Context: an optimization exercise on an open-source flow, tuned for small area, a short achievable clock period and few clock cycles per item. The choices shown serve that exercise and are no tape-out recipe.
RTL that was checked went through simulation tests only; none was proved equivalent to the original.
The series may have gaps, and a smaller design here may also do less where the tests do not look.
For runs 6, 7 and 17 to 21, only the layout was checked, not whether the RTL still works.

`flow/config.mk`:
```
export PLATFORM = sky130hd
export DESIGN_NAME = EC_TOP
export DESIGN_NICKNAME = EC_TOP
export VERILOG_FILES = /design/flow/design.v
export SDC_FILE = /design/flow/constraint.sdc
export NUM_CORES = 4
export LEC_CHECK = 0
export ABC_AREA = 1
export CAP_MARGIN = 20
export CORE_MARGIN = 2
export CORE_UTILIZATION = 40
export SLEW_MARGIN = 20
export SETUP_SLACK_MARGIN = 33.5
```
`flow/constraint.sdc`:
```
create_clock -name core_clock -period 44.0 [get_ports {clk}]
set_input_delay 8.8000 -clock core_clock [delete_from_list [all_inputs] [get_ports {clk}]]
set_output_delay 8.8000 -clock core_clock [all_outputs]
set_load 0.01 [all_outputs]
```
`flow/design.v`:
```
module INV_IP (
    input  [5:0] p,
    input  [4:0] x,
    output [5:0] y
);
    wire n0;
    wire n1;
    wire n2;
    wire n3;
    wire n4;
    wire n5;
    wire n6;
    wire n7;
    wire n8;
    wire n9;
    wire n10;
    wire n11;
    wire n12;
    wire n13;
    wire n14;
    wire n15;
    wire n16;
    wire n17;
    wire n18;
    wire n19;
    wire n20;
    wire n21;
    wire n22;
    wire n23;
    wire n24;
    wire n25;
    wire n26;
    wire n27;
    wire n28;
    wire n29;
    wire n30;
    wire n31;
    wire n32;
    wire n33;
    wire n34;
    wire n35;
    wire n36;
    wire n37;
    wire n38;
    wire n39;
    wire n40;
    wire n41;
    wire n42;
    wire n43;
    wire n44;
    wire n45;
    wire n46;
    wire n47;
    wire n48;
    wire n49;
    wire n50;
    wire n51;
    wire n52;
    wire n53;
    wire n54;
    wire n55;
    wire n56;
    wire n57;
    wire n58;
    wire n59;
    wire n60;
    wire n61;
    wire n62;
    wire n63;
    wire n64;
    wire n65;
    wire n66;
    wire n67;
    wire n68;
    wire n69;
    wire n70;
    wire n71;
    wire n72;
    wire n73;
    wire n74;
    wire n75;
    wire n76;
    wire n77;
    wire n78;
    wire n79;
    wire n80;
    wire n81;
    wire n82;
    wire n83;
    wire n84;
    wire n85;
    wire n86;
    wire n87;
    wire n88;
    wire n89;
    wire n90;
    wire n91;
    wire n92;
    wire n93;
    wire n94;
    wire n95;
    wire n96;
    wire n97;
    wire n98;
    wire n99;
    wire n100;
    wire n101;
    wire n102;
    wire n103;
    wire n104;
    wire n105;
    wire n106;
    wire n107;
    wire n108;
    wire n109;
    wire n110;
    wire n111;
    wire n112;
    wire n113;
    wire n114;
    wire n115;
    wire n116;
    wire n117;
    wire n118;
    wire n119;
    wire n120;
    wire n121;
    wire n122;
    wire n123;
    wire n124;
    wire n125;
    wire n126;
    wire n127;
    wire n128;
    wire n129;
    wire n130;
    wire n131;
    wire n132;
    wire n133;
    wire n134;
    wire n135;
    wire n136;
    wire n137;
    wire n138;
    wire n139;
    wire n140;
    wire n141;
    wire n142;
    wire n143;
    wire n144;
    wire n145;
    wire n146;
    wire n147;
    wire n148;
    wire n149;
    wire n150;
    wire n151;
    wire n152;
    wire n153;
    wire n154;
    wire n155;
    wire n156;
    wire n157;
    wire n158;
    wire n159;
    wire n160;
    wire n161;
    wire n162;
    wire n163;
    wire n164;
    wire n165;
    wire n166;
    wire n167;
    wire n168;
    wire n169;
    wire n170;
    wire n171;
    wire n172;
    wire n173;
    wire n174;
    wire n175;
    wire n176;
    wire n177;
    wire n178;
    wire n179;
    wire n180;
    wire n181;
    wire n182;
    wire n183;
    wire n184;
    wire n185;
    wire n186;
    wire n187;
    wire n188;
    wire n189;
    wire n190;
    wire n191;
    wire n192;
    wire n193;
    wire n194;
    wire n195;
    wire n196;
    wire n197;
    wire n198;
    wire n199;
    wire n200;
    wire n201;
    wire n202;
    wire n203;
    wire n204;
    wire n205;
    wire n206;
    wire n207;
    wire n208;
    wire n209;
    wire n210;
    wire n211;
    wire n212;
    wire n213;
    wire n214;
    wire n215;
    wire n216;
    wire n217;
    wire n218;
    wire n219;
    wire n220;
    wire n221;
    wire n222;
    wire n223;
    wire n224;
    wire n225;
    wire n226;
    wire n227;
    wire n228;
    wire n229;
    wire n230;
    wire n231;
    wire n232;
    wire n233;
    wire n234;
    wire n235;
    wire n236;
    wire n237;
    wire n238;
    wire n239;
    wire n240;
    wire n241;
    wire n242;
    wire n243;
    wire n244;
    wire n245;
    wire n246;
    wire n247;
    wire n248;
    wire n249;
    wire n250;
    wire n251;
    wire n252;
    wire n253;
    wire n254;
    wire n255;
    wire n256;
    wire n257;
    wire n258;
    wire n259;
    wire n260;
    wire n261;
    wire n262;
    wire n263;
    wire n264;
    wire n265;
    wire n266;
    wire n267;
    wire n268;
    wire n269;
    wire n270;
    wire n271;
    wire n272;
    wire n273;
    wire n274;
    wire n275;
    wire n276;
    wire n277;
    wire n278;
    wire n279;
    wire n280;
    wire n281;
    wire n282;
    wire n283;
    wire n284;
    wire n285;
    wire n286;
    wire n287;
    wire n288;
    wire n289;
    wire n290;
    wire n291;
    wire n292;
    wire n293;
    wire n294;
    wire n295;
    wire n296;
    wire n297;
    wire n298;
    wire n299;
    wire n300;
    wire n301;
    wire n302;
    wire n303;
    wire n304;
    wire n305;
    wire n306;
    wire n307;
    wire n308;
    wire n309;
    wire n310;
    wire n311;
    wire n312;
    wire n313;
    wire n314;
    wire n315;
    wire n316;
    wire n317;
    wire n318;
    wire n319;
    wire n320;
    wire n321;
    wire n322;
    wire n323;
    wire n324;
    wire n325;
    wire n326;
    wire n327;
    wire n328;
    wire n329;
    wire n330;
    wire n331;
    wire n332;
    wire n333;
    wire n334;
    wire n335;
    wire n336;
    wire n337;
    wire n338;
    wire n339;
    wire n340;
    wire n341;
    wire n342;
    wire n343;
    wire n344;
    wire n345;
    wire n346;
    wire n347;
    wire n348;
    wire n349;
    wire n350;
    wire n351;
    wire n352;
    wire n353;
    wire n354;
    wire n355;
    wire n356;
    wire n357;
    wire n358;
    wire n359;
    wire n360;
    wire n361;
    wire n362;
    wire n363;
    wire n364;
    wire n365;
    wire n366;
    wire n367;
    wire n368;
    wire n369;
    wire n370;
    wire n371;
    wire n372;
    wire n373;
    wire n374;
    wire n375;
    wire n376;
    wire n377;
    wire n378;
    wire n379;
    wire n380;
    wire n381;
    wire n382;
    wire n383;
    wire n384;
    wire n385;
    wire n386;
    wire n387;
    wire n388;
    wire n389;
    wire n390;
    wire n391;
    wire n392;
    wire n393;
    wire n394;
    wire n395;
    wire n396;
    wire n397;
    wire n398;
    wire n399;
    wire n400;
    wire n401;
    wire n402;
    wire n403;
    wire n404;
    wire n405;
    wire n406;
    wire n407;
    wire n408;
    wire n409;
    wire n410;
    wire n411;
    wire n412;
    wire n413;
    wire n414;
    wire n415;
    wire n416;
    wire n417;
    wire n418;
    wire n419;
    wire n420;
    wire n421;
    wire n422;
    wire n423;
    wire n424;
    wire n425;
    wire n426;
    wire n427;
    wire n428;
    wire n429;
    wire n430;
    wire n431;
    wire n432;
    wire n433;
    wire n434;
    wire n435;
    wire n436;
    wire n437;
    wire n438;
    wire n439;
    wire n440;
    wire n441;
    wire n442;
    wire n443;
    wire n444;
    wire n445;
    wire n446;
    wire n447;
    wire n448;
    wire n449;
    wire n450;
    wire n451;
    wire n452;
    wire n453;
    wire n454;
    wire n455;
    wire n456;
    wire n457;
    wire n458;
    wire n459;
    wire n460;
    wire n461;
    wire n462;
    wire n463;
    wire n464;
    wire n465;
    wire n466;
    wire n467;
    wire n468;
    wire n469;
    wire n470;
    wire n471;
    wire n472;
    wire n473;
    wire n474;
    wire n475;
    wire n476;
    wire n477;
    wire n478;
    wire n479;
    wire n480;
    wire n481;
    wire n482;
    wire n483;
    wire n484;
    wire n485;
    wire n486;
    wire n487;
    wire n488;
    wire n489;
    wire n490;
    wire n491;
    wire n492;
    wire n493;
    wire n494;
    wire n495;
    wire n496;
    wire n497;
    wire n498;
    wire n499;
    wire n500;
    wire n501;
    wire n502;
    wire n503;
    assign n0 = (p[0] & p[1]);
    assign n1 = (~p[3] & n0);
    assign n2 = (~x[2] & ~x[3]);
    assign n3 = (~p[2] & ~n2);
    assign n4 = (~p[2] & x[1]);
    assign n5 = (~n3 & ~n4);
    assign n6 = (n1 & ~n5);
    assign n7 = (~x[0] & n6);
    assign n8 = (p[0] & p[2]);
    assign n9 = (p[3] & n8);
    assign n10 = (~x[0] & ~x[1]);
    assign n11 = (x[2] & n10);
    assign n12 = (n9 & n11);
    assign n13 = (x[0] & x[1]);
    assign n14 = (~x[0] & x[2]);
    assign n15 = (~n13 & ~n14);
    assign n16 = (~p[2] & n0);
    assign n17 = (~x[0] & x[1]);
    assign n18 = (~p[3] & ~n17);
    assign n19 = (n16 & n18);
    assign n20 = (n15 & n19);
    assign n21 = (~n12 & ~n20);
    assign n22 = (x[0] & x[2]);
    assign n23 = (n1 & n22);
    assign n24 = (n21 & n23);
    assign n25 = (~n7 & ~n24);
    assign n26 = (~x[1] & ~n25);
    assign n27 = (~p[1] & n9);
    assign n28 = (x[0] & ~x[2]);
    assign n29 = (~x[3] & n17);
    assign n30 = (x[2] & n29);
    assign n31 = (~n28 & ~n30);
    assign n32 = (x[0] & ~x[1]);
    assign n33 = (~x[2] & x[3]);
    assign n34 = (~n32 & ~n33);
    assign n35 = (n31 & n34);
    assign n36 = (n27 & ~n35);
    assign n37 = (~x[1] & ~x[3]);
    assign n38 = (~n14 & n37);
    assign n39 = (n9 & n38);
    assign n40 = (~n36 & ~n39);
    assign n41 = (p[4] & ~p[5]);
    assign n42 = (p[2] & n0);
    assign n43 = (n2 & n13);
    assign n44 = (n42 & n43);
    assign n45 = (n41 & ~n44);
    assign n46 = (p[0] & ~p[2]);
    assign n47 = (~p[1] & ~p[3]);
    assign n48 = (n46 & n47);
    assign n49 = (p[3] & n42);
    assign n50 = (~n48 & ~n49);
    assign n51 = (x[1] & x[2]);
    assign n52 = (x[0] & ~x[3]);
    assign n53 = (~n51 & ~n52);
    assign n54 = (x[2] & ~x[3]);
    assign n55 = (~x[1] & ~n54);
    assign n56 = (n53 & ~n55);
    assign n57 = (~n2 & ~n56);
    assign n58 = (~n9 & ~n57);
    assign n59 = (x[0] & x[3]);
    assign n60 = (~x[2] & n59);
    assign n61 = (n13 & n54);
    assign n62 = (~n60 & ~n61);
    assign n63 = (~n17 & ~n32);
    assign n64 = (x[2] & x[3]);
    assign n65 = (n63 & n64);
    assign n66 = (n62 & ~n65);
    assign n67 = (~n58 & n66);
    assign n68 = (~n50 & ~n67);
    assign n69 = (n45 & ~n68);
    assign n70 = (n40 & n69);
    assign n71 = (~n26 & n70);
    assign n72 = (~p[1] & n8);
    assign n73 = (~p[3] & n72);
    assign n74 = (~x[3] & x[4]);
    assign n75 = (~x[3] & ~x[4]);
    assign n76 = (x[2] & n75);
    assign n77 = (~x[2] & ~n75);
    assign n78 = (~n76 & ~n77);
    assign n79 = (~n74 & n78);
    assign n80 = (n17 & n79);
    assign n81 = (n13 & n74);
    assign n82 = (~x[4] & n17);
    assign n83 = (x[4] & n32);
    assign n84 = (n33 & ~n83);
    assign n85 = (~n82 & n84);
    assign n86 = (~n81 & ~n85);
    assign n87 = (~n80 & n86);
    assign n88 = (n73 & ~n87);
    assign n89 = (~x[2] & n17);
    assign n90 = (~x[3] & n89);
    assign n91 = (n27 & ~n90);
    assign n92 = (~x[4] & n32);
    assign n93 = (n33 & n92);
    assign n94 = (x[1] & ~x[4]);
    assign n95 = (n2 & n94);
    assign n96 = (~n11 & ~n82);
    assign n97 = (~n95 & n96);
    assign n98 = (~n93 & n97);
    assign n99 = (n91 & n98);
    assign n100 = (p[4] & p[5]);
    assign n101 = (p[3] & n16);
    assign n102 = (~n13 & n54);
    assign n103 = (~n43 & ~n102);
    assign n104 = (x[3] & ~n22);
    assign n105 = (~n10 & ~n104);
    assign n106 = (n103 & n105);
    assign n107 = (~x[1] & ~x[2]);
    assign n108 = (~n59 & ~n107);
    assign n109 = (~x[4] & ~n108);
    assign n110 = (x[1] & n75);
    assign n111 = (~n109 & ~n110);
    assign n112 = (~n106 & n111);
    assign n113 = (n101 & ~n112);
    assign n114 = (n100 & ~n113);
    assign n115 = (~n99 & n114);
    assign n116 = (~n88 & n115);
    assign n117 = (~x[3] & n83);
    assign n118 = (p[3] & ~n117);
    assign n119 = (x[2] & ~n74);
    assign n120 = (~n29 & n119);
    assign n121 = (n42 & ~n120);
    assign n122 = (~n90 & n121);
    assign n123 = (n118 & n122);
    assign n124 = (~p[4] & p[5]);
    assign n125 = (~n123 & n124);
    assign n126 = (~x[1] & n75);
    assign n127 = (~n22 & n126);
    assign n128 = (p[1] & ~n127);
    assign n129 = (x[4] & n89);
    assign n130 = (x[1] & n33);
    assign n131 = (p[3] & n46);
    assign n132 = (~x[1] & x[3]);
    assign n133 = (x[2] & n132);
    assign n134 = (n131 & ~n133);
    assign n135 = (~n130 & n134);
    assign n136 = (~n129 & n135);
    assign n137 = (n128 & n136);
    assign n138 = (~p[1] & n131);
    assign n139 = (n33 & n63);
    assign n140 = (~n102 & ~n139);
    assign n141 = (~n10 & ~n140);
    assign n142 = (n138 & ~n141);
    assign n143 = (n10 & ~n33);
    assign n144 = (n62 & ~n143);
    assign n145 = (~x[4] & n107);
    assign n146 = (~x[3] & n145);
    assign n147 = (n144 & ~n146);
    assign n148 = (n73 & ~n147);
    assign n149 = (~n142 & ~n148);
    assign n150 = (~n137 & n149);
    assign n151 = (n125 & n150);
    assign n152 = (~p[4] & ~p[5]);
    assign n153 = (p[3] & x[1]);
    assign n154 = (n16 & n153);
    assign n155 = (~n27 & ~n154);
    assign n156 = (p[2] & ~n13);
    assign n157 = (~n155 & ~n156);
    assign n158 = (n152 & ~n157);
    assign n159 = (n8 & n18);
    assign n160 = (n158 & ~n159);
    assign n161 = (~n151 & ~n160);
    assign n162 = (~n116 & n161);
    assign y[0] = (~n71 & n162);
    assign n163 = (p[3] & ~x[0]);
    assign n164 = (n13 & n49);
    assign n165 = (~n163 & ~n164);
    assign n166 = (n33 & ~n165);
    assign n167 = (~n138 & ~n166);
    assign n168 = (~n0 & n33);
    assign n169 = (x[2] & n13);
    assign n170 = (~n168 & ~n169);
    assign n171 = (~n90 & n170);
    assign n172 = (~n127 & n171);
    assign n173 = (~n167 & n172);
    assign n174 = (~x[0] & n74);
    assign n175 = (~x[2] & n174);
    assign n176 = (~x[2] & n13);
    assign n177 = (x[2] & n32);
    assign n178 = (~n64 & ~n177);
    assign n179 = (~n176 & n178);
    assign n180 = (n73 & n179);
    assign n181 = (~n175 & n180);
    assign n182 = (n124 & ~n181);
    assign n183 = (~x[4] & n176);
    assign n184 = (x[3] & n22);
    assign n185 = (~n54 & ~n74);
    assign n186 = (~x[1] & ~n185);
    assign n187 = (~n184 & ~n186);
    assign n188 = (~n183 & n187);
    assign n189 = (n49 & ~n188);
    assign n190 = (n54 & n83);
    assign n191 = (x[2] & ~n75);
    assign n192 = (n10 & ~n191);
    assign n193 = (n28 & n75);
    assign n194 = (~n169 & ~n193);
    assign n195 = (~n192 & n194);
    assign n196 = (~n190 & n195);
    assign n197 = (n101 & ~n196);
    assign n198 = (~n189 & ~n197);
    assign n199 = (n182 & n198);
    assign n200 = (~n173 & n199);
    assign n201 = (x[4] & ~n155);
    assign n202 = (n27 & n37);
    assign n203 = (x[3] & ~n92);
    assign n204 = (n101 & ~n203);
    assign n205 = (~n202 & ~n204);
    assign n206 = (~n201 & n205);
    assign n207 = (~x[2] & ~n17);
    assign n208 = (~n206 & n207);
    assign n209 = (x[2] & n72);
    assign n210 = (x[4] & n17);
    assign n211 = (~x[4] & n10);
    assign n212 = (~n52 & ~n211);
    assign n213 = (~n210 & n212);
    assign n214 = (p[3] & ~n213);
    assign n215 = (n13 & n75);
    assign n216 = (~n214 & ~n215);
    assign n217 = (n209 & ~n216);
    assign n218 = (n37 & n101);
    assign n219 = (~n73 & ~n218);
    assign n220 = (~x[0] & n33);
    assign n221 = (n53 & ~n220);
    assign n222 = (~n145 & ~n221);
    assign n223 = (~n219 & ~n222);
    assign n224 = (n100 & ~n223);
    assign n225 = (~n217 & n224);
    assign n226 = (~n208 & n225);
    assign n227 = (~n153 & ~n163);
    assign n228 = (~n18 & n227);
    assign n229 = (n72 & ~n228);
    assign n230 = (~n16 & ~n229);
    assign n231 = (n163 & ~n209);
    assign n232 = (~n230 & ~n231);
    assign n233 = (n101 & n107);
    assign n234 = (n152 & ~n233);
    assign n235 = (~n232 & n234);
    assign n236 = (~x[3] & n22);
    assign n237 = (~x[0] & n64);
    assign n238 = (~n236 & ~n237);
    assign n239 = (n91 & n238);
    assign n240 = (x[1] & n54);
    assign n241 = (~n60 & ~n240);
    assign n242 = (n9 & ~n241);
    assign n243 = (~n6 & ~n242);
    assign n244 = (~n239 & n243);
    assign n245 = (~n13 & ~n244);
    assign n246 = (p[2] & n139);
    assign n247 = (~n51 & ~n246);
    assign n248 = (n1 & ~n247);
    assign n249 = (~n15 & n48);
    assign n250 = (n41 & ~n249);
    assign n251 = (~n248 & n250);
    assign n252 = (~n245 & n251);
    assign n253 = (~n235 & ~n252);
    assign n254 = (~n226 & n253);
    assign y[1] = (~n200 & n254);
    assign n255 = (~n22 & n153);
    assign n256 = (n103 & ~n255);
    assign n257 = (~x[4] & ~n29);
    assign n258 = (~n256 & ~n257);
    assign n259 = (n118 & ~n133);
    assign n260 = (~x[1] & x[2]);
    assign n261 = (~n74 & ~n176);
    assign n262 = (~n260 & ~n261);
    assign n263 = (x[4] & n130);
    assign n264 = (~n83 & ~n236);
    assign n265 = (~n263 & n264);
    assign n266 = (~n191 & n265);
    assign n267 = (~n262 & n266);
    assign n268 = (~p[3] & ~n267);
    assign n269 = (~n259 & ~n268);
    assign n270 = (~n258 & ~n269);
    assign n271 = (n72 & ~n270);
    assign n272 = (~n31 & ~n83);
    assign n273 = (n32 & n64);
    assign n274 = (~n146 & ~n273);
    assign n275 = (~x[4] & n240);
    assign n276 = (n84 & ~n145);
    assign n277 = (~n275 & ~n276);
    assign n278 = (n274 & n277);
    assign n279 = (~n272 & n278);
    assign n280 = (n101 & ~n279);
    assign n281 = (n100 & ~n280);
    assign n282 = (~n271 & n281);
    assign n283 = (~n83 & ~n132);
    assign n284 = (~n108 & ~n283);
    assign n285 = (n73 & ~n284);
    assign n286 = (x[3] & n32);
    assign n287 = (x[2] & n74);
    assign n288 = (~n286 & ~n287);
    assign n289 = (~n2 & ~n13);
    assign n290 = (n288 & n289);
    assign n291 = (n96 & ~n290);
    assign n292 = (n49 & ~n291);
    assign n293 = (~n285 & ~n292);
    assign n294 = (~n240 & ~n293);
    assign n295 = (~n138 & ~n164);
    assign n296 = (~n54 & ~n130);
    assign n297 = (n4 & ~n296);
    assign n298 = (n5 & n74);
    assign n299 = (~n174 & ~n220);
    assign n300 = (~n273 & n299);
    assign n301 = (~n298 & n300);
    assign n302 = (~n297 & n301);
    assign n303 = (~n295 & ~n302);
    assign n304 = (~n14 & ~n215);
    assign n305 = (n288 & n304);
    assign n306 = (n101 & ~n305);
    assign n307 = (n124 & ~n306);
    assign n308 = (~n303 & n307);
    assign n309 = (~n294 & n308);
    assign n310 = (x[1] & n1);
    assign n311 = (n72 & ~n107);
    assign n312 = (~n310 & ~n311);
    assign n313 = (~n232 & ~n312);
    assign n314 = (n158 & ~n313);
    assign n315 = (~n64 & ~n132);
    assign n316 = (p[1] & ~n315);
    assign n317 = (n104 & n144);
    assign n318 = (~n316 & ~n317);
    assign n319 = (n9 & ~n318);
    assign n320 = (~n10 & n33);
    assign n321 = (~n11 & n156);
    assign n322 = (~n3 & ~n321);
    assign n323 = (~n320 & ~n322);
    assign n324 = (n1 & ~n323);
    assign n325 = (n27 & n56);
    assign n326 = (n48 & ~n51);
    assign n327 = (~n207 & n326);
    assign n328 = (n45 & ~n327);
    assign n329 = (~n325 & n328);
    assign n330 = (~n324 & n329);
    assign n331 = (~n319 & n330);
    assign n332 = (~n314 & ~n331);
    assign n333 = (~n309 & n332);
    assign y[2] = (~n282 & n333);
    assign n334 = (n128 & ~n190);
    assign n335 = (~x[0] & ~n79);
    assign n336 = (~p[4] & ~n43);
    assign n337 = (~n335 & n336);
    assign n338 = (~n334 & ~n337);
    assign n339 = (p[4] & x[4]);
    assign n340 = (n13 & n339);
    assign n341 = (n131 & ~n340);
    assign n342 = (~n338 & n341);
    assign n343 = (n33 & ~n63);
    assign n344 = (~x[4] & n343);
    assign n345 = (~n51 & ~n344);
    assign n346 = (n342 & n345);
    assign n347 = (~n65 & ~n126);
    assign n348 = (~p[3] & ~n347);
    assign n349 = (~n59 & ~n74);
    assign n350 = (n228 & ~n349);
    assign n351 = (~n74 & ~n82);
    assign n352 = (p[3] & x[2]);
    assign n353 = (~n351 & n352);
    assign n354 = (~n145 & ~n193);
    assign n355 = (~n343 & n354);
    assign n356 = (~n353 & n355);
    assign n357 = (~n350 & n356);
    assign n358 = (~n348 & n357);
    assign n359 = (n72 & ~n358);
    assign n360 = (n100 & ~n359);
    assign n361 = (~n346 & n360);
    assign n362 = (n79 & ~n176);
    assign n363 = (~n83 & ~n362);
    assign n364 = (p[1] & ~n363);
    assign n365 = (~n184 & ~n286);
    assign n366 = (~n364 & n365);
    assign n367 = (n342 & n366);
    assign n368 = (~n29 & ~n174);
    assign n369 = (n140 & n368);
    assign n370 = (n73 & ~n369);
    assign n371 = (n49 & ~n183);
    assign n372 = (~n89 & n104);
    assign n373 = (~n190 & ~n372);
    assign n374 = (n371 & n373);
    assign n375 = (n124 & ~n374);
    assign n376 = (~n370 & n375);
    assign n377 = (~n367 & n376);
    assign n378 = (~n48 & n296);
    assign n379 = (n10 & n33);
    assign n380 = (~n176 & ~n379);
    assign n381 = (~n50 & n380);
    assign n382 = (~n378 & n381);
    assign n383 = (x[1] & n2);
    assign n384 = (~n60 & ~n383);
    assign n385 = (~n49 & ~n384);
    assign n386 = (n42 & n385);
    assign n387 = (n27 & ~n289);
    assign n388 = (n9 & n184);
    assign n389 = (n41 & ~n388);
    assign n390 = (~n387 & n389);
    assign n391 = (n21 & n390);
    assign n392 = (~n386 & n391);
    assign n393 = (~n382 & n392);
    assign n394 = (~n89 & n321);
    assign n395 = (n27 & n394);
    assign n396 = (n10 & n101);
    assign n397 = (n234 & ~n396);
    assign n398 = (~n395 & n397);
    assign n399 = (~n393 & ~n398);
    assign n400 = (~n377 & n399);
    assign y[3] = (~n361 & n400);
    assign n401 = (n40 & ~n42);
    assign n402 = (~n61 & ~n132);
    assign n403 = (~n11 & n402);
    assign n404 = (n49 & n107);
    assign n405 = (~n385 & ~n404);
    assign n406 = (n403 & n405);
    assign n407 = (~n401 & n406);
    assign n408 = (~x[0] & ~n54);
    assign n409 = (n27 & n408);
    assign n410 = (~n394 & n409);
    assign n411 = (n48 & n379);
    assign n412 = (~p[5] & ~n411);
    assign n413 = (~n410 & n412);
    assign n414 = (~n24 & n413);
    assign n415 = (~n407 & n414);
    assign n416 = (~x[1] & ~n74);
    assign n417 = (x[1] & n74);
    assign n418 = (~n416 & ~n417);
    assign n419 = (n22 & ~n418);
    assign n420 = (~n132 & ~n417);
    assign n421 = (n14 & ~n420);
    assign n422 = (~n368 & ~n421);
    assign n423 = (~n419 & ~n422);
    assign n424 = (p[5] & n49);
    assign n425 = (~n423 & n424);
    assign n426 = (~x[0] & n76);
    assign n427 = (n17 & n33);
    assign n428 = (~n273 & ~n427);
    assign n429 = (~n175 & n428);
    assign n430 = (~n426 & n429);
    assign n431 = (n101 & ~n430);
    assign n432 = (~n33 & ~n55);
    assign n433 = (n138 & n432);
    assign n434 = (n212 & n433);
    assign n435 = (~n108 & n416);
    assign n436 = (n384 & ~n435);
    assign n437 = (n73 & ~n436);
    assign n438 = (n154 & ~n185);
    assign n439 = (~p[4] & ~n438);
    assign n440 = (~n437 & n439);
    assign n441 = (~n434 & n440);
    assign n442 = (~n431 & n441);
    assign n443 = (~n425 & n442);
    assign n444 = (~n11 & ~n240);
    assign n445 = (x[4] & ~n444);
    assign n446 = (~n215 & ~n445);
    assign n447 = (p[3] & ~n446);
    assign n448 = (~x[4] & ~n163);
    assign n449 = (x[4] & n163);
    assign n450 = (n320 & ~n449);
    assign n451 = (~n448 & n450);
    assign n452 = (n76 & ~n153);
    assign n453 = (~p[3] & n59);
    assign n454 = (n22 & ~n83);
    assign n455 = (~n453 & ~n454);
    assign n456 = (~n452 & n455);
    assign n457 = (~n451 & n456);
    assign n458 = (~n447 & n457);
    assign n459 = (n13 & ~n74);
    assign n460 = (~p[3] & n459);
    assign n461 = (n72 & ~n460);
    assign n462 = (~n458 & n461);
    assign n463 = (n63 & n418);
    assign n464 = (~n95 & n101);
    assign n465 = (n265 & n464);
    assign n466 = (~n463 & n465);
    assign n467 = (n100 & ~n466);
    assign n468 = (~n462 & n467);
    assign n469 = (~n443 & ~n468);
    assign y[4] = (~n415 & n469);
    assign n470 = (n408 & n418);
    assign n471 = (~n64 & n289);
    assign n472 = (~n264 & n471);
    assign n473 = (p[3] & ~n472);
    assign n474 = (~n470 & n473);
    assign n475 = (~p[3] & ~n273);
    assign n476 = (~n262 & n475);
    assign n477 = (~n474 & ~n476);
    assign n478 = (~n190 & ~n477);
    assign n479 = (n72 & ~n478);
    assign n480 = (x[4] & ~n403);
    assign n481 = (~x[4] & n220);
    assign n482 = (n101 & ~n481);
    assign n483 = (n274 & n482);
    assign n484 = (~n480 & n483);
    assign n485 = (p[4] & ~n484);
    assign n486 = (~n479 & n485);
    assign n487 = (~n88 & ~n101);
    assign n488 = (~n117 & ~n237);
    assign n489 = (~n487 & ~n488);
    assign n490 = (x[1] & ~n77);
    assign n491 = (n49 & ~n490);
    assign n492 = (~n180 & ~n491);
    assign n493 = (x[0] & ~n416);
    assign n494 = (~n492 & n493);
    assign n495 = (n63 & ~n459);
    assign n496 = (n138 & n495);
    assign n497 = (~n78 & n496);
    assign n498 = (n49 & n421);
    assign n499 = (~p[4] & ~n498);
    assign n500 = (~n497 & n499);
    assign n501 = (~n494 & n500);
    assign n502 = (~n489 & n501);
    assign n503 = (p[5] & ~n502);
    assign y[5] = (~n486 & n503);
endmodule
module EC_TOP(
    clk, rst_n, in_valid,
    in_Px, in_Py, in_Qx, in_Qy, in_prime, in_a,
    out_valid, out_Rx, out_Ry
);
    input clk, rst_n, in_valid;
    input [6-1:0] in_Px, in_Py, in_Qx, in_Qy, in_prime, in_a;
    output reg out_valid;
    output reg [6-1:0] out_Rx, out_Ry;
    reg c1, c2, c3, c4;
    always @(posedge clk or negedge rst_n) begin
        if (!rst_n) begin
            c1 <= 1'b0; c2 <= 1'b0; c3 <= 1'b0; c4 <= 1'b0; out_valid <= 1'b0;
        end else begin
            c1 <= in_valid;
            c2 <= c1;
            c3 <= c2;
            c4 <= c3;
            out_valid <= c4;
        end
    end
    wire      in_dbl = (in_Px == in_Qx);
    reg [5:0] p, px, qx, npy;
    always @(posedge clk) begin
        if (in_valid) begin
            p   <= in_prime;
            px  <= in_Px;
            qx  <= in_Qx;
            npy <= in_prime - in_Py;
        end
    end
    reg [5:0] cq;                
    reg       dbl, cadd;         
    always @(posedge clk) begin
        cq   <= !in_valid ? 6'd0 : in_dbl ? in_a : in_Qy;
        dbl  <= in_dbl;
        cadd <= in_valid & !in_dbl;
    end
    wire [7:0] d    = dbl ? ({2'b0, p} - {1'b0, npy, 1'b0}) : ({2'b0, qx} - {2'b0, px});
    wire       dneg = d[7];
    wire [5:0] dabs = dneg ? (6'd0 - d[5:0]) : d[5:0];
    wire [6:0] dcmp = {1'b0, p} - {dabs, 1'b0};         
    wire       fold = dcmp[6];
    wire [5:0] xh   = fold ? (p - dabs) : dabs;
    wire [5:0] jh;
    INV_IP u_inv (.p(p), .x(xh[4:0]), .y(jh));
    wire [5:0] jv   = (dneg ^ fold) ? (p - jh) : jh;
    reg  [7:0] ra;               
    reg  [5:0] rb;               
    wire [7:0] k3a = {1'b0, p, 1'b0};
    wire [7:0] k3b = {2'b11, ~px};
    wire [7:0] k3c = {2'b11, ~qx};
    wire [7:0] k3s;
    EC_RCA #(8) u_k3 (.a(k3a ^ k3b ^ k3c), .b({((k3a & k3b) | (k3a & k3c) | (k3b & k3c)), 1'b0}),
                      .ci(1'b1), .s(k3s));
    wire [6:0] k3  = k3s[6:0] + 7'd1;
    wire [7:0] k4  = {2'b0, npy} + (yq[6] ? ra : 8'd0);    
    wire [7:0] mk  = c3 ? {1'b0, k3} : c4 ? k4 : 8'd0;
    wire [7:0] ya  = {2'b0, px};
    wire [7:0] yb  = {2'b0, p};
    wire [7:0] yc  = {2'b11, ~out_Rx};
    wire [7:0] yq;
    EC_RCA #(8) u_yq (.a(ya ^ yb ^ yc), .b({((ya & yb) | (ya & yc) | (yb & yc)), 1'b0}),
                      .ci(1'b1), .s(yq));
    wire [5:0] my  = c4 ? {yq[5:1], ~(px[0] ^ out_Rx[0])} : rb;
    wire [8:0] sa [0:6];
    wire [8:0] sb [0:6];
    assign sa[0] = {3'b0, cq};
    assign sb[0] = {3'b0, cadd ? npy : 6'd0};
    genvar i;
    generate
        for (i = 0; i < 6; i = i + 1) begin : it
            wire [8:0] v3 = my[i] ? {1'b0, ra} : 9'd0;
            wire       m  = sa[i][0] ^ sb[i][0] ^ v3[0];
            wire [8:0] v4 = m ? {3'b0, p} : 9'd0;
            wire [8:0] s1 = sa[i] ^ sb[i] ^ v3;
            wire [8:0] k1 = (sa[i] & sb[i]) | (sa[i] & v3) | (sb[i] & v3);
            wire [8:0] c1s = {k1[7:0], 1'b0};
            wire [8:0] s2 = s1 ^ c1s ^ v4;
            wire [8:0] k2 = (s1 & c1s) | (s1 & v4) | (c1s & v4);
            assign sa[i+1] = {1'b0, s2[8:1]};
            assign sb[i+1] = k2;
        end
    endgenerate
    wire [9:0] ua  = {1'b0, sa[6]};
    wire [9:0] ub  = {1'b0, sb[6]};
    wire [9:0] uk  = {2'b0, mk};
    wire [9:0] np1, np3;                                    
    EC_RCA #(10) u_np1 (.a(~{4'b0, p}), .b(10'd0), .ci(1'b1), .s(np1));
    EC_RCA #(10) u_np3 (.a(np1), .b({np1[8:0], 1'b0}), .ci(1'b0), .s(np3));
    wire [9:0] np2 = {np1[8:0], 1'b0};
    wire [9:0] a1  = ua ^ ub ^ uk;
    wire [9:0] b1  = {((ua & ub) | (ua & uk) | (ub & uk)), 1'b0};
    wire [9:0] r0  = a1 + b1;
    wire [9:0] r1  = (a1 ^ b1 ^ np1) + {((a1 & b1) | (a1 & np1) | (b1 & np1)), 1'b0};
    wire [9:0] r2  = (a1 ^ b1 ^ np2) + {((a1 & b1) | (a1 & np2) | (b1 & np2)), 1'b0};
    wire [9:0] r3  = (a1 ^ b1 ^ np3) + {((a1 & b1) | (a1 & np3) | (b1 & np3)), 1'b0};
    wire [5:0] res = !r3[9] ? r3[5:0] : !r2[9] ? r2[5:0] : !r1[9] ? r1[5:0] : r0[5:0];
    wire [6:0] e1 = {1'b0, ra[5:0]};
    wire [7:0] g1 = {e1, 1'b0} - {2'b0, p};
    wire [5:0] f1 = g1[7] ? {e1[4:0], 1'b0} : g1[5:0];
    wire [7:0] g2 = {1'b0, f1, 1'b0} - {2'b0, p};
    wire [5:0] f2 = g2[7] ? {f1[4:0], 1'b0} : g2[5:0];
    wire [7:0] g3 = {1'b0, f2, 1'b0} - {2'b0, p};
    wire [5:0] f3 = g3[7] ? {f2[4:0], 1'b0} : g3[5:0];
    wire [7:0] ra_o = in_valid ? ({2'b0, in_Px} + {1'b0, in_Px, 1'b0}) : {2'b0, f3};
    wire [5:0] rb_o = in_valid ? (in_dbl ? in_Px : 6'd0) : jv;
    always @(posedge clk) begin
        ra <= (c1 | c2) ? {2'b0, res} : ra_o;
        rb <= c2 ? res : rb_o;
        out_Ry <= res;
        if (c3) out_Rx <= res;
    end
endmodule
module EC_RCA #(parameter W = 8) (
    input  [W-1:0] a,
    input  [W-1:0] b,
    input          ci,
    output [W-1:0] s
);
    wire [W:0] c;
    assign c[0] = ci;
    genvar k;
    generate
        for (k = 0; k < W; k = k + 1) begin : bit_
            assign s[k]   = a[k] ^ b[k] ^ c[k];
            assign c[k+1] = (a[k] & b[k]) | (a[k] & c[k]) | (b[k] & c[k]);
        end
    endgenerate
endmodule
```
`flow/flow/run.sh`:
```
#!/bin/bash
set -euo pipefail
TARGET_NS=$(cat flow/target_ns)
MARGIN=$(python3 -c "print(round(${FLOW_PERIOD_NS} - ${TARGET_NS}, 3))")
echo "export SETUP_SLACK_MARGIN = ${MARGIN}" >> config.mk
bash standard.sh > standard_make.log 2>&1
```
`flow/flow/target_ns`:
```
10.5
```
`flow/standard.sh`:
```
#!/bin/bash
# synth_recipe.tcl (not shown) runs the flow's synth.tcl, then flattens the netlist and writes it again
# the make line also repeats each setting of config.mk as NAME=value (left out here)
make -C /OpenROAD-flow-scripts/flow DESIGN_CONFIG=/design/flow/config.mk WORK_HOME=/design/flow/orfs CLKGATE_MAP_FILE= SYNTH_SCRIPT=/design/flow/synth_recipe.tcl "${@:-finish}"
```
Run 1, the metal 2 layer:
Bar = 50 µm.
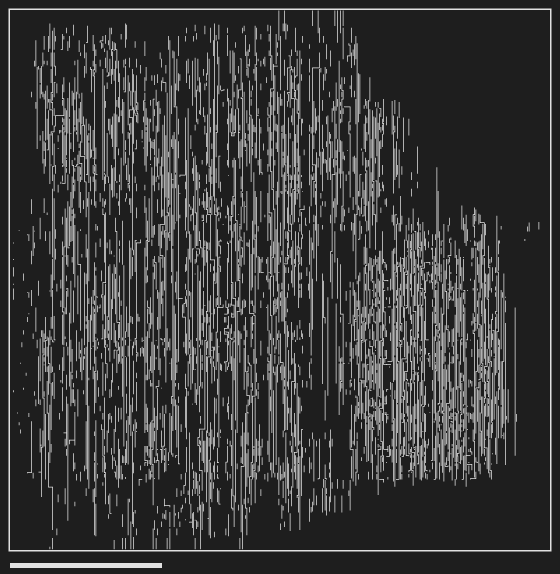
share of all routed wire: 46%
longest straight run: 75.8 µm

Run 1, logic cells by family:
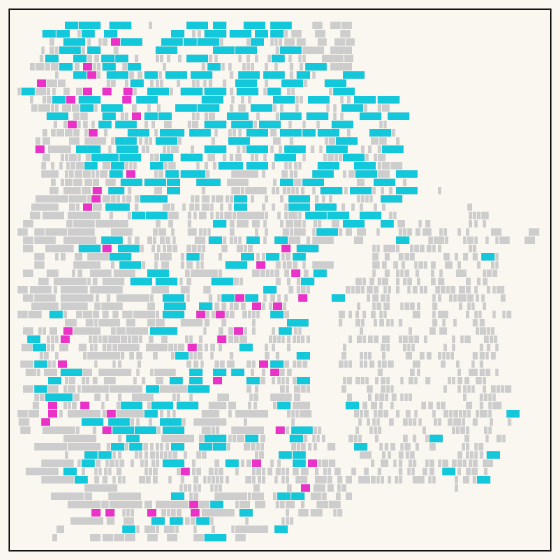
| colour | family | cells | most used |
|---|---|---|---|
| magenta | xor and xnor cells | 52 | xor2_1 |
| cyan | fa/ha/maj cells | 259 | fa_1 |

Run 1, CTS result over the die:
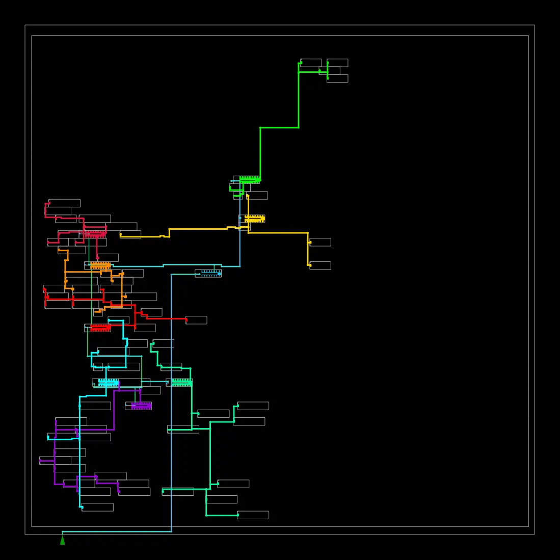
clk sinks: 63
htree depth: 3

Run 1, layout detail:
Region (64, 64) to (114, 114) µm. Cells in grey, sequential cells in the stronger grey; small squares are vias.
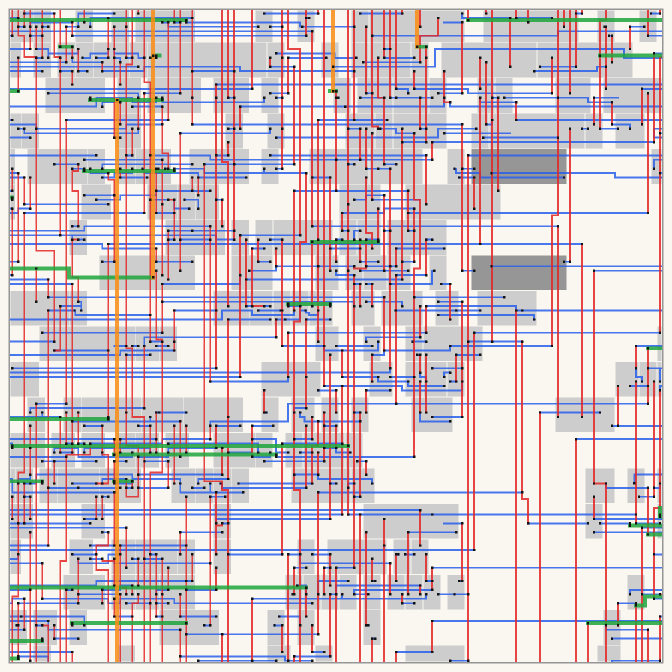
| colour | layer |
|---|---|
| blue | M1 |
| green | M3 |
| red | M2 |
| orange | M4 |
sequential cells in the window: 2
cells with their middle in the window: 180
netlist names of flops here include: cq (2)
most frequent: nand2_1 (39), inv_1 (29), nor2_1 (20)

==> results.txt, run 1 <==
status no timing/DRC/antenna violations; Cells after Synth 1,661; Place WS 32.53 ns; top cells by count, synth nand2_1 (375), inv_1 (316), nor2_1 (145); antenna cells 0; multi-input gate share of total cell area 66.9%; Synth Cell Area 12,100 µm²; XOR/XNOR share of the synthesized area 3.77%; Non-clock buffers 100; max FFs per register 8; count of multi-input gates 1,243; DR pass1 iterations 7; Reg-to-Reg Start px[0]$_DFFE_PP_; WHS Path Cells 0; Worst path max stage delay 0.59 ns; Seq cells post-synth 63; setup TNS 0 ns; Buf+Inv Stages, Crit Path 12; Ys Warns 3; Post-DP Area 13,000 µm²; Final setup violation count 0; RSZ-0062 raised after global routing true; count leader, synth nand2_1; final core utilization 47.0%; cts hold-fix bufs 0; Multi-input gate area 9350 µm²; CTS tree done; drt total wl 39,900 µm; Synth Net Count 1,959; Initial Util 40.7%; commonest non-fill, non-tap cell in the layout nand2_1; MaxCap Viol Count 0; Final GP Congestion 1.02; die height 178 µm; critical path's top delay family adder cells; Taps Inserted 390; syn avg cell area 7.27 µm²; Register Area 1590 µm²; Final HPWL DP 31,300 µm; Synth Area in Compound Gates 11.3%; async set-reset flop share out of synthesis 7.94%; core area 29,700 µm²; cell mode on critical path fa_1; Post-synth EDFFs 30; multiplexer area fraction after synthesis 0.0829%; initial antenna violation count 0; fill count 3,039; # DRC 0; fraction of layout cells with a size suffix above 1 12.2%; Non-clock buffer share 6.58%; Final Cycle Share 25.8%; Synth top area share 22.2%; slowest CP cell fa_1; stages on the worst setup path 48; Vias 11,372; CP max FO 7; Post-synth top flop edfxtp_1; minimum hold slack 0.375 ns; Worst Setup End Kind flip-flop; Final nets 2,044; Max-slew headroom 35.9%; Remaining Overflow, GRT 0; max-slew violations 0; DR top layer met4; # rows 63
Testbench counts for the RTL of run 1, summed over its fixed seeds: cycles 95,992, items 16,000.
Run 1, signal wires on met1:
Bar = 50 µm. Supply wires on this layer in grey.
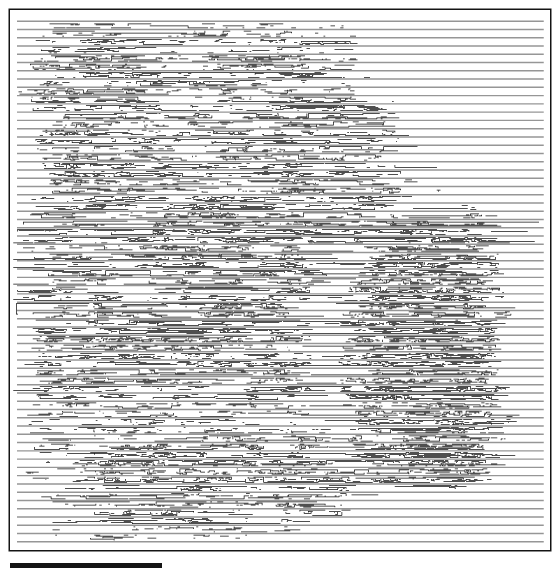

==> run 2, diff against run 1 <==
==> flow/flow/target_ns (replaced) <==
11.2
--- a/flow/config.mk
+++ b/flow/config.mk
@@ -10,4 +10,4 @@
 export CORE_MARGIN = 2
 export CORE_UTILIZATION = 40
 export SLEW_MARGIN = 20
-export SETUP_SLACK_MARGIN = 33.5
+export SETUP_SLACK_MARGIN = 32.8
Run 2, signal wires on met1:
Bar = 50 µm. Supply wires on this layer in grey.
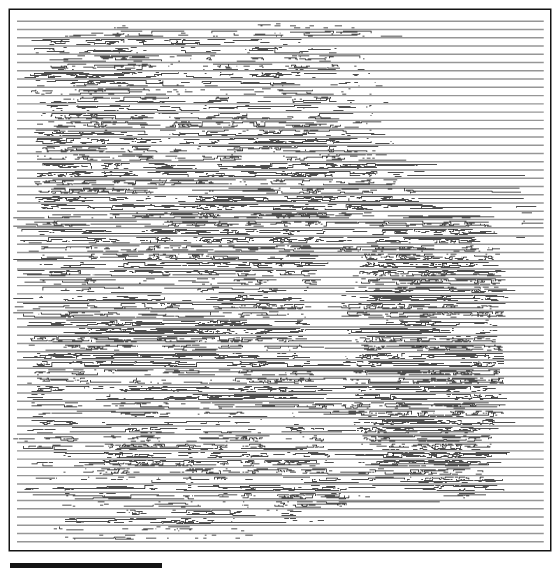
main direction: horizontal
longest straight run: 75.9 µm
share of all routed wire: 43%
wire length on this layer: 17,200 µm

Run 2, logic cells by family:
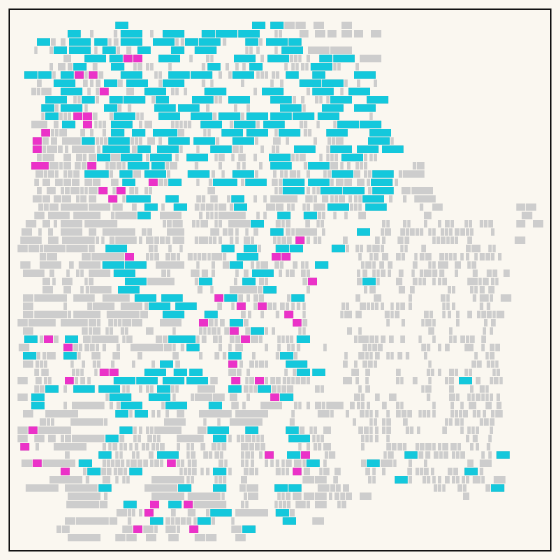
multi-input gate share of total cell area: 67.3%
final non-filler cell total: 2,138
commonest non-fill, non-tap cell in the layout: nand2_1

Run 2, CTS result over the die:
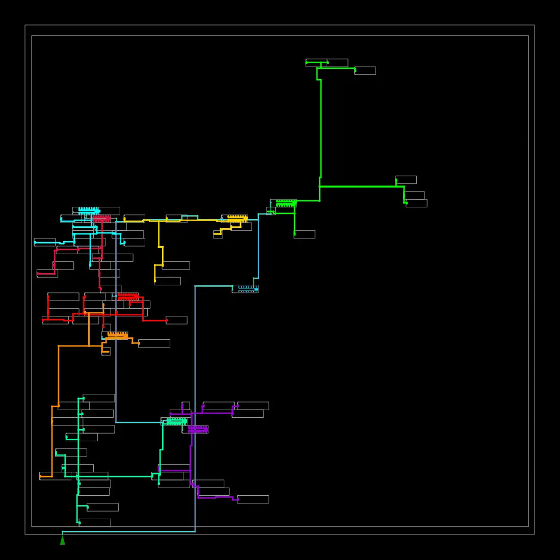
CTS buffer count: 9
seq_cells: 63
CTS Root Cell: clkbuf_16

==> run 2 against run 1 <==
Utilization fell by 0.65 points. Cell count fell by 0.14%. Global-route usage rose by 0.40 points. Routed wire length rose by 0.66%. Worst hold slack improved by 0.0030 ns. Critical path type unchanged.
==> results.txt, run 2 <==
antenna cells 0; Synth top area share 22.2%; # rows 63; max-slew violations 0; Post-synth EDFFs 30; Final Cycle Share 25.3%; postcts setup bufs 13; Final nets 2,041; Remaining Overflow, GRT 0; setup TNS 0 ns; syn avg cell area 7.27 µm²; Worst path max stage delay 0.59 ns; Synth area leaders fa_1 (22%), ha_1 (13%), nand2_1 (12%), inv_1 (9.8%), edfxtp_1 (7.5%); htree depth 3; status no timing/DRC/antenna violations; CP max FO 6; fill count 2,932; Register Area 1590 µm²; Max-slew headroom 44.3%; drt total wl 40,100 µm; WHS Path Cells 0; Place WS 31.75 ns; Worst Setup End Kind flip-flop; DR top layer met4; Buf+Inv Stages, Crit Path 9; Taps Inserted 390; Seq cells post-synth 63; stages on the worst setup path 44; Final GP Congestion 0.976; cts hold-fix bufs 0; slowest CP cell fa_1; MaxCap Viol Count 0; CP Data Required Time 44.26 ns; cell mode on critical path fa_1; async set-reset flop share out of synthesis 7.94%; clk sinks 63; critical path's top delay family adder cells; Non-clock buffer share 6.36%; Final setup violation count 0; multiplexer area fraction after synthesis 0.0829%; Total Die Area 31,600 µm²; commonest cells after routing, fill and taps aside nand2_1 (360), inv_1 (293), nor2_1 (142); Post-synth top flop edfxtp_1; critical path class flip-flop to flip-flop; die height 178 µm; PostCTS Resize Cnt 35; met1 track demand over resource 35.3%; hold_sp c1$_DFF_PN0_; final core utilization 46.3%; RSZ-0062 raised after global routing true; Synth Net Count 1,959; DR pass1 iterations 8; XOR/XNOR share of the synthesized area 3.77%; initial antenna violation count 0; Non-clock buffers 99; fraction of layout cells with a size suffix above 1 10.9%; Final HPWL DP 31,900 µm; Vias 11,377; Reg-to-Reg Start px[0]$_DFFE_PP_; Ys Warns 3; count of multi-input gates 1,243; count leader, synth nand2_1; Multi-input gate area 9260 µm²; minimum hold slack 0.378 ns; CTS tree done; Cells after Synth 1,661; core area 29,700 µm²; Synth Area in Compound Gates 11.3%; max FFs per register 8; Post-DP Area 13,000 µm²; Initial Util 40.7%
Run 2, the metal 2 layer:
Bar = 50 µm.
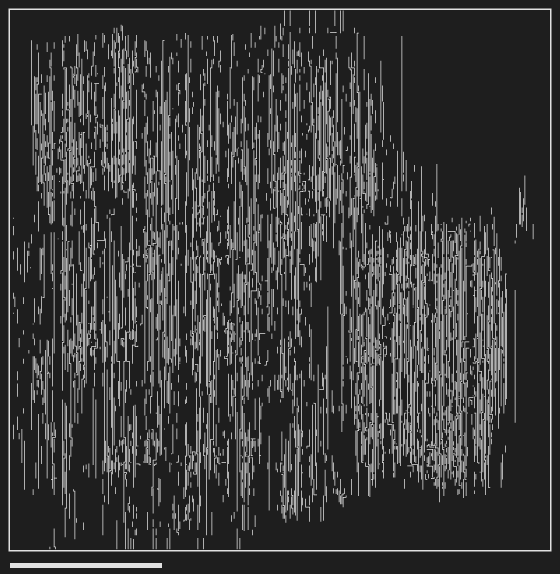

==> run 3, diff against run 2 <==
==> flow/flow/target_ns (replaced) <==
12.0
--- a/flow/config.mk
+++ b/flow/config.mk
@@ -10,4 +10,4 @@
 export CORE_MARGIN = 2
 export CORE_UTILIZATION = 40
 export SLEW_MARGIN = 20
-export SETUP_SLACK_MARGIN = 32.8
+export SETUP_SLACK_MARGIN = 32.0
Run 3, the metal 2 layer:
Bar = 50 µm.
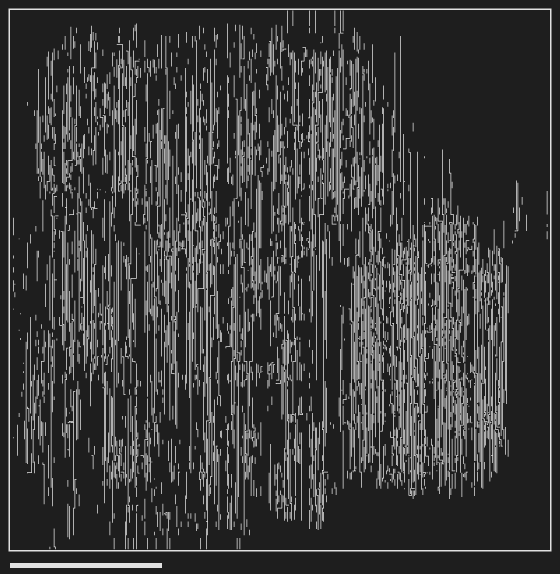
met2 usage: 43.4%
Vias: 11,263
drt total wl: 40,500 µm

Run 3, CTS result over the die:
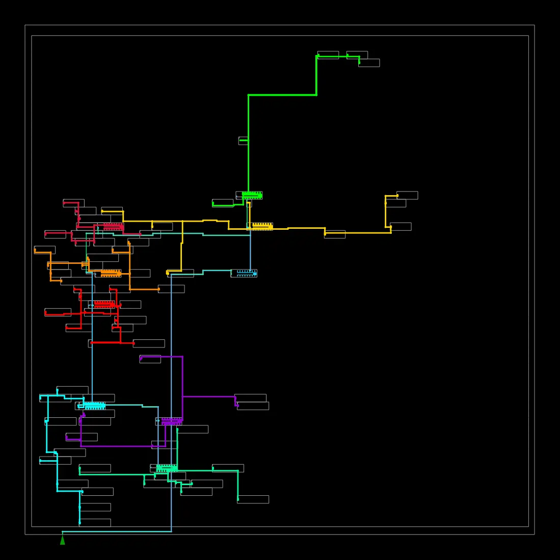

==> run 3 against run 2 <==
Critical endpoint is now out_Rx[2]$_DFFE_PP_. Still clean. Register-to-register slack worse by 0.35 ns. Critical path depth up 6. Largest cell class unchanged.
==> results.txt, run 3 <==
status no timing/DRC/antenna violations; critical path's top delay family adder cells; Final setup violation count 0; hold_sp c1$_DFF_PN0_; critical path class flip-flop to flip-flop; Taps Inserted 390; cell mode on critical path fa_1; # DRC 0; RSZ-0062 raised after global routing false; Synth top area share 22.2%; minimum hold slack 0.379 ns; WHS Path Cells 0; Worst path max stage delay 0.56 ns; CTS tree done; final core utilization 45.2%; Register Area 1590 µm²; antenna cells 0; slowest CP cell fa_1; die height 178 µm; max FFs per register 8; Final nets 2,016; Synth area leaders fa_1 (22%), ha_1 (13%), nand2_1 (12%), inv_1 (9.8%), edfxtp_1 (7.5%); CTS Root Cell clkbuf_16; multiplexer area fraction after synthesis 0.0829%; multi-input gate share of total cell area 68.0%; DR top layer met4; Final HPWL DP 32,300 µm; core area 29,700 µm²; commonest non-fill, non-tap cell in the layout nand2_1; Synth Net Count 1,959; htree depth 3; Post-synth top flop edfxtp_1; Final Cycle Share 26.1%; initial antenna violation count 0; Max-slew headroom 40.5%; Place WS 31.81 ns; Non-clock buffers 74; Reg-to-Reg Start out_Rx[0]$_DFFE_PP_; commonest cells after routing, fill and taps aside nand2_1 (372), inv_1 (306), nor2_1 (145); final non-filler cell total 2,113; Seq cells post-synth 63; cts hold-fix bufs 0
Run 3, signal wires on met1:
Bar = 50 µm. Supply wires on this layer in grey.
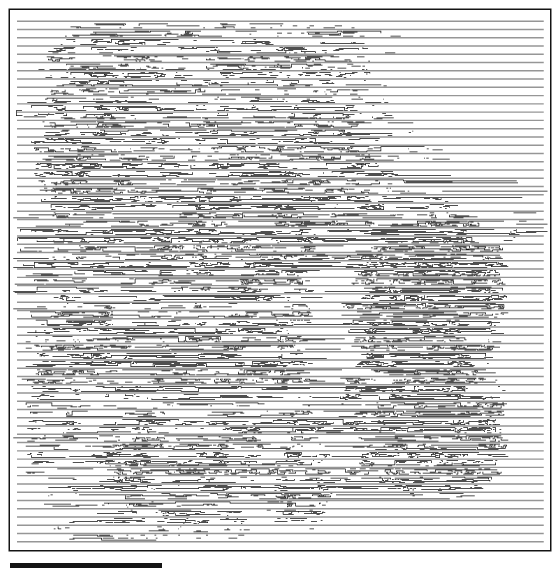
met1 track demand over resource: 36.0%

Run 3, layout detail:
Region (64, 64) to (114, 114) µm. Cells in grey, sequential cells in the stronger grey; small squares are vias.
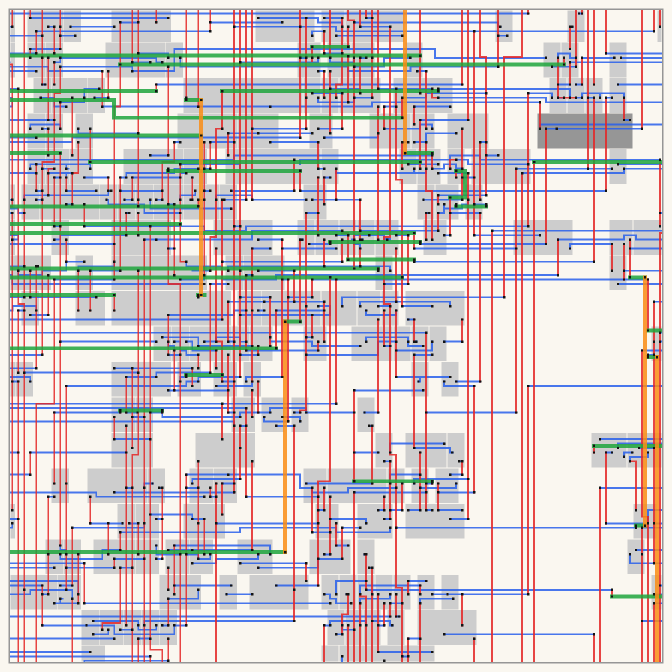

==> run 4, diff against run 3 <==
==> flow/flow/run.sh (replaced) <==
#!/bin/bash
set -euo pipefail
TARGET_NS=$(cat flow/target_ns)
MARGIN=$(python3 -c "print(round(${FLOW_PERIOD_NS} - ${TARGET_NS}, 3))")
echo "export SETUP_SLACK_MARGIN = ${MARGIN}" >> config.mk
echo "export BUFFER_PORTS_ARGS = -buffer_cell sky130_fd_sc_hd__buf_2" >> config.mk
bash standard.sh > standard_make.log 2>&1
==> flow/flow/target_ns (replaced) <==
11.2
--- a/flow/config.mk
+++ b/flow/config.mk
@@ -10,4 +10,5 @@
 export CORE_MARGIN = 2
 export CORE_UTILIZATION = 40
 export SLEW_MARGIN = 20
-export SETUP_SLACK_MARGIN = 32.0
+export SETUP_SLACK_MARGIN = 32.8
+export BUFFER_PORTS_ARGS = -buffer_cell sky130_fd_sc_hd__buf_2
Run 4, layout detail:
Region (64, 64) to (114, 114) µm. Cells in grey, sequential cells in the stronger grey; small squares are vias.
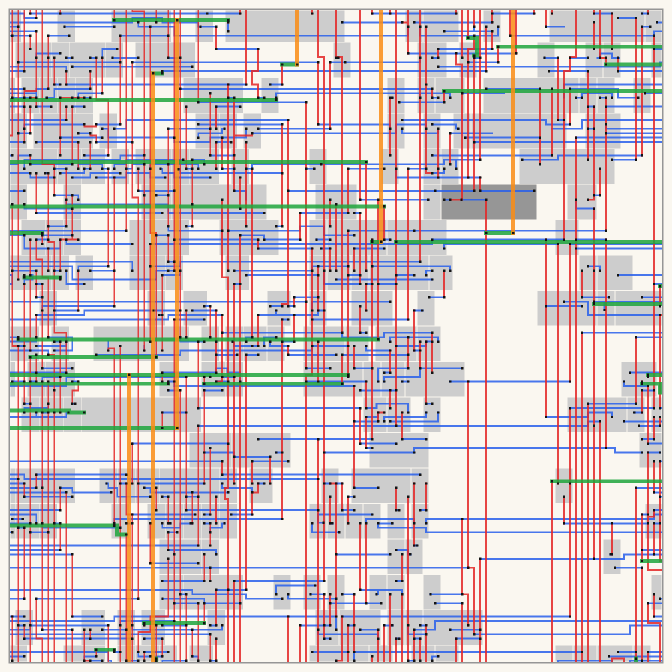
| colour | layer |
|---|---|
| blue | M1 |
| orange | M4 |
| red | M2 |
| green | M3 |
netlist names of flops here include: cadd (1)
most frequent: nand2_1 (42), inv_1 (34), nor2_1 (23)
cells with their middle in the window: 180
sequential cells in the window: 1

Run 4, signal wires on met1:
Bar = 50 µm. Supply wires on this layer in grey.
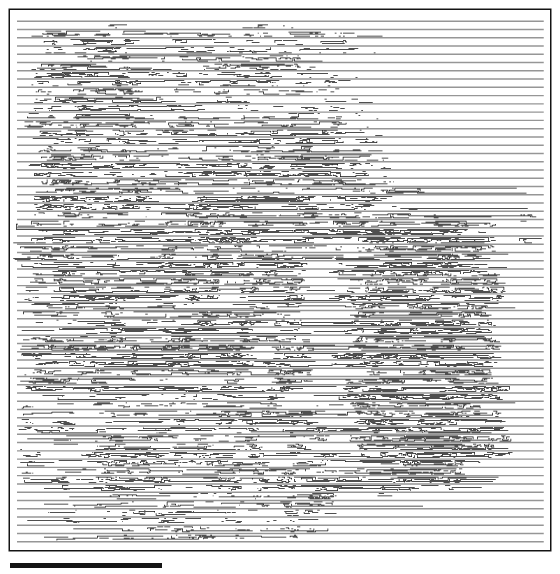
wire length on this layer: 17,400 µm
nets with wire on the layer: 1,885
share of all routed wire: 43%
longest straight run: 51.1 µm
main direction: horizontal

Run 4, the metal 2 layer:
Bar = 50 µm.
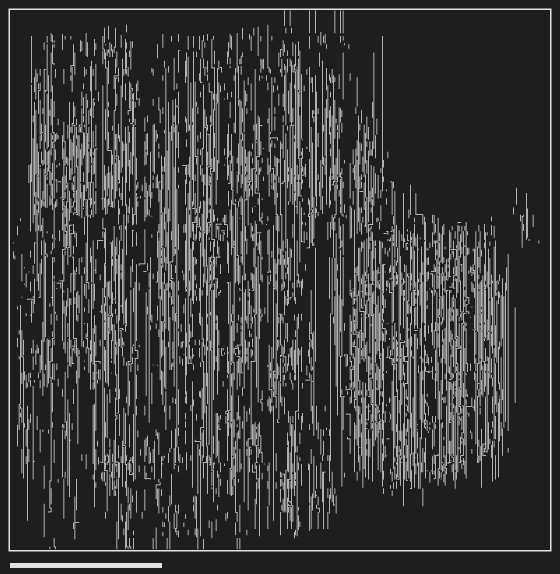
nets with wire on the layer: 1,644
share of all routed wire: 46%

==> run 4 against run 3 <==
Clock skew down 0.00095 ns. Largest cell class unchanged. Highest routed layer is now met5. Still clean. Worst hold slack better by 0.00076 ns. Critical path type unchanged. Register-to-register slack better by 0.30 ns. Count of clock-buffer cells in the layout down 5. Non-clock buffer count up 27. Global-route usage up 0.14 points.
==> results.txt, run 4 <==
final core utilization 45.7%; PostCTS Resize Cnt 38; CTS Root Cell clkbuf_16; async set-reset flop share out of synthesis 7.94%; core area 29,700 µm²; final non-filler cell total 2,142; CP Data Required Time 44.10 ns; cell mode on critical path fa_1; die height 178 µm; slowest CP cell fa_1; WHS Path Cells 0; Initial Util 40.7%; Final setup violation count 0; DR top layer met5; # rows 63; drt total wl 40,900 µm; max FFs per register 8; postcts setup bufs 22; Final HPWL DP 31,900 µm; CP max FO 7; Synth area leaders fa_1 (22%), ha_1 (13%), nand2_1 (12%), inv_1 (9.8%), edfxtp_1 (7.5%); Register Area 1590 µm²; fill count 2,978; Buf+Inv Stages, Crit Path 13; clk sinks 63; Final GP Congestion 1.01; seq_cells 63; DR pass1 iterations 5; top cells by count, synth nand2_1 (375), inv_1 (316), nor2_1 (145); Final nets 2,044; status no timing/DRC/antenna violations; Synth Area in Compound Gates 11.3%; Max-slew headroom 37.4%; multi-input gate share of total cell area 68.4%; Post-DP Area 12,700 µm²; commonest non-fill, non-tap cell in the layout nand2_1; Ys Warns 3; critical path's top delay family adder cells; Post-synth top flop edfxtp_1; Worst path max stage delay 0.59 ns; Cells after Synth 1,661; Synth top area share 22.2%; htree depth 3; Multi-input gate area 9300 µm²; count of multi-input gates 1,243; Worst Setup End Kind flip-flop; Post-synth EDFFs 30; Place WS 31.74 ns; MaxCap Viol Count 0; CTS tree done; met1 track demand over resource 35.3%; hold_sp c1$_DFF_PN0_; commonest cells after routing, fill and taps aside nand2_1 (362), inv_1 (296), nor2_1 (142); # DRC 0; Seq cells post-synth 63; Non-clock buffers 101; antenna cells 1; Remaining Overflow, GRT 0; setup TNS 0 ns; initial antenna violation count 1; max-slew violations 0; Synth Cell Area 12,100 µm²; RSZ-0062 raised after global routing true; Vias 11,346
Run 4, CTS result over the die:
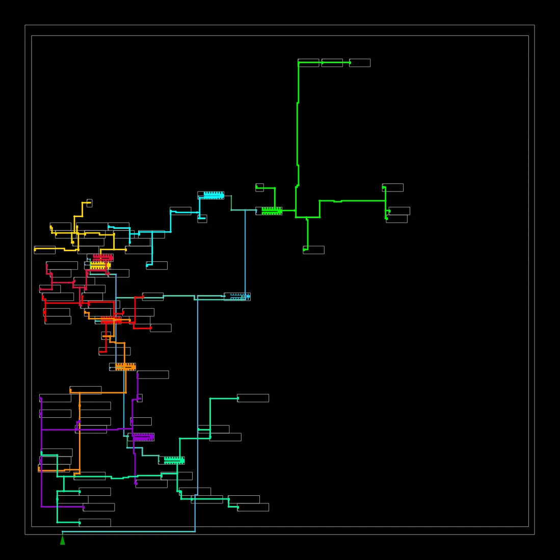

==> run 5, diff against run 4 <==
==> flow/flow/run.sh (replaced) <==
#!/bin/bash
set -euo pipefail
TARGET_NS=$(cat flow/target_ns)
MARGIN=$(python3 -c "print(round(${FLOW_PERIOD_NS} - ${TARGET_NS}, 3))")
echo "export SETUP_SLACK_MARGIN = ${MARGIN}" >> config.mk
echo "export BUFFER_PORTS_ARGS = -buffer_cell sky130_fd_sc_hd__buf_1" >> config.mk
bash standard.sh > standard_make.log 2>&1
--- a/flow/config.mk
+++ b/flow/config.mk
@@ -11,4 +11,4 @@
 export CORE_UTILIZATION = 40
 export SLEW_MARGIN = 20
 export SETUP_SLACK_MARGIN = 32.8
-export BUFFER_PORTS_ARGS = -buffer_cell sky130_fd_sc_hd__buf_2
+export BUFFER_PORTS_ARGS = -buffer_cell sky130_fd_sc_hd__buf_1
Run 5, CTS result over the die:
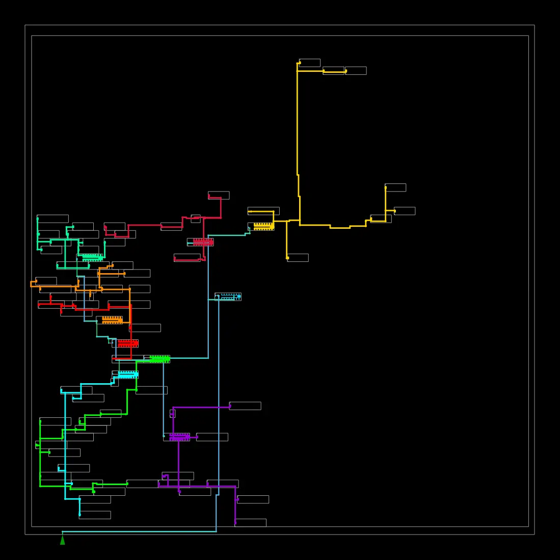

Run 5, the metal 2 layer:
Bar = 50 µm.
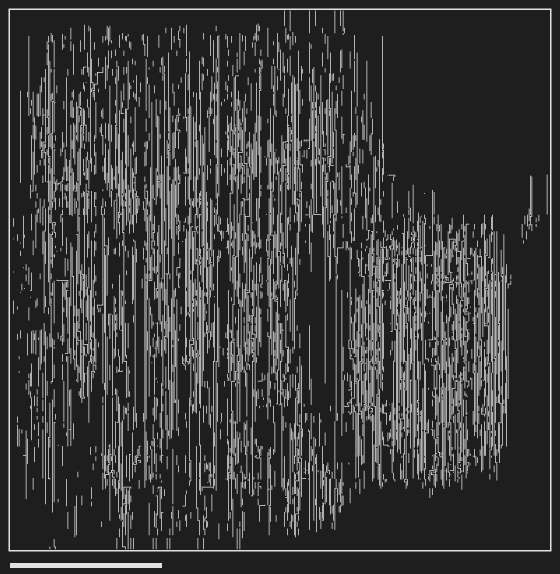
wire length on this layer: 18,800 µm
longest straight run: 73.1 µm
share of all routed wire: 46%
main direction: vertical

Run 5, signal wires on met1:
Bar = 50 µm. Supply wires on this layer in grey.
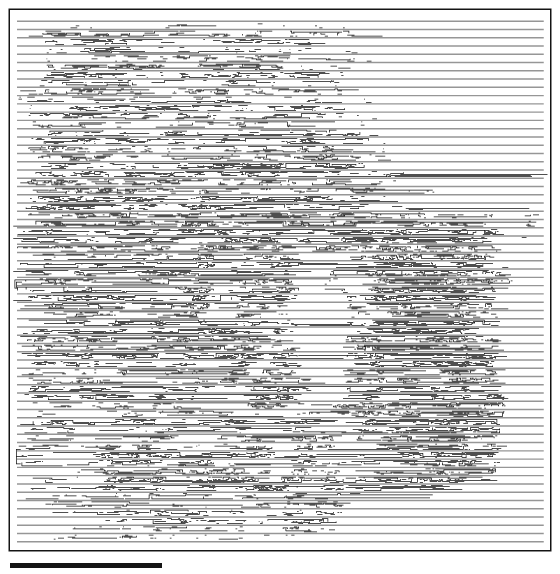
nets with wire on the layer: 1,873
longest straight run: 58.0 µm

==> run 5 against run 4 <==
Still clean on timing, DRC and antenna. Count of clock-buffer cells in the layout rose by 1. Cell count fell by 0.37%. Global-route usage fell by 0.17 points. Sequential share of layout area rose by 0.12 points. Clock skew fell by 0.0030 ns. Die area did not move. First-iteration DRC count rose by 2.7%. Critical path depth fell by 1. Critical endpoint is now rb[1]$_DFF_P_. Largest cell class unchanged.
==> results.txt, run 5 <==
slowest CP cell fa_1; Final setup violation count 0; critical path class flip-flop to flip-flop; die height 178 µm; Buf+Inv Stages, Crit Path 15; status no timing/DRC/antenna violations; commonest cells after routing, fill and taps aside nand2_1 (362), inv_1 (296), nor2_1 (140); Synth Area in Compound Gates 11.3%; Taps Inserted 390; Multi-input gate area 9280 µm²; top cells by count, synth nand2_1 (375), inv_1 (316), nor2_1 (145); max-slew violations 0; XOR/XNOR share of the synthesized area 3.77%; Post-synth top flop edfxtp_1; initial antenna violation count 0; CTS Root Cell clkbuf_16; CTS tree done; max FFs per register 8; htree depth 3; # DRC 0; Initial Util 40.7%; setup TNS 0 ns; count of multi-input gates 1,243; core area 29,700 µm²; Worst path max stage delay 0.58 ns; RSZ-0062 raised after global routing true; Ys Warns 3; MaxCap Viol Count 0; Max-slew headroom 40.9%; async set-reset flop share out of synthesis 7.94%; syn avg cell area 7.27 µm²; DR pass1 iterations 5; seq_cells 63; WHS Path Cells 0; Final Cycle Share 25.3%; clk sinks 63; final core utilization 45.3%; Vias 11,332; cts hold-fix bufs 0; hold_sp c1$_DFF_PN0_; met2 usage 43.7%; cell mode on critical path fa_1; Place WS 31.67 ns; DR top layer met4; Synth Net Count 1,959; multi-input gate share of total cell area 69.0%; stages on the worst setup path 46; Non-clock buffers 93; count leader, synth nand2_1; commonest non-fill, non-tap cell in the layout nand2_1; CP Data Required Time 44.22 ns
Run 5, logic cells by family:
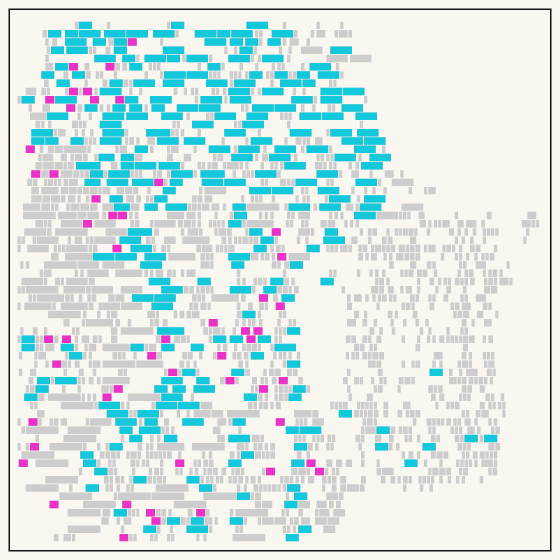

==> run 6, diff against run 5 <==
--- a/flow/design.v
+++ b/flow/design.v
@@ -1071,9 +1071,9 @@
     wire [7:0] k3b = {2'b11, ~px};
     wire [7:0] k3c = {2'b11, ~qx};
     wire [7:0] k3s;
-    EC_RCA #(8) u_k3 (.a(k3a ^ k3b ^ k3c), .b({((k3a & k3b) | (k3a & k3c) | (k3b & k3c)), 1'b0}),
+    EC_RCA #(8) u_k3 (.a(k3a ^ k3b ^ k3c), .b({((k3a & k3b) | (k3a & k3c) | (k3b & k3c)), 1'b1}),
                       .ci(1'b1), .s(k3s));
-    wire [6:0] k3  = k3s[6:0] + 7'd1;
+    wire [6:0] k3  = k3s[6:0];
     wire [7:0] k4  = {2'b0, npy} + (yq[6] ? ra : 8'd0);    
     wire [7:0] mk  = c3 ? {1'b0, k3} : c4 ? k4 : 8'd0;
     wire [7:0] ya  = {2'b0, px};
@@ -1082,7 +1082,7 @@
     wire [7:0] yq;
     EC_RCA #(8) u_yq (.a(ya ^ yb ^ yc), .b({((ya & yb) | (ya & yc) | (yb & yc)), 1'b0}),
                       .ci(1'b1), .s(yq));
-    wire [5:0] my  = c4 ? {yq[5:1], ~(px[0] ^ out_Rx[0])} : rb;
+    wire [5:0] my  = {c4 ? yq[5:1] : rb[5:1], rb[0]};
     wire [8:0] sa [0:6];
     wire [8:0] sb [0:6];
     assign sa[0] = {3'b0, cq};
@@ -1127,7 +1127,8 @@
     wire [5:0] rb_o = in_valid ? (in_dbl ? in_Px : 6'd0) : jv;
     always @(posedge clk) begin
         ra <= (c1 | c2) ? {2'b0, res} : ra_o;
-        rb <= c2 ? res : rb_o;
+        rb[5:1] <= c2 ? res[5:1] : rb_o[5:1];
+        rb[0]   <= c2 ? res[0] : c3 ? ~(px[0] ^ res[0]) : rb_o[0];
         out_Ry <= res;
         if (c3) out_Rx <= res;
     end
Run 6, logic cells by family:
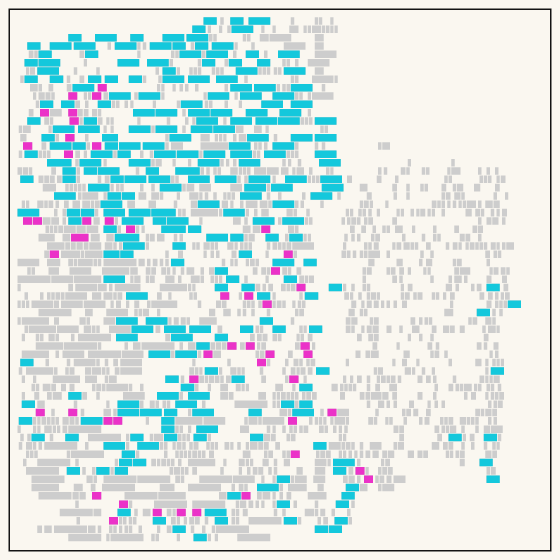
| colour | family | cells | most used |
|---|---|---|---|
| magenta | xor and xnor cells | 49 | xor2_1 |
| cyan | fa/ha/maj cells | 255 | fa_1 |

Run 6, signal wires on met1:
Bar = 50 µm. Supply wires on this layer in grey.
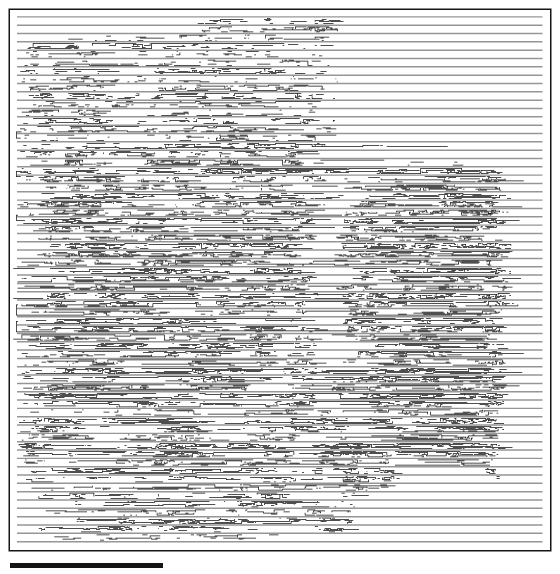
Vias: 11,251
drt total wl: 40,000 µm
met1 track demand over resource: 34.4%

Run 6, the metal 2 layer:
Bar = 50 µm.
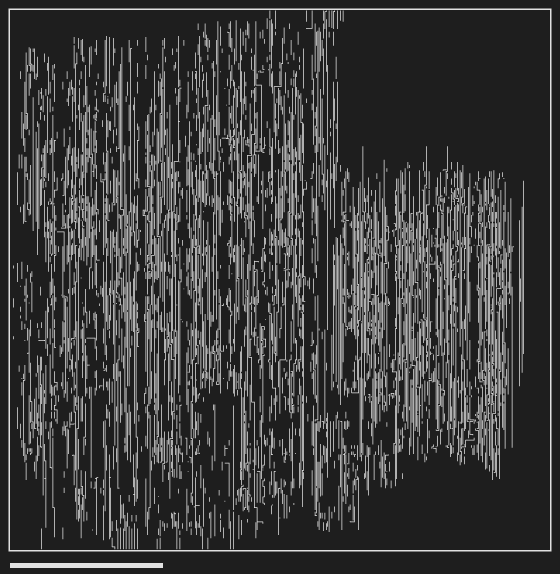
met2 usage: 45.7%

==> run 6 against run 5 <==
First-iteration DRC count decreased by 7.1%. Die area decreased by 1.6%. Utilization about the same. Critical path depth increased by 1. Area after synthesis decreased by 1.7%. Sequential share of layout area increased by 0.19 points. Critical path type unchanged. Largest cell class unchanged.
==> results.txt, run 6 <==
critical path's top delay family adder cells; MaxCap Viol Count 0; Reg-to-Reg Start p[1]$_DFFE_PP_; XOR/XNOR share of the synthesized area 3.61%; drt via density 5.33; stages on the worst setup path 47; status no timing/DRC/antenna violations; minimum hold slack 0.381 ns; htree depth 3; Non-clock buffer share 4.49%; core area 29,400 µm²; # rows 63; Final HPWL DP 31,400 µm; Max-slew headroom 38.6%; DR pass1 iterations 6; cts hold-fix bufs 0; Synth top area share 22.4%; top cells by count, synth nand2_1 (378), inv_1 (305), nor2_1 (139); Routed Antenna Nets 0; Place WS 31.84 ns; Register Area 1590 µm²; fill count 3,000; Synth Area in Compound Gates 11.6%; Cells after Synth 1,638; slowest CP cell fa_2; # DRC 0; Area Overhead vs Synth 12.0%; postcts setup bufs 17; Worst Setup End Kind flip-flop; DR top layer met4; final core utilization 45.3%; seq_cells 63; multiplexer area fraction after synthesis 0%; Remaining Overflow, GRT 0; Total Die Area 31,100 µm²; Buf+Inv Stages, Crit Path 14; hold_sp c1$_DFF_PN0_; count of multi-input gates 1,231; CP max FO 4; CP Data Required Time 44.25 ns; die height 176 µm; multi-input gate share of total cell area 68.5%; CTS Root Cell clkbuf_16; Worst path max stage delay 0.61 ns; Seq cells post-synth 63; fraction of layout cells with a size suffix above 1 10.5%; Post-synth EDFFs 30; Ys Warns 3; Post-synth top flop edfxtp_1; RSZ-0062 raised after global routing true; max FFs per register 8; Final Cycle Share 25.4%; largest net degree at the start of global routing 37; Synth Cell Area 11,900 µm²; CTS tree done; clk sinks 63; cell mode on critical path fa_1; DR iter-0 viols 886; async set-reset flop share out of synthesis 7.94%; WHS Path Cells 0; Post-DP Area 12,500 µm²; max-slew violations 0; Taps Inserted 390; PostCTS Resize Cnt 31; setup TNS 0 ns; final non-filler cell total 2,111; commonest non-fill, non-tap cell in the layout nand2_1; port bufs 51; syn avg cell area 7.25 µm²; Multi-input gate area 9110 µm²; Final setup violation count 0; count leader, synth nand2_1; antenna cells 0; Initial Util 40.4%; initial antenna violation count 0; Synth area leaders fa_1 (22%), ha_1 (13%), nand2_1 (12%), inv_1 (9.6%), edfxtp_1 (7.6%)
==> run 7, diff against run 6 <==
--- a/flow/config.mk
+++ b/flow/config.mk
@@ -9,6 +9,7 @@
 export CAP_MARGIN = 20
 export CORE_MARGIN = 2
 export CORE_UTILIZATION = 40
+export GPL_TIMING_DRIVEN = 1
 export SLEW_MARGIN = 20
 export SETUP_SLACK_MARGIN = 32.8
 export BUFFER_PORTS_ARGS = -buffer_cell sky130_fd_sc_hd__buf_1
Run 7, layout detail:
Region (63, 63) to (113, 113) µm. Cells in grey, sequential cells in the stronger grey; small squares are vias.
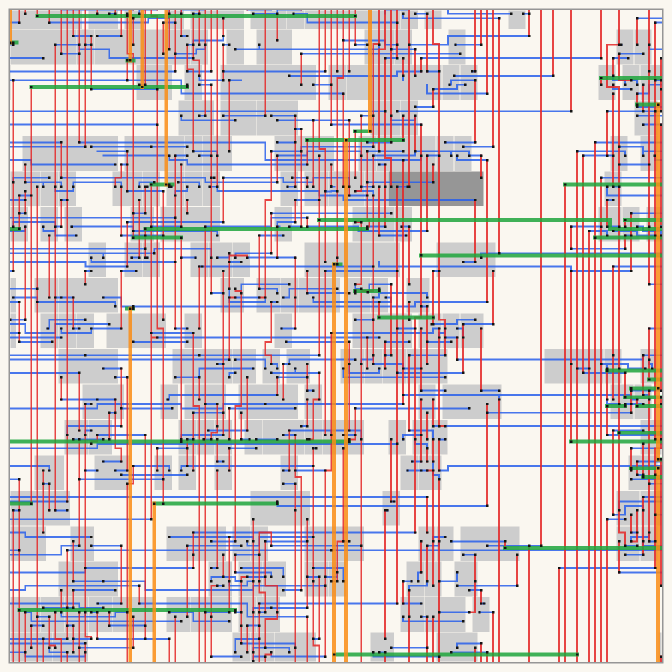
| colour | layer |
|---|---|
| green | M3 |
| red | M2 |
| orange | M4 |
| blue | M1 |
netlist names of flops here include: cadd (1)
sequential cells in the window: 1
cells with their middle in the window: 189
most frequent: nand2_1 (41), inv_1 (25), nor2_1 (21)

==> run 7 against run 6 <==
Sequential share of layout area is the same. Critical path depth is the same. Routed wire length is the same. Area after synthesis is the same. Worst hold slack is the same. Cell count is the same. Die area is the same. Highest routed layer unchanged.
==> results.txt, run 7 <==
# rows 63; drt total wl 40,000 µm; port bufs 51; DR pass1 iterations 6; initial antenna violation count 0; hold_sp c1$_DFF_PN0_; async set-reset flop share out of synthesis 7.94%; PostCTS Resize Cnt 31; critical path's top delay family adder cells; cts hold-fix bufs 0; Final GP Congestion 0.971; Final nets 2,010; clk sinks 63; DR top layer met4; antenna cells 0; Register Area 1590 µm²; status no timing/DRC/antenna violations; met1 track demand over resource 34.4%; fraction of layout cells with a size suffix above 1 10.5%; stages on the worst setup path 47; Cells after Synth 1,638; Max-slew headroom 38.6%; Vias 11,251; CP max FO 4; WHS Path Cells 0; Non-clock buffer share 4.49%; Post-synth top flop edfxtp_1; Ys Warns 3; die height 176 µm; multi-input gate share of total cell area 68.5%; cell mode on critical path fa_1; Taps Inserted 390; Post-synth EDFFs 30; Initial Util 40.4%; fill count 3,000; commonest non-fill, non-tap cell in the layout nand2_1; Final HPWL DP 31,400 µm; Final Cycle Share 25.4%; CTS buffer count 9; Synth area leaders fa_1 (22%), ha_1 (13%), nand2_1 (12%), inv_1 (9.6%), edfxtp_1 (7.6%); met2 usage 45.7%; max FFs per register 8; CP Data Required Time 44.25 ns; drt via density 5.33; Synth Cell Area 11,900 µm²; # DRC 0; Synth Area in Compound Gates 11.6%; DR iter-0 viols 886; Worst Setup End Kind flip-flop; Reg-to-Reg Start p[1]$_DFFE_PP_; max-slew violations 0; largest net degree at the start of global routing 37; MaxCap Viol Count 0; multiplexer area fraction after synthesis 0%; Post-DP Area 12,500 µm²; syn avg cell area 7.25 µm²; core area 29,400 µm²; Worst path max stage delay 0.61 ns; setup TNS 0 ns; CTS tree done; Multi-input gate area 9110 µm²; minimum hold slack 0.381 ns; Final setup violation count 0; slowest CP cell fa_2; CTS Root Cell clkbuf_16; Place WS 31.84 ns; count of multi-input gates 1,231; final non-filler cell total 2,111; XOR/XNOR share of the synthesized area 3.61%; Seq cells post-synth 63
Run 7, CTS result over the die:
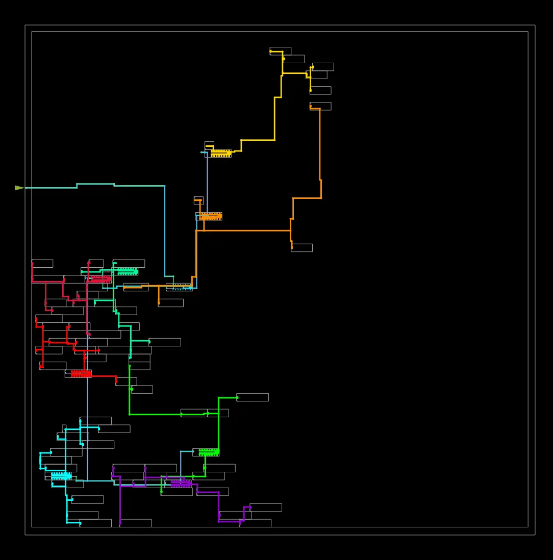

==> run 8, diff against run 7 <==
--- a/flow/design.v
+++ b/flow/design.v
@@ -1071,9 +1071,9 @@
     wire [7:0] k3b = {2'b11, ~px};
     wire [7:0] k3c = {2'b11, ~qx};
     wire [7:0] k3s;
-    EC_RCA #(8) u_k3 (.a(k3a ^ k3b ^ k3c), .b({((k3a & k3b) | (k3a & k3c) | (k3b & k3c)), 1'b1}),
+    EC_RCA #(8) u_k3 (.a(k3a ^ k3b ^ k3c), .b({((k3a & k3b) | (k3a & k3c) | (k3b & k3c)), 1'b0}),
                       .ci(1'b1), .s(k3s));
-    wire [6:0] k3  = k3s[6:0];
+    wire [6:0] k3  = k3s[6:0] + 7'd1;
     wire [7:0] k4  = {2'b0, npy} + (yq[6] ? ra : 8'd0);    
     wire [7:0] mk  = c3 ? {1'b0, k3} : c4 ? k4 : 8'd0;
     wire [7:0] ya  = {2'b0, px};
@@ -1082,7 +1082,7 @@
     wire [7:0] yq;
     EC_RCA #(8) u_yq (.a(ya ^ yb ^ yc), .b({((ya & yb) | (ya & yc) | (yb & yc)), 1'b0}),
                       .ci(1'b1), .s(yq));
-    wire [5:0] my  = {c4 ? yq[5:1] : rb[5:1], rb[0]};
+    wire [5:0] my  = c4 ? {yq[5:1], ~(px[0] ^ out_Rx[0])} : rb;
     wire [8:0] sa [0:6];
     wire [8:0] sb [0:6];
     assign sa[0] = {3'b0, cq};
@@ -1102,20 +1102,20 @@
             assign sb[i+1] = k2;
         end
     endgenerate
-    wire [9:0] ua  = {1'b0, sa[6]};
-    wire [9:0] ub  = {1'b0, sb[6]};
-    wire [9:0] uk  = {2'b0, mk};
-    wire [9:0] np1, np3;                                    
-    EC_RCA #(10) u_np1 (.a(~{4'b0, p}), .b(10'd0), .ci(1'b1), .s(np1));
-    EC_RCA #(10) u_np3 (.a(np1), .b({np1[8:0], 1'b0}), .ci(1'b0), .s(np3));
-    wire [9:0] np2 = {np1[8:0], 1'b0};
-    wire [9:0] a1  = ua ^ ub ^ uk;
-    wire [9:0] b1  = {((ua & ub) | (ua & uk) | (ub & uk)), 1'b0};
-    wire [9:0] r0  = a1 + b1;
-    wire [9:0] r1  = (a1 ^ b1 ^ np1) + {((a1 & b1) | (a1 & np1) | (b1 & np1)), 1'b0};
-    wire [9:0] r2  = (a1 ^ b1 ^ np2) + {((a1 & b1) | (a1 & np2) | (b1 & np2)), 1'b0};
-    wire [9:0] r3  = (a1 ^ b1 ^ np3) + {((a1 & b1) | (a1 & np3) | (b1 & np3)), 1'b0};
-    wire [5:0] res = !r3[9] ? r3[5:0] : !r2[9] ? r2[5:0] : !r1[9] ? r1[5:0] : r0[5:0];
+    wire [8:0] ua  = sa[6];
+    wire [8:0] ub  = sb[6];
+    wire [8:0] uk  = {1'b0, mk};
+    wire [8:0] np1, np3;                                    
+    EC_RCA #(9) u_np1 (.a(~{3'b0, p}), .b(9'd0), .ci(1'b1), .s(np1));
+    EC_RCA #(9) u_np3 (.a(np1), .b({np1[7:0], 1'b0}), .ci(1'b0), .s(np3));
+    wire [8:0] np2 = {np1[7:0], 1'b0};
+    wire [8:0] a1  = ua ^ ub ^ uk;
+    wire [8:0] b1  = {((ua[7:0] & ub[7:0]) | (ua[7:0] & uk[7:0]) | (ub[7:0] & uk[7:0])), 1'b0};
+    wire [8:0] r0  = a1 + b1;
+    wire [8:0] r1  = (a1 ^ b1 ^ np1) + {((a1[7:0] & b1[7:0]) | (a1[7:0] & np1[7:0]) | (b1[7:0] & np1[7:0])), 1'b0};
+    wire [8:0] r2  = (a1 ^ b1 ^ np2) + {((a1[7:0] & b1[7:0]) | (a1[7:0] & np2[7:0]) | (b1[7:0] & np2[7:0])), 1'b0};
+    wire [8:0] r3  = (a1 ^ b1 ^ np3) + {((a1[7:0] & b1[7:0]) | (a1[7:0] & np3[7:0]) | (b1[7:0] & np3[7:0])), 1'b0};
+    wire [5:0] res = !r3[8] ? r3[5:0] : !r2[8] ? r2[5:0] : !r1[8] ? r1[5:0] : r0[5:0];
     wire [6:0] e1 = {1'b0, ra[5:0]};
     wire [7:0] g1 = {e1, 1'b0} - {2'b0, p};
     wire [5:0] f1 = g1[7] ? {e1[4:0], 1'b0} : g1[5:0];
@@ -1127,8 +1127,7 @@
     wire [5:0] rb_o = in_valid ? (in_dbl ? in_Px : 6'd0) : jv;
     always @(posedge clk) begin
         ra <= (c1 | c2) ? {2'b0, res} : ra_o;
-        rb[5:1] <= c2 ? res[5:1] : rb_o[5:1];
-        rb[0]   <= c2 ? res[0] : c3 ? ~(px[0] ^ res[0]) : rb_o[0];
+        rb <= c2 ? res : rb_o;
         out_Ry <= res;
         if (c3) out_Rx <= res;
     end
--- a/flow/config.mk
+++ b/flow/config.mk
@@ -9,7 +9,6 @@
 export CAP_MARGIN = 20
 export CORE_MARGIN = 2
 export CORE_UTILIZATION = 40
-export GPL_TIMING_DRIVEN = 1
 export SLEW_MARGIN = 20
 export SETUP_SLACK_MARGIN = 32.8
 export BUFFER_PORTS_ARGS = -buffer_cell sky130_fd_sc_hd__buf_1
Run 8, logic cells by family:
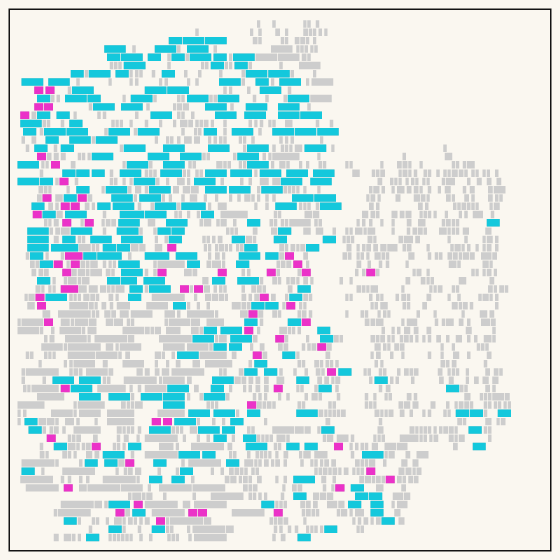
| colour | family | cells | most used |
|---|---|---|---|
| cyan | fa/ha/maj cells | 256 | fa_1 |
| magenta | xor and xnor cells | 61 | xor2_1 |

Run 8, signal wires on met1:
Bar = 50 µm. Supply wires on this layer in grey.
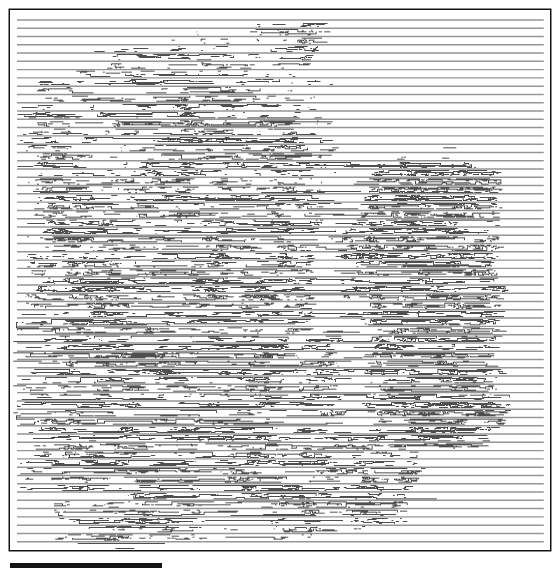
drt total wl: 40,300 µm
Vias: 11,397
met1 track demand over resource: 32.5%

Run 8, CTS result over the die:
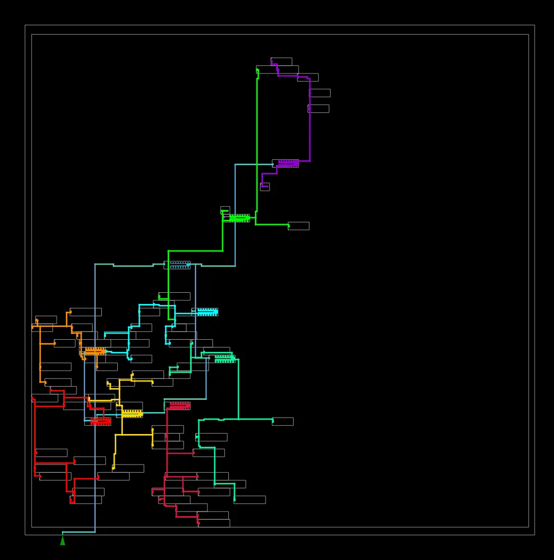

==> run 8 against run 7 <==
Still clean on timing, DRC and antenna. Via count is 1.3% higher. Maximum frequency is 1.5% lower. Worst hold slack worse by 0.0028 ns. Routed wire length is 0.75% higher. Clock skew is 0.0047 ns lower. Synthesized cell count is 1.8% higher. Global-route usage is 0.065 points higher. Count of clock-buffer cells in the layout is 1 higher. Critical path type unchanged. Largest cell class unchanged.
==> results.txt, run 8 <==
clk sinks 63; syn avg cell area 7.21 µm²; WHS Path Cells 0; largest net degree at the start of global routing 47; CTS buffer count 9; CP Data Required Time 44.10 ns; DR pass1 iterations 5; port bufs 51; Total Die Area 31,400 µm²; Worst Setup End Kind flip-flop; fill count 3,124; Final Cycle Share 25.8%; CP max FO 5; # DRC 0; critical path class flip-flop to flip-flop; Seq cells post-synth 63; Taps Inserted 390; count leader, synth nand2_1; multi-input gate share of total cell area 69.3%; critical path's top delay family adder cells; Worst path max stage delay 0.60 ns; Max-slew headroom 32.3%; Ys Warns 3; Post-synth EDFFs 30; hold_sp c1$_DFF_PN0_; Area Overhead vs Synth 10.7%; met2 usage 43.9%; DR WL/cell 18.8 µm; Final nets 2,036; stages on the worst setup path 46; postcts setup bufs 16; MaxCap Viol Count 0; setup TNS 0 ns; Non-clock buffers 89; cell mode on critical path fa_1; htree depth 3; Synth Cell Area 12,000 µm²; count of multi-input gates 1,267; antenna cells 0; Final setup violation count 0; Reg-to-Reg Start px[0]$_DFFE_PP_; max FFs per register 8; RSZ-0062 raised after global routing true; Non-clock buffer share 3.71%; status no timing/DRC/antenna violations; fraction of layout cells with a size suffix above 1 9.79%; Synth Area in Compound Gates 9.88%; async set-reset flop share out of synthesis 7.94%; Final GP Congestion 1.01; XOR/XNOR share of the synthesized area 4.45%; Buf+Inv Stages, Crit Path 11; final core utilization 44.9%; slowest CP cell fa_2; Post-synth top flop edfxtp_1; Final HPWL DP 32,000 µm; core area 29,600 µm²; max-slew violations 0; commonest cells after routing, fill and taps aside nand2_1 (397), inv_1 (281), nor2_1 (152); commonest non-fill, non-tap cell in the layout nand2_1; minimum hold slack 0.378 ns; PostCTS Resize Cnt 36; Multi-input gate area 9220 µm²; Routed Antenna Nets 0; cts hold-fix bufs 0; Place WS 31.56 ns; Post-DP Area 12,600 µm²; seq_cells 63; CTS Root Cell clkbuf_16; Synth area leaders fa_1 (22%), ha_1 (13%), nand2_1 (13%), inv_1 (9.2%), edfxtp_1 (7.5%); final non-filler cell total 2,136; Remaining Overflow, GRT 0; Initial Util 40.5%; DR iter-0 viols 1,060; Synth top area share 22.3%; top cells by count, synth nand2_1 (402), inv_1 (296), nor2_1 (158); # rows 63
Testbench counts for the RTL of run 8, summed over its fixed seeds: cycles 95,992, items 16,000.
Run 8, layout detail:
Region (64, 64) to (114, 114) µm. Cells in grey, sequential cells in the stronger grey; small squares are vias.
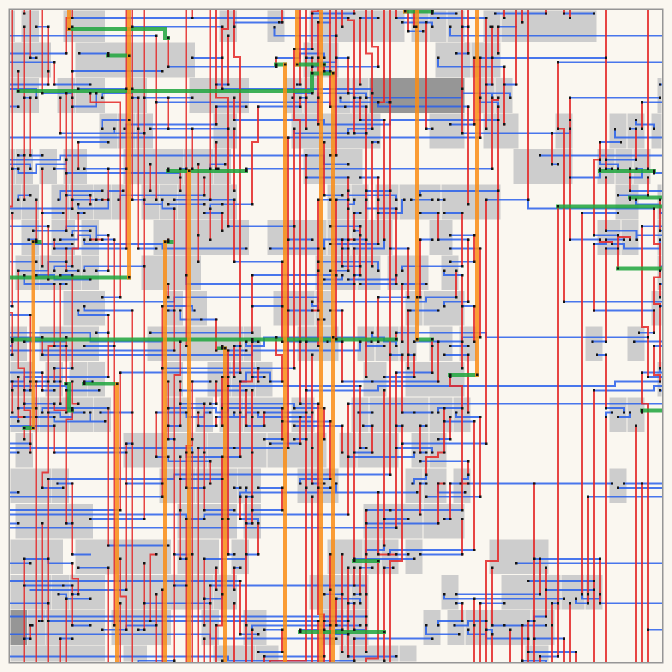

==> run 9, diff against run 8 <==
==> flow/flow/target_ns (replaced) <==
10.8
--- a/flow/config.mk
+++ b/flow/config.mk
@@ -9,6 +9,7 @@
 export CAP_MARGIN = 20
 export CORE_MARGIN = 2
 export CORE_UTILIZATION = 40
+export CTS_BUF_LIST = sky130_fd_sc_hd__clkbuf_8
 export SLEW_MARGIN = 20
-export SETUP_SLACK_MARGIN = 32.8
+export SETUP_SLACK_MARGIN = 33.2
 export BUFFER_PORTS_ARGS = -buffer_cell sky130_fd_sc_hd__buf_1
Run 9, layout detail:
Region (64, 64) to (114, 114) µm. Cells in grey, sequential cells in the stronger grey; small squares are vias.
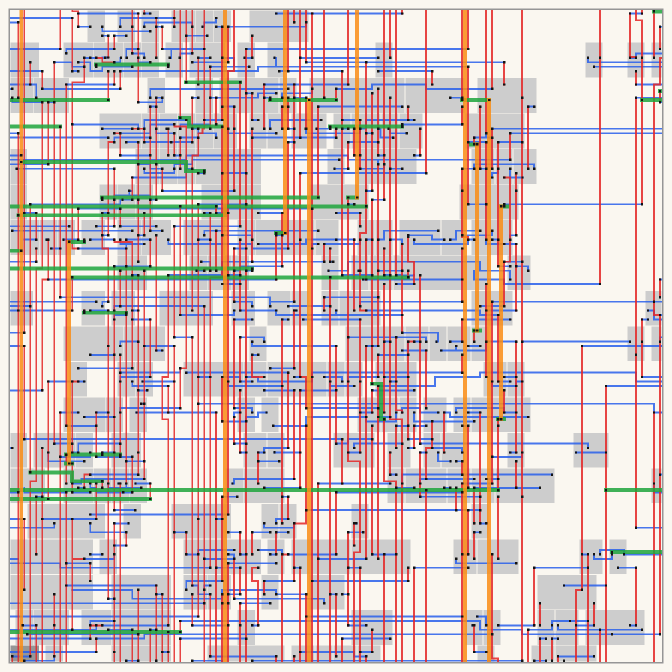
| colour | layer |
|---|---|
| red | M2 |
| orange | M4 |
| green | M3 |
| blue | M1 |
most frequent: nand2_1 (39), inv_1 (27), ha_1 (23)
cells with their middle in the window: 182
sequential cells in the window: 0

Run 9, logic cells by family:
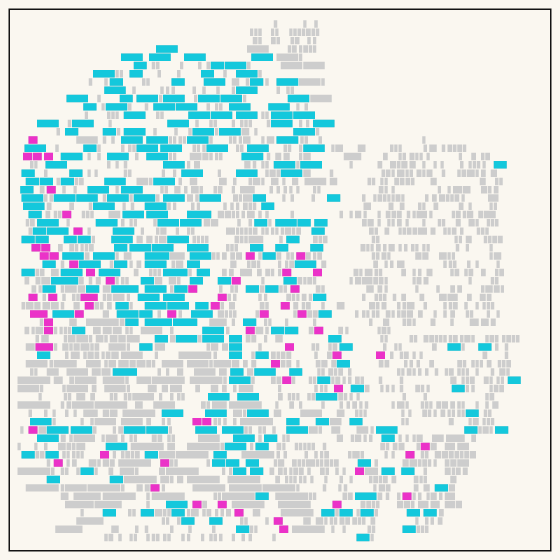
| colour | family | cells | most used |
|---|---|---|---|
| magenta | xor and xnor cells | 61 | xor2_1 |
| cyan | fa/ha/maj cells | 256 | fa_1 |

Run 9, the metal 2 layer:
Bar = 50 µm.
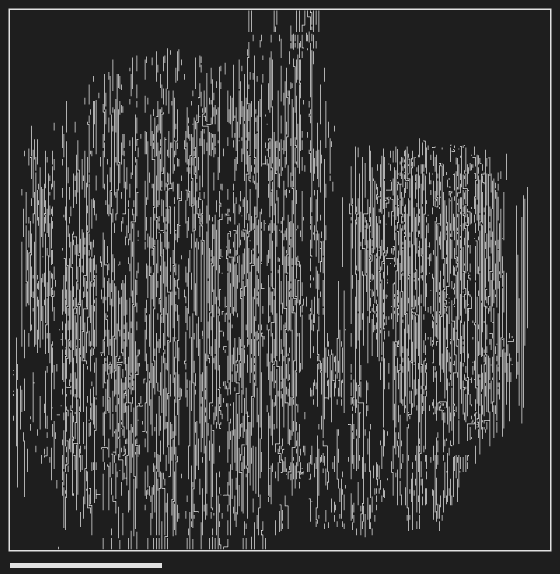
longest straight run: 85.3 µm
wire length on this layer: 20.1 mm

==> run 9 against run 8 <==
Still clean on timing, DRC and antenna. Maximum frequency is 2.4% higher. Non-clock buffer count grew 18. Via count up 1.0%. Cell count grew 0.84%. Critical path type unchanged. Largest cell class unchanged. Highest routed layer unchanged.
==> results.txt, run 9 <==
status no timing/DRC/antenna violations; Initial Util 40.5%; Max-slew headroom 40.0%; max FFs per register 8; antenna cells 0; met2 usage 46.2%; largest net degree at the start of global routing 47; max-slew violations 0; Multi-input gate area 9330 µm²; Seq cells post-synth 63; cts hold-fix bufs 0; multiplexer area fraction after synthesis 0.0833%; Final setup violation count 0; Area Overhead vs Synth 12.4%; minimum hold slack 0.379 ns; Taps Inserted 390; fill count 3,077; Routed Antenna Nets 0; # DRC 0; Ys Warns 3; # rows 63; Synth area leaders fa_1 (22%), ha_1 (13%), nand2_1 (13%), inv_1 (9.2%), edfxtp_1 (7.5%); CTS tree done; DR pass1 iterations 5; WHS Path Cells 0; Post-synth top flop edfxtp_1; Total Die Area 31,400 µm²; count leader, synth nand2_1; CTS buffer count 9; Register Area 1590 µm²; Final Cycle Share 25.2%; Reg-to-Reg Start px[0]$_DFFE_PP_; die height 177 µm; Place WS 32.25 ns; final non-filler cell total 2,154; Final nets 2,054; slowest CP cell fa_2; critical path's top delay family adder cells; CP Data Required Time 44.11 ns; Synth Net Count 1,962; fraction of layout cells with a size suffix above 1 12.2%; drt via density 5.34; stages on the worst setup path 45; port bufs 51; Worst path max stage delay 0.61 ns; clk sinks 63; core area 29,600 µm²; cell mode on critical path fa_1; PostCTS Resize Cnt 59; drt total wl 41,200 µm; seq_cells 63; DR WL/cell 19.1 µm; Post-synth EDFFs 30; Cells after Synth 1,667; met1 track demand over resource 33.2%; Final HPWL DP 32,300 µm; htree depth 3; commonest cells after routing, fill and taps aside nand2_1 (391), inv_1 (272), nor2_1 (149); Buf+Inv Stages, Crit Path 12; Non-clock buffers 107; Non-clock buffer share 4.86%; initial antenna violation count 0; Synth top area share 22.3%; Vias 11,513; Worst Setup End Kind flip-flop; syn avg cell area 7.21 µm²; DR top layer met4; Synth Area in Compound Gates 9.88%; DR iter-0 viols 1,160; RSZ-0062 raised after global routing true; final core utilization 45.6%
Run 9, signal wires on met1:
Bar = 50 µm. Supply wires on this layer in grey.
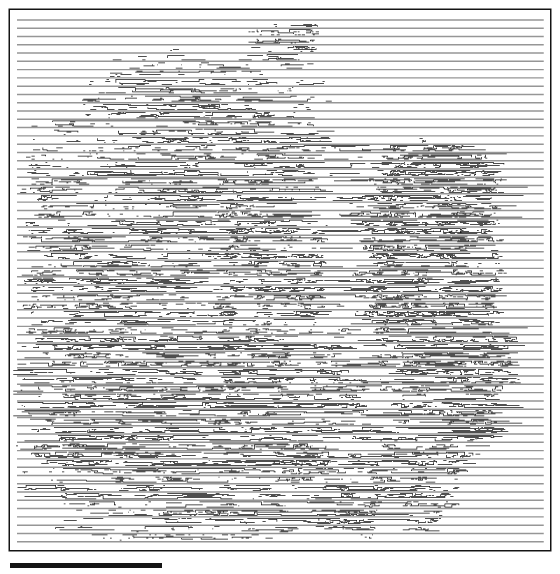

==> run 10, diff against run 9 <==
==> flow/flow/target_ns (replaced) <==
11.2
--- a/flow/config.mk
+++ b/flow/config.mk
@@ -8,8 +8,8 @@
 export ABC_AREA = 1
 export CAP_MARGIN = 20
 export CORE_MARGIN = 2
-export CORE_UTILIZATION = 40
+export CORE_UTILIZATION = 55
 export CTS_BUF_LIST = sky130_fd_sc_hd__clkbuf_8
 export SLEW_MARGIN = 20
-export SETUP_SLACK_MARGIN = 33.2
+export SETUP_SLACK_MARGIN = 32.8
 export BUFFER_PORTS_ARGS = -buffer_cell sky130_fd_sc_hd__buf_1
Run 10, signal wires on met1:
Bar = 50 µm. Supply wires on this layer in grey.
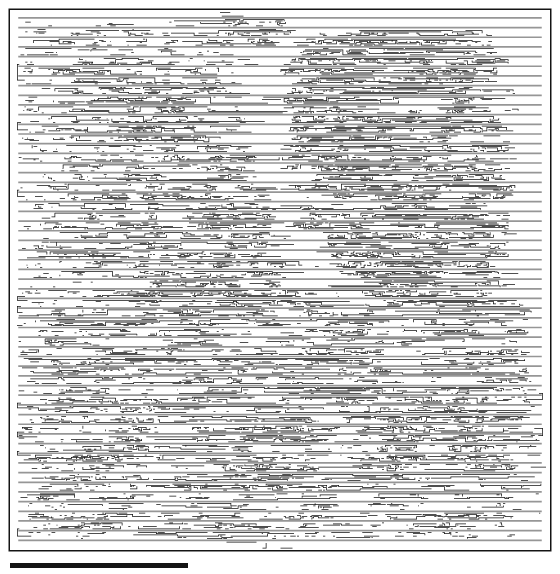
wire length on this layer: 15,200 µm
main direction: horizontal
longest straight run: 51.5 µm

Run 10, layout detail:
Region (51, 51) to (101, 101) µm. Cells in grey, sequential cells in the stronger grey; small squares are vias.
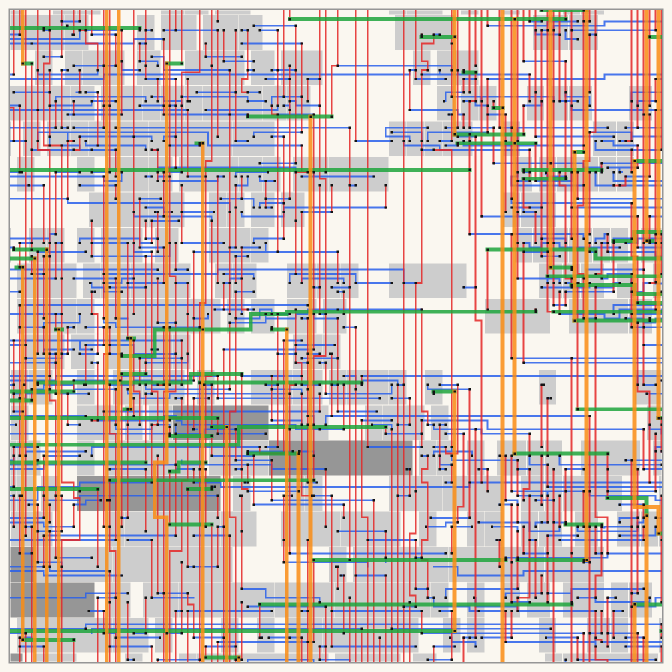

==> run 10 against run 9 <==
Worst setup slack lost 0.072 ns. Critical endpoint is now ra[0]$_DFF_P_. Synthesized cell count is the same. Global-route usage grew 7.5 points. Die area shrank 27%. Largest cell class unchanged. Register-to-register slack lost 0.07 ns.
==> results.txt, run 10 <==
DR top layer met4; Non-clock buffers 88; drt total wl 39,400 µm; port bufs 51; critical path's top delay family adder cells; Synth Net Count 1,962; Final GP Congestion 0.976; CTS buffer count 9; XOR/XNOR share of the synthesized area 4.45%; Register Area 1590 µm²; fraction of layout cells with a size suffix above 1 10.6%; max-slew violations 0; cell mode on critical path fa_1; final non-filler cell total 2,025; CP max FO 5; hold_sp c1$_DFF_PN0_; # rows 54; Initial Util 55.6%; final core utilization 60.5%; setup TNS 0 ns; PostCTS Resize Cnt 30; Synth Area in Compound Gates 9.88%; count of multi-input gates 1,267; CTS tree done; syn avg cell area 7.21 µm²; commonest non-fill, non-tap cell in the layout nand2_1; Place WS 31.97 ns; Routed Antenna Nets 0; Non-clock buffer share 3.74%; Seq cells post-synth 63; die height 152 µm; Vias 11,365; Post-synth top flop edfxtp_1; DR pass1 iterations 7; minimum hold slack 0.395 ns; Total Die Area 23,000 µm²; Reg-to-Reg Start px[0]$_DFFE_PP_; status no timing/DRC/antenna violations; RSZ-0062 raised after global routing true; Post-DP Area 12,500 µm²; met2 usage 57.7%; Taps Inserted 280; Cells after Synth 1,667; critical path class flip-flop to flip-flop; postcts setup bufs 9; Buf+Inv Stages, Crit Path 12; commonest cells after routing, fill and taps aside nand2_1 (393), inv_1 (277), nor2_1 (151); WHS Path Cells 0; fill count 2,110; Synth Cell Area 12,000 µm²; antenna cells 0; Final Cycle Share 25.3%; stages on the worst setup path 48; Ys Warns 3; cts hold-fix bufs 0; Worst path max stage delay 0.60 ns; htree depth 3; DR WL/cell 19.5 µm; max FFs per register 8
Run 10, CTS result over the die:
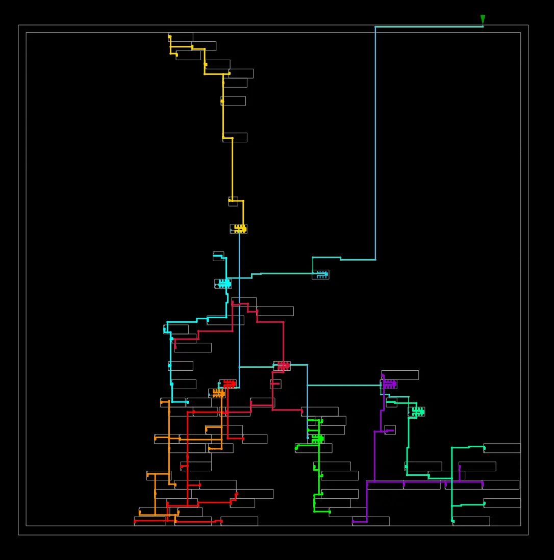
CTS Root Cell: clkbuf_8

Run 10, the metal 2 layer:
Bar = 50 µm.
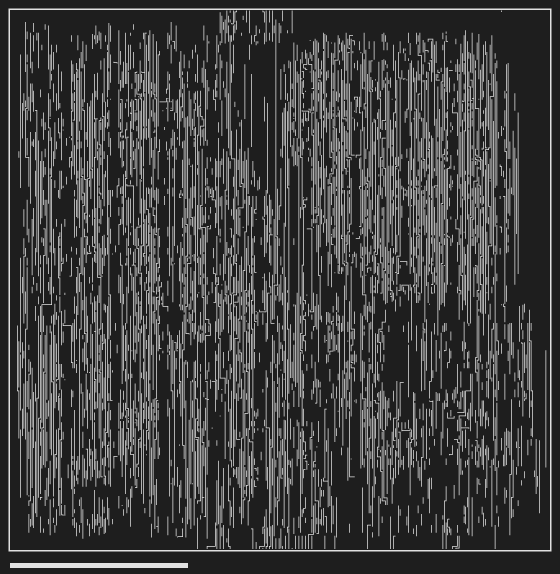

==> run 11, diff against run 10 <==
--- a/flow/config.mk
+++ b/flow/config.mk
@@ -8,7 +8,7 @@
 export ABC_AREA = 1
 export CAP_MARGIN = 20
 export CORE_MARGIN = 2
-export CORE_UTILIZATION = 55
+export CORE_UTILIZATION = 62
 export CTS_BUF_LIST = sky130_fd_sc_hd__clkbuf_8
 export SLEW_MARGIN = 20
 export SETUP_SLACK_MARGIN = 32.8
Run 11, the metal 2 layer:
Bar = 50 µm.
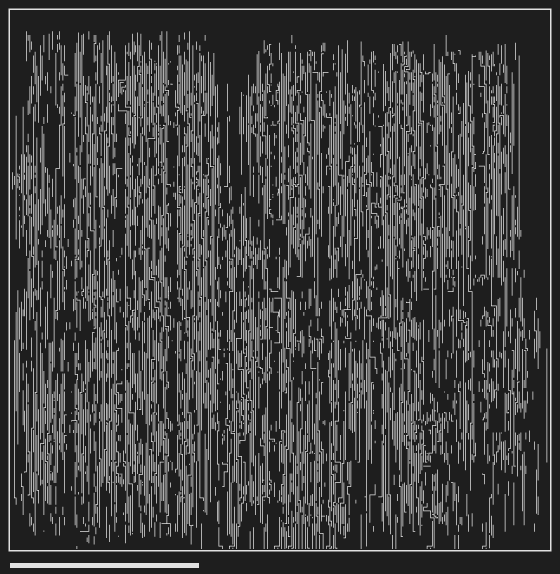
drt total wl: 40,000 µm
met2 usage: 65.0%
Vias: 11,790

Run 11, logic cells by family:
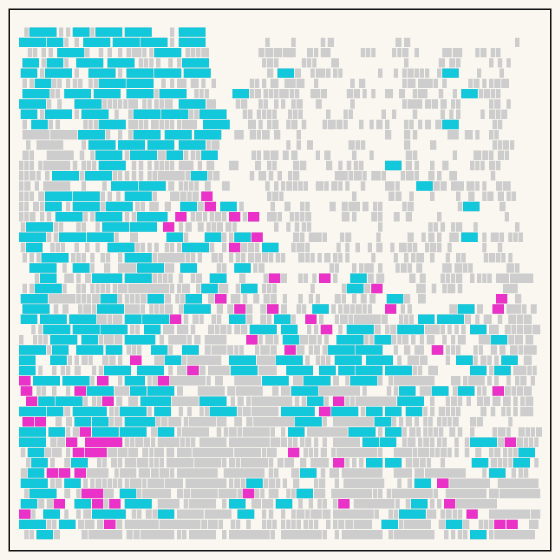
| colour | family | cells | most used |
|---|---|---|---|
| magenta | xor and xnor cells | 61 | xor2_1 |
| cyan | fa/ha/maj cells | 256 | fa_1 |

Run 11, CTS result over the die:
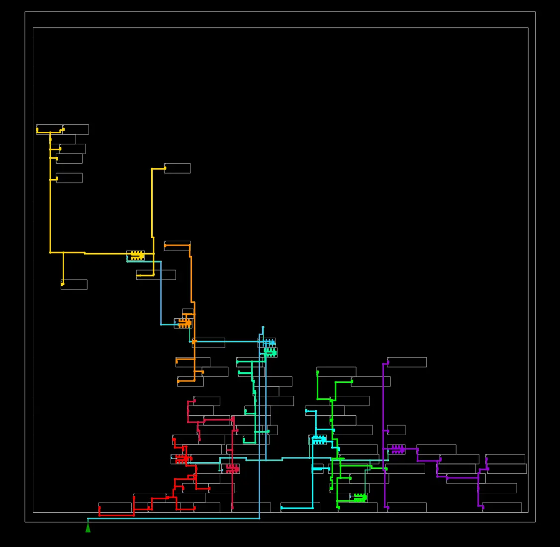

==> run 11 against run 10 <==
Utilization rose by 9.3 points. Worst setup slack lost 0.076 ns. Worst hold slack better by 0.027 ns. Highest routed layer unchanged. Sequential share of layout area fell by 0.092 points. Maximum frequency fell by 0.68%. Still clean. Clock skew decreased by 0.00071 ns. Critical path depth down 1. Via count grew 3.7%.
==> results.txt, run 11 <==
Final Cycle Share 25.5%; XOR/XNOR share of the synthesized area 4.45%; DR top layer met4; # DRC 0; Final HPWL DP 31,100 µm; top cells by count, synth nand2_1 (402), inv_1 (296), nor2_1 (158); minimum hold slack 0.422 ns; core area 18,900 µm²; CTS Root Cell clkbuf_8; Register Area 1590 µm²; final core utilization 69.8%; DR pass1 iterations 6; postcts setup bufs 14; CTS tree done; Max-slew headroom 34.8%; stages on the worst setup path 47; largest net degree at the start of global routing 47; Initial Util 63.6%; drt via density 5.88; Final GP Congestion 1.01; Total Die Area 20,500 µm²; critical path's top delay family adder cells; Area Overhead vs Synth 9.67%; Multi-input gate area 9340 µm²; initial antenna violation count 1; Synth Net Count 1,962; clk sinks 63; async set-reset flop share out of synthesis 7.94%; Synth top area share 22.3%; Synth Cell Area 12,000 µm²; CTS buffer count 9; Cells after Synth 1,667; CP Data Required Time 44.28 ns; Worst Setup End Kind flip-flop; CP max FO 8; status no timing/DRC/antenna violations; Synth area leaders fa_1 (22%), ha_1 (13%), nand2_1 (13%), inv_1 (9.2%), edfxtp_1 (7.5%); final non-filler cell total 2,005; die height 143 µm; cts hold-fix bufs 0; Worst path max stage delay 0.61 ns; slowest CP cell fa_2; Routed Antenna Nets 0; seq_cells 63; fraction of layout cells with a size suffix above 1 10.6%; port bufs 51; Seq cells post-synth 63; DR iter-0 viols 1,315; Post-synth top flop edfxtp_1; Taps Inserted 260; commonest cells after routing, fill and taps aside nand2_1 (392), inv_1 (277), nor2_1 (150); Post-DP Area 12,500 µm²; syn avg cell area 7.21 µm²; Buf+Inv Stages, Crit Path 11; htree depth 3; max-slew violations 0; Reg-to-Reg Start out_Rx[0]$_DFFE_PP_; multi-input gate share of total cell area 70.9%; Ys Warns 3; WL met3 4150 µm; RSZ-0062 raised after global routing true; count of multi-input gates 1,267; count leader, synth nand2_1; Final nets 2,034; antenna cells 1; Place WS 31.76 ns; cell mode on critical path fa_1; WHS Path Cells 0; fill count 1,575; Post-synth EDFFs 30; Final setup violation count 0; PostCTS Resize Cnt 33; Synth Area in Compound Gates 9.88%; MaxCap Viol Count 0; # rows 50; commonest non-fill, non-tap cell in the layout nand2_1; hold_sp c1$_DFF_PN0_; DR WL/cell 19.9 µm; Non-clock buffer share 3.66%; max FFs per register 8
Run 11, layout detail:
Region (47, 47) to (97, 97) µm. Cells in grey, sequential cells in the stronger grey; small squares are vias.
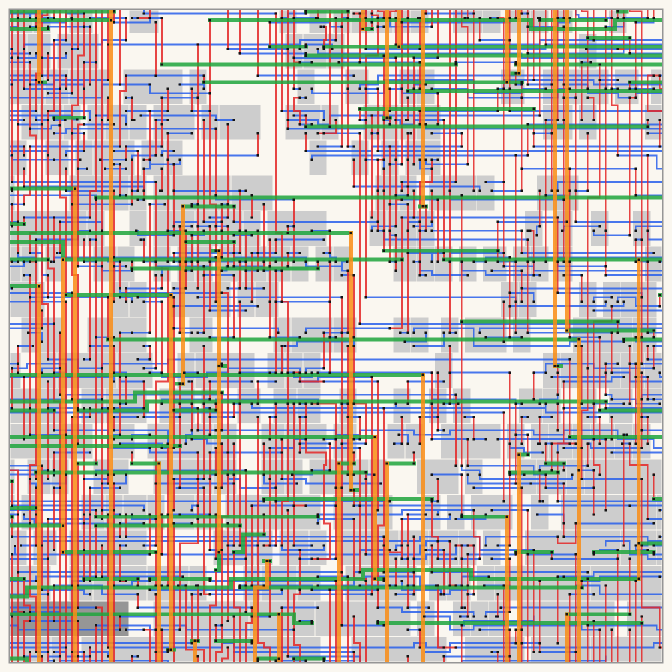

==> run 12, diff against run 11 <==
--- a/flow/config.mk
+++ b/flow/config.mk
@@ -8,7 +8,7 @@
 export ABC_AREA = 1
 export CAP_MARGIN = 20
 export CORE_MARGIN = 2
-export CORE_UTILIZATION = 62
+export CORE_UTILIZATION = 40
 export CTS_BUF_LIST = sky130_fd_sc_hd__clkbuf_8
 export SLEW_MARGIN = 20
 export SETUP_SLACK_MARGIN = 32.8
Run 12, layout detail:
Region (64, 64) to (114, 114) µm. Cells in grey, sequential cells in the stronger grey; small squares are vias.
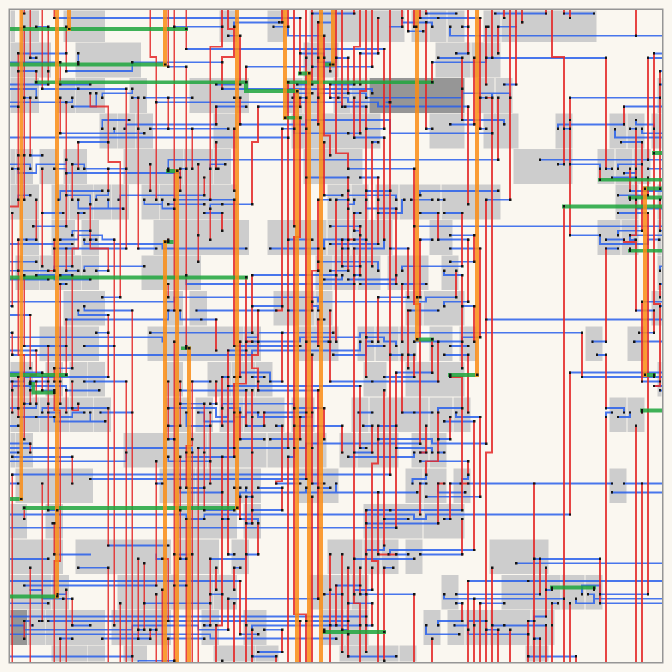

Run 12, CTS result over the die:
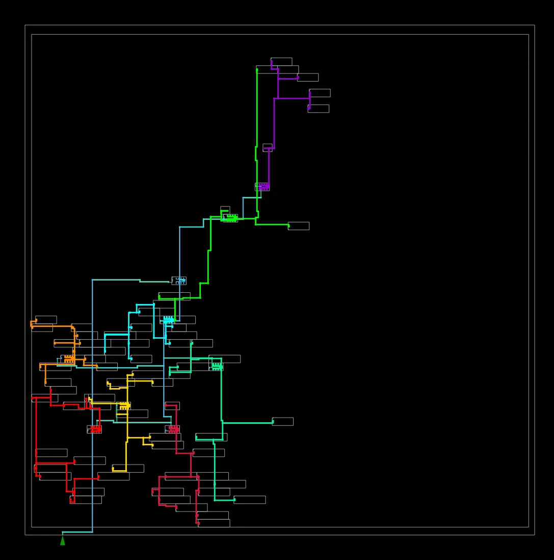

Run 12, signal wires on met1:
Bar = 50 µm. Supply wires on this layer in grey.
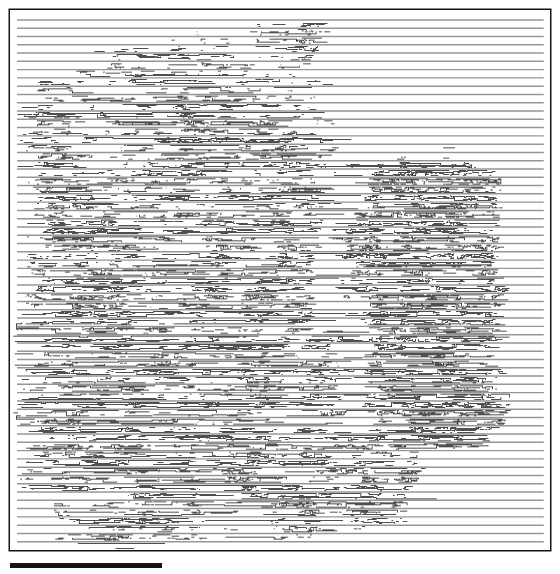
share of all routed wire: 40%
main direction: horizontal

==> run 12 against run 11 <==
Sequential cell count did not move. Count of clock-buffer cells in the layout grew 1. Sequential share of layout area decreased by 0.054 points. Still clean on timing, DRC and antenna. Highest routed layer unchanged. Clock skew is essentially flat. Critical path depth decreased by 1. Via count fell by 3.8%. Worst hold slack worse by 0.041 ns. Final area grew 0.45%.
==> results.txt, run 12 <==
Reg-to-Reg Start px[0]$_DFFE_PP_; drt total wl 40,200 µm; Final Cycle Share 25.5%; CP max FO 7; Total Die Area 31,400 µm²; seq_cells 63; Synth Area in Compound Gates 9.88%; XOR/XNOR share of the synthesized area 4.45%; stages on the worst setup path 46; async set-reset flop share out of synthesis 7.94%; drt via density 5.30; status no timing/DRC/antenna violations; Worst Setup End Kind flip-flop; final non-filler cell total 2,139; fill count 3,145; Remaining Overflow, GRT 0; Vias 11,344; commonest non-fill, non-tap cell in the layout nand2_1; final core utilization 44.7%; Synth Net Count 1,962; CP Data Required Time 44.22 ns; WL met3 2720 µm; Final nets 2,039; Routed Antenna Nets 0; DR iter-0 viols 1,027; Post-synth top flop edfxtp_1; DR WL/cell 18.8 µm; initial antenna violation count 0; Post-synth EDFFs 30; CTS Root Cell clkbuf_8; critical path's top delay family adder cells; CTS buffer count 9; DR top layer met4; max FFs per register 8; # rows 63; cell mode on critical path fa_1; multiplexer area fraction after synthesis 0.0833%; PostCTS Resize Cnt 41; met2 usage 43.7%; antenna cells 0; setup TNS 0 ns; Buf+Inv Stages, Crit Path 10; Non-clock buffers 92; count leader, synth nand2_1; Non-clock buffer share 3.93%; Worst path max stage delay 0.62 ns; top cells by count, synth nand2_1 (402), inv_1 (296), nor2_1 (158); multi-input gate share of total cell area 69.7%; syn avg cell area 7.21 µm²; core area 29,600 µm²; Taps Inserted 390; Final GP Congestion 1.01; Synth top area share 22.3%; Post-DP Area 12,600 µm²; slowest CP cell fa_2; largest family of logic cells by synthesized area adder cells; Seq cells post-synth 63; Synth area leaders fa_1 (22%), ha_1 (13%), nand2_1 (13%), inv_1 (9.2%), edfxtp_1 (7.5%); Area Overhead vs Synth 10.2%; Cells after Synth 1,667; Place WS 31.56 ns; htree depth 3; Max-slew headroom 35.2%; Multi-input gate area 9230 µm²; cts hold-fix bufs 0; Ys Warns 3; # DRC 0; WHS Path Cells 0; CTS tree done; max-slew violations 0; Final HPWL DP 32,000 µm; critical path class flip-flop to flip-flop; cell taking the most area after synthesis fa_1; commonest cells after routing, fill and taps aside nand2_1 (395), inv_1 (280), nor2_1 (151); clk sinks 63; port bufs 51; largest net degree at the start of global routing 47; count of multi-input gates 1,267
Run 12, logic cells by family:
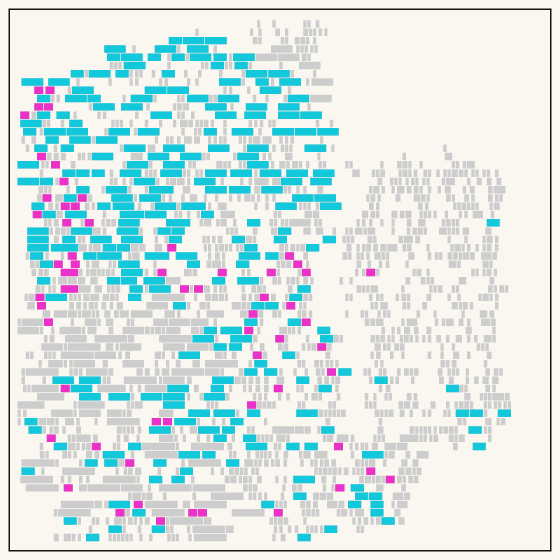

==> run 13, diff against run 12 <==
--- a/flow/design.v
+++ b/flow/design.v
@@ -1078,11 +1078,12 @@
     wire [7:0] mk  = c3 ? {1'b0, k3} : c4 ? k4 : 8'd0;
     wire [7:0] ya  = {2'b0, px};
     wire [7:0] yb  = {2'b0, p};
-    wire [7:0] yc  = {2'b11, ~out_Rx};
+    wire [5:0] rx  = {rb[5:1], ~(rb[0] ^ px[0])};        
+    wire [7:0] yc  = {2'b11, ~rx};
     wire [7:0] yq;
     EC_RCA #(8) u_yq (.a(ya ^ yb ^ yc), .b({((ya & yb) | (ya & yc) | (yb & yc)), 1'b0}),
                       .ci(1'b1), .s(yq));
-    wire [5:0] my  = c4 ? {yq[5:1], ~(px[0] ^ out_Rx[0])} : rb;
+    wire [5:0] my  = {c4 ? yq[5:1] : rb[5:1], rb[0]};
     wire [8:0] sa [0:6];
     wire [8:0] sb [0:6];
     assign sa[0] = {3'b0, cq};
@@ -1127,9 +1128,10 @@
     wire [5:0] rb_o = in_valid ? (in_dbl ? in_Px : 6'd0) : jv;
     always @(posedge clk) begin
         ra <= (c1 | c2) ? {2'b0, res} : ra_o;
-        rb <= c2 ? res : rb_o;
+        rb[5:1] <= (c2 | c3) ? res[5:1] : rb_o[5:1];
+        rb[0]   <= c2 ? res[0] : c3 ? ~(px[0] ^ res[0]) : rb_o[0];
         out_Ry <= res;
-        if (c3) out_Rx <= res;
+        out_Rx <= rx;
     end
 endmodule
 module EC_RCA #(parameter W = 8) (
--- a/flow/config.mk
+++ b/flow/config.mk
@@ -6,10 +6,10 @@
 export NUM_CORES = 4
 export LEC_CHECK = 0
 export ABC_AREA = 1
-export CAP_MARGIN = 20
+export CAP_MARGIN = 5
 export CORE_MARGIN = 2
-export CORE_UTILIZATION = 40
+export CORE_UTILIZATION = 55
 export CTS_BUF_LIST = sky130_fd_sc_hd__clkbuf_8
-export SLEW_MARGIN = 20
+export SLEW_MARGIN = 5
 export SETUP_SLACK_MARGIN = 32.8
 export BUFFER_PORTS_ARGS = -buffer_cell sky130_fd_sc_hd__buf_1
Run 13, logic cells by family:
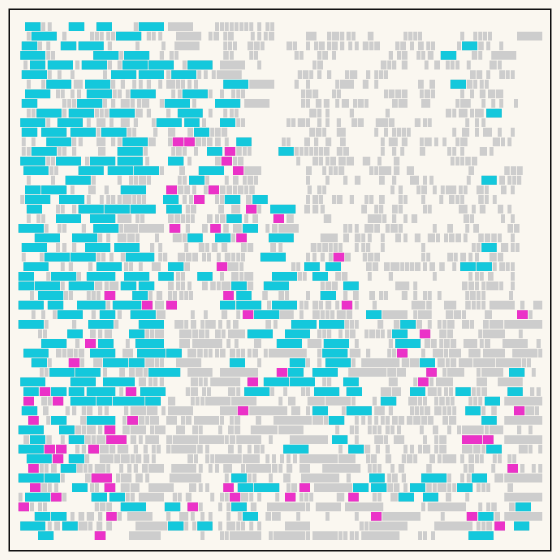
| colour | family | cells | most used |
|---|---|---|---|
| magenta | xor and xnor cells | 64 | xor2_1 |
| cyan | fa/ha/maj cells | 254 | fa_1 |

Run 13, the metal 2 layer:
Bar = 50 µm.
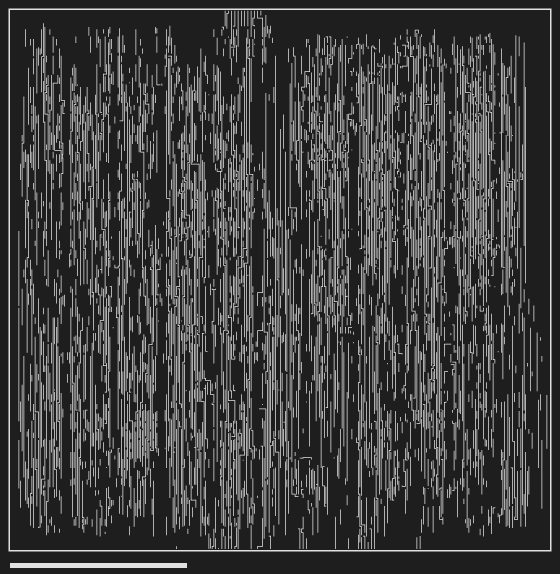
share of all routed wire: 48%
nets with wire on the layer: 1,663

Run 13, CTS result over the die:
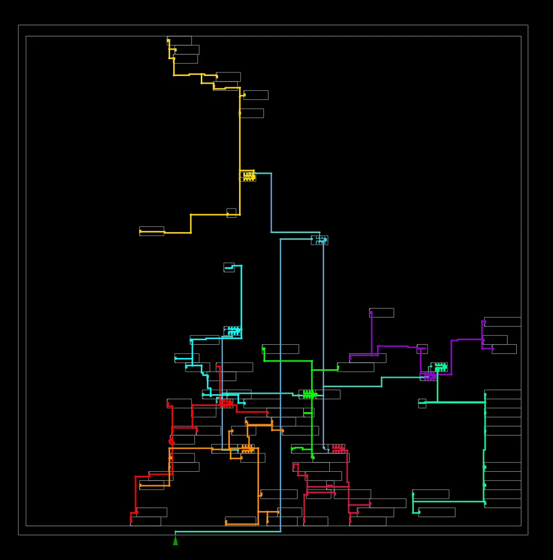

==> run 13 against run 12 <==
Critical path type unchanged. Still clean on timing, DRC and antenna. Non-clock buffer count is 7 lower. Clock skew about the same.
==> results.txt, run 13 <==
WL met3 2830 µm; Non-clock buffers 85; Final HPWL DP 31,700 µm; PostCTS Resize Cnt 28; top cells by count, synth nand2_1 (409), inv_1 (298), nor2_1 (141); stages on the worst setup path 50; fill count 2,084; commonest non-fill, non-tap cell in the layout nand2_1; Worst path max stage delay 0.59 ns; DR WL/cell 19.5 µm; met1 track demand over resource 42.4%; setup TNS 0 ns; Routed Antenna Nets 0; antenna cells 0; Synth top area share 21.8%; WHS Path Cells 0; CP max FO 4; Synth Area in Compound Gates 10.6%; multiplexer area fraction after synthesis 0%; async set-reset flop share out of synthesis 7.94%; Buf+Inv Stages, Crit Path 13; CP Data Required Time 44.27 ns; multi-input gate share of total cell area 71.5%; status no timing/DRC/antenna violations; seq_cells 63; RSZ-0062 raised after global routing true; # DRC 0; clk sinks 63; drt via density 5.63; Ys Warns 3; Synth Cell Area 12,200 µm²; Worst Setup End Kind flip-flop; DR iter-0 viols 869; XOR/XNOR share of the synthesized area 4.66%; count leader, synth nand2_1; max FFs per register 8; cts hold-fix bufs 0; Synth area leaders fa_1 (22%), nand2_1 (13%), ha_1 (12%), inv_1 (9.2%), edfxtp_1 (5.9%); port bufs 51; met2 usage 59.0%; CTS buffer count 9; htree depth 3; Post-synth top flop dfxtp_1; Non-clock buffer share 3.50%; drt total wl 39,900 µm; final core utilization 60.6%; fraction of layout cells with a size suffix above 1 10.9%; core area 21,800 µm²; Total Die Area 23,400 µm²; Place WS 32.14 ns; Final setup violation count 0; CTS tree done; syn avg cell area 7.22 µm²; critical path's top delay family adder cells; clk buf depth 2; postcts setup bufs 7; Final nets 2,048; minimum hold slack 0.386 ns; critical path class flip-flop to flip-flop; commonest cells after routing, fill and taps aside nand2_1 (398), inv_1 (277), nor2_1 (136); count of multi-input gates 1,277; max-slew violations 0; Seq cells post-synth 63; largest net degree at the start of global routing 47; cell taking the most area after synthesis fa_1; die height 153 µm; hold_sp c1$_DFF_PN0_; DR top layer met4; final non-filler cell total 2,040; # rows 54; Synth Net Count 1,983; Max-slew headroom 37.4%; Multi-input gate area 9460 µm²; Register Area 1540 µm²; Vias 11,489; Area Overhead vs Synth 8.41%; initial antenna violation count 0; Remaining Overflow, GRT 0; CTS Root Cell clkbuf_8; DR pass1 iterations 5; Post-synth EDFFs 24; Reg-to-Reg Start p[1]$_DFFE_PP_
Testbench counts for the RTL of run 13, summed over its fixed seeds: cycles 95,992, items 16,000.
==> run 14, diff against run 13 <==
--- a/flow/config.mk
+++ b/flow/config.mk
@@ -6,10 +6,10 @@
 export NUM_CORES = 4
 export LEC_CHECK = 0
 export ABC_AREA = 1
-export CAP_MARGIN = 5
+export CAP_MARGIN = 20
 export CORE_MARGIN = 2
 export CORE_UTILIZATION = 55
 export CTS_BUF_LIST = sky130_fd_sc_hd__clkbuf_8
-export SLEW_MARGIN = 5
+export SLEW_MARGIN = 20
 export SETUP_SLACK_MARGIN = 32.8
 export BUFFER_PORTS_ARGS = -buffer_cell sky130_fd_sc_hd__buf_1
Run 14, signal wires on met1:
Bar = 50 µm. Supply wires on this layer in grey.
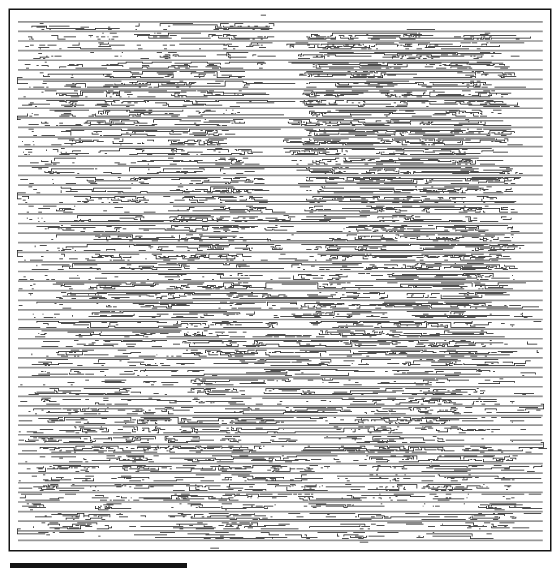
share of all routed wire: 39%
main direction: horizontal

Run 14, layout detail:
Region (51, 51) to (101, 101) µm. Cells in grey, sequential cells in the stronger grey; small squares are vias.
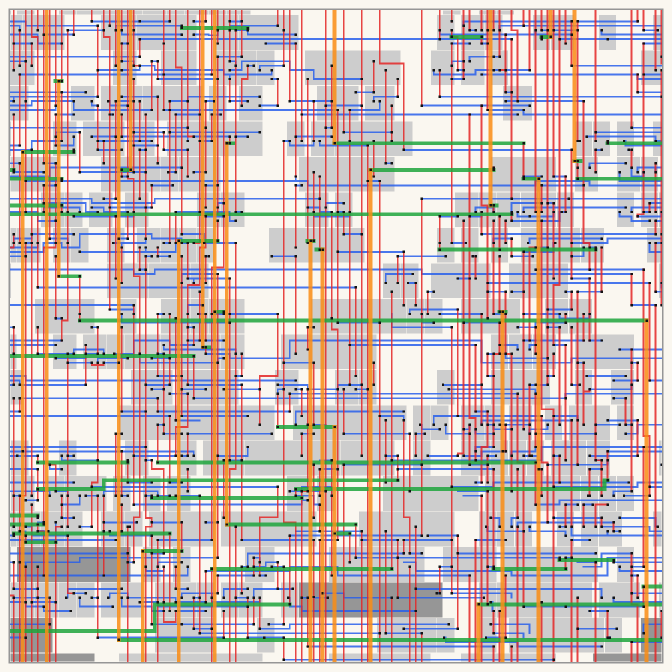
| colour | layer |
|---|---|
| red | M2 |
| orange | M4 |
| blue | M1 |
| green | M3 |
most frequent: nand2_1 (42), inv_1 (33), o21ai_0 (23)
sequential cells in the window: 2
cells with their middle in the window: 210
netlist names of flops here include: p (1), ra (1)

==> run 14 against run 13 <==
Synthesized cell count is the same. Cell count is the same. Maximum frequency unchanged. Critical path depth is the same. Via count unchanged. Final area unchanged. Critical path type unchanged. Critical endpoint unchanged.
==> results.txt, run 14 <==
status no timing/DRC/antenna violations; Final GP Congestion 1.01; Buf+Inv Stages, Crit Path 13; multi-input gate share of total cell area 71.5%; fraction of layout cells with a size suffix above 1 10.9%; met1 track demand over resource 42.4%; Final HPWL DP 31,700 µm; Routed Antenna Nets 0; WL met3 2830 µm; async set-reset flop share out of synthesis 7.94%; Final Cycle Share 25.0%; Cells after Synth 1,690; CP Data Required Time 44.27 ns; Synth Area in Compound Gates 10.6%; clk buf depth 2; Multi-input gate area 9460 µm²; WHS Path Cells 0; drt via density 5.63; Register Area 1540 µm²; minimum hold slack 0.386 ns; antenna cells 0; Synth area leaders fa_1 (22%), nand2_1 (13%), ha_1 (12%), inv_1 (9.2%), edfxtp_1 (5.9%); Initial Util 55.9%; Ys Warns 3; PostCTS Resize Cnt 28; htree depth 3; die height 153 µm; cts hold-fix bufs 0; cell taking the most area after synthesis fa_1; initial antenna violation count 0; final core utilization 60.6%; Synth Net Count 1,983; Taps Inserted 280; Worst path max stage delay 0.59 ns; DR iter-0 viols 869; Synth top area share 21.8%; stages on the worst setup path 50
==> run 15, diff against run 14 <==
==> flow/flow/target_ns (replaced) <==
11.0
--- a/flow/config.mk
+++ b/flow/config.mk
@@ -11,5 +11,5 @@
 export CORE_UTILIZATION = 55
 export CTS_BUF_LIST = sky130_fd_sc_hd__clkbuf_8
 export SLEW_MARGIN = 20
-export SETUP_SLACK_MARGIN = 32.8
+export SETUP_SLACK_MARGIN = 33.0
 export BUFFER_PORTS_ARGS = -buffer_cell sky130_fd_sc_hd__buf_1
Run 15, signal wires on met1:
Bar = 50 µm. Supply wires on this layer in grey.
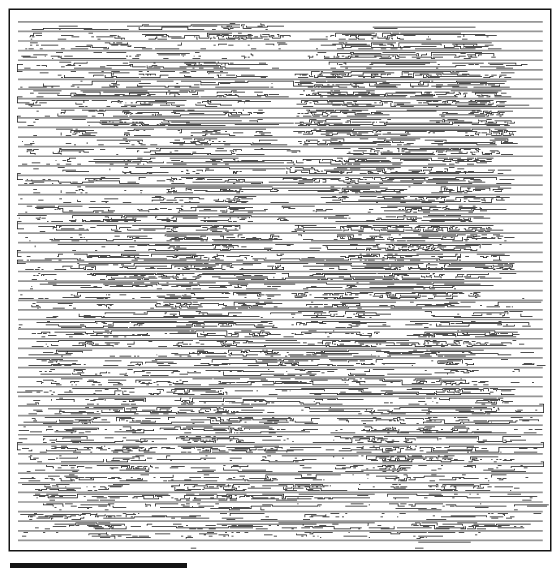
Vias: 11,543
drt total wl: 40,300 µm

Run 15, CTS result over the die:
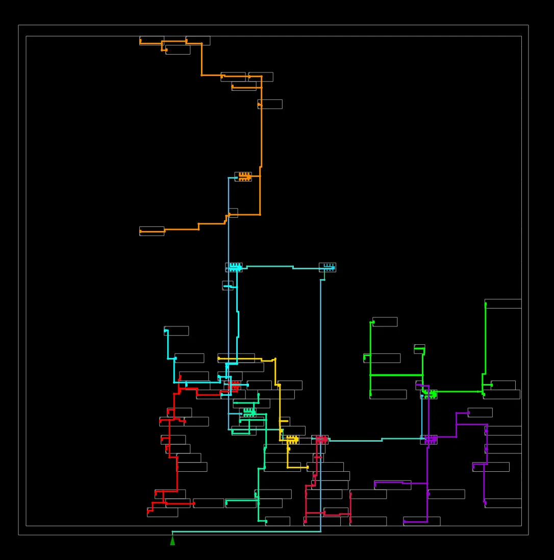

Run 15, logic cells by family:
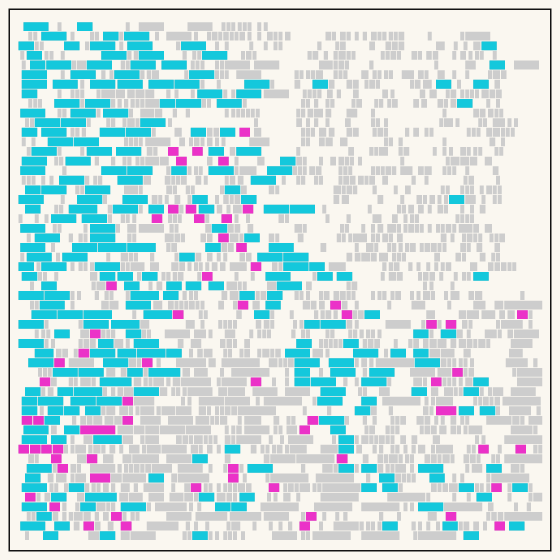
| colour | family | cells | most used |
|---|---|---|---|
| cyan | fa/ha/maj cells | 254 | fa_1 |
| magenta | xor and xnor cells | 64 | xor2_1 |

==> run 15 against run 14 <==
Still clean on timing, DRC and antenna. Die area is the same. Worst hold slack gained 0.013 ns. Register-to-register slack lost 0.05 ns. Highest routed layer unchanged. Synthesized cell count is the same. Global-route usage grew 0.26 points. Final area grew 2.2%. Largest cell class unchanged. Via count grew 0.47%.
==> results.txt, run 15 <==
Register Area 1530 µm²; Non-clock buffers 95; Cells after Synth 1,690; antenna cells 0; multiplexer area fraction after synthesis 0%; htree depth 3; top cells by count, synth nand2_1 (409), inv_1 (298), nor2_1 (141); Post-synth EDFFs 24; Routed Antenna Nets 0; CTS tree done; drt via density 5.63; Reg-to-Reg Start p[1]$_DFFE_PP_; Seq cells post-synth 63; count of multi-input gates 1,277; Max-slew headroom 43.6%; RSZ-0062 raised after global routing true; Synth area leaders fa_1 (22%), nand2_1 (13%), ha_1 (12%), inv_1 (9.2%), edfxtp_1 (5.9%); MaxCap Viol Count 0; die height 153 µm; Synth top area share 21.8%; Worst Setup End Kind flip-flop; cell taking the most area after synthesis fa_1; final core utilization 61.9%; slowest CP cell fa_2; CTS Root Cell clkbuf_8; cell mode on critical path fa_1; DR WL/cell 19.6 µm; CP max FO 3; Taps Inserted 280; Non-clock buffer share 4.33%; hold_sp c1$_DFF_PN0_; max FFs per register 8; CTS buffer count 9; Area Overhead vs Synth 10.8%; Synth Net Count 1,983; Post-DP Area 12,600 µm²; postcts setup bufs 21; initial antenna violation count 0; fill count 2,040; XOR/XNOR share of the synthesized area 4.66%; fraction of layout cells with a size suffix above 1 12.8%; max-slew violations 0; Remaining Overflow, GRT 0; DR iter-0 viols 944; status no timing/DRC/antenna violations; Initial Util 55.9%; multi-input gate share of total cell area 71.1%
Run 15, layout detail:
Region (51, 51) to (101, 101) µm. Cells in grey, sequential cells in the stronger grey; small squares are vias.
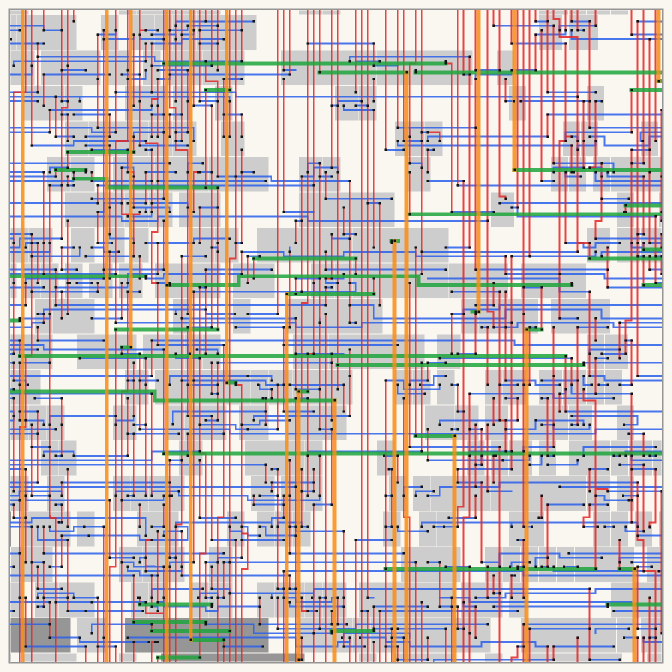

==> run 16, diff against run 15 <==
==> flow/flow/target_ns (replaced) <==
11.4
--- a/flow/config.mk
+++ b/flow/config.mk
@@ -11,5 +11,5 @@
 export CORE_UTILIZATION = 55
 export CTS_BUF_LIST = sky130_fd_sc_hd__clkbuf_8
 export SLEW_MARGIN = 20
-export SETUP_SLACK_MARGIN = 33.0
+export SETUP_SLACK_MARGIN = 32.6
 export BUFFER_PORTS_ARGS = -buffer_cell sky130_fd_sc_hd__buf_1
Run 16, layout detail:
Region (51, 51) to (101, 101) µm. Cells in grey, sequential cells in the stronger grey; small squares are vias.
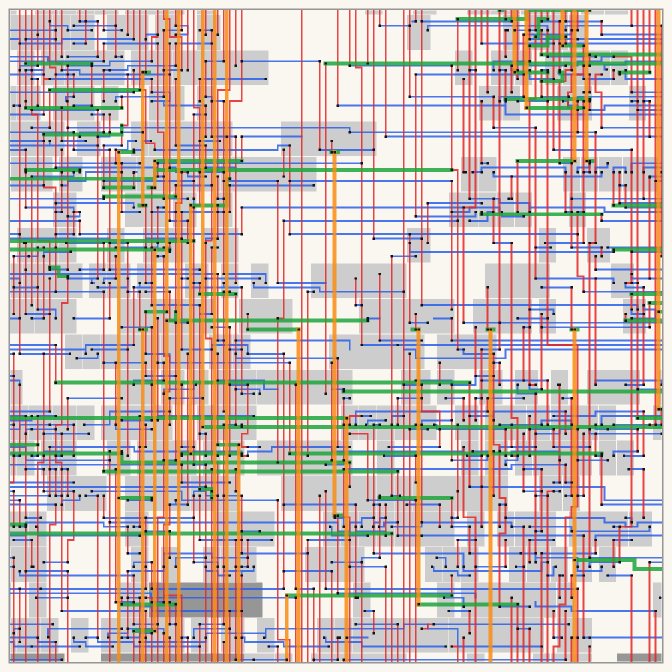
| colour | layer |
|---|---|
| blue | M1 |
| orange | M4 |
| red | M2 |
| green | M3 |
netlist names of flops here include: rb (1)
cells with their middle in the window: 204
sequential cells in the window: 1
most frequent: nand2_1 (42), inv_1 (33)

Run 16, the metal 2 layer:
Bar = 50 µm.
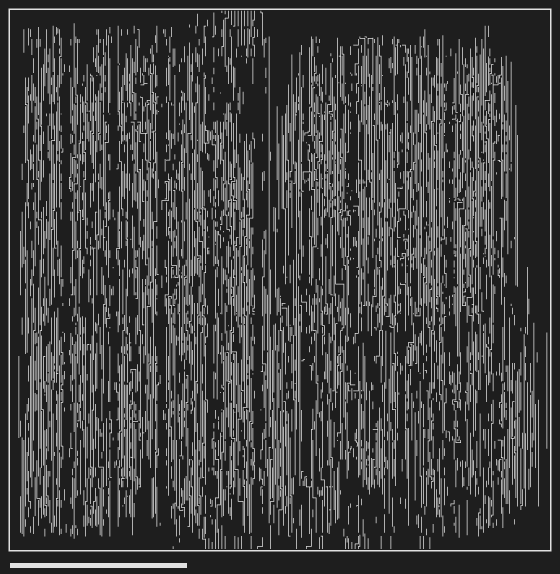
longest straight run: 113 µm
main direction: vertical

Run 16, logic cells by family:
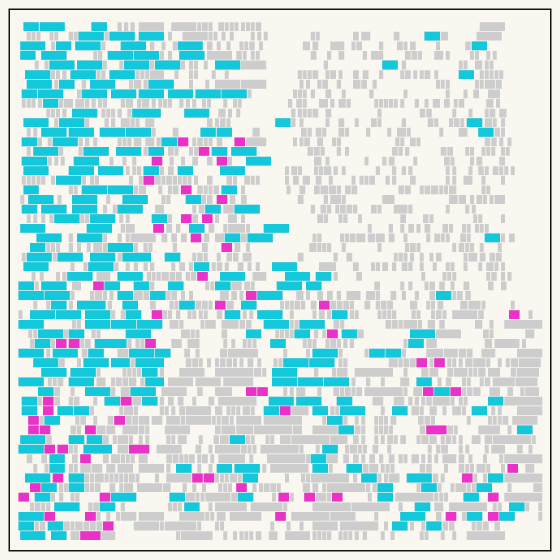
| colour | family | cells | most used |
|---|---|---|---|
| magenta | xor and xnor cells | 64 | xor2_1 |
| cyan | fa/ha/maj cells | 254 | fa_1 |

==> run 16 against run 15 <==
Critical path depth decreased by 1. Critical endpoint is now ra[2]$_DFF_P_. Still clean on timing, DRC and antenna. Utilization decreased by 1.7 points. Worst hold slack worse by 0.010 ns. Sequential share of layout area is 0.33 points higher. Cell count decreased by 0.88%. Register-to-register slack worse by 0.07 ns. Global-route usage about the same. Final area decreased by 2.7%.
==> results.txt, run 16 <==
Final HPWL DP 32,300 µm; # DRC 0; DR pass1 iterations 5; DR iter-0 viols 918; Final setup violation count 0; Multi-input gate area 9440 µm²; multi-input gate share of total cell area 71.8%; core area 21,800 µm²; Buf+Inv Stages, Crit Path 14; Total Die Area 23,400 µm²; Place WS 32.05 ns; Register Area 1540 µm²; setup TNS 0 ns; CP max FO 7; Remaining Overflow, GRT 0; Max-slew headroom 41.1%; Final Cycle Share 25.3%; seq_cells 63; Non-clock buffers 77; critical path class flip-flop to flip-flop; Area Overhead vs Synth 7.74%; Taps Inserted 280; PostCTS Resize Cnt 13; CTS Root Cell clkbuf_8; status no timing/DRC/antenna violations; count leader, synth nand2_1; top cells by count, synth nand2_1 (409), inv_1 (298), nor2_1 (141); minimum hold slack 0.389 ns; Post-DP Area 12,600 µm²; drt total wl 40,600 µm; Post-synth top flop dfxtp_1; Initial Util 55.9%; cell taking the most area after synthesis fa_1; Worst Setup End Kind flip-flop; htree depth 3
Run 16, CTS result over the die:
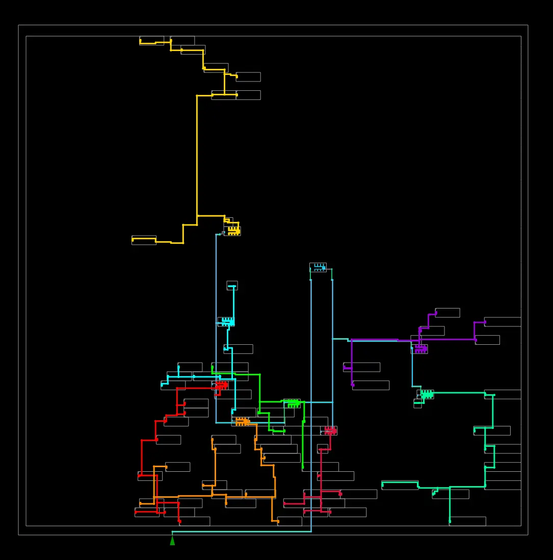

==> run 17, diff against run 16 <==
--- a/flow/design.v
+++ b/flow/design.v
@@ -1027,6 +1027,7 @@
     input [6-1:0] in_Px, in_Py, in_Qx, in_Qy, in_prime, in_a;
     output reg out_valid;
     output reg [6-1:0] out_Rx, out_Ry;
+    reg [5:0] ry;                
     reg c1, c2, c3, c4;
     always @(posedge clk or negedge rst_n) begin
         if (!rst_n) begin
@@ -1052,7 +1053,7 @@
     reg [5:0] cq;                
     reg       dbl, cadd;         
     always @(posedge clk) begin
-        cq   <= !in_valid ? 6'd0 : in_dbl ? in_a : in_Qy;
+        cq   <= in_valid ? (in_dbl ? in_a : in_Qy) : c4 ? (p - npy) : 6'd0;
         dbl  <= in_dbl;
         cadd <= in_valid & !in_dbl;
     end
@@ -1071,11 +1072,12 @@
     wire [7:0] k3b = {2'b11, ~px};
     wire [7:0] k3c = {2'b11, ~qx};
     wire [7:0] k3s;
-    EC_RCA #(8) u_k3 (.a(k3a ^ k3b ^ k3c), .b({((k3a & k3b) | (k3a & k3c) | (k3b & k3c)), 1'b0}),
+    EC_RCA #(8) u_k3 (.a(k3a ^ k3b ^ k3c), .b({((k3a & k3b) | (k3a & k3c) | (k3b & k3c)), 1'b1}),
                       .ci(1'b1), .s(k3s));
-    wire [6:0] k3  = k3s[6:0] + 7'd1;
-    wire [7:0] k4  = {2'b0, npy} + (yq[6] ? ra : 8'd0);    
-    wire [7:0] mk  = c3 ? {1'b0, k3} : c4 ? k4 : 8'd0;
+    wire [7:0] k3m;
+    EC_RCA #(8) u_k3m (.a(k3s), .b(~{2'b0, p}), .ci(1'b1), .s(k3m));
+    wire [6:0] k3  = k3m[7] ? k3s[6:0] : k3m[6:0];
+    wire [7:0] mk  = c3 ? {1'b0, k3} : (c4 & yq[6]) ? ra : 8'd0;
     wire [7:0] ya  = {2'b0, px};
     wire [7:0] yb  = {2'b0, p};
     wire [5:0] rx  = {rb[5:1], ~(rb[0] ^ px[0])};        
@@ -1106,17 +1108,16 @@
     wire [8:0] ua  = sa[6];
     wire [8:0] ub  = sb[6];
     wire [8:0] uk  = {1'b0, mk};
-    wire [8:0] np1, np3;                                    
+    wire [8:0] np1;                                         
     EC_RCA #(9) u_np1 (.a(~{3'b0, p}), .b(9'd0), .ci(1'b1), .s(np1));
-    EC_RCA #(9) u_np3 (.a(np1), .b({np1[7:0], 1'b0}), .ci(1'b0), .s(np3));
     wire [8:0] np2 = {np1[7:0], 1'b0};
     wire [8:0] a1  = ua ^ ub ^ uk;
     wire [8:0] b1  = {((ua[7:0] & ub[7:0]) | (ua[7:0] & uk[7:0]) | (ub[7:0] & uk[7:0])), 1'b0};
     wire [8:0] r0  = a1 + b1;
     wire [8:0] r1  = (a1 ^ b1 ^ np1) + {((a1[7:0] & b1[7:0]) | (a1[7:0] & np1[7:0]) | (b1[7:0] & np1[7:0])), 1'b0};
     wire [8:0] r2  = (a1 ^ b1 ^ np2) + {((a1[7:0] & b1[7:0]) | (a1[7:0] & np2[7:0]) | (b1[7:0] & np2[7:0])), 1'b0};
-    wire [8:0] r3  = (a1 ^ b1 ^ np3) + {((a1[7:0] & b1[7:0]) | (a1[7:0] & np3[7:0]) | (b1[7:0] & np3[7:0])), 1'b0};
-    wire [5:0] res = !r3[8] ? r3[5:0] : !r2[8] ? r2[5:0] : !r1[8] ? r1[5:0] : r0[5:0];
+    wire [6:0] rsel = !r2[8] ? r2[6:0] : !r1[8] ? r1[6:0] : r0[6:0];    
+    wire [5:0] res = rsel[5:0];
     wire [6:0] e1 = {1'b0, ra[5:0]};
     wire [7:0] g1 = {e1, 1'b0} - {2'b0, p};
     wire [5:0] f1 = g1[7] ? {e1[4:0], 1'b0} : g1[5:0];
@@ -1127,12 +1128,15 @@
     wire [7:0] ra_o = in_valid ? ({2'b0, in_Px} + {1'b0, in_Px, 1'b0}) : {2'b0, f3};
     wire [5:0] rb_o = in_valid ? (in_dbl ? in_Px : 6'd0) : jv;
     always @(posedge clk) begin
-        ra <= (c1 | c2) ? {2'b0, res} : ra_o;
+        ra <= (c1 | c2) ? {1'b0, rsel} : ra_o;
         rb[5:1] <= (c2 | c3) ? res[5:1] : rb_o[5:1];
         rb[0]   <= c2 ? res[0] : c3 ? ~(px[0] ^ res[0]) : rb_o[0];
-        out_Ry <= res;
+        ry <= res;
         out_Rx <= rx;
     end
+    wire [6:0] oy0 = {1'b0, ry} + {1'b0, npy};
+    wire [6:0] oy1 = {1'b0, ry} - {1'b0, cq};
+    always @(*) out_Ry = oy1[6] ? oy0[5:0] : oy1[5:0];
 endmodule
 module EC_RCA #(parameter W = 8) (
     input  [W-1:0] a,
==> flow/flow/target_ns (replaced) <==
11.2
--- a/flow/config.mk
+++ b/flow/config.mk
@@ -11,5 +11,5 @@
 export CORE_UTILIZATION = 55
 export CTS_BUF_LIST = sky130_fd_sc_hd__clkbuf_8
 export SLEW_MARGIN = 20
-export SETUP_SLACK_MARGIN = 32.6
+export SETUP_SLACK_MARGIN = 32.8
 export BUFFER_PORTS_ARGS = -buffer_cell sky130_fd_sc_hd__buf_1
Run 17, CTS result over the die:
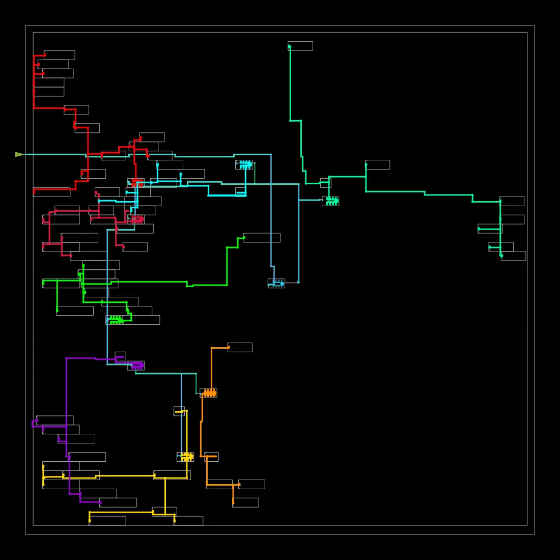

Run 17, logic cells by family:
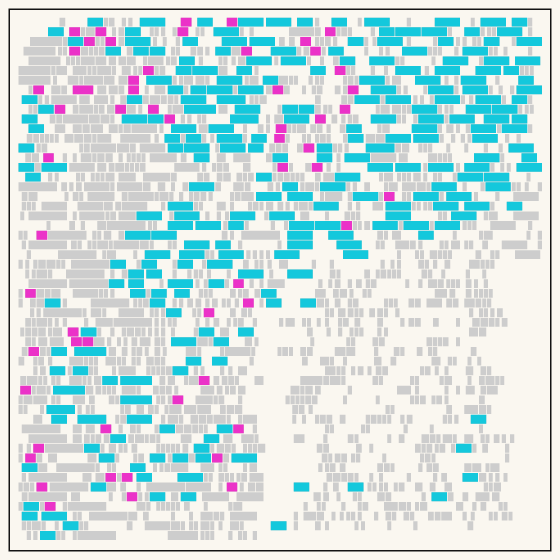
| colour | family | cells | most used |
|---|---|---|---|
| magenta | xor and xnor cells | 57 | xor2_1 |
| cyan | fa/ha/maj cells | 251 | fa_1 |

Run 17, the metal 2 layer:
Bar = 50 µm.
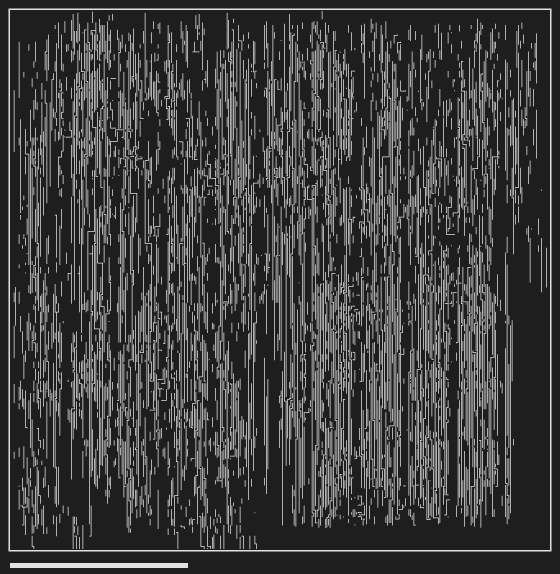
share of all routed wire: 44%
wire length on this layer: 18,600 µm

==> run 17 against run 16 <==
Worst hold slack got worse by 0.0045 ns. Area after synthesis down 1.7%. Count of clock-buffer cells in the layout is the same. Register-to-register slack lost 0.52 ns. Largest cell class unchanged.
==> results.txt, run 17 <==
status no timing/DRC/antenna violations; initial antenna violation count 0; hold_sp c1$_DFF_PN0_; drt total wl 42,200 µm; Synth area leaders fa_1 (22%), ha_1 (13%), nand2_1 (12%), inv_1 (9.9%), edfxtp_1 (6.0%); Area Overhead vs Synth 11.1%; Synth Net Count 1,963; htree depth 3; count of multi-input gates 1,247; port bufs 51; Synth top area share 21.7%; Worst Setup End Kind flip-flop; clk sinks 63; DR WL/cell 20.6 µm; Buf+Inv Stages, Crit Path 20; CTS Root Cell clkbuf_8; Routed Antenna Nets 0; drt via density 5.74; Taps Inserted 280; Synth Area in Compound Gates 12.0%; fraction of layout cells with a size suffix above 1 12.8%; largest net degree at the start of global routing 39; Multi-input gate area 9270 µm²; count leader, synth nand2_1; Final Cycle Share 26.5%; Synth Cell Area 12,000 µm²; Cells after Synth 1,673; cell mode on critical path fa_1; max-slew violations 0; Post-DP Area 12,500 µm²; largest family of logic cells by synthesized area adder cells; multi-input gate share of total cell area 69.6%; final core utilization 61.6%; setup TNS 0 ns
Run 17, signal wires on met1:
Bar = 50 µm. Supply wires on this layer in grey.
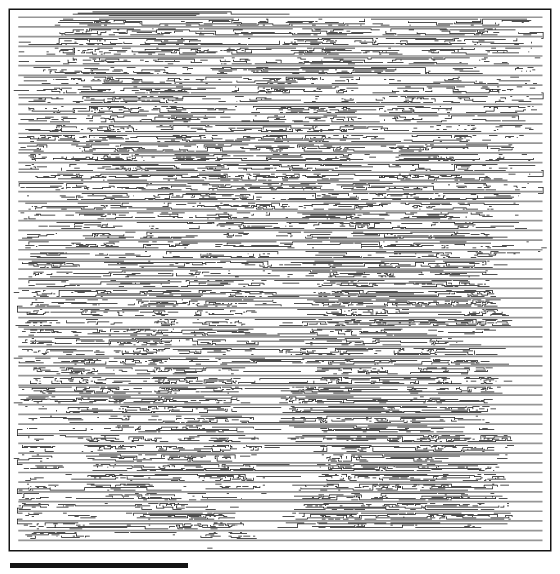

## Run 18: files that changed since run 17, shown whole
==> flow/design.v <==
module INV_IP (
    input  [5:0] p,
    input  [4:0] k,
    output [5:0] y
);
    wire n0;
    wire n1;
    wire n2;
    wire n3;
    wire n4;
    wire n5;
    wire n6;
    wire n7;
    wire n8;
    wire n9;
    wire n10;
    wire n11;
    wire n12;
    wire n13;
    wire n14;
    wire n15;
    wire n16;
    wire n17;
    wire n18;
    wire n19;
    wire n20;
    wire n21;
    wire n22;
    wire n23;
    wire n24;
    wire n25;
    wire n26;
    wire n27;
    wire n28;
    wire n29;
    wire n30;
    wire n31;
    wire n32;
    wire n33;
    wire n34;
    wire n35;
    wire n36;
    wire n37;
    wire n38;
    wire n39;
    wire n40;
    wire n41;
    wire n42;
    wire n43;
    wire n44;
    wire n45;
    wire n46;
    wire n47;
    wire n48;
    wire n49;
    wire n50;
    wire n51;
    wire n52;
    wire n53;
    wire n54;
    wire n55;
    wire n56;
    wire n57;
    wire n58;
    wire n59;
    wire n60;
    wire n61;
    wire n62;
    wire n63;
    wire n64;
    wire n65;
    wire n66;
    wire n67;
    wire n68;
    wire n69;
    wire n70;
    wire n71;
    wire n72;
    wire n73;
    wire n74;
    wire n75;
    wire n76;
    wire n77;
    wire n78;
    wire n79;
    wire n80;
    wire n81;
    wire n82;
    wire n83;
    wire n84;
    wire n85;
    wire n86;
    wire n87;
    wire n88;
    wire n89;
    wire n90;
    wire n91;
    wire n92;
    wire n93;
    wire n94;
    wire n95;
    wire n96;
    wire n97;
    wire n98;
    wire n99;
    wire n100;
    wire n101;
    wire n102;
    wire n103;
    wire n104;
    wire n105;
    wire n106;
    wire n107;
    wire n108;
    wire n109;
    wire n110;
    wire n111;
    wire n112;
    wire n113;
    wire n114;
    wire n115;
    wire n116;
    wire n117;
    wire n118;
    wire n119;
    wire n120;
    wire n121;
    wire n122;
    wire n123;
    wire n124;
    wire n125;
    wire n126;
    wire n127;
    wire n128;
    wire n129;
    wire n130;
    wire n131;
    wire n132;
    wire n133;
    wire n134;
    wire n135;
    wire n136;
    wire n137;
    wire n138;
    wire n139;
    wire n140;
    wire n141;
    wire n142;
    wire n143;
    wire n144;
    wire n145;
    wire n146;
    wire n147;
    wire n148;
    wire n149;
    wire n150;
    wire n151;
    wire n152;
    wire n153;
    wire n154;
    wire n155;
    wire n156;
    wire n157;
    wire n158;
    wire n159;
    wire n160;
    wire n161;
    wire n162;
    wire n163;
    wire n164;
    wire n165;
    wire n166;
    wire n167;
    wire n168;
    wire n169;
    wire n170;
    wire n171;
    wire n172;
    wire n173;
    wire n174;
    wire n175;
    wire n176;
    wire n177;
    wire n178;
    wire n179;
    wire n180;
    wire n181;
    wire n182;
    wire n183;
    wire n184;
    wire n185;
    wire n186;
    wire n187;
    wire n188;
    wire n189;
    wire n190;
    wire n191;
    wire n192;
    wire n193;
    wire n194;
    wire n195;
    wire n196;
    wire n197;
    wire n198;
    wire n199;
    wire n200;
    wire n201;
    wire n202;
    wire n203;
    wire n204;
    wire n205;
    wire n206;
    wire n207;
    wire n208;
    wire n209;
    wire n210;
    wire n211;
    wire n212;
    wire n213;
    wire n214;
    wire n215;
    wire n216;
    wire n217;
    wire n218;
    wire n219;
    wire n220;
    wire n221;
    wire n222;
    wire n223;
    wire n224;
    wire n225;
    wire n226;
    wire n227;
    wire n228;
    wire n229;
    wire n230;
    wire n231;
    wire n232;
    wire n233;
    wire n234;
    wire n235;
    wire n236;
    wire n237;
    wire n238;
    wire n239;
    wire n240;
    wire n241;
    wire n242;
    wire n243;
    wire n244;
    wire n245;
    wire n246;
    wire n247;
    wire n248;
    wire n249;
    wire n250;
    wire n251;
    wire n252;
    wire n253;
    wire n254;
    wire n255;
    wire n256;
    wire n257;
    wire n258;
    wire n259;
    wire n260;
    wire n261;
    wire n262;
    wire n263;
    wire n264;
    wire n265;
    wire n266;
    wire n267;
    wire n268;
    wire n269;
    wire n270;
    wire n271;
    wire n272;
    wire n273;
    wire n274;
    wire n275;
    wire n276;
    wire n277;
    wire n278;
    wire n279;
    wire n280;
    wire n281;
    wire n282;
    wire n283;
    wire n284;
    wire n285;
    wire n286;
    wire n287;
    wire n288;
    wire n289;
    wire n290;
    wire n291;
    wire n292;
    wire n293;
    wire n294;
    wire n295;
    wire n296;
    wire n297;
    wire n298;
    wire n299;
    wire n300;
    wire n301;
    wire n302;
    wire n303;
    wire n304;
    wire n305;
    wire n306;
    wire n307;
    wire n308;
    wire n309;
    wire n310;
    wire n311;
    wire n312;
    wire n313;
    wire n314;
    wire n315;
    wire n316;
    wire n317;
    wire n318;
    wire n319;
    wire n320;
    wire n321;
    wire n322;
    wire n323;
    wire n324;
    wire n325;
    wire n326;
    wire n327;
    wire n328;
    wire n329;
    wire n330;
    wire n331;
    wire n332;
    wire n333;
    wire n334;
    wire n335;
    wire n336;
    wire n337;
    wire n338;
    wire n339;
    wire n340;
    wire n341;
    wire n342;
    wire n343;
    wire n344;
    wire n345;
    wire n346;
    wire n347;
    wire n348;
    wire n349;
    wire n350;
    wire n351;
    wire n352;
    wire n353;
    wire n354;
    wire n355;
    wire n356;
    wire n357;
    wire n358;
    wire n359;
    wire n360;
    wire n361;
    wire n362;
    wire n363;
    wire n364;
    wire n365;
    wire n366;
    wire n367;
    wire n368;
    wire n369;
    wire n370;
    wire n371;
    wire n372;
    wire n373;
    wire n374;
    wire n375;
    wire n376;
    wire n377;
    wire n378;
    wire n379;
    wire n380;
    wire n381;
    wire n382;
    wire n383;
    wire n384;
    wire n385;
    wire n386;
    wire n387;
    wire n388;
    wire n389;
    wire n390;
    wire n391;
    wire n392;
    wire n393;
    wire n394;
    wire n395;
    wire n396;
    wire n397;
    wire n398;
    wire n399;
    wire n400;
    wire n401;
    wire n402;
    wire n403;
    wire n404;
    wire n405;
    wire n406;
    wire n407;
    wire n408;
    wire n409;
    wire n410;
    wire n411;
    wire n412;
    wire n413;
    wire n414;
    wire n415;
    wire n416;
    wire n417;
    wire n418;
    wire n419;
    wire n420;
    wire n421;
    wire n422;
    wire n423;
    wire n424;
    wire n425;
    wire n426;
    wire n427;
    wire n428;
    wire n429;
    wire n430;
    wire n431;
    wire n432;
    wire n433;
    wire n434;
    wire n435;
    wire n436;
    wire n437;
    wire n438;
    wire n439;
    wire n440;
    wire n441;
    wire n442;
    wire n443;
    wire n444;
    wire n445;
    wire n446;
    wire n447;
    wire n448;
    wire n449;
    wire n450;
    wire n451;
    wire n452;
    wire n453;
    wire n454;
    wire n455;
    wire n456;
    wire n457;
    wire n458;
    wire n459;
    wire n460;
    wire n461;
    wire n462;
    wire n463;
    wire n464;
    wire n465;
    wire n466;
    wire n467;
    wire n468;
    wire n469;
    wire n470;
    wire n471;
    wire n472;
    wire n473;
    wire n474;
    wire n475;
    wire n476;
    wire n477;
    wire n478;
    wire n479;
    wire n480;
    wire n481;
    wire n482;
    wire n483;
    wire n484;
    wire n485;
    wire n486;
    wire n487;
    wire n488;
    wire n489;
    wire n490;
    wire n491;
    wire n492;
    wire n493;
    wire n494;
    wire n495;
    wire n496;
    wire n497;
    wire n498;
    wire n499;
    wire n500;
    wire n501;
    wire n502;
    wire n503;
    wire n504;
    wire n505;
    wire n506;
    wire n507;
    wire n508;
    wire n509;
    wire n510;
    wire n511;
    wire n512;
    wire n513;
    wire n514;
    wire n515;
    wire n516;
    wire n517;
    wire n518;
    wire n519;
    assign n0 = (p[0] & p[2]);
    assign n1 = (~p[1] & n0);
    assign n2 = (p[0] & p[1]);
    assign n3 = (~p[2] & n2);
    assign n4 = (p[3] & n3);
    assign n5 = (~k[2] & ~k[3]);
    assign n6 = (~k[4] & n5);
    assign n7 = (n4 & n6);
    assign n8 = (~n1 & ~n7);
    assign n9 = (~k[0] & n5);
    assign n10 = (~k[4] & n9);
    assign n11 = (~n8 & ~n10);
    assign n12 = (~p[3] & n0);
    assign n13 = (~p[4] & ~n12);
    assign n14 = (~n11 & n13);
    assign n15 = (~k[2] & k[3]);
    assign n16 = (~k[4] & n15);
    assign n17 = (~k[0] & ~k[1]);
    assign n18 = (n16 & ~n17);
    assign n19 = (n1 & ~n18);
    assign n20 = (k[0] & ~k[4]);
    assign n21 = (k[1] & ~k[2]);
    assign n22 = (n20 & n21);
    assign n23 = (n19 & ~n22);
    assign n24 = (~k[0] & k[1]);
    assign n25 = (k[2] & ~k[3]);
    assign n26 = (~k[4] & n25);
    assign n27 = (n24 & n26);
    assign n28 = (k[0] & ~k[1]);
    assign n29 = (n16 & n28);
    assign n30 = (~n27 & ~n29);
    assign n31 = (p[2] & n2);
    assign n32 = (n30 & n31);
    assign n33 = (p[3] & p[4]);
    assign n34 = (~n32 & n33);
    assign n35 = (~n23 & n34);
    assign n36 = (p[0] & ~p[2]);
    assign n37 = (~p[1] & n36);
    assign n38 = (~k[3] & ~k[4]);
    assign n39 = (~k[1] & n38);
    assign n40 = (~k[2] & ~k[4]);
    assign n41 = (k[0] & ~k[3]);
    assign n42 = (n40 & n41);
    assign n43 = (~n39 & ~n42);
    assign n44 = (n37 & ~n43);
    assign n45 = (~p[3] & p[4]);
    assign n46 = (~n37 & ~n45);
    assign n47 = (k[2] & ~k[4]);
    assign n48 = (~k[0] & n47);
    assign n49 = (~p[2] & n38);
    assign n50 = (~n48 & n49);
    assign n51 = (n2 & ~n50);
    assign n52 = (~n46 & ~n51);
    assign n53 = (~n44 & n52);
    assign n54 = (n2 & n45);
    assign n55 = (n5 & n28);
    assign n56 = (n54 & ~n55);
    assign n57 = (~n43 & n56);
    assign n58 = (~n53 & ~n57);
    assign n59 = (~n35 & n58);
    assign n60 = (~n14 & n59);
    assign n61 = (~p[5] & ~n60);
    assign n62 = (~p[4] & n4);
    assign n63 = (k[0] & k[1]);
    assign n64 = (~n17 & ~n63);
    assign n65 = (n47 & n64);
    assign n66 = (~n17 & n38);
    assign n67 = (~n47 & ~n66);
    assign n68 = (~n65 & ~n67);
    assign n69 = (~k[2] & ~n64);
    assign n70 = (~k[4] & n17);
    assign n71 = (~k[3] & ~n70);
    assign n72 = (n69 & n71);
    assign n73 = (n16 & ~n63);
    assign n74 = (~n72 & ~n73);
    assign n75 = (~n68 & n74);
    assign n76 = (n62 & ~n75);
    assign n77 = (p[4] & n4);
    assign n78 = (k[3] & k[4]);
    assign n79 = (k[1] & ~n40);
    assign n80 = (~n78 & n79);
    assign n81 = (~n26 & ~n41);
    assign n82 = (~n69 & n81);
    assign n83 = (~n80 & n82);
    assign n84 = (n77 & ~n83);
    assign n85 = (p[3] & ~p[4]);
    assign n86 = (n37 & n85);
    assign n87 = (n17 & n26);
    assign n88 = (~n42 & ~n87);
    assign n89 = (k[1] & k[2]);
    assign n90 = (n38 & n89);
    assign n91 = (~k[1] & n40);
    assign n92 = (~n55 & ~n91);
    assign n93 = (~n90 & n92);
    assign n94 = (n88 & n93);
    assign n95 = (n86 & ~n94);
    assign n96 = (p[5] & ~n95);
    assign n97 = (~n84 & n96);
    assign n98 = (~n76 & n97);
    assign n99 = (~k[3] & k[4]);
    assign n100 = (~n16 & ~n99);
    assign n101 = (k[0] & ~n100);
    assign n102 = (k[3] & ~k[4]);
    assign n103 = (n89 & n102);
    assign n104 = (k[0] & n103);
    assign n105 = (~k[0] & k[4]);
    assign n106 = (~k[2] & k[4]);
    assign n107 = (n105 & n106);
    assign n108 = (~k[1] & n25);
    assign n109 = (~p[3] & ~n108);
    assign n110 = (~n107 & n109);
    assign n111 = (~n104 & n110);
    assign n112 = (~n101 & n111);
    assign n113 = (n24 & n99);
    assign n114 = (~n55 & ~n113);
    assign n115 = (~n87 & n114);
    assign n116 = (~n104 & n115);
    assign n117 = (p[3] & ~n116);
    assign n118 = (p[4] & n1);
    assign n119 = (~k[2] & n24);
    assign n120 = (n21 & n99);
    assign n121 = (~n119 & ~n120);
    assign n122 = (k[0] & n102);
    assign n123 = (~k[0] & n40);
    assign n124 = (~n113 & ~n123);
    assign n125 = (~n122 & n124);
    assign n126 = (~n121 & n125);
    assign n127 = (n118 & ~n126);
    assign n128 = (~n117 & n127);
    assign n129 = (~n112 & n128);
    assign n130 = (k[4] & n108);
    assign n131 = (~k[0] & n130);
    assign n132 = (n31 & n85);
    assign n133 = (k[2] & n122);
    assign n134 = (~k[3] & n21);
    assign n135 = (~n133 & ~n134);
    assign n136 = (n132 & n135);
    assign n137 = (~n131 & n136);
    assign n138 = (~k[2] & n99);
    assign n139 = (~k[1] & n138);
    assign n140 = (~k[0] & n139);
    assign n141 = (~p[3] & n1);
    assign n142 = (~p[4] & n141);
    assign n143 = (n6 & n64);
    assign n144 = (n142 & ~n143);
    assign n145 = (~n140 & n144);
    assign n146 = (~n137 & ~n145);
    assign n147 = (k[3] & n17);
    assign n148 = (~k[4] & n147);
    assign n149 = (~k[0] & n16);
    assign n150 = (~n148 & ~n149);
    assign n151 = (~n90 & n150);
    assign n152 = (~n146 & n151);
    assign n153 = (~n129 & ~n152);
    assign n154 = (n98 & n153);
    assign y[0] = (~n61 & ~n154);
    assign n155 = (~n17 & ~n38);
    assign n156 = (n43 & ~n139);
    assign n157 = (k[0] & n156);
    assign n158 = (~n40 & ~n103);
    assign n159 = (~n157 & n158);
    assign n160 = (~p[4] & n17);
    assign n161 = (~n159 & n160);
    assign n162 = (p[4] & n159);
    assign n163 = (~k[3] & n22);
    assign n164 = (~k[3] & n70);
    assign n165 = (~n78 & ~n164);
    assign n166 = (~n163 & n165);
    assign n167 = (~n162 & n166);
    assign n168 = (~n161 & n167);
    assign n169 = (~n155 & n168);
    assign n170 = (n31 & ~n164);
    assign n171 = (~n169 & n170);
    assign n172 = (k[2] & n17);
    assign n173 = (~n21 & ~n172);
    assign n174 = (n3 & ~n173);
    assign n175 = (k[0] & ~n89);
    assign n176 = (~k[0] & n89);
    assign n177 = (~n175 & ~n176);
    assign n178 = (n37 & ~n177);
    assign n179 = (~n174 & ~n178);
    assign n180 = (n38 & ~n179);
    assign n181 = (n45 & ~n180);
    assign n182 = (~n171 & n181);
    assign n183 = (n1 & ~n88);
    assign n184 = (n85 & ~n183);
    assign n185 = (~k[3] & n91);
    assign n186 = (~n134 & ~n147);
    assign n187 = (n125 & n186);
    assign n188 = (n1 & ~n187);
    assign n189 = (n185 & n188);
    assign n190 = (~p[3] & ~p[4]);
    assign n191 = (n31 & ~n185);
    assign n192 = (n190 & ~n191);
    assign n193 = (~n189 & n192);
    assign n194 = (~n184 & ~n193);
    assign n195 = (~n3 & ~n194);
    assign n196 = (~n15 & n70);
    assign n197 = (~k[0] & n26);
    assign n198 = (~n18 & ~n197);
    assign n199 = (~n196 & n198);
    assign n200 = (n1 & ~n199);
    assign n201 = (~k[1] & n102);
    assign n202 = (k[2] & n201);
    assign n203 = (~k[0] & n202);
    assign n204 = (n38 & ~n172);
    assign n205 = (n31 & ~n204);
    assign n206 = (~n203 & n205);
    assign n207 = (n33 & ~n206);
    assign n208 = (~n200 & n207);
    assign n209 = (~n195 & ~n208);
    assign n210 = (~n182 & n209);
    assign n211 = (~p[5] & ~n210);
    assign n212 = (n141 & ~n168);
    assign n213 = (~k[4] & ~n39);
    assign n214 = (~n175 & ~n213);
    assign n215 = (~n24 & ~n25);
    assign n216 = (n173 & n215);
    assign n217 = (~n214 & ~n216);
    assign n218 = (n3 & ~n217);
    assign n219 = (~n188 & ~n218);
    assign n220 = (n33 & ~n219);
    assign n221 = (~n15 & ~n26);
    assign n222 = (~k[1] & ~n221);
    assign n223 = (~k[4] & n222);
    assign n224 = (~n24 & n138);
    assign n225 = (n28 & n102);
    assign n226 = (~n224 & ~n225);
    assign n227 = (n24 & n38);
    assign n228 = (n62 & ~n227);
    assign n229 = (n226 & n228);
    assign n230 = (~n223 & n229);
    assign n231 = (~n102 & ~n130);
    assign n232 = (k[0] & ~n231);
    assign n233 = (~n22 & ~n120);
    assign n234 = (n132 & n233);
    assign n235 = (~n164 & n234);
    assign n236 = (~n232 & n235);
    assign n237 = (~n148 & n190);
    assign n238 = (n19 & ~n38);
    assign n239 = (n237 & n238);
    assign n240 = (~k[4] & n24);
    assign n241 = (~n55 & ~n201);
    assign n242 = (~n240 & n241);
    assign n243 = (n86 & ~n242);
    assign n244 = (p[5] & ~n243);
    assign n245 = (~n239 & n244);
    assign n246 = (~n236 & n245);
    assign n247 = (~n230 & n246);
    assign n248 = (~n220 & n247);
    assign n249 = (~n212 & n248);
    assign y[1] = (~n211 & ~n249);
    assign n250 = (~n29 & ~n107);
    assign n251 = (~n65 & n250);
    assign n252 = (n156 & n251);
    assign n253 = (n77 & ~n252);
    assign n254 = (n63 & n99);
    assign n255 = (n15 & ~n63);
    assign n256 = (p[3] & ~n255);
    assign n257 = (~n254 & n256);
    assign n258 = (k[1] & n48);
    assign n259 = (~n133 & ~n258);
    assign n260 = (n257 & n259);
    assign n261 = (n118 & ~n260);
    assign n262 = (~n253 & ~n261);
    assign n263 = (~n130 & ~n148);
    assign n264 = (n25 & n63);
    assign n265 = (n5 & n24);
    assign n266 = (~n264 & ~n265);
    assign n267 = (n41 & ~n254);
    assign n268 = (~n20 & ~n47);
    assign n269 = (k[1] & ~n268);
    assign n270 = (~n267 & ~n269);
    assign n271 = (n266 & n270);
    assign n272 = (n263 & n271);
    assign n273 = (~p[3] & ~n272);
    assign n274 = (~n262 & ~n273);
    assign n275 = (k[0] & n16);
    assign n276 = (~n131 & ~n275);
    assign n277 = (n24 & n40);
    assign n278 = (~n103 & ~n277);
    assign n279 = (~n67 & ~n278);
    assign n280 = (~n203 & ~n279);
    assign n281 = (n276 & n280);
    assign n282 = (n132 & ~n281);
    assign n283 = (~n16 & ~n138);
    assign n284 = (n17 & ~n283);
    assign n285 = (~n22 & ~n103);
    assign n286 = (~n65 & n285);
    assign n287 = (~n284 & n286);
    assign n288 = (n86 & ~n287);
    assign n289 = (~n42 & ~n197);
    assign n290 = (~n102 & ~n138);
    assign n291 = (k[1] & ~n290);
    assign n292 = (n289 & ~n291);
    assign n293 = (n62 & ~n292);
    assign n294 = (~n16 & ~n48);
    assign n295 = (n285 & n294);
    assign n296 = (n142 & n295);
    assign n297 = (p[5] & ~n296);
    assign n298 = (~n293 & n297);
    assign n299 = (~n288 & n298);
    assign n300 = (~n282 & n299);
    assign n301 = (~n274 & n300);
    assign n302 = (~p[3] & ~n218);
    assign n303 = (n37 & n289);
    assign n304 = (~n185 & n303);
    assign n305 = (~n10 & n51);
    assign n306 = (n30 & n305);
    assign n307 = (~n304 & ~n306);
    assign n308 = (n302 & n307);
    assign n309 = (n20 & n222);
    assign n310 = (n150 & ~n309);
    assign n311 = (n1 & ~n310);
    assign n312 = (n26 & n28);
    assign n313 = (n5 & ~n28);
    assign n314 = (~k[4] & n313);
    assign n315 = (~n16 & n31);
    assign n316 = (~n314 & n315);
    assign n317 = (~n312 & n316);
    assign n318 = (~n45 & ~n317);
    assign n319 = (~n311 & n318);
    assign n320 = (~p[3] & n40);
    assign n321 = (~p[4] & ~n320);
    assign n322 = (~n319 & ~n321);
    assign n323 = (~n308 & n322);
    assign n324 = (n62 & ~n314);
    assign n325 = (n1 & n85);
    assign n326 = (n143 & n325);
    assign n327 = (~p[5] & ~n326);
    assign n328 = (~n324 & n327);
    assign n329 = (~n323 & n328);
    assign y[2] = (~n301 & ~n329);
    assign n330 = (p[1] & ~n25);
    assign n331 = (k[2] & n28);
    assign n332 = (~k[0] & ~n25);
    assign n333 = (n173 & n332);
    assign n334 = (~n331 & ~n333);
    assign n335 = (~n330 & ~n334);
    assign n336 = (p[1] & k[0]);
    assign n337 = (~k[2] & n336);
    assign n338 = (~k[4] & ~n134);
    assign n339 = (~n337 & n338);
    assign n340 = (~n335 & n339);
    assign n341 = (~p[1] & ~n9);
    assign n342 = (n226 & ~n341);
    assign n343 = (k[4] & ~n342);
    assign n344 = (n36 & ~n343);
    assign n345 = (~n340 & n344);
    assign n346 = (~n28 & n204);
    assign n347 = (n283 & ~n346);
    assign n348 = (n24 & ~n38);
    assign n349 = (n31 & ~n348);
    assign n350 = (~n347 & n349);
    assign n351 = (n85 & ~n350);
    assign n352 = (~n345 & n351);
    assign n353 = (~n225 & n278);
    assign n354 = (~n312 & n353);
    assign n355 = (n1 & ~n354);
    assign n356 = (n190 & ~n355);
    assign n357 = (p[3] & k[0]);
    assign n358 = (~k[4] & n357);
    assign n359 = (~n254 & ~n358);
    assign n360 = (k[2] & ~n359);
    assign n361 = (n1 & ~n163);
    assign n362 = (n106 & n147);
    assign n363 = (p[3] & k[1]);
    assign n364 = (n6 & n363);
    assign n365 = (~n362 & ~n364);
    assign n366 = (n361 & n365);
    assign n367 = (~n360 & n366);
    assign n368 = (~n309 & n367);
    assign n369 = (~k[1] & ~n15);
    assign n370 = (~n48 & n100);
    assign n371 = (~n369 & ~n370);
    assign n372 = (~p[3] & n371);
    assign n373 = (n106 & ~n313);
    assign n374 = (~n131 & ~n373);
    assign n375 = (p[3] & ~n374);
    assign n376 = (~n372 & ~n375);
    assign n377 = (n368 & n376);
    assign n378 = (~n139 & ~n148);
    assign n379 = (~n63 & n66);
    assign n380 = (n21 & n78);
    assign n381 = (k[0] & n380);
    assign n382 = (~n379 & ~n381);
    assign n383 = (n378 & n382);
    assign n384 = (n80 & n176);
    assign n385 = (~n203 & ~n384);
    assign n386 = (n383 & n385);
    assign n387 = (n4 & ~n386);
    assign n388 = (p[4] & ~n387);
    assign n389 = (~n377 & n388);
    assign n390 = (~n356 & ~n389);
    assign n391 = (~n352 & n390);
    assign n392 = (p[5] & ~n391);
    assign n393 = (~n41 & n91);
    assign n394 = (~n163 & ~n393);
    assign n395 = (~n3 & ~n394);
    assign n396 = (n306 & ~n395);
    assign n397 = (n3 & ~n42);
    assign n398 = (n37 & n314);
    assign n399 = (~n397 & ~n398);
    assign n400 = (~n396 & n399);
    assign n401 = (n45 & ~n90);
    assign n402 = (~n400 & n401);
    assign n403 = (n17 & n117);
    assign n404 = (~k[4] & ~n255);
    assign n405 = (n278 & n404);
    assign n406 = (~p[1] & ~n405);
    assign n407 = (p[1] & n369);
    assign n408 = (k[3] & ~n89);
    assign n409 = (n64 & n408);
    assign n410 = (~n407 & ~n409);
    assign n411 = (~k[4] & ~n410);
    assign n412 = (n0 & n33);
    assign n413 = (~n411 & n412);
    assign n414 = (~n406 & n413);
    assign n415 = (~n403 & n414);
    assign n416 = (n62 & n185);
    assign n417 = (~n325 & ~n416);
    assign n418 = (~n42 & ~n417);
    assign n419 = (~p[5] & ~n418);
    assign n420 = (~n415 & n419);
    assign n421 = (~n402 & n420);
    assign y[3] = (~n392 & ~n421);
    assign n422 = (n175 & ~n313);
    assign n423 = (p[1] & ~n422);
    assign n424 = (~n119 & n341);
    assign n425 = (~n423 & ~n424);
    assign n426 = (n266 & ~n425);
    assign n427 = (n412 & ~n426);
    assign n428 = (~p[2] & n89);
    assign n429 = (~n63 & ~n428);
    assign n430 = (~k[3] & ~n429);
    assign n431 = (k[3] & ~n28);
    assign n432 = (~k[2] & ~n41);
    assign n433 = (p[2] & n432);
    assign n434 = (~n431 & n433);
    assign n435 = (~n430 & ~n434);
    assign n436 = (n54 & ~n435);
    assign n437 = (~n427 & ~n436);
    assign n438 = (~k[4] & ~n437);
    assign n439 = (~p[5] & ~n438);
    assign n440 = (~n27 & ~n202);
    assign n441 = (~n275 & n440);
    assign n442 = (~n72 & n441);
    assign n443 = (n62 & ~n442);
    assign n444 = (n28 & ~n100);
    assign n445 = (k[4] & ~n25);
    assign n446 = (~n432 & n445);
    assign n447 = (~n164 & ~n197);
    assign n448 = (~n446 & n447);
    assign n449 = (~n444 & n448);
    assign n450 = (n77 & ~n449);
    assign n451 = (p[5] & ~n450);
    assign n452 = (~n443 & n451);
    assign n453 = (n31 & ~n138);
    assign n454 = (~n149 & n453);
    assign n455 = (~n267 & n454);
    assign n456 = (~n39 & ~n133);
    assign n457 = (~n9 & n456);
    assign n458 = (n303 & n457);
    assign n459 = (~n455 & ~n458);
    assign n460 = (~n70 & n85);
    assign n461 = (~n91 & n460);
    assign n462 = (~n459 & n461);
    assign n463 = (~n139 & n198);
    assign n464 = (~k[0] & ~n463);
    assign n465 = (n456 & ~n464);
    assign n466 = (n142 & ~n465);
    assign n467 = (n16 & n63);
    assign n468 = (~p[3] & n48);
    assign n469 = (~n362 & ~n468);
    assign n470 = (~n467 & n469);
    assign n471 = (n221 & n357);
    assign n472 = (~n240 & ~n363);
    assign n473 = (~n102 & ~n472);
    assign n474 = (~n120 & ~n202);
    assign n475 = (~n473 & n474);
    assign n476 = (~n471 & n475);
    assign n477 = (n470 & n476);
    assign n478 = (n118 & ~n477);
    assign n479 = (~n466 & ~n478);
    assign n480 = (~n462 & n479);
    assign n481 = (n452 & n480);
    assign y[4] = (~n439 & ~n481);
    assign n482 = (~n290 & ~n313);
    assign n483 = (~n371 & n482);
    assign n484 = (n38 & ~n64);
    assign n485 = (~n265 & ~n362);
    assign n486 = (~n484 & n485);
    assign n487 = (~n483 & n486);
    assign n488 = (n45 & ~n487);
    assign n489 = (~n163 & n237);
    assign n490 = (p[5] & ~n489);
    assign n491 = (~n488 & n490);
    assign n492 = (~n119 & ~n134);
    assign n493 = (~n105 & ~n492);
    assign n494 = (~n15 & n20);
    assign n495 = (~n222 & ~n494);
    assign n496 = (~n493 & n495);
    assign n497 = (n4 & ~n496);
    assign n498 = (p[3] & ~n119);
    assign n499 = (~n107 & ~n380);
    assign n500 = (n498 & n499);
    assign n501 = (k[2] & n147);
    assign n502 = (~n130 & ~n501);
    assign n503 = (n500 & n502);
    assign n504 = (n1 & ~n503);
    assign n505 = (~n85 & ~n504);
    assign n506 = (~n497 & n505);
    assign n507 = (n3 & n268);
    assign n508 = (~n29 & ~n104);
    assign n509 = (n37 & ~n508);
    assign n510 = (~n507 & ~n509);
    assign n511 = (~n313 & ~n510);
    assign n512 = (~n28 & n138);
    assign n513 = (n25 & n28);
    assign n514 = (~n73 & ~n513);
    assign n515 = (~n512 & n514);
    assign n516 = (n31 & ~n515);
    assign n517 = (n85 & ~n516);
    assign n518 = (~n511 & n517);
    assign n519 = (~n506 & ~n518);
    assign y[5] = (n491 & n519);
endmodule
module EC_TOP(
    clk, rst_n, in_valid,
    in_Px, in_Py, in_Qx, in_Qy, in_prime, in_a,
    out_valid, out_Rx, out_Ry
);
    input clk, rst_n, in_valid;
    input [6-1:0] in_Px, in_Py, in_Qx, in_Qy, in_prime, in_a;
    output reg out_valid;
    output reg [6-1:0] out_Rx, out_Ry;
    reg c1, c2, c3, c4;
    always @(posedge clk or negedge rst_n) begin
        if (!rst_n) begin
            c1 <= 1'b0; c2 <= 1'b0; c3 <= 1'b0; c4 <= 1'b0; out_valid <= 1'b0;
        end else begin
            c1 <= in_valid;
            c2 <= c1;
            c3 <= c2;
            c4 <= c3;
            out_valid <= c4;
        end
    end
    wire      in_dbl = (in_Px == in_Qx);
    reg [5:0] p, px, qx, npy;
    always @(posedge clk) begin
        if (in_valid) begin
            p   <= in_prime;
            px  <= in_Px;
            qx  <= in_Qx;
            npy <= in_prime - in_Py;
        end
    end
    reg [5:0] cq;                
    reg       dbl, cadd;         
    always @(posedge clk) begin
        cq   <= !in_valid ? 6'd0 : in_dbl ? in_a : in_Qy;
        dbl  <= in_dbl;
        cadd <= in_valid & !in_dbl;
    end
    wire [7:0] d    = dbl ? ({2'b0, p} - {1'b0, npy, 1'b0}) : ({2'b0, qx} - {2'b0, px});
    wire       dneg = d[7];
    wire [5:0] dabs = dneg ? (6'd0 - d[5:0]) : d[5:0];
    wire       dodd = d[0];
    wire [5:0] xo   = dodd ? dabs : (p - dabs);
    wire [5:0] jh;
    INV_IP u_inv (.p(p), .k(xo[5:1]), .y(jh));
    wire [5:0] jv   = (dneg ^ !dodd) ? (p - jh) : jh;
    reg  [7:0] ra;               
    reg  [5:0] rb;               
    wire [7:0] k3a = {1'b0, p, 1'b0};
    wire [7:0] k3b = {2'b11, ~px};
    wire [7:0] k3c = {2'b11, ~qx};
    wire [7:0] k3s;
    EC_RCA #(8) u_k3 (.a(k3a ^ k3b ^ k3c), .b({((k3a & k3b) | (k3a & k3c) | (k3b & k3c)), 1'b0}),
                      .ci(1'b1), .s(k3s));
    wire [6:0] k3  = k3s[6:0] + 7'd1;
    wire [7:0] k4  = {2'b0, npy} + (yq[6] ? ra : 8'd0);    
    wire [7:0] mk  = c3 ? {1'b0, k3} : c4 ? k4 : 8'd0;
    wire [7:0] ya  = {2'b0, px};
    wire [7:0] yb  = {2'b0, p};
    wire [7:0] yc  = {2'b11, ~out_Rx};
    wire [7:0] yq;
    EC_RCA #(8) u_yq (.a(ya ^ yb ^ yc), .b({((ya & yb) | (ya & yc) | (yb & yc)), 1'b0}),
                      .ci(1'b1), .s(yq));
    wire [5:0] my  = c4 ? {yq[5:1], ~(px[0] ^ out_Rx[0])} : rb;
    wire [8:0] sa [0:6];
    wire [8:0] sb [0:6];
    assign sa[0] = {3'b0, cq};
    assign sb[0] = {3'b0, cadd ? npy : 6'd0};
    genvar i;
    generate
        for (i = 0; i < 6; i = i + 1) begin : it
            wire [8:0] v3 = my[i] ? {1'b0, ra} : 9'd0;
            wire       m  = sa[i][0] ^ sb[i][0] ^ v3[0];
            wire [8:0] v4 = m ? {3'b0, p} : 9'd0;
            wire [8:0] s1 = sa[i] ^ sb[i] ^ v3;
            wire [8:0] k1 = (sa[i] & sb[i]) | (sa[i] & v3) | (sb[i] & v3);
            wire [8:0] c1s = {k1[7:0], 1'b0};
            wire [8:0] s2 = s1 ^ c1s ^ v4;
            wire [8:0] k2 = (s1 & c1s) | (s1 & v4) | (c1s & v4);
            assign sa[i+1] = {1'b0, s2[8:1]};
            assign sb[i+1] = k2;
        end
    endgenerate
    wire [8:0] ua  = sa[6];
    wire [8:0] ub  = sb[6];
    wire [8:0] uk  = {1'b0, mk};
    wire [8:0] np1, np3;                                    
    EC_RCA #(9) u_np1 (.a(~{3'b0, p}), .b(9'd0), .ci(1'b1), .s(np1));
    EC_RCA #(9) u_np3 (.a(np1), .b({np1[7:0], 1'b0}), .ci(1'b0), .s(np3));
    wire [8:0] np2 = {np1[7:0], 1'b0};
    wire [8:0] a1  = ua ^ ub ^ uk;
    wire [8:0] b1  = {((ua[7:0] & ub[7:0]) | (ua[7:0] & uk[7:0]) | (ub[7:0] & uk[7:0])), 1'b0};
    wire [8:0] r0  = a1 + b1;
    wire [8:0] r1  = (a1 ^ b1 ^ np1) + {((a1[7:0] & b1[7:0]) | (a1[7:0] & np1[7:0]) | (b1[7:0] & np1[7:0])), 1'b0};
    wire [8:0] r2  = (a1 ^ b1 ^ np2) + {((a1[7:0] & b1[7:0]) | (a1[7:0] & np2[7:0]) | (b1[7:0] & np2[7:0])), 1'b0};
    wire [8:0] r3  = (a1 ^ b1 ^ np3) + {((a1[7:0] & b1[7:0]) | (a1[7:0] & np3[7:0]) | (b1[7:0] & np3[7:0])), 1'b0};
    wire [5:0] res = !r3[8] ? r3[5:0] : !r2[8] ? r2[5:0] : !r1[8] ? r1[5:0] : r0[5:0];
    wire [6:0] e1 = {1'b0, ra[5:0]};
    wire [7:0] g1 = {e1, 1'b0} - {2'b0, p};
    wire [5:0] f1 = g1[7] ? {e1[4:0], 1'b0} : g1[5:0];
    wire [7:0] g2 = {1'b0, f1, 1'b0} - {2'b0, p};
    wire [5:0] f2 = g2[7] ? {f1[4:0], 1'b0} : g2[5:0];
    wire [7:0] g3 = {1'b0, f2, 1'b0} - {2'b0, p};
    wire [5:0] f3 = g3[7] ? {f2[4:0], 1'b0} : g3[5:0];
    wire [7:0] ra_o = in_valid ? ({2'b0, in_Px} + {1'b0, in_Px, 1'b0}) : {2'b0, f3};
    wire [5:0] rb_o = in_valid ? (in_dbl ? in_Px : 6'd0) : jv;
    always @(posedge clk) begin
        ra <= (c1 | c2) ? {2'b0, res} : ra_o;
        rb <= c2 ? res : rb_o;
        out_Ry <= res;
        if (c3) out_Rx <= res;
    end
endmodule
module EC_RCA #(parameter W = 8) (
    input  [W-1:0] a,
    input  [W-1:0] b,
    input          ci,
    output [W-1:0] s
);
    wire [W:0] c;
    assign c[0] = ci;
    genvar k;
    generate
        for (k = 0; k < W; k = k + 1) begin : bit_
            assign s[k]   = a[k] ^ b[k] ^ c[k];
            assign c[k+1] = (a[k] & b[k]) | (a[k] & c[k]) | (b[k] & c[k]);
        end
    endgenerate
endmodule
Run 18, signal wires on met1:
Bar = 50 µm. Supply wires on this layer in grey.
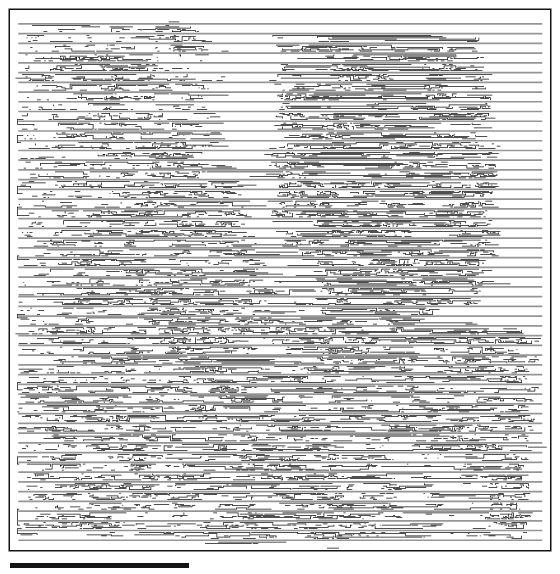
share of all routed wire: 38%
main direction: horizontal

Run 18, the metal 2 layer:
Bar = 50 µm.
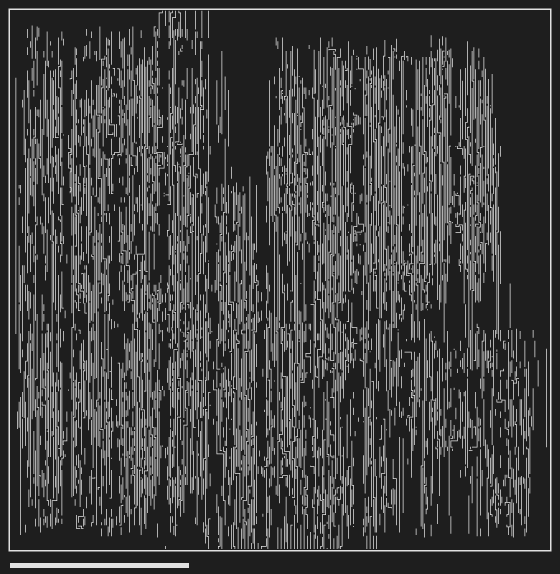
nets with wire on the layer: 1,660
main direction: vertical
wire length on this layer: 19,400 µm
longest straight run: 71.4 µm

==> run 18 against run 17 <==
Maximum frequency increased by 2.5%. Global-route usage decreased by 0.15 points. Routed wire length decreased by 2.6%. Final area decreased by 1.7%. Non-clock buffer count decreased by 11. Critical path type unchanged.
==> results.txt, run 18 <==
status no timing/DRC/antenna violations; Final Cycle Share 25.8%; CTS buffer count 9; Final nets 1,987; cell mode on critical path fa_1; largest net degree at the start of global routing 36; top cells by count, synth nand2_1 (350), inv_1 (292), nor2_1 (153); Final HPWL DP 33,000 µm; seq_cells 63; Worst path max stage delay 0.60 ns; max-slew violations 0; Cells after Synth 1,612; stages on the worst setup path 50; hold_sp c1$_DFF_PN0_; clk buf depth 2; drt total wl 41,100 µm; DR pass1 iterations 7; DR WL/cell 20.8 µm; Taps Inserted 275; commonest cells after routing, fill and taps aside nand2_1 (338), inv_1 (271), nor2_1 (144); htree depth 3; Buf+Inv Stages, Crit Path 16; count of multi-input gates 1,216; Synth Net Count 1,901; multi-input gate share of total cell area 70.2%; Final GP Congestion 1.01; critical path's top delay family adder cells; fraction of layout cells with a size suffix above 1 11.6%; CTS tree done; final core utilization 62.1%; drt via density 5.82; count leader, synth nand2_1; die height 151 µm; RSZ-0062 raised after global routing true; XOR/XNOR share of the synthesized area 4.51%; Area Overhead vs Synth 10.5%; Ys Warns 3; initial antenna violation count 0; Post-DP Area 12,300 µm²; port bufs 51; Vias 11,508; Reg-to-Reg Start px[0]$_DFFE_PP_; slowest CP cell fa_1; WL met3 3310 µm; clk sinks 63; Synth Cell Area 11,800 µm²; antenna cells 0; CP max FO 4; Seq cells post-synth 63; Synth area leaders fa_1 (23%), ha_1 (12%), nand2_1 (11%), inv_1 (9.3%), edfxtp_1 (7.6%); WHS Path Cells 0; Remaining Overflow, GRT 0; # DRC 0; Non-clock buffers 100; Routed Antenna Nets 0; commonest non-fill, non-tap cell in the layout nand2_1; met2 usage 61.7%; met1 track demand over resource 46.3%; Initial Util 56.2%; setup TNS 0 ns; Max-slew headroom 38.5%; # rows 53; max FFs per register 8; multiplexer area fraction after synthesis 0.0845%; Place WS 31.81 ns; DR top layer met4; Synth top area share 22.7%; DR iter-0 viols 1,107; fill count 1,916; syn avg cell area 7.35 µm²; PostCTS Resize Cnt 42; Total Die Area 22,700 µm²; CTS Root Cell clkbuf_8; Worst Setup End Kind flip-flop; critical path class flip-flop to flip-flop; cts hold-fix bufs 0; largest family of logic cells by synthesized area adder cells; postcts setup bufs 24
Run 18, CTS result over the die:
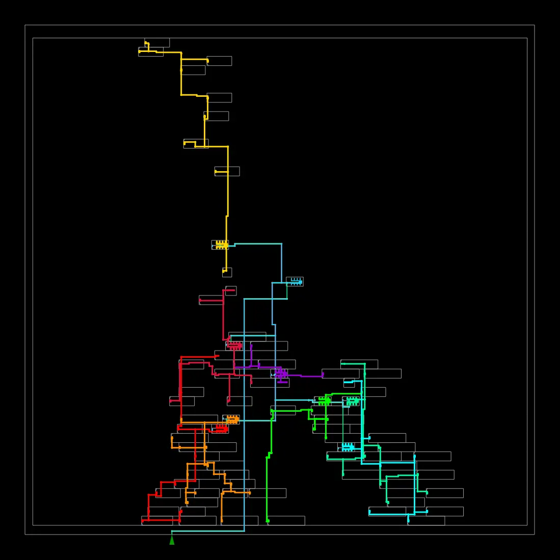

Run 18, logic cells by family:
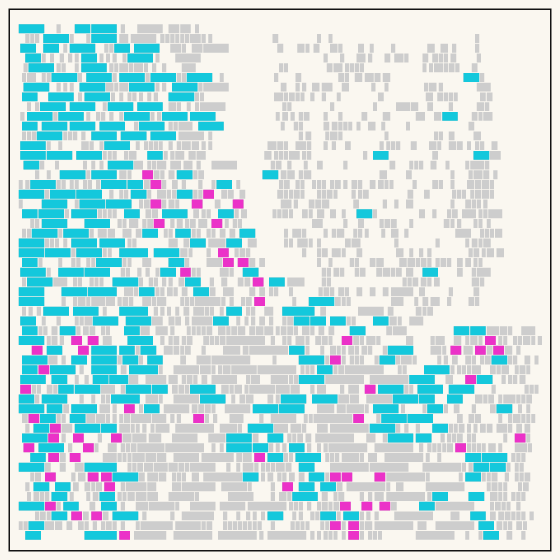

--- run 19 (changed files replaced; the others as in run 18) ---
==> flow/design.v <==
module INV_IP (
    input  [5:0] p,
    input  [4:0] x,
    output [5:0] y
);
    wire n0;
    wire n1;
    wire n2;
    wire n3;
    wire n4;
    wire n5;
    wire n6;
    wire n7;
    wire n8;
    wire n9;
    wire n10;
    wire n11;
    wire n12;
    wire n13;
    wire n14;
    wire n15;
    wire n16;
    wire n17;
    wire n18;
    wire n19;
    wire n20;
    wire n21;
    wire n22;
    wire n23;
    wire n24;
    wire n25;
    wire n26;
    wire n27;
    wire n28;
    wire n29;
    wire n30;
    wire n31;
    wire n32;
    wire n33;
    wire n34;
    wire n35;
    wire n36;
    wire n37;
    wire n38;
    wire n39;
    wire n40;
    wire n41;
    wire n42;
    wire n43;
    wire n44;
    wire n45;
    wire n46;
    wire n47;
    wire n48;
    wire n49;
    wire n50;
    wire n51;
    wire n52;
    wire n53;
    wire n54;
    wire n55;
    wire n56;
    wire n57;
    wire n58;
    wire n59;
    wire n60;
    wire n61;
    wire n62;
    wire n63;
    wire n64;
    wire n65;
    wire n66;
    wire n67;
    wire n68;
    wire n69;
    wire n70;
    wire n71;
    wire n72;
    wire n73;
    wire n74;
    wire n75;
    wire n76;
    wire n77;
    wire n78;
    wire n79;
    wire n80;
    wire n81;
    wire n82;
    wire n83;
    wire n84;
    wire n85;
    wire n86;
    wire n87;
    wire n88;
    wire n89;
    wire n90;
    wire n91;
    wire n92;
    wire n93;
    wire n94;
    wire n95;
    wire n96;
    wire n97;
    wire n98;
    wire n99;
    wire n100;
    wire n101;
    wire n102;
    wire n103;
    wire n104;
    wire n105;
    wire n106;
    wire n107;
    wire n108;
    wire n109;
    wire n110;
    wire n111;
    wire n112;
    wire n113;
    wire n114;
    wire n115;
    wire n116;
    wire n117;
    wire n118;
    wire n119;
    wire n120;
    wire n121;
    wire n122;
    wire n123;
    wire n124;
    wire n125;
    wire n126;
    wire n127;
    wire n128;
    wire n129;
    wire n130;
    wire n131;
    wire n132;
    wire n133;
    wire n134;
    wire n135;
    wire n136;
    wire n137;
    wire n138;
    wire n139;
    wire n140;
    wire n141;
    wire n142;
    wire n143;
    wire n144;
    wire n145;
    wire n146;
    wire n147;
    wire n148;
    wire n149;
    wire n150;
    wire n151;
    wire n152;
    wire n153;
    wire n154;
    wire n155;
    wire n156;
    wire n157;
    wire n158;
    wire n159;
    wire n160;
    wire n161;
    wire n162;
    wire n163;
    wire n164;
    wire n165;
    wire n166;
    wire n167;
    wire n168;
    wire n169;
    wire n170;
    wire n171;
    wire n172;
    wire n173;
    wire n174;
    wire n175;
    wire n176;
    wire n177;
    wire n178;
    wire n179;
    wire n180;
    wire n181;
    wire n182;
    wire n183;
    wire n184;
    wire n185;
    wire n186;
    wire n187;
    wire n188;
    wire n189;
    wire n190;
    wire n191;
    wire n192;
    wire n193;
    wire n194;
    wire n195;
    wire n196;
    wire n197;
    wire n198;
    wire n199;
    wire n200;
    wire n201;
    wire n202;
    wire n203;
    wire n204;
    wire n205;
    wire n206;
    wire n207;
    wire n208;
    wire n209;
    wire n210;
    wire n211;
    wire n212;
    wire n213;
    wire n214;
    wire n215;
    wire n216;
    wire n217;
    wire n218;
    wire n219;
    wire n220;
    wire n221;
    wire n222;
    wire n223;
    wire n224;
    wire n225;
    wire n226;
    wire n227;
    wire n228;
    wire n229;
    wire n230;
    wire n231;
    wire n232;
    wire n233;
    wire n234;
    wire n235;
    wire n236;
    wire n237;
    wire n238;
    wire n239;
    wire n240;
    wire n241;
    wire n242;
    wire n243;
    wire n244;
    wire n245;
    wire n246;
    wire n247;
    wire n248;
    wire n249;
    wire n250;
    wire n251;
    wire n252;
    wire n253;
    wire n254;
    wire n255;
    wire n256;
    wire n257;
    wire n258;
    wire n259;
    wire n260;
    wire n261;
    wire n262;
    wire n263;
    wire n264;
    wire n265;
    wire n266;
    wire n267;
    wire n268;
    wire n269;
    wire n270;
    wire n271;
    wire n272;
    wire n273;
    wire n274;
    wire n275;
    wire n276;
    wire n277;
    wire n278;
    wire n279;
    wire n280;
    wire n281;
    wire n282;
    wire n283;
    wire n284;
    wire n285;
    wire n286;
    wire n287;
    wire n288;
    wire n289;
    wire n290;
    wire n291;
    wire n292;
    wire n293;
    wire n294;
    wire n295;
    wire n296;
    wire n297;
    wire n298;
    wire n299;
    wire n300;
    wire n301;
    wire n302;
    wire n303;
    wire n304;
    wire n305;
    wire n306;
    wire n307;
    wire n308;
    wire n309;
    wire n310;
    wire n311;
    wire n312;
    wire n313;
    wire n314;
    wire n315;
    wire n316;
    wire n317;
    wire n318;
    wire n319;
    wire n320;
    wire n321;
    wire n322;
    wire n323;
    wire n324;
    wire n325;
    wire n326;
    wire n327;
    wire n328;
    wire n329;
    wire n330;
    wire n331;
    wire n332;
    wire n333;
    wire n334;
    wire n335;
    wire n336;
    wire n337;
    wire n338;
    wire n339;
    wire n340;
    wire n341;
    wire n342;
    wire n343;
    wire n344;
    wire n345;
    wire n346;
    wire n347;
    wire n348;
    wire n349;
    wire n350;
    wire n351;
    wire n352;
    wire n353;
    wire n354;
    wire n355;
    wire n356;
    wire n357;
    wire n358;
    wire n359;
    wire n360;
    wire n361;
    wire n362;
    wire n363;
    wire n364;
    wire n365;
    wire n366;
    wire n367;
    wire n368;
    wire n369;
    wire n370;
    wire n371;
    wire n372;
    wire n373;
    wire n374;
    wire n375;
    wire n376;
    wire n377;
    wire n378;
    wire n379;
    wire n380;
    wire n381;
    assign n0 = (p[1] & p[2]);
    assign n1 = (p[0] & ~p[3]);
    assign n2 = (n0 & n1);
    assign n3 = (x[1] & x[3]);
    assign n4 = (~x[2] & n3);
    assign n5 = (x[0] & ~n4);
    assign n6 = (~x[1] & x[2]);
    assign n7 = (x[1] & ~x[2]);
    assign n8 = (~n6 & ~n7);
    assign n9 = (n5 & ~n8);
    assign n10 = (p[4] & ~n9);
    assign n11 = (n2 & ~n10);
    assign n12 = (p[0] & ~p[4]);
    assign n13 = (~p[1] & p[2]);
    assign n14 = (x[0] & x[1]);
    assign n15 = (p[3] & ~n14);
    assign n16 = (n13 & ~n15);
    assign n17 = (~x[0] & x[1]);
    assign n18 = (p[1] & ~p[2]);
    assign n19 = (~n17 & n18);
    assign n20 = (~n16 & ~n19);
    assign n21 = (n12 & ~n20);
    assign n22 = (~p[1] & n21);
    assign n23 = (~n11 & ~n22);
    assign n24 = (~p[1] & n14);
    assign n25 = (x[0] & ~x[3]);
    assign n26 = (p[1] & ~n14);
    assign n27 = (~n25 & n26);
    assign n28 = (~n24 & ~n27);
    assign n29 = (x[2] & ~n28);
    assign n30 = (p[3] & p[4]);
    assign n31 = (p[0] & n30);
    assign n32 = (p[2] & n31);
    assign n33 = (~x[0] & ~n8);
    assign n34 = (n32 & ~n33);
    assign n35 = (~n29 & n34);
    assign n36 = (p[3] & n12);
    assign n37 = (p[1] & n36);
    assign n38 = (~p[2] & x[1]);
    assign n39 = (n37 & n38);
    assign n40 = (~p[5] & ~n39);
    assign n41 = (p[4] & n1);
    assign n42 = (~p[2] & n41);
    assign n43 = (~x[0] & n6);
    assign n44 = (~p[1] & ~n6);
    assign n45 = (~n43 & ~n44);
    assign n46 = (n42 & ~n45);
    assign n47 = (n40 & ~n46);
    assign n48 = (~n35 & n47);
    assign n49 = (n23 & n48);
    assign n50 = (~x[0] & x[2]);
    assign n51 = (~x[2] & ~x[3]);
    assign n52 = (n17 & ~n51);
    assign n53 = (x[0] & x[4]);
    assign n54 = (~x[3] & n53);
    assign n55 = (~n52 & ~n54);
    assign n56 = (~n50 & n55);
    assign n57 = (x[3] & ~n56);
    assign n58 = (~x[1] & ~x[3]);
    assign n59 = (~x[2] & n58);
    assign n60 = (~x[2] & n53);
    assign n61 = (~n58 & ~n60);
    assign n62 = (~n59 & ~n61);
    assign n63 = (~n57 & ~n62);
    assign n64 = (~x[2] & x[3]);
    assign n65 = (x[2] & ~x[3]);
    assign n66 = (~n64 & ~n65);
    assign n67 = (~n63 & ~n66);
    assign n68 = (~x[3] & x[4]);
    assign n69 = (x[0] & ~x[1]);
    assign n70 = (n68 & n69);
    assign n71 = (x[2] & n69);
    assign n72 = (~n70 & ~n71);
    assign n73 = (~n67 & ~n72);
    assign n74 = (x[0] & x[3]);
    assign n75 = (x[1] & x[2]);
    assign n76 = (~n64 & ~n75);
    assign n77 = (~n74 & ~n76);
    assign n78 = (~n4 & ~n77);
    assign n79 = (~n73 & n78);
    assign n80 = (n63 & n79);
    assign n81 = (~x[3] & ~n7);
    assign n82 = (~n68 & ~n81);
    assign n83 = (~x[2] & n82);
    assign n84 = (n80 & n83);
    assign n85 = (~p[1] & n32);
    assign n86 = (~n17 & n85);
    assign n87 = (~n43 & n86);
    assign n88 = (~n84 & n87);
    assign n89 = (x[4] & n14);
    assign n90 = (~x[4] & n58);
    assign n91 = (~x[0] & ~n75);
    assign n92 = (~n90 & ~n91);
    assign n93 = (~n89 & n92);
    assign n94 = (p[2] & n93);
    assign n95 = (x[0] & ~n6);
    assign n96 = (~n66 & n95);
    assign n97 = (~n43 & ~n96);
    assign n98 = (~p[2] & ~n93);
    assign n99 = (n97 & n98);
    assign n100 = (~n94 & ~n99);
    assign n101 = (x[1] & n100);
    assign n102 = (p[4] & ~n101);
    assign n103 = (~x[2] & ~n17);
    assign n104 = (n55 & ~n103);
    assign n105 = (p[2] & n37);
    assign n106 = (~n104 & n105);
    assign n107 = (n1 & n13);
    assign n108 = (x[0] & x[2]);
    assign n109 = (~x[1] & ~n108);
    assign n110 = (~p[4] & ~n109);
    assign n111 = (~x[3] & ~n110);
    assign n112 = (n97 & ~n111);
    assign n113 = (n107 & ~n112);
    assign n114 = (~n106 & ~n113);
    assign n115 = (n58 & ~n100);
    assign n116 = (~n114 & ~n115);
    assign n117 = (~n102 & n116);
    assign n118 = (n5 & ~n58);
    assign n119 = (~n59 & ~n118);
    assign n120 = (~n75 & ~n108);
    assign n121 = (~p[1] & ~n120);
    assign n122 = (n119 & n121);
    assign n123 = (~n3 & ~n90);
    assign n124 = (p[1] & ~x[2]);
    assign n125 = (x[0] & ~x[2]);
    assign n126 = (n3 & n125);
    assign n127 = (~n124 & ~n126);
    assign n128 = (~n123 & ~n127);
    assign n129 = (~p[2] & n36);
    assign n130 = (~n25 & ~n64);
    assign n131 = (p[1] & ~x[1]);
    assign n132 = (n130 & n131);
    assign n133 = (n129 & ~n132);
    assign n134 = (~n128 & n133);
    assign n135 = (~n122 & n134);
    assign n136 = (n18 & n31);
    assign n137 = (p[4] & n64);
    assign n138 = (n107 & n137);
    assign n139 = (~n136 & ~n138);
    assign n140 = (n63 & ~n139);
    assign n141 = (p[5] & ~n140);
    assign n142 = (~n135 & n141);
    assign n143 = (~n117 & n142);
    assign n144 = (~n88 & n143);
    assign y[0] = (~n49 & ~n144);
    assign n145 = (~x[1] & ~n80);
    assign n146 = (p[2] & ~n82);
    assign n147 = (~n145 & n146);
    assign n148 = (x[2] & n68);
    assign n149 = (~n75 & ~n148);
    assign n150 = (~p[2] & n149);
    assign n151 = (~x[3] & ~x[4]);
    assign n152 = (~n75 & ~n151);
    assign n153 = (~n65 & ~n152);
    assign n154 = (x[0] & ~n153);
    assign n155 = (n150 & n154);
    assign n156 = (~x[1] & x[3]);
    assign n157 = (n125 & n156);
    assign n158 = (n17 & ~n64);
    assign n159 = (~n157 & ~n158);
    assign n160 = (n37 & n159);
    assign n161 = (~n155 & n160);
    assign n162 = (~n147 & n161);
    assign n163 = (n63 & ~n81);
    assign n164 = (n86 & ~n163);
    assign n165 = (x[3] & n14);
    assign n166 = (~n9 & ~n165);
    assign n167 = (p[4] & x[3]);
    assign n168 = (~n75 & n167);
    assign n169 = (~n166 & ~n168);
    assign n170 = (p[4] & ~n55);
    assign n171 = (n107 & ~n170);
    assign n172 = (~n169 & n171);
    assign n173 = (~n3 & ~n58);
    assign n174 = (n91 & n173);
    assign n175 = (n8 & n53);
    assign n176 = (~n174 & ~n175);
    assign n177 = (n109 & n176);
    assign n178 = (~x[1] & n74);
    assign n179 = (n103 & ~n178);
    assign n180 = (~x[3] & ~n50);
    assign n181 = (~n53 & ~n180);
    assign n182 = (n179 & ~n181);
    assign n183 = (~n177 & ~n182);
    assign n184 = (n136 & ~n183);
    assign n185 = (~p[1] & n129);
    assign n186 = (~x[2] & ~n25);
    assign n187 = (x[1] & ~n108);
    assign n188 = (~n186 & n187);
    assign n189 = (n72 & ~n188);
    assign n190 = (n185 & ~n189);
    assign n191 = (p[5] & ~n190);
    assign n192 = (~n184 & n191);
    assign n193 = (~n172 & n192);
    assign n194 = (~n164 & n193);
    assign n195 = (~n162 & n194);
    assign n196 = (~p[5] & ~n43);
    assign n197 = (~n14 & n196);
    assign n198 = (~n47 & ~n197);
    assign n199 = (~x[1] & ~n65);
    assign n200 = (~n50 & ~n199);
    assign n201 = (~n131 & ~n200);
    assign n202 = (~n157 & ~n201);
    assign n203 = (n32 & ~n202);
    assign n204 = (n2 & n14);
    assign n205 = (n10 & n204);
    assign n206 = (n1 & n18);
    assign n207 = (~n179 & n206);
    assign n208 = (~n21 & ~n207);
    assign n209 = (~n205 & n208);
    assign n210 = (~n203 & n209);
    assign n211 = (~n198 & n210);
    assign y[1] = (~n195 & ~n211);
    assign n212 = (p[1] & ~n81);
    assign n213 = (n5 & ~n212);
    assign n214 = (n5 & n32);
    assign n215 = (~n8 & n85);
    assign n216 = (~n214 & ~n215);
    assign n217 = (~n213 & ~n216);
    assign n218 = (n13 & n36);
    assign n219 = (n18 & n36);
    assign n220 = (~n108 & n219);
    assign n221 = (~n218 & ~n220);
    assign n222 = (~n109 & ~n221);
    assign n223 = (p[4] & n2);
    assign n224 = (~n97 & n223);
    assign n225 = (~p[1] & n6);
    assign n226 = (~n17 & ~n124);
    assign n227 = (~n225 & n226);
    assign n228 = (n42 & ~n227);
    assign n229 = (~n204 & ~n228);
    assign n230 = (n40 & n229);
    assign n231 = (~n224 & n230);
    assign n232 = (~n222 & n231);
    assign n233 = (~n217 & n232);
    assign n234 = (~n79 & n185);
    assign n235 = (~n59 & ~n165);
    assign n236 = (n37 & n235);
    assign n237 = (n100 & n236);
    assign n238 = (~p[4] & ~n76);
    assign n239 = (~n200 & n238);
    assign n240 = (p[4] & x[2]);
    assign n241 = (n156 & n240);
    assign n242 = (n107 & ~n241);
    assign n243 = (~n239 & n242);
    assign n244 = (n108 & n173);
    assign n245 = (~x[1] & n60);
    assign n246 = (~n244 & ~n245);
    assign n247 = (~x[4] & n108);
    assign n248 = (n14 & ~n68);
    assign n249 = (~n247 & ~n248);
    assign n250 = (p[4] & ~n249);
    assign n251 = (n246 & ~n250);
    assign n252 = (n243 & n251);
    assign n253 = (n130 & n173);
    assign n254 = (n53 & ~n75);
    assign n255 = (~n156 & n254);
    assign n256 = (~n253 & ~n255);
    assign n257 = (n85 & ~n256);
    assign n258 = (x[2] & ~n173);
    assign n259 = (n136 & ~n258);
    assign n260 = (n176 & n259);
    assign n261 = (p[5] & ~n260);
    assign n262 = (~n257 & n261);
    assign n263 = (~n252 & n262);
    assign n264 = (~n237 & n263);
    assign n265 = (~n234 & n264);
    assign y[2] = (~n233 & ~n265);
    assign n266 = (~p[2] & ~n77);
    assign n267 = (~n70 & ~n248);
    assign n268 = (~n8 & ~n267);
    assign n269 = (p[1] & ~n268);
    assign n270 = (~n266 & n269);
    assign n271 = (x[0] & ~n199);
    assign n272 = (n150 & n271);
    assign n273 = (~p[1] & ~p[2]);
    assign n274 = (n180 & n273);
    assign n275 = (~p[4] & ~n274);
    assign n276 = (~n272 & n275);
    assign n277 = (~n270 & n276);
    assign n278 = (n18 & ~n52);
    assign n279 = (~n89 & n278);
    assign n280 = (n149 & n279);
    assign n281 = (~n177 & n280);
    assign n282 = (~n74 & n104);
    assign n283 = (n13 & ~n165);
    assign n284 = (~n282 & n283);
    assign n285 = (n30 & ~n284);
    assign n286 = (~n281 & n285);
    assign n287 = (~n277 & ~n286);
    assign n288 = (~n154 & ~n158);
    assign n289 = (~x[2] & n156);
    assign n290 = (~n90 & ~n289);
    assign n291 = (~n288 & n290);
    assign n292 = (n13 & ~n291);
    assign n293 = (p[2] & n289);
    assign n294 = (n24 & n51);
    assign n295 = (p[3] & ~n294);
    assign n296 = (~n293 & n295);
    assign n297 = (~n292 & ~n296);
    assign n298 = (p[0] & ~n297);
    assign n299 = (n287 & n298);
    assign n300 = (n107 & n119);
    assign n301 = (~n287 & n300);
    assign n302 = (p[5] & ~n301);
    assign n303 = (~n299 & n302);
    assign n304 = (~n32 & n187);
    assign n305 = (~x[2] & n131);
    assign n306 = (n32 & n305);
    assign n307 = (~n157 & ~n306);
    assign n308 = (~n304 & n307);
    assign n309 = (n223 & ~n308);
    assign n310 = (~n125 & n273);
    assign n311 = (n41 & n310);
    assign n312 = (~p[5] & ~n311);
    assign n313 = (~n309 & n312);
    assign n314 = (~n124 & ~n157);
    assign n315 = (n32 & n314);
    assign n316 = (~n122 & n315);
    assign n317 = (n42 & ~n50);
    assign n318 = (n221 & ~n317);
    assign n319 = (~x[1] & ~n318);
    assign n320 = (~n316 & ~n319);
    assign n321 = (n313 & n320);
    assign y[3] = (~n303 & ~n321);
    assign n322 = (~n0 & ~n38);
    assign n323 = (n41 & ~n322);
    assign n324 = (n32 & ~n244);
    assign n325 = (~n323 & ~n324);
    assign n326 = (~n24 & n196);
    assign n327 = (~n325 & n326);
    assign n328 = (n308 & n327);
    assign n329 = (~n75 & n249);
    assign n330 = (n5 & ~n329);
    assign n331 = (~n67 & ~n330);
    assign n332 = (n85 & ~n331);
    assign n333 = (~n179 & ~n181);
    assign n334 = (n136 & ~n333);
    assign n335 = (~n108 & ~n158);
    assign n336 = (n105 & ~n335);
    assign n337 = (n240 & n242);
    assign n338 = (~n336 & ~n337);
    assign n339 = (~n334 & n338);
    assign n340 = (~n248 & ~n339);
    assign n341 = (n56 & ~n244);
    assign n342 = (n219 & ~n341);
    assign n343 = (~p[4] & ~x[2]);
    assign n344 = (~n178 & ~n343);
    assign n345 = (n107 & ~n344);
    assign n346 = (x[1] & n130);
    assign n347 = (n185 & n346);
    assign n348 = (~n345 & ~n347);
    assign n349 = (~n342 & n348);
    assign n350 = (~n340 & n349);
    assign n351 = (~n332 & n350);
    assign n352 = (p[5] & ~n70);
    assign n353 = (~n351 & n352);
    assign y[4] = ~((~n328 & ~n353));
    assign n354 = (n152 & ~n156);
    assign n355 = (n37 & n354);
    assign n356 = (~n150 & n355);
    assign n357 = (~n107 & ~n355);
    assign n358 = (~n65 & ~n68);
    assign n359 = (n8 & n358);
    assign n360 = (~p[4] & ~n8);
    assign n361 = (n151 & n240);
    assign n362 = (~n360 & ~n361);
    assign n363 = (~n359 & n362);
    assign n364 = (~n357 & n363);
    assign n365 = (~n356 & ~n364);
    assign n366 = (x[0] & ~n365);
    assign n367 = (~n7 & n63);
    assign n368 = (~n17 & ~n69);
    assign n369 = (n85 & ~n368);
    assign n370 = (~n367 & n369);
    assign n371 = (n235 & n246);
    assign n372 = (n267 & ~n371);
    assign n373 = (~x[0] & n64);
    assign n374 = (n136 & ~n373);
    assign n375 = (x[0] & ~n68);
    assign n376 = (n368 & ~n375);
    assign n377 = (n185 & n376);
    assign n378 = (~n374 & ~n377);
    assign n379 = (~n372 & ~n378);
    assign n380 = (~n370 & ~n379);
    assign n381 = (~n366 & n380);
    assign y[5] = (p[5] & ~n381);
endmodule
module EC_TOP(
    clk, rst_n, in_valid,
    in_Px, in_Py, in_Qx, in_Qy, in_prime, in_a,
    out_valid, out_Rx, out_Ry
);
    input clk, rst_n, in_valid;
    input [6-1:0] in_Px, in_Py, in_Qx, in_Qy, in_prime, in_a;
    output reg out_valid;
    output reg [6-1:0] out_Rx, out_Ry;
    reg c1, c2, c3, c4;
    always @(posedge clk or negedge rst_n) begin
        if (!rst_n) begin
            c1 <= 1'b0; c2 <= 1'b0; c3 <= 1'b0; c4 <= 1'b0; out_valid <= 1'b0;
        end else begin
            c1 <= in_valid;
            c2 <= c1;
            c3 <= c2;
            c4 <= c3;
            out_valid <= c4;
        end
    end
    wire      in_dbl = (in_Px == in_Qx);
    reg [5:0] p, px, qx, npy;
    always @(posedge clk) begin
        if (in_valid) begin
            p   <= in_prime;
            px  <= in_Px;
            qx  <= in_Qx;
            npy <= in_prime - in_Py;
        end
    end
    reg [5:0] cq;                
    reg       dbl, cadd;         
    always @(posedge clk) begin
        cq   <= !in_valid ? 6'd0 : in_dbl ? in_a : in_Qy;
        dbl  <= in_dbl;
        cadd <= in_valid & !in_dbl;
    end
    wire [7:0] d    = dbl ? ({2'b0, p} - {1'b0, npy, 1'b0}) : ({2'b0, qx} - {2'b0, px});
    wire       dneg = d[7];
    wire [5:0] dabs = dneg ? (6'd0 - d[5:0]) : d[5:0];
    wire [6:0] dcmp = {1'b0, p} - {dabs, 1'b0};         
    wire       fold = dcmp[6];
    wire [5:0] xh   = fold ? (p - dabs) : dabs;
    wire       xev  = !xh[0];
    wire [4:0] xl   = xev ? {1'b0, xh[4:1]} : xh[4:0];
    wire [5:0] jh;
    INV_IP u_inv (.p(p), .x(xl), .y(jh));
    wire [6:0] jhp  = {1'b0, jh} + (jh[0] ? {1'b0, p} : 7'd0);
    wire [5:0] jx   = xev ? jhp[6:1] : jh;
    wire [5:0] jv   = (dneg ^ fold) ? (p - jx) : jx;
    reg  [7:0] ra;               
    reg  [5:0] rb;               
    wire [7:0] k3a = {1'b0, p, 1'b0};
    wire [7:0] k3b = {2'b11, ~px};
    wire [7:0] k3c = {2'b11, ~qx};
    wire [7:0] k3s;
    EC_RCA #(8) u_k3 (.a(k3a ^ k3b ^ k3c), .b({((k3a & k3b) | (k3a & k3c) | (k3b & k3c)), 1'b0}),
                      .ci(1'b1), .s(k3s));
    wire [6:0] k3  = k3s[6:0] + 7'd1;
    wire [7:0] k4  = {2'b0, npy} + (yq[6] ? ra : 8'd0);    
    wire [7:0] mk  = c3 ? {1'b0, k3} : c4 ? k4 : 8'd0;
    wire [7:0] ya  = {2'b0, px};
    wire [7:0] yb  = {2'b0, p};
    wire [5:0] rx  = {rb[5:1], ~(rb[0] ^ px[0])};        
    wire [7:0] yc  = {2'b11, ~rx};
    wire [7:0] yq;
    EC_RCA #(8) u_yq (.a(ya ^ yb ^ yc), .b({((ya & yb) | (ya & yc) | (yb & yc)), 1'b0}),
                      .ci(1'b1), .s(yq));
    wire [5:0] my  = {c4 ? yq[5:1] : rb[5:1], rb[0]};
    wire [8:0] sa [0:6];
    wire [8:0] sb [0:6];
    assign sa[0] = {3'b0, cq};
    assign sb[0] = {3'b0, cadd ? npy : 6'd0};
    genvar i;
    generate
        for (i = 0; i < 6; i = i + 1) begin : it
            wire [8:0] v3 = my[i] ? {1'b0, ra} : 9'd0;
            wire       m  = sa[i][0] ^ sb[i][0] ^ v3[0];
            wire [8:0] v4 = m ? {3'b0, p} : 9'd0;
            wire [8:0] s1 = sa[i] ^ sb[i] ^ v3;
            wire [8:0] k1 = (sa[i] & sb[i]) | (sa[i] & v3) | (sb[i] & v3);
            wire [8:0] c1s = {k1[7:0], 1'b0};
            wire [8:0] s2 = s1 ^ c1s ^ v4;
            wire [8:0] k2 = (s1 & c1s) | (s1 & v4) | (c1s & v4);
            assign sa[i+1] = {1'b0, s2[8:1]};
            assign sb[i+1] = k2;
        end
    endgenerate
    wire [8:0] ua  = sa[6];
    wire [8:0] ub  = sb[6];
    wire [8:0] uk  = {1'b0, mk};
    wire [8:0] np1, np3;                                    
    EC_RCA #(9) u_np1 (.a(~{3'b0, p}), .b(9'd0), .ci(1'b1), .s(np1));
    EC_RCA #(9) u_np3 (.a(np1), .b({np1[7:0], 1'b0}), .ci(1'b0), .s(np3));
    wire [8:0] np2 = {np1[7:0], 1'b0};
    wire [8:0] a1  = ua ^ ub ^ uk;
    wire [8:0] b1  = {((ua[7:0] & ub[7:0]) | (ua[7:0] & uk[7:0]) | (ub[7:0] & uk[7:0])), 1'b0};
    wire [8:0] r0  = a1 + b1;
    wire [8:0] r1  = (a1 ^ b1 ^ np1) + {((a1[7:0] & b1[7:0]) | (a1[7:0] & np1[7:0]) | (b1[7:0] & np1[7:0])), 1'b0};
    wire [8:0] r2  = (a1 ^ b1 ^ np2) + {((a1[7:0] & b1[7:0]) | (a1[7:0] & np2[7:0]) | (b1[7:0] & np2[7:0])), 1'b0};
    wire [8:0] r3  = (a1 ^ b1 ^ np3) + {((a1[7:0] & b1[7:0]) | (a1[7:0] & np3[7:0]) | (b1[7:0] & np3[7:0])), 1'b0};
    wire [5:0] res = !r3[8] ? r3[5:0] : !r2[8] ? r2[5:0] : !r1[8] ? r1[5:0] : r0[5:0];
    wire [6:0] e1 = {1'b0, ra[5:0]};
    wire [7:0] g1 = {e1, 1'b0} - {2'b0, p};
    wire [5:0] f1 = g1[7] ? {e1[4:0], 1'b0} : g1[5:0];
    wire [7:0] g2 = {1'b0, f1, 1'b0} - {2'b0, p};
    wire [5:0] f2 = g2[7] ? {f1[4:0], 1'b0} : g2[5:0];
    wire [7:0] g3 = {1'b0, f2, 1'b0} - {2'b0, p};
    wire [5:0] f3 = g3[7] ? {f2[4:0], 1'b0} : g3[5:0];
    wire [7:0] ra_o = in_valid ? ({2'b0, in_Px} + {1'b0, in_Px, 1'b0}) : {2'b0, f3};
    wire [5:0] rb_o = in_valid ? (in_dbl ? in_Px : 6'd0) : jv;
    always @(posedge clk) begin
        ra <= (c1 | c2) ? {2'b0, res} : ra_o;
        rb[5:1] <= (c2 | c3) ? res[5:1] : rb_o[5:1];
        rb[0]   <= c2 ? res[0] : c3 ? ~(px[0] ^ res[0]) : rb_o[0];
        out_Ry <= res;
        out_Rx <= rx;
    end
endmodule
module EC_RCA #(parameter W = 8) (
    input  [W-1:0] a,
    input  [W-1:0] b,
    input          ci,
    output [W-1:0] s
);
    wire [W:0] c;
    assign c[0] = ci;
    genvar k;
    generate
        for (k = 0; k < W; k = k + 1) begin : bit_
            assign s[k]   = a[k] ^ b[k] ^ c[k];
            assign c[k+1] = (a[k] & b[k]) | (a[k] & c[k]) | (b[k] & c[k]);
        end
    endgenerate
endmodule
Run 19, logic cells by family:
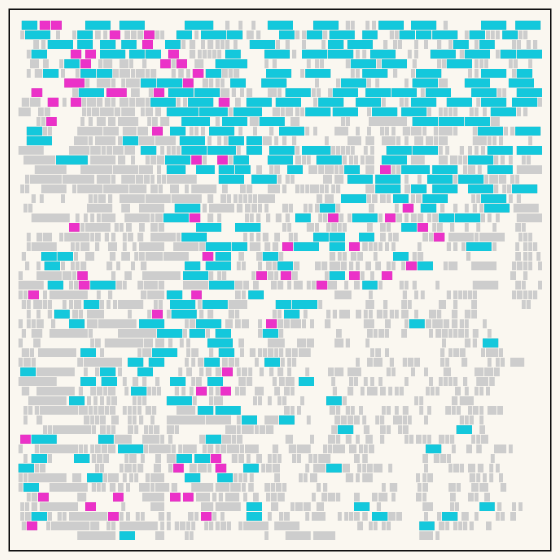
final non-filler cell total: 2,035
multi-input gate share of total cell area: 70.6%

Run 19, layout detail:
Region (51, 51) to (101, 101) µm. Cells in grey, sequential cells in the stronger grey; small squares are vias.
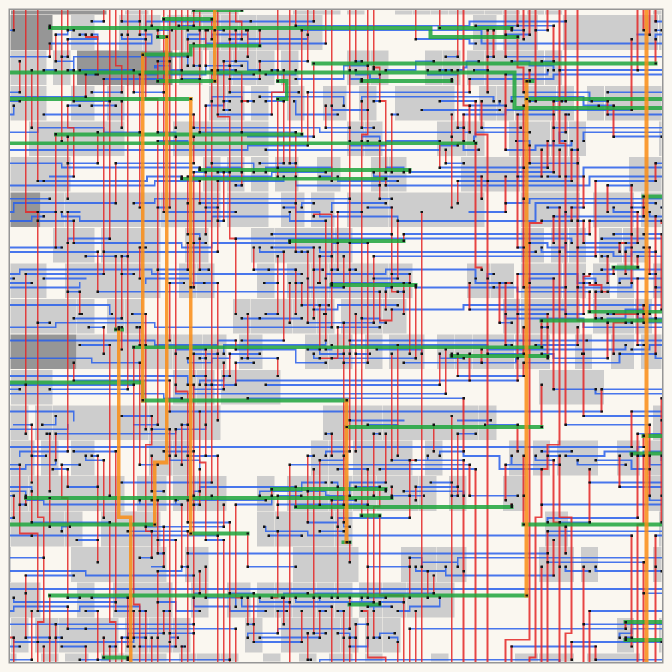
| colour | layer |
|---|---|
| orange | M4 |
| green | M3 |
| red | M2 |
| blue | M1 |
sequential cells in the window: 2
netlist names of flops here include: out_Rx (1), rb (1)
cells with their middle in the window: 206
most frequent: nand2_1 (37), inv_1 (28), nor2_1 (22)

==> run 19 against run 18 <==
Count of clock-buffer cells in the layout did not move. Worst setup slack better by 0.16 ns. Area after synthesis increased by 2.5%. Via count down 2.5%. Global-route usage down 4.9 points. Clock skew about the same. Die area increased by 2.4%. Sequential share of layout area down 0.74 points. Non-clock buffer count is 2 lower. Critical endpoint is now rb[0]$_DFF_P_.
==> results.txt, run 19 <==
DR iter-0 viols 961; port bufs 51; commonest non-fill, non-tap cell in the layout nand2_1; CTS Root Cell clkbuf_8; # DRC 0; Vias 11,217; # rows 54; Final nets 2,052; Max-slew headroom 46.4%; count of multi-input gates 1,244; drt via density 5.51; Reg-to-Reg Start p[1]$_DFFE_PP_; max FFs per register 8; Final GP Congestion 0.954; Synth Area in Compound Gates 10.4%; critical path's top delay family adder cells; met1 track demand over resource 47.6%; Place WS 31.85 ns; PostCTS Resize Cnt 28; Final HPWL DP 29,600 µm; postcts setup bufs 10; cell mode on critical path fa_1; Ys Warns 3; Post-synth top flop dfxtp_1; Worst path max stage delay 0.59 ns; WHS Path Cells 0; count leader, synth nand2_1; Non-clock buffers 98; CTS buffer count 9; Taps Inserted 280; antenna cells 0; Buf+Inv Stages, Crit Path 11; commonest cells after routing, fill and taps aside nand2_1 (363), inv_1 (291), nor2_1 (129); Post-DP Area 12,600 µm²; Remaining Overflow, GRT 0; Initial Util 55.8%; minimum hold slack 0.389 ns; core area 21,800 µm²; met2 usage 49.9%; XOR/XNOR share of the synthesized area 4.47%; status no timing/DRC/antenna violations; Synth Net Count 1,965; fill count 2,029; Register Area 1530 µm²
Run 19, CTS result over the die:
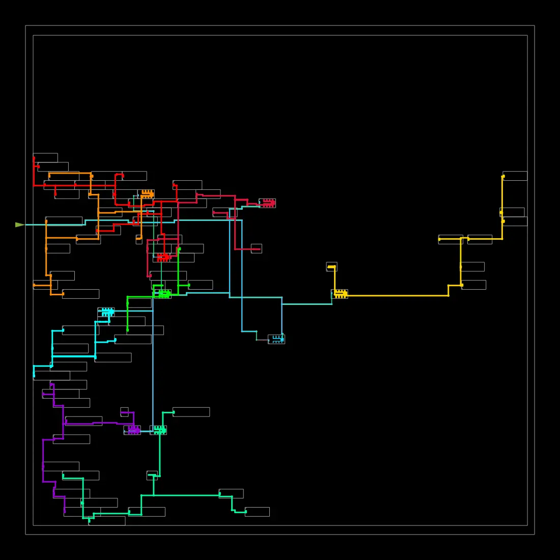

Run 19, the metal 2 layer:
Bar = 50 µm.
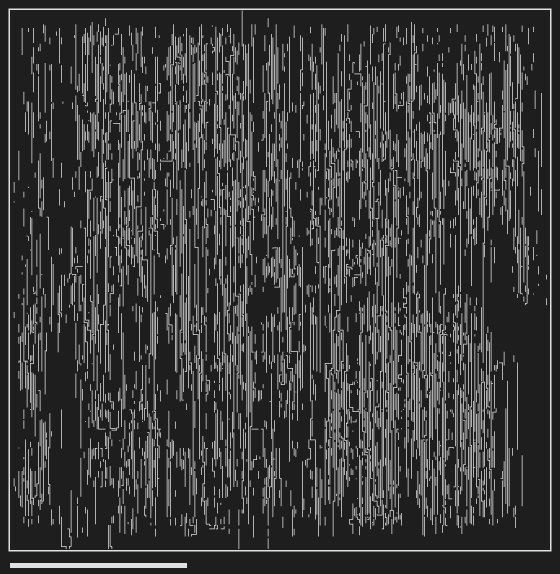

==> run 20: too many edits to list; what changed since run 19 <==
flow/design.v: 912 -> 3706 lines; modules unchanged: 1
  INV_IP: edited, 776 -> 3568 lines
  EC_TOP: edited, 120 -> 122 lines
==> module EC_TOP as of run 20 <==
module EC_TOP(
    clk, rst_n, in_valid,
    in_Px, in_Py, in_Qx, in_Qy, in_prime, in_a,
    out_valid, out_Rx, out_Ry
);
    input clk, rst_n, in_valid;
    input [6-1:0] in_Px, in_Py, in_Qx, in_Qy, in_prime, in_a;
    output reg out_valid;
    output reg [6-1:0] out_Rx, out_Ry;
    reg c1, c2, c3, c4;
    always @(posedge clk or negedge rst_n) begin
        if (!rst_n) begin
            c1 <= 1'b0; c2 <= 1'b0; c3 <= 1'b0; c4 <= 1'b0; out_valid <= 1'b0;
        end else begin
            c1 <= in_valid;
            c2 <= c1;
            c3 <= c2;
            c4 <= c3;
            out_valid <= c4;
        end
    end
    wire      in_dbl = (in_Px == in_Qx);
    reg [5:0] p, px, qx, npy;
    always @(posedge clk) begin
        if (in_valid) begin
            p   <= in_prime;
            px  <= in_Px;
            qx  <= in_Qx;
            npy <= in_prime - in_Py;
        end
    end
    reg [5:0] cq;                
    reg       dbl, cadd;         
    always @(posedge clk) begin
        cq   <= !in_valid ? 6'd0 : in_dbl ? in_a : in_Qy;
        dbl  <= in_dbl;
        cadd <= in_valid & !in_dbl;
    end
    wire [7:0] d    = dbl ? ({2'b0, p} - {1'b0, npy, 1'b0}) : ({2'b0, qx} - {2'b0, px});
    wire       dneg = d[7];
    wire [5:0] dabs = dneg ? (6'd0 - d[5:0]) : d[5:0];
    wire [6:0] dcmp = {1'b0, p} - {dabs, 1'b0};         
    wire       fold = dcmp[6];
    wire [5:0] xh   = fold ? (p - dabs) : dabs;
    wire [5:0] jh;
    INV_IP u_inv (.p(p), .x(xh[4:0]), .y(jh));
    reg neg_p;
    always @(*) begin
        case (p)
            6'd7, 6'd31, 6'd43: neg_p = 1'b1;
            default:            neg_p = 1'b0;
        endcase
    end
    wire [5:0] jv   = (dneg ^ fold ^ neg_p) ? (p - jh) : jh;
    reg  [7:0] ra;               
    reg  [5:0] rb;               
    wire [7:0] k3a = {1'b0, p, 1'b0};
    wire [7:0] k3b = {2'b11, ~px};
    wire [7:0] k3c = {2'b11, ~qx};
    wire [7:0] k3s;
    EC_RCA #(8) u_k3 (.a(k3a ^ k3b ^ k3c), .b({((k3a & k3b) | (k3a & k3c) | (k3b & k3c)), 1'b1}),
                      .ci(1'b1), .s(k3s));
    wire [6:0] k3  = k3s[6:0];
    wire [7:0] k4  = {2'b0, npy} + (yq[6] ? ra : 8'd0);    
    wire [7:0] mk  = c3 ? {1'b0, k3} : c4 ? k4 : 8'd0;
    wire [7:0] ya  = {2'b0, px};
    wire [7:0] yb  = {2'b0, p};
    wire [7:0] yc  = {2'b11, ~out_Rx};
    wire [7:0] yq;
    EC_RCA #(8) u_yq (.a(ya ^ yb ^ yc), .b({((ya & yb) | (ya & yc) | (yb & yc)), 1'b0}),
                      .ci(1'b1), .s(yq));
    wire [5:0] my  = {c4 ? yq[5:1] : rb[5:1], rb[0]};
    wire [8:0] sa [0:6];
    wire [8:0] sb [0:6];
    assign sa[0] = {3'b0, cq};
    assign sb[0] = {3'b0, cadd ? npy : 6'd0};
    genvar i;
    generate
        for (i = 0; i < 6; i = i + 1) begin : it
            wire [8:0] v3 = my[i] ? {1'b0, ra} : 9'd0;
            wire       m  = sa[i][0] ^ sb[i][0] ^ v3[0];
            wire [8:0] v4 = m ? {3'b0, p} : 9'd0;
            wire [8:0] s1 = sa[i] ^ sb[i] ^ v3;
            wire [8:0] k1 = (sa[i] & sb[i]) | (sa[i] & v3) | (sb[i] & v3);
            wire [8:0] c1s = {k1[7:0], 1'b0};
            wire [8:0] s2 = s1 ^ c1s ^ v4;
            wire [8:0] k2 = (s1 & c1s) | (s1 & v4) | (c1s & v4);
            assign sa[i+1] = {1'b0, s2[8:1]};
            assign sb[i+1] = k2;
        end
    endgenerate
    wire [9:0] ua  = {1'b0, sa[6]};
    wire [9:0] ub  = {1'b0, sb[6]};
    wire [9:0] uk  = {2'b0, mk};
    wire [9:0] np1, np3;                                    
    EC_RCA #(10) u_np1 (.a(~{4'b0, p}), .b(10'd0), .ci(1'b1), .s(np1));
    EC_RCA #(10) u_np3 (.a(np1), .b({np1[8:0], 1'b0}), .ci(1'b0), .s(np3));
    wire [9:0] np2 = {np1[8:0], 1'b0};
    wire [9:0] a1  = ua ^ ub ^ uk;
    wire [9:0] b1  = {((ua & ub) | (ua & uk) | (ub & uk)), 1'b0};
    wire [9:0] r0  = a1 + b1;
    wire [9:0] r1  = (a1 ^ b1 ^ np1) + {((a1 & b1) | (a1 & np1) | (b1 & np1)), 1'b0};
    wire [9:0] r2  = (a1 ^ b1 ^ np2) + {((a1 & b1) | (a1 & np2) | (b1 & np2)), 1'b0};
    wire [9:0] r3  = (a1 ^ b1 ^ np3) + {((a1 & b1) | (a1 & np3) | (b1 & np3)), 1'b0};
    wire [5:0] res = !r3[9] ? r3[5:0] : !r2[9] ? r2[5:0] : !r1[9] ? r1[5:0] : r0[5:0];
    wire [6:0] e1 = {1'b0, ra[5:0]};
    wire [7:0] g1 = {e1, 1'b0} - {2'b0, p};
    wire [5:0] f1 = g1[7] ? {e1[4:0], 1'b0} : g1[5:0];
    wire [7:0] g2 = {1'b0, f1, 1'b0} - {2'b0, p};
    wire [5:0] f2 = g2[7] ? {f1[4:0], 1'b0} : g2[5:0];
    wire [7:0] g3 = {1'b0, f2, 1'b0} - {2'b0, p};
    wire [5:0] f3 = g3[7] ? {f2[4:0], 1'b0} : g3[5:0];
    wire [7:0] ra_o = in_valid ? ({2'b0, in_Px} + {1'b0, in_Px, 1'b0}) : {2'b0, f3};
    wire [5:0] rb_o = in_valid ? (in_dbl ? in_Px : 6'd0) : jv;
    always @(posedge clk) begin
        ra <= (c1 | c2) ? {2'b0, res} : ra_o;
        rb[5:1] <= c2 ? res[5:1] : rb_o[5:1];
        rb[0]   <= c2 ? res[0] : c3 ? ~(px[0] ^ res[0]) : rb_o[0];
        out_Ry <= res;
        if (c3) out_Rx <= res;
    end
endmodule
--- a/flow/config.mk
+++ b/flow/config.mk
@@ -9,6 +9,5 @@
 export CAP_MARGIN = 20
 export CORE_MARGIN = 2
-export CORE_UTILIZATION = 55
-export CTS_BUF_LIST = sky130_fd_sc_hd__clkbuf_8
+export CORE_UTILIZATION = 40
 export SLEW_MARGIN = 20
 export SETUP_SLACK_MARGIN = 32.8
Run 20, the metal 2 layer:
Bar = 50 µm.
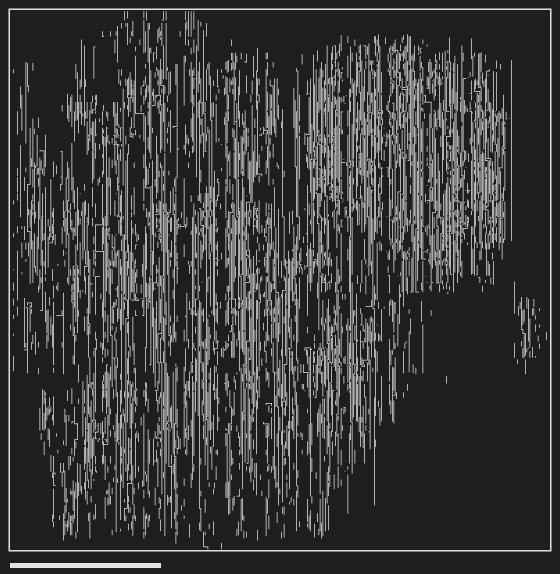
main direction: vertical
longest straight run: 72.1 µm
wire length on this layer: 18,700 µm
share of all routed wire: 45%
nets with wire on the layer: 1,610

Run 20, signal wires on met1:
Bar = 50 µm. Supply wires on this layer in grey.
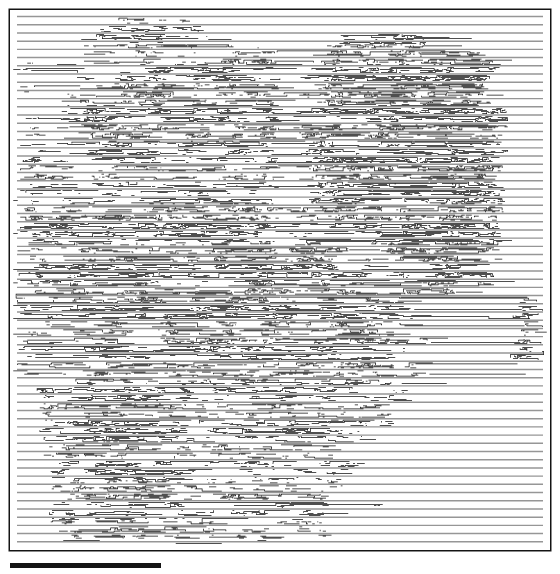
share of all routed wire: 43%
longest straight run: 50.1 µm
wire length on this layer: 17,900 µm
main direction: horizontal
nets with wire on the layer: 1,908

==> run 20 against run 19 <==
Clock skew shrank 0.0066 ns. Non-clock buffer count shrank 4. Critical endpoint is now ra[3]$_DFF_P_. Area after synthesis grew 0.92%. Final area grew 1.1%. Worst setup slack gained 0.094 ns. Critical path type unchanged. Cell count grew 5.9%. Via count grew 3.4%. Highest routed layer unchanged.
==> results.txt, run 20 <==
status no timing/DRC/antenna violations; Buf+Inv Stages, Crit Path 14; hold_sp c1$_DFF_PN0_; XOR/XNOR share of the synthesized area 3.50%; fraction of layout cells with a size suffix above 1 11.2%; CP Data Required Time 44.19 ns; Post-synth top flop edfxtp_1; Seq cells post-synth 63; RSZ-0062 raised after global routing true; multi-input gate share of total cell area 69.2%; Place WS 31.94 ns; cell taking the most area after synthesis fa_1; drt via density 5.38; initial antenna violation count 0; Reg-to-Reg Start p[1]$_DFFE_PP_; htree depth 3; Final HPWL DP 32,500 µm; critical path class flip-flop to flip-flop; Final Cycle Share 25.2%; Register Area 1590 µm²; core area 30,300 µm²; clk sinks 63; max-slew violations 0; Max-slew headroom 43.0%; antenna cells 0; Taps Inserted 396; CTS buffer count 9; Synth Area in Compound Gates 11.8%; MaxCap Viol Count 0; Synth Net Count 1,976; die height 179 µm; commonest cells after routing, fill and taps aside nand2_1 (371), inv_1 (288), nor2_1 (131); Cells after Synth 1,683; Worst Setup End Kind flip-flop; count of multi-input gates 1,268; clk buf depth 2; Non-clock buffers 94; Post-DP Area 12,800 µm²; Multi-input gate area 9420 µm²
Run 20, logic cells by family:
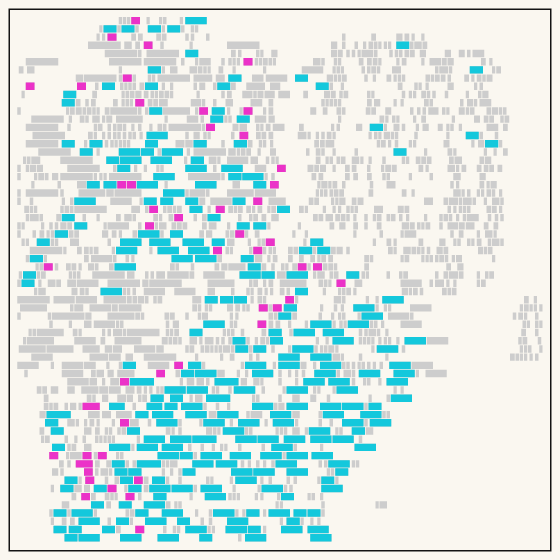
| colour | family | cells | most used |
|---|---|---|---|
| cyan | fa/ha/maj cells | 254 | fa_1 |
| magenta | xor and xnor cells | 49 | xor2_1 |

Run 20, layout detail:
Region (64, 64) to (114, 114) µm. Cells in grey, sequential cells in the stronger grey; small squares are vias.
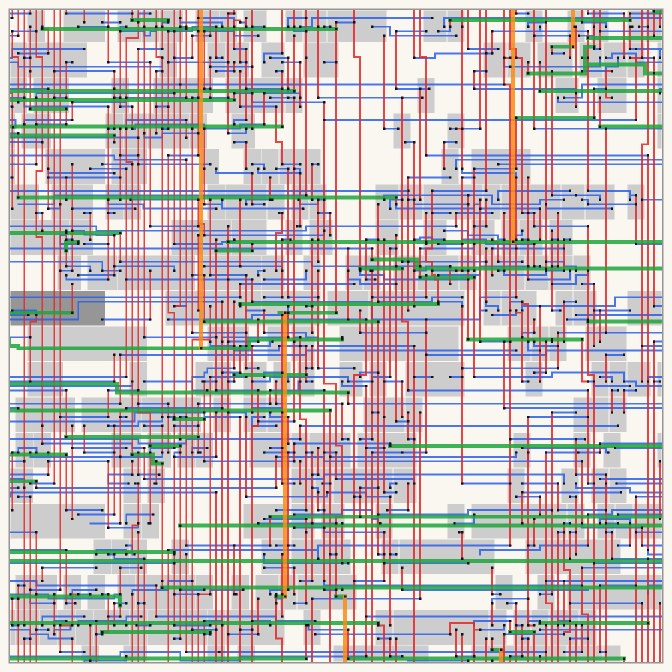

==> run 21: too many edits to list; what changed since run 20 <==
flow/design.v: 3706 -> 3829 lines; modules unchanged: 1
  INV_IP: edited, 3568 -> 3700 lines
  EC_TOP: edited, 122 -> 113 lines
--- a/flow/config.mk
+++ b/flow/config.mk
@@ -9,5 +9,6 @@
 export CAP_MARGIN = 20
 export CORE_MARGIN = 2
-export CORE_UTILIZATION = 40
+export CORE_UTILIZATION = 55
+export CTS_BUF_LIST = sky130_fd_sc_hd__clkbuf_8
 export SLEW_MARGIN = 20
 export SETUP_SLACK_MARGIN = 32.8
Run 21, layout detail:
Region (52, 52) to (102, 102) µm. Cells in grey, sequential cells in the stronger grey; small squares are vias.
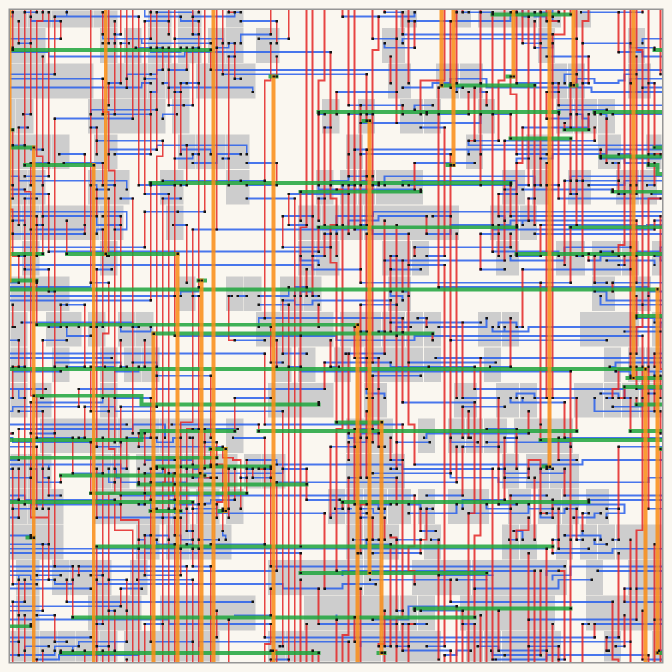
| colour | layer |
|---|---|
| orange | M4 |
| blue | M1 |
| green | M3 |
| red | M2 |
sequential cells in the window: 0
cells with their middle in the window: 214
most frequent: nand2_1 (57), inv_1 (34), nand3_1 (26)

Run 21, logic cells by family:
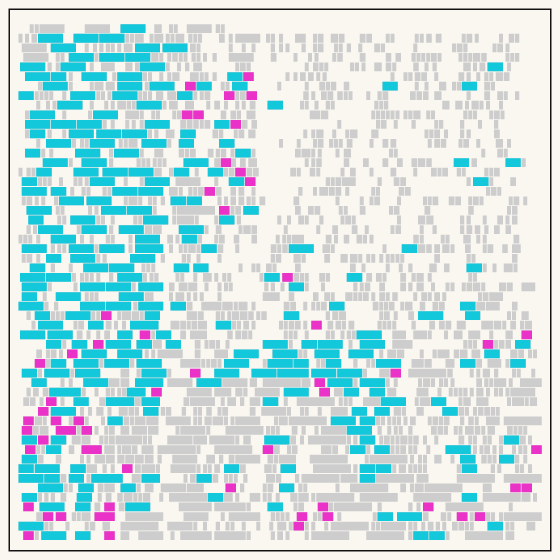
multi-input gate share of total cell area: 70.5%
final non-filler cell total: 2,082

Run 21, signal wires on met1:
Bar = 50 µm. Supply wires on this layer in grey.
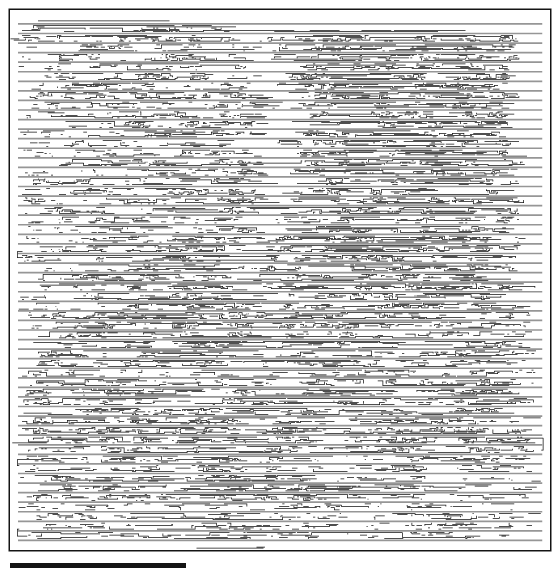
longest straight run: 55.2 µm
main direction: horizontal

==> run 21 against run 20 <==
Non-clock buffer count grew 5. Area after synthesis grew 0.45%. Maximum frequency shrank 0.58%. Sequential cell count is the same. Critical endpoint is now ra[0]$_DFF_P_. Clock skew grew 0.012 ns. First-iteration DRC count shrank 15%. Worst setup slack lost 0.064 ns. Via count grew 1.9%. Critical path depth grew 2. Global-route usage grew 8.6 points.
==> results.txt, run 21 <==
status no timing/DRC/antenna violations; minimum hold slack 0.376 ns; async set-reset flop share out of synthesis 7.94%; RSZ-0062 raised after global routing true; largest family of logic cells by synthesized area adder cells; Non-clock buffers 99; postcts setup bufs 18; setup TNS 0 ns; max-slew violations 0; cell taking the most area after synthesis fa_1; final core utilization 61.5%; slowest CP cell fa_2; core area 21,900 µm²; Place WS 31.67 ns; Synth area leaders fa_1 (22%), nand2_1 (13%), ha_1 (12%), inv_1 (9.0%), edfxtp_1 (7.3%); met1 track demand over resource 44.5%; DR WL/cell 20.0 µm; Routed Antenna Nets 0; Final setup violation count 0; Worst path max stage delay 0.61 ns; Initial Util 56.2%; hold_sp c1$_DFF_PN0_; max FFs per register 8; stages on the worst setup path 48; Final HPWL DP 32,800 µm; Final Cycle Share 25.4%; antenna cells 0; Multi-input gate area 9480 µm²; Cells after Synth 1,723; CP Data Required Time 44.22 ns; WHS Path Cells 0; Worst Setup End Kind flip-flop; count of multi-input gates 1,309; PostCTS Resize Cnt 40; met2 usage 60.8%; CP max FO 6; WL met3 3010 µm; largest net degree at the start of global routing 51; critical path's top delay family adder cells; Remaining Overflow, GRT 0; Total Die Area 23,600 µm²; fraction of layout cells with a size suffix above 1 11.0%; top cells by count, synth nand2_1 (413), inv_1 (295), nor2_1 (147); Buf+Inv Stages, Crit Path 12; CTS tree done; Post-synth EDFFs 30; count leader, synth nand2_1; die height 154 µm; Vias 11,815; initial antenna violation count 0; # DRC 0; Register Area 1590 µm²; Non-clock buffer share 4.35%

==> notes/layouts.md <==
Pictures saved along the way, in no particular order.

The metal 2 layer.
Bar = 50 µm.
image #1
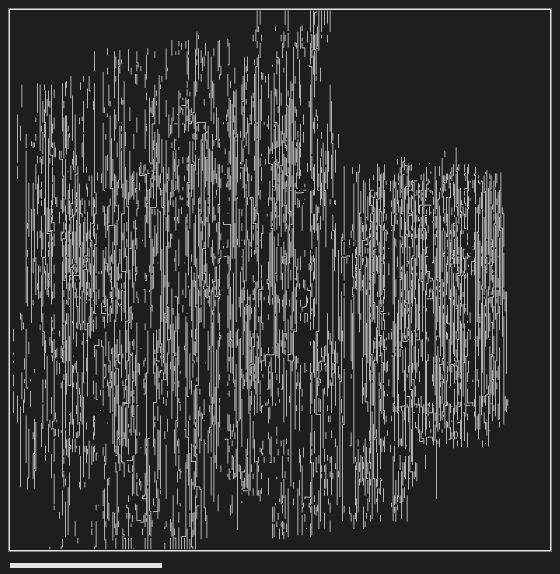
image #2
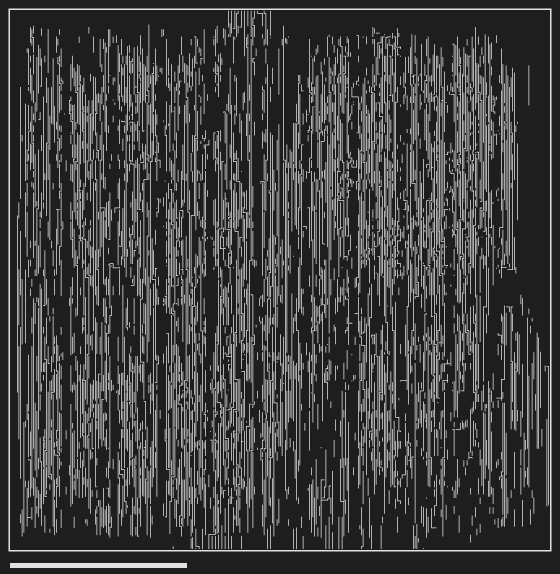
For run 8, see image #1.
For run 15, see image #2.
The one with the largest die is image #1.

Key to image #1:
longest straight run: 86.7 µm
share of all routed wire: 46%
nets with wire on the layer: 1,621
main direction: vertical
wire length on this layer: 18,600 µm


==> notes/layouts.md <==
Pictures saved along the way, in no particular order.

Layout detail.
(a)
Region (64, 64) to (114, 114) µm. Cells in grey, sequential cells in the stronger grey; small squares are vias.
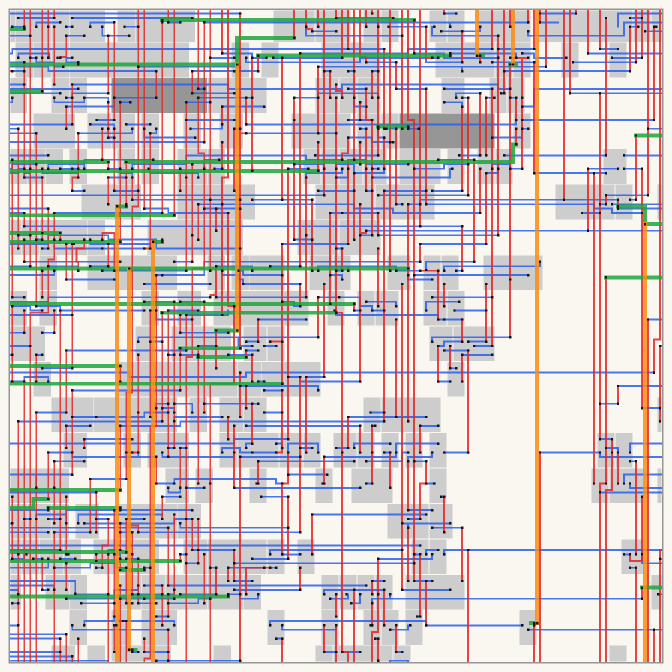
(b)
Region (64, 64) to (114, 114) µm. Cells in grey, sequential cells in the stronger grey; small squares are vias.
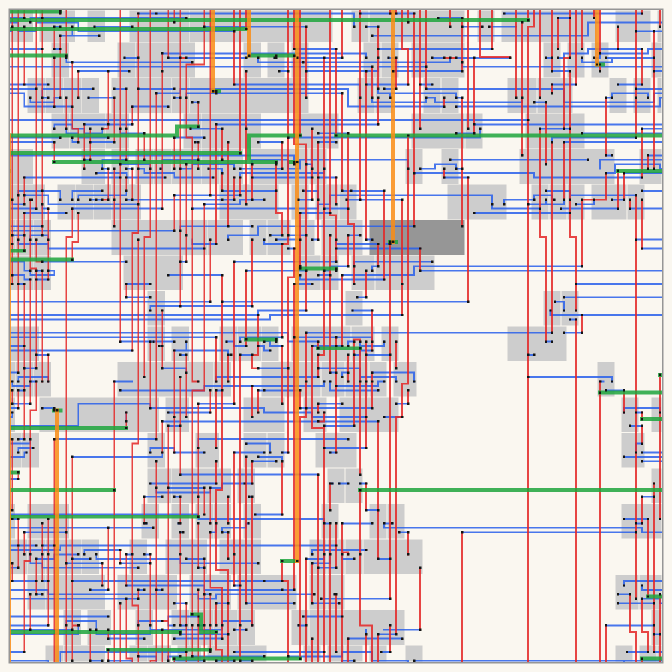
(c)
Region (51, 51) to (101, 101) µm. Cells in grey, sequential cells in the stronger grey; small squares are vias.
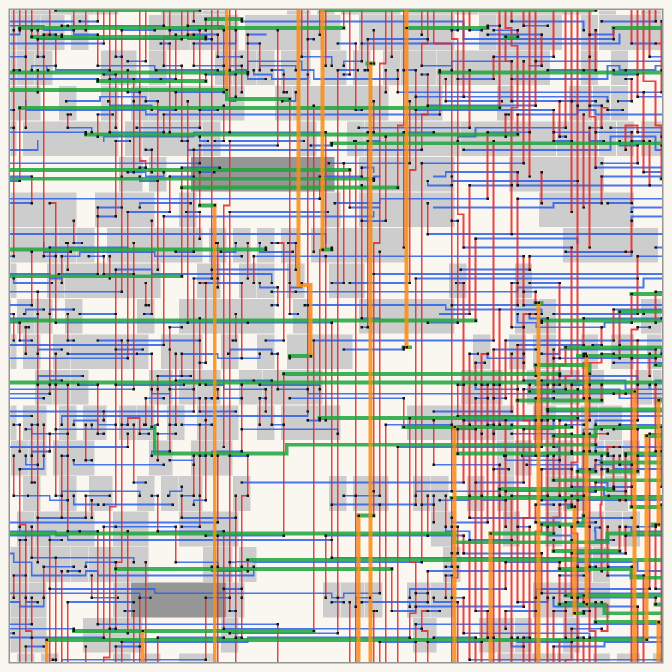
(d)
Region (50, 50) to (100, 100) µm. Cells in grey, sequential cells in the stronger grey; small squares are vias.
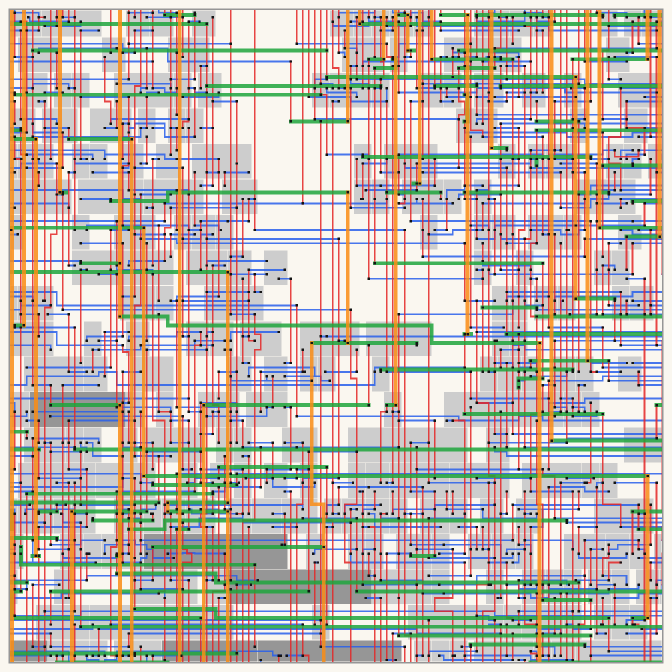
(c) comes from run 17.
(b) comes from run 5.
(a) comes from run 2.
(d) comes from run 18.

Key to (a):
| colour | layer |
|---|---|
| red | M2 |
| blue | M1 |
| orange | M4 |
| green | M3 |
netlist names of flops here include: cadd (1), ra (1)
sequential cells in the window: 2
cells with their middle in the window: 184
most frequent: nand2_1 (43), inv_1 (30), ha_1 (21)

static timing again, ports no longer ideal:
Ports are ideal in the flow. The routed layouts listed here were re-timed in OpenROAD.
Step 1: set_driving_cell puts a clkbuf_16 on clk and a buf_2 on each other input, an assumption about the parent block.
Step 2 adds t to the input delays and takes it off the output delays; t is the mean of the earliest and latest rising clock arrival at the registers after step 1. Input paths then give back, and output paths get back, about the clock's delay inside the block.
Three values: ideal ports, drivers, drivers and shift; two values: the first two.
run | shift t [ns] | setup slack, ns | worst setup path after step 2
run 1 | 0.383 | 32.653 / 32.653 / 32.653 | register to register
run 2 | 0.389 | 32.862 / 32.862 / 32.862 | register to register
run 3 | 0.385 | 32.509 / 32.509 / 32.509 | register to register
run 4 | 0.386 | 32.812 / 32.812 / 32.812 | register to register
run 5 | 0.382 | 32.879 / 32.879 / 32.879 | register to register
run 6 | 0.388 | 32.827 / 32.827 / 32.719 | input to register
run 7 | 0.388 | 32.827 / 32.827 / 32.719 | input to register
run 8 | 0.382 | 32.662 / 32.662 / 32.662 | register to register
run 9 | 0.418 | 32.923 / 32.923 / 32.923 | register to register
run 10 | 0.394 | 32.851 / 32.851 / 32.851 | register to register
run 11 | 0.394 | 32.775 / 32.775 / 32.775 | register to register
run 12 | 0.403 | 32.763 / 32.763 / 32.763 | register to register
run 13 | 0.411 | 32.998 / 32.998 / 32.998 | register to register
run 14 | 0.411 | 32.998 / 32.998 / 32.998 | register to register
run 15 | 0.397 | 32.947 / 32.947 / 32.947 | register to register
run 16 | 0.404 | 32.879 / 32.879 / 32.879 | register to register
run 17 | 0.419 | 32.356 / 32.356 / 32.356 | register to register
run 18 | 0.387 | 32.645 / 32.645 / 32.503 | input to register
run 19 | 0.401 | 32.805 / 32.805 / 32.805 | register to register
run 20 | 0.382 | 32.899 / 32.899 / 32.899 | register to register
run 21 | 0.402 | 32.835 / 32.835 / 32.835 | register to register
After both steps every run listed still meets setup and hold. For run 18, which loses most, drivers alone change the setup slack by 0.000 ns; drivers and shift together by -0.142 ns.
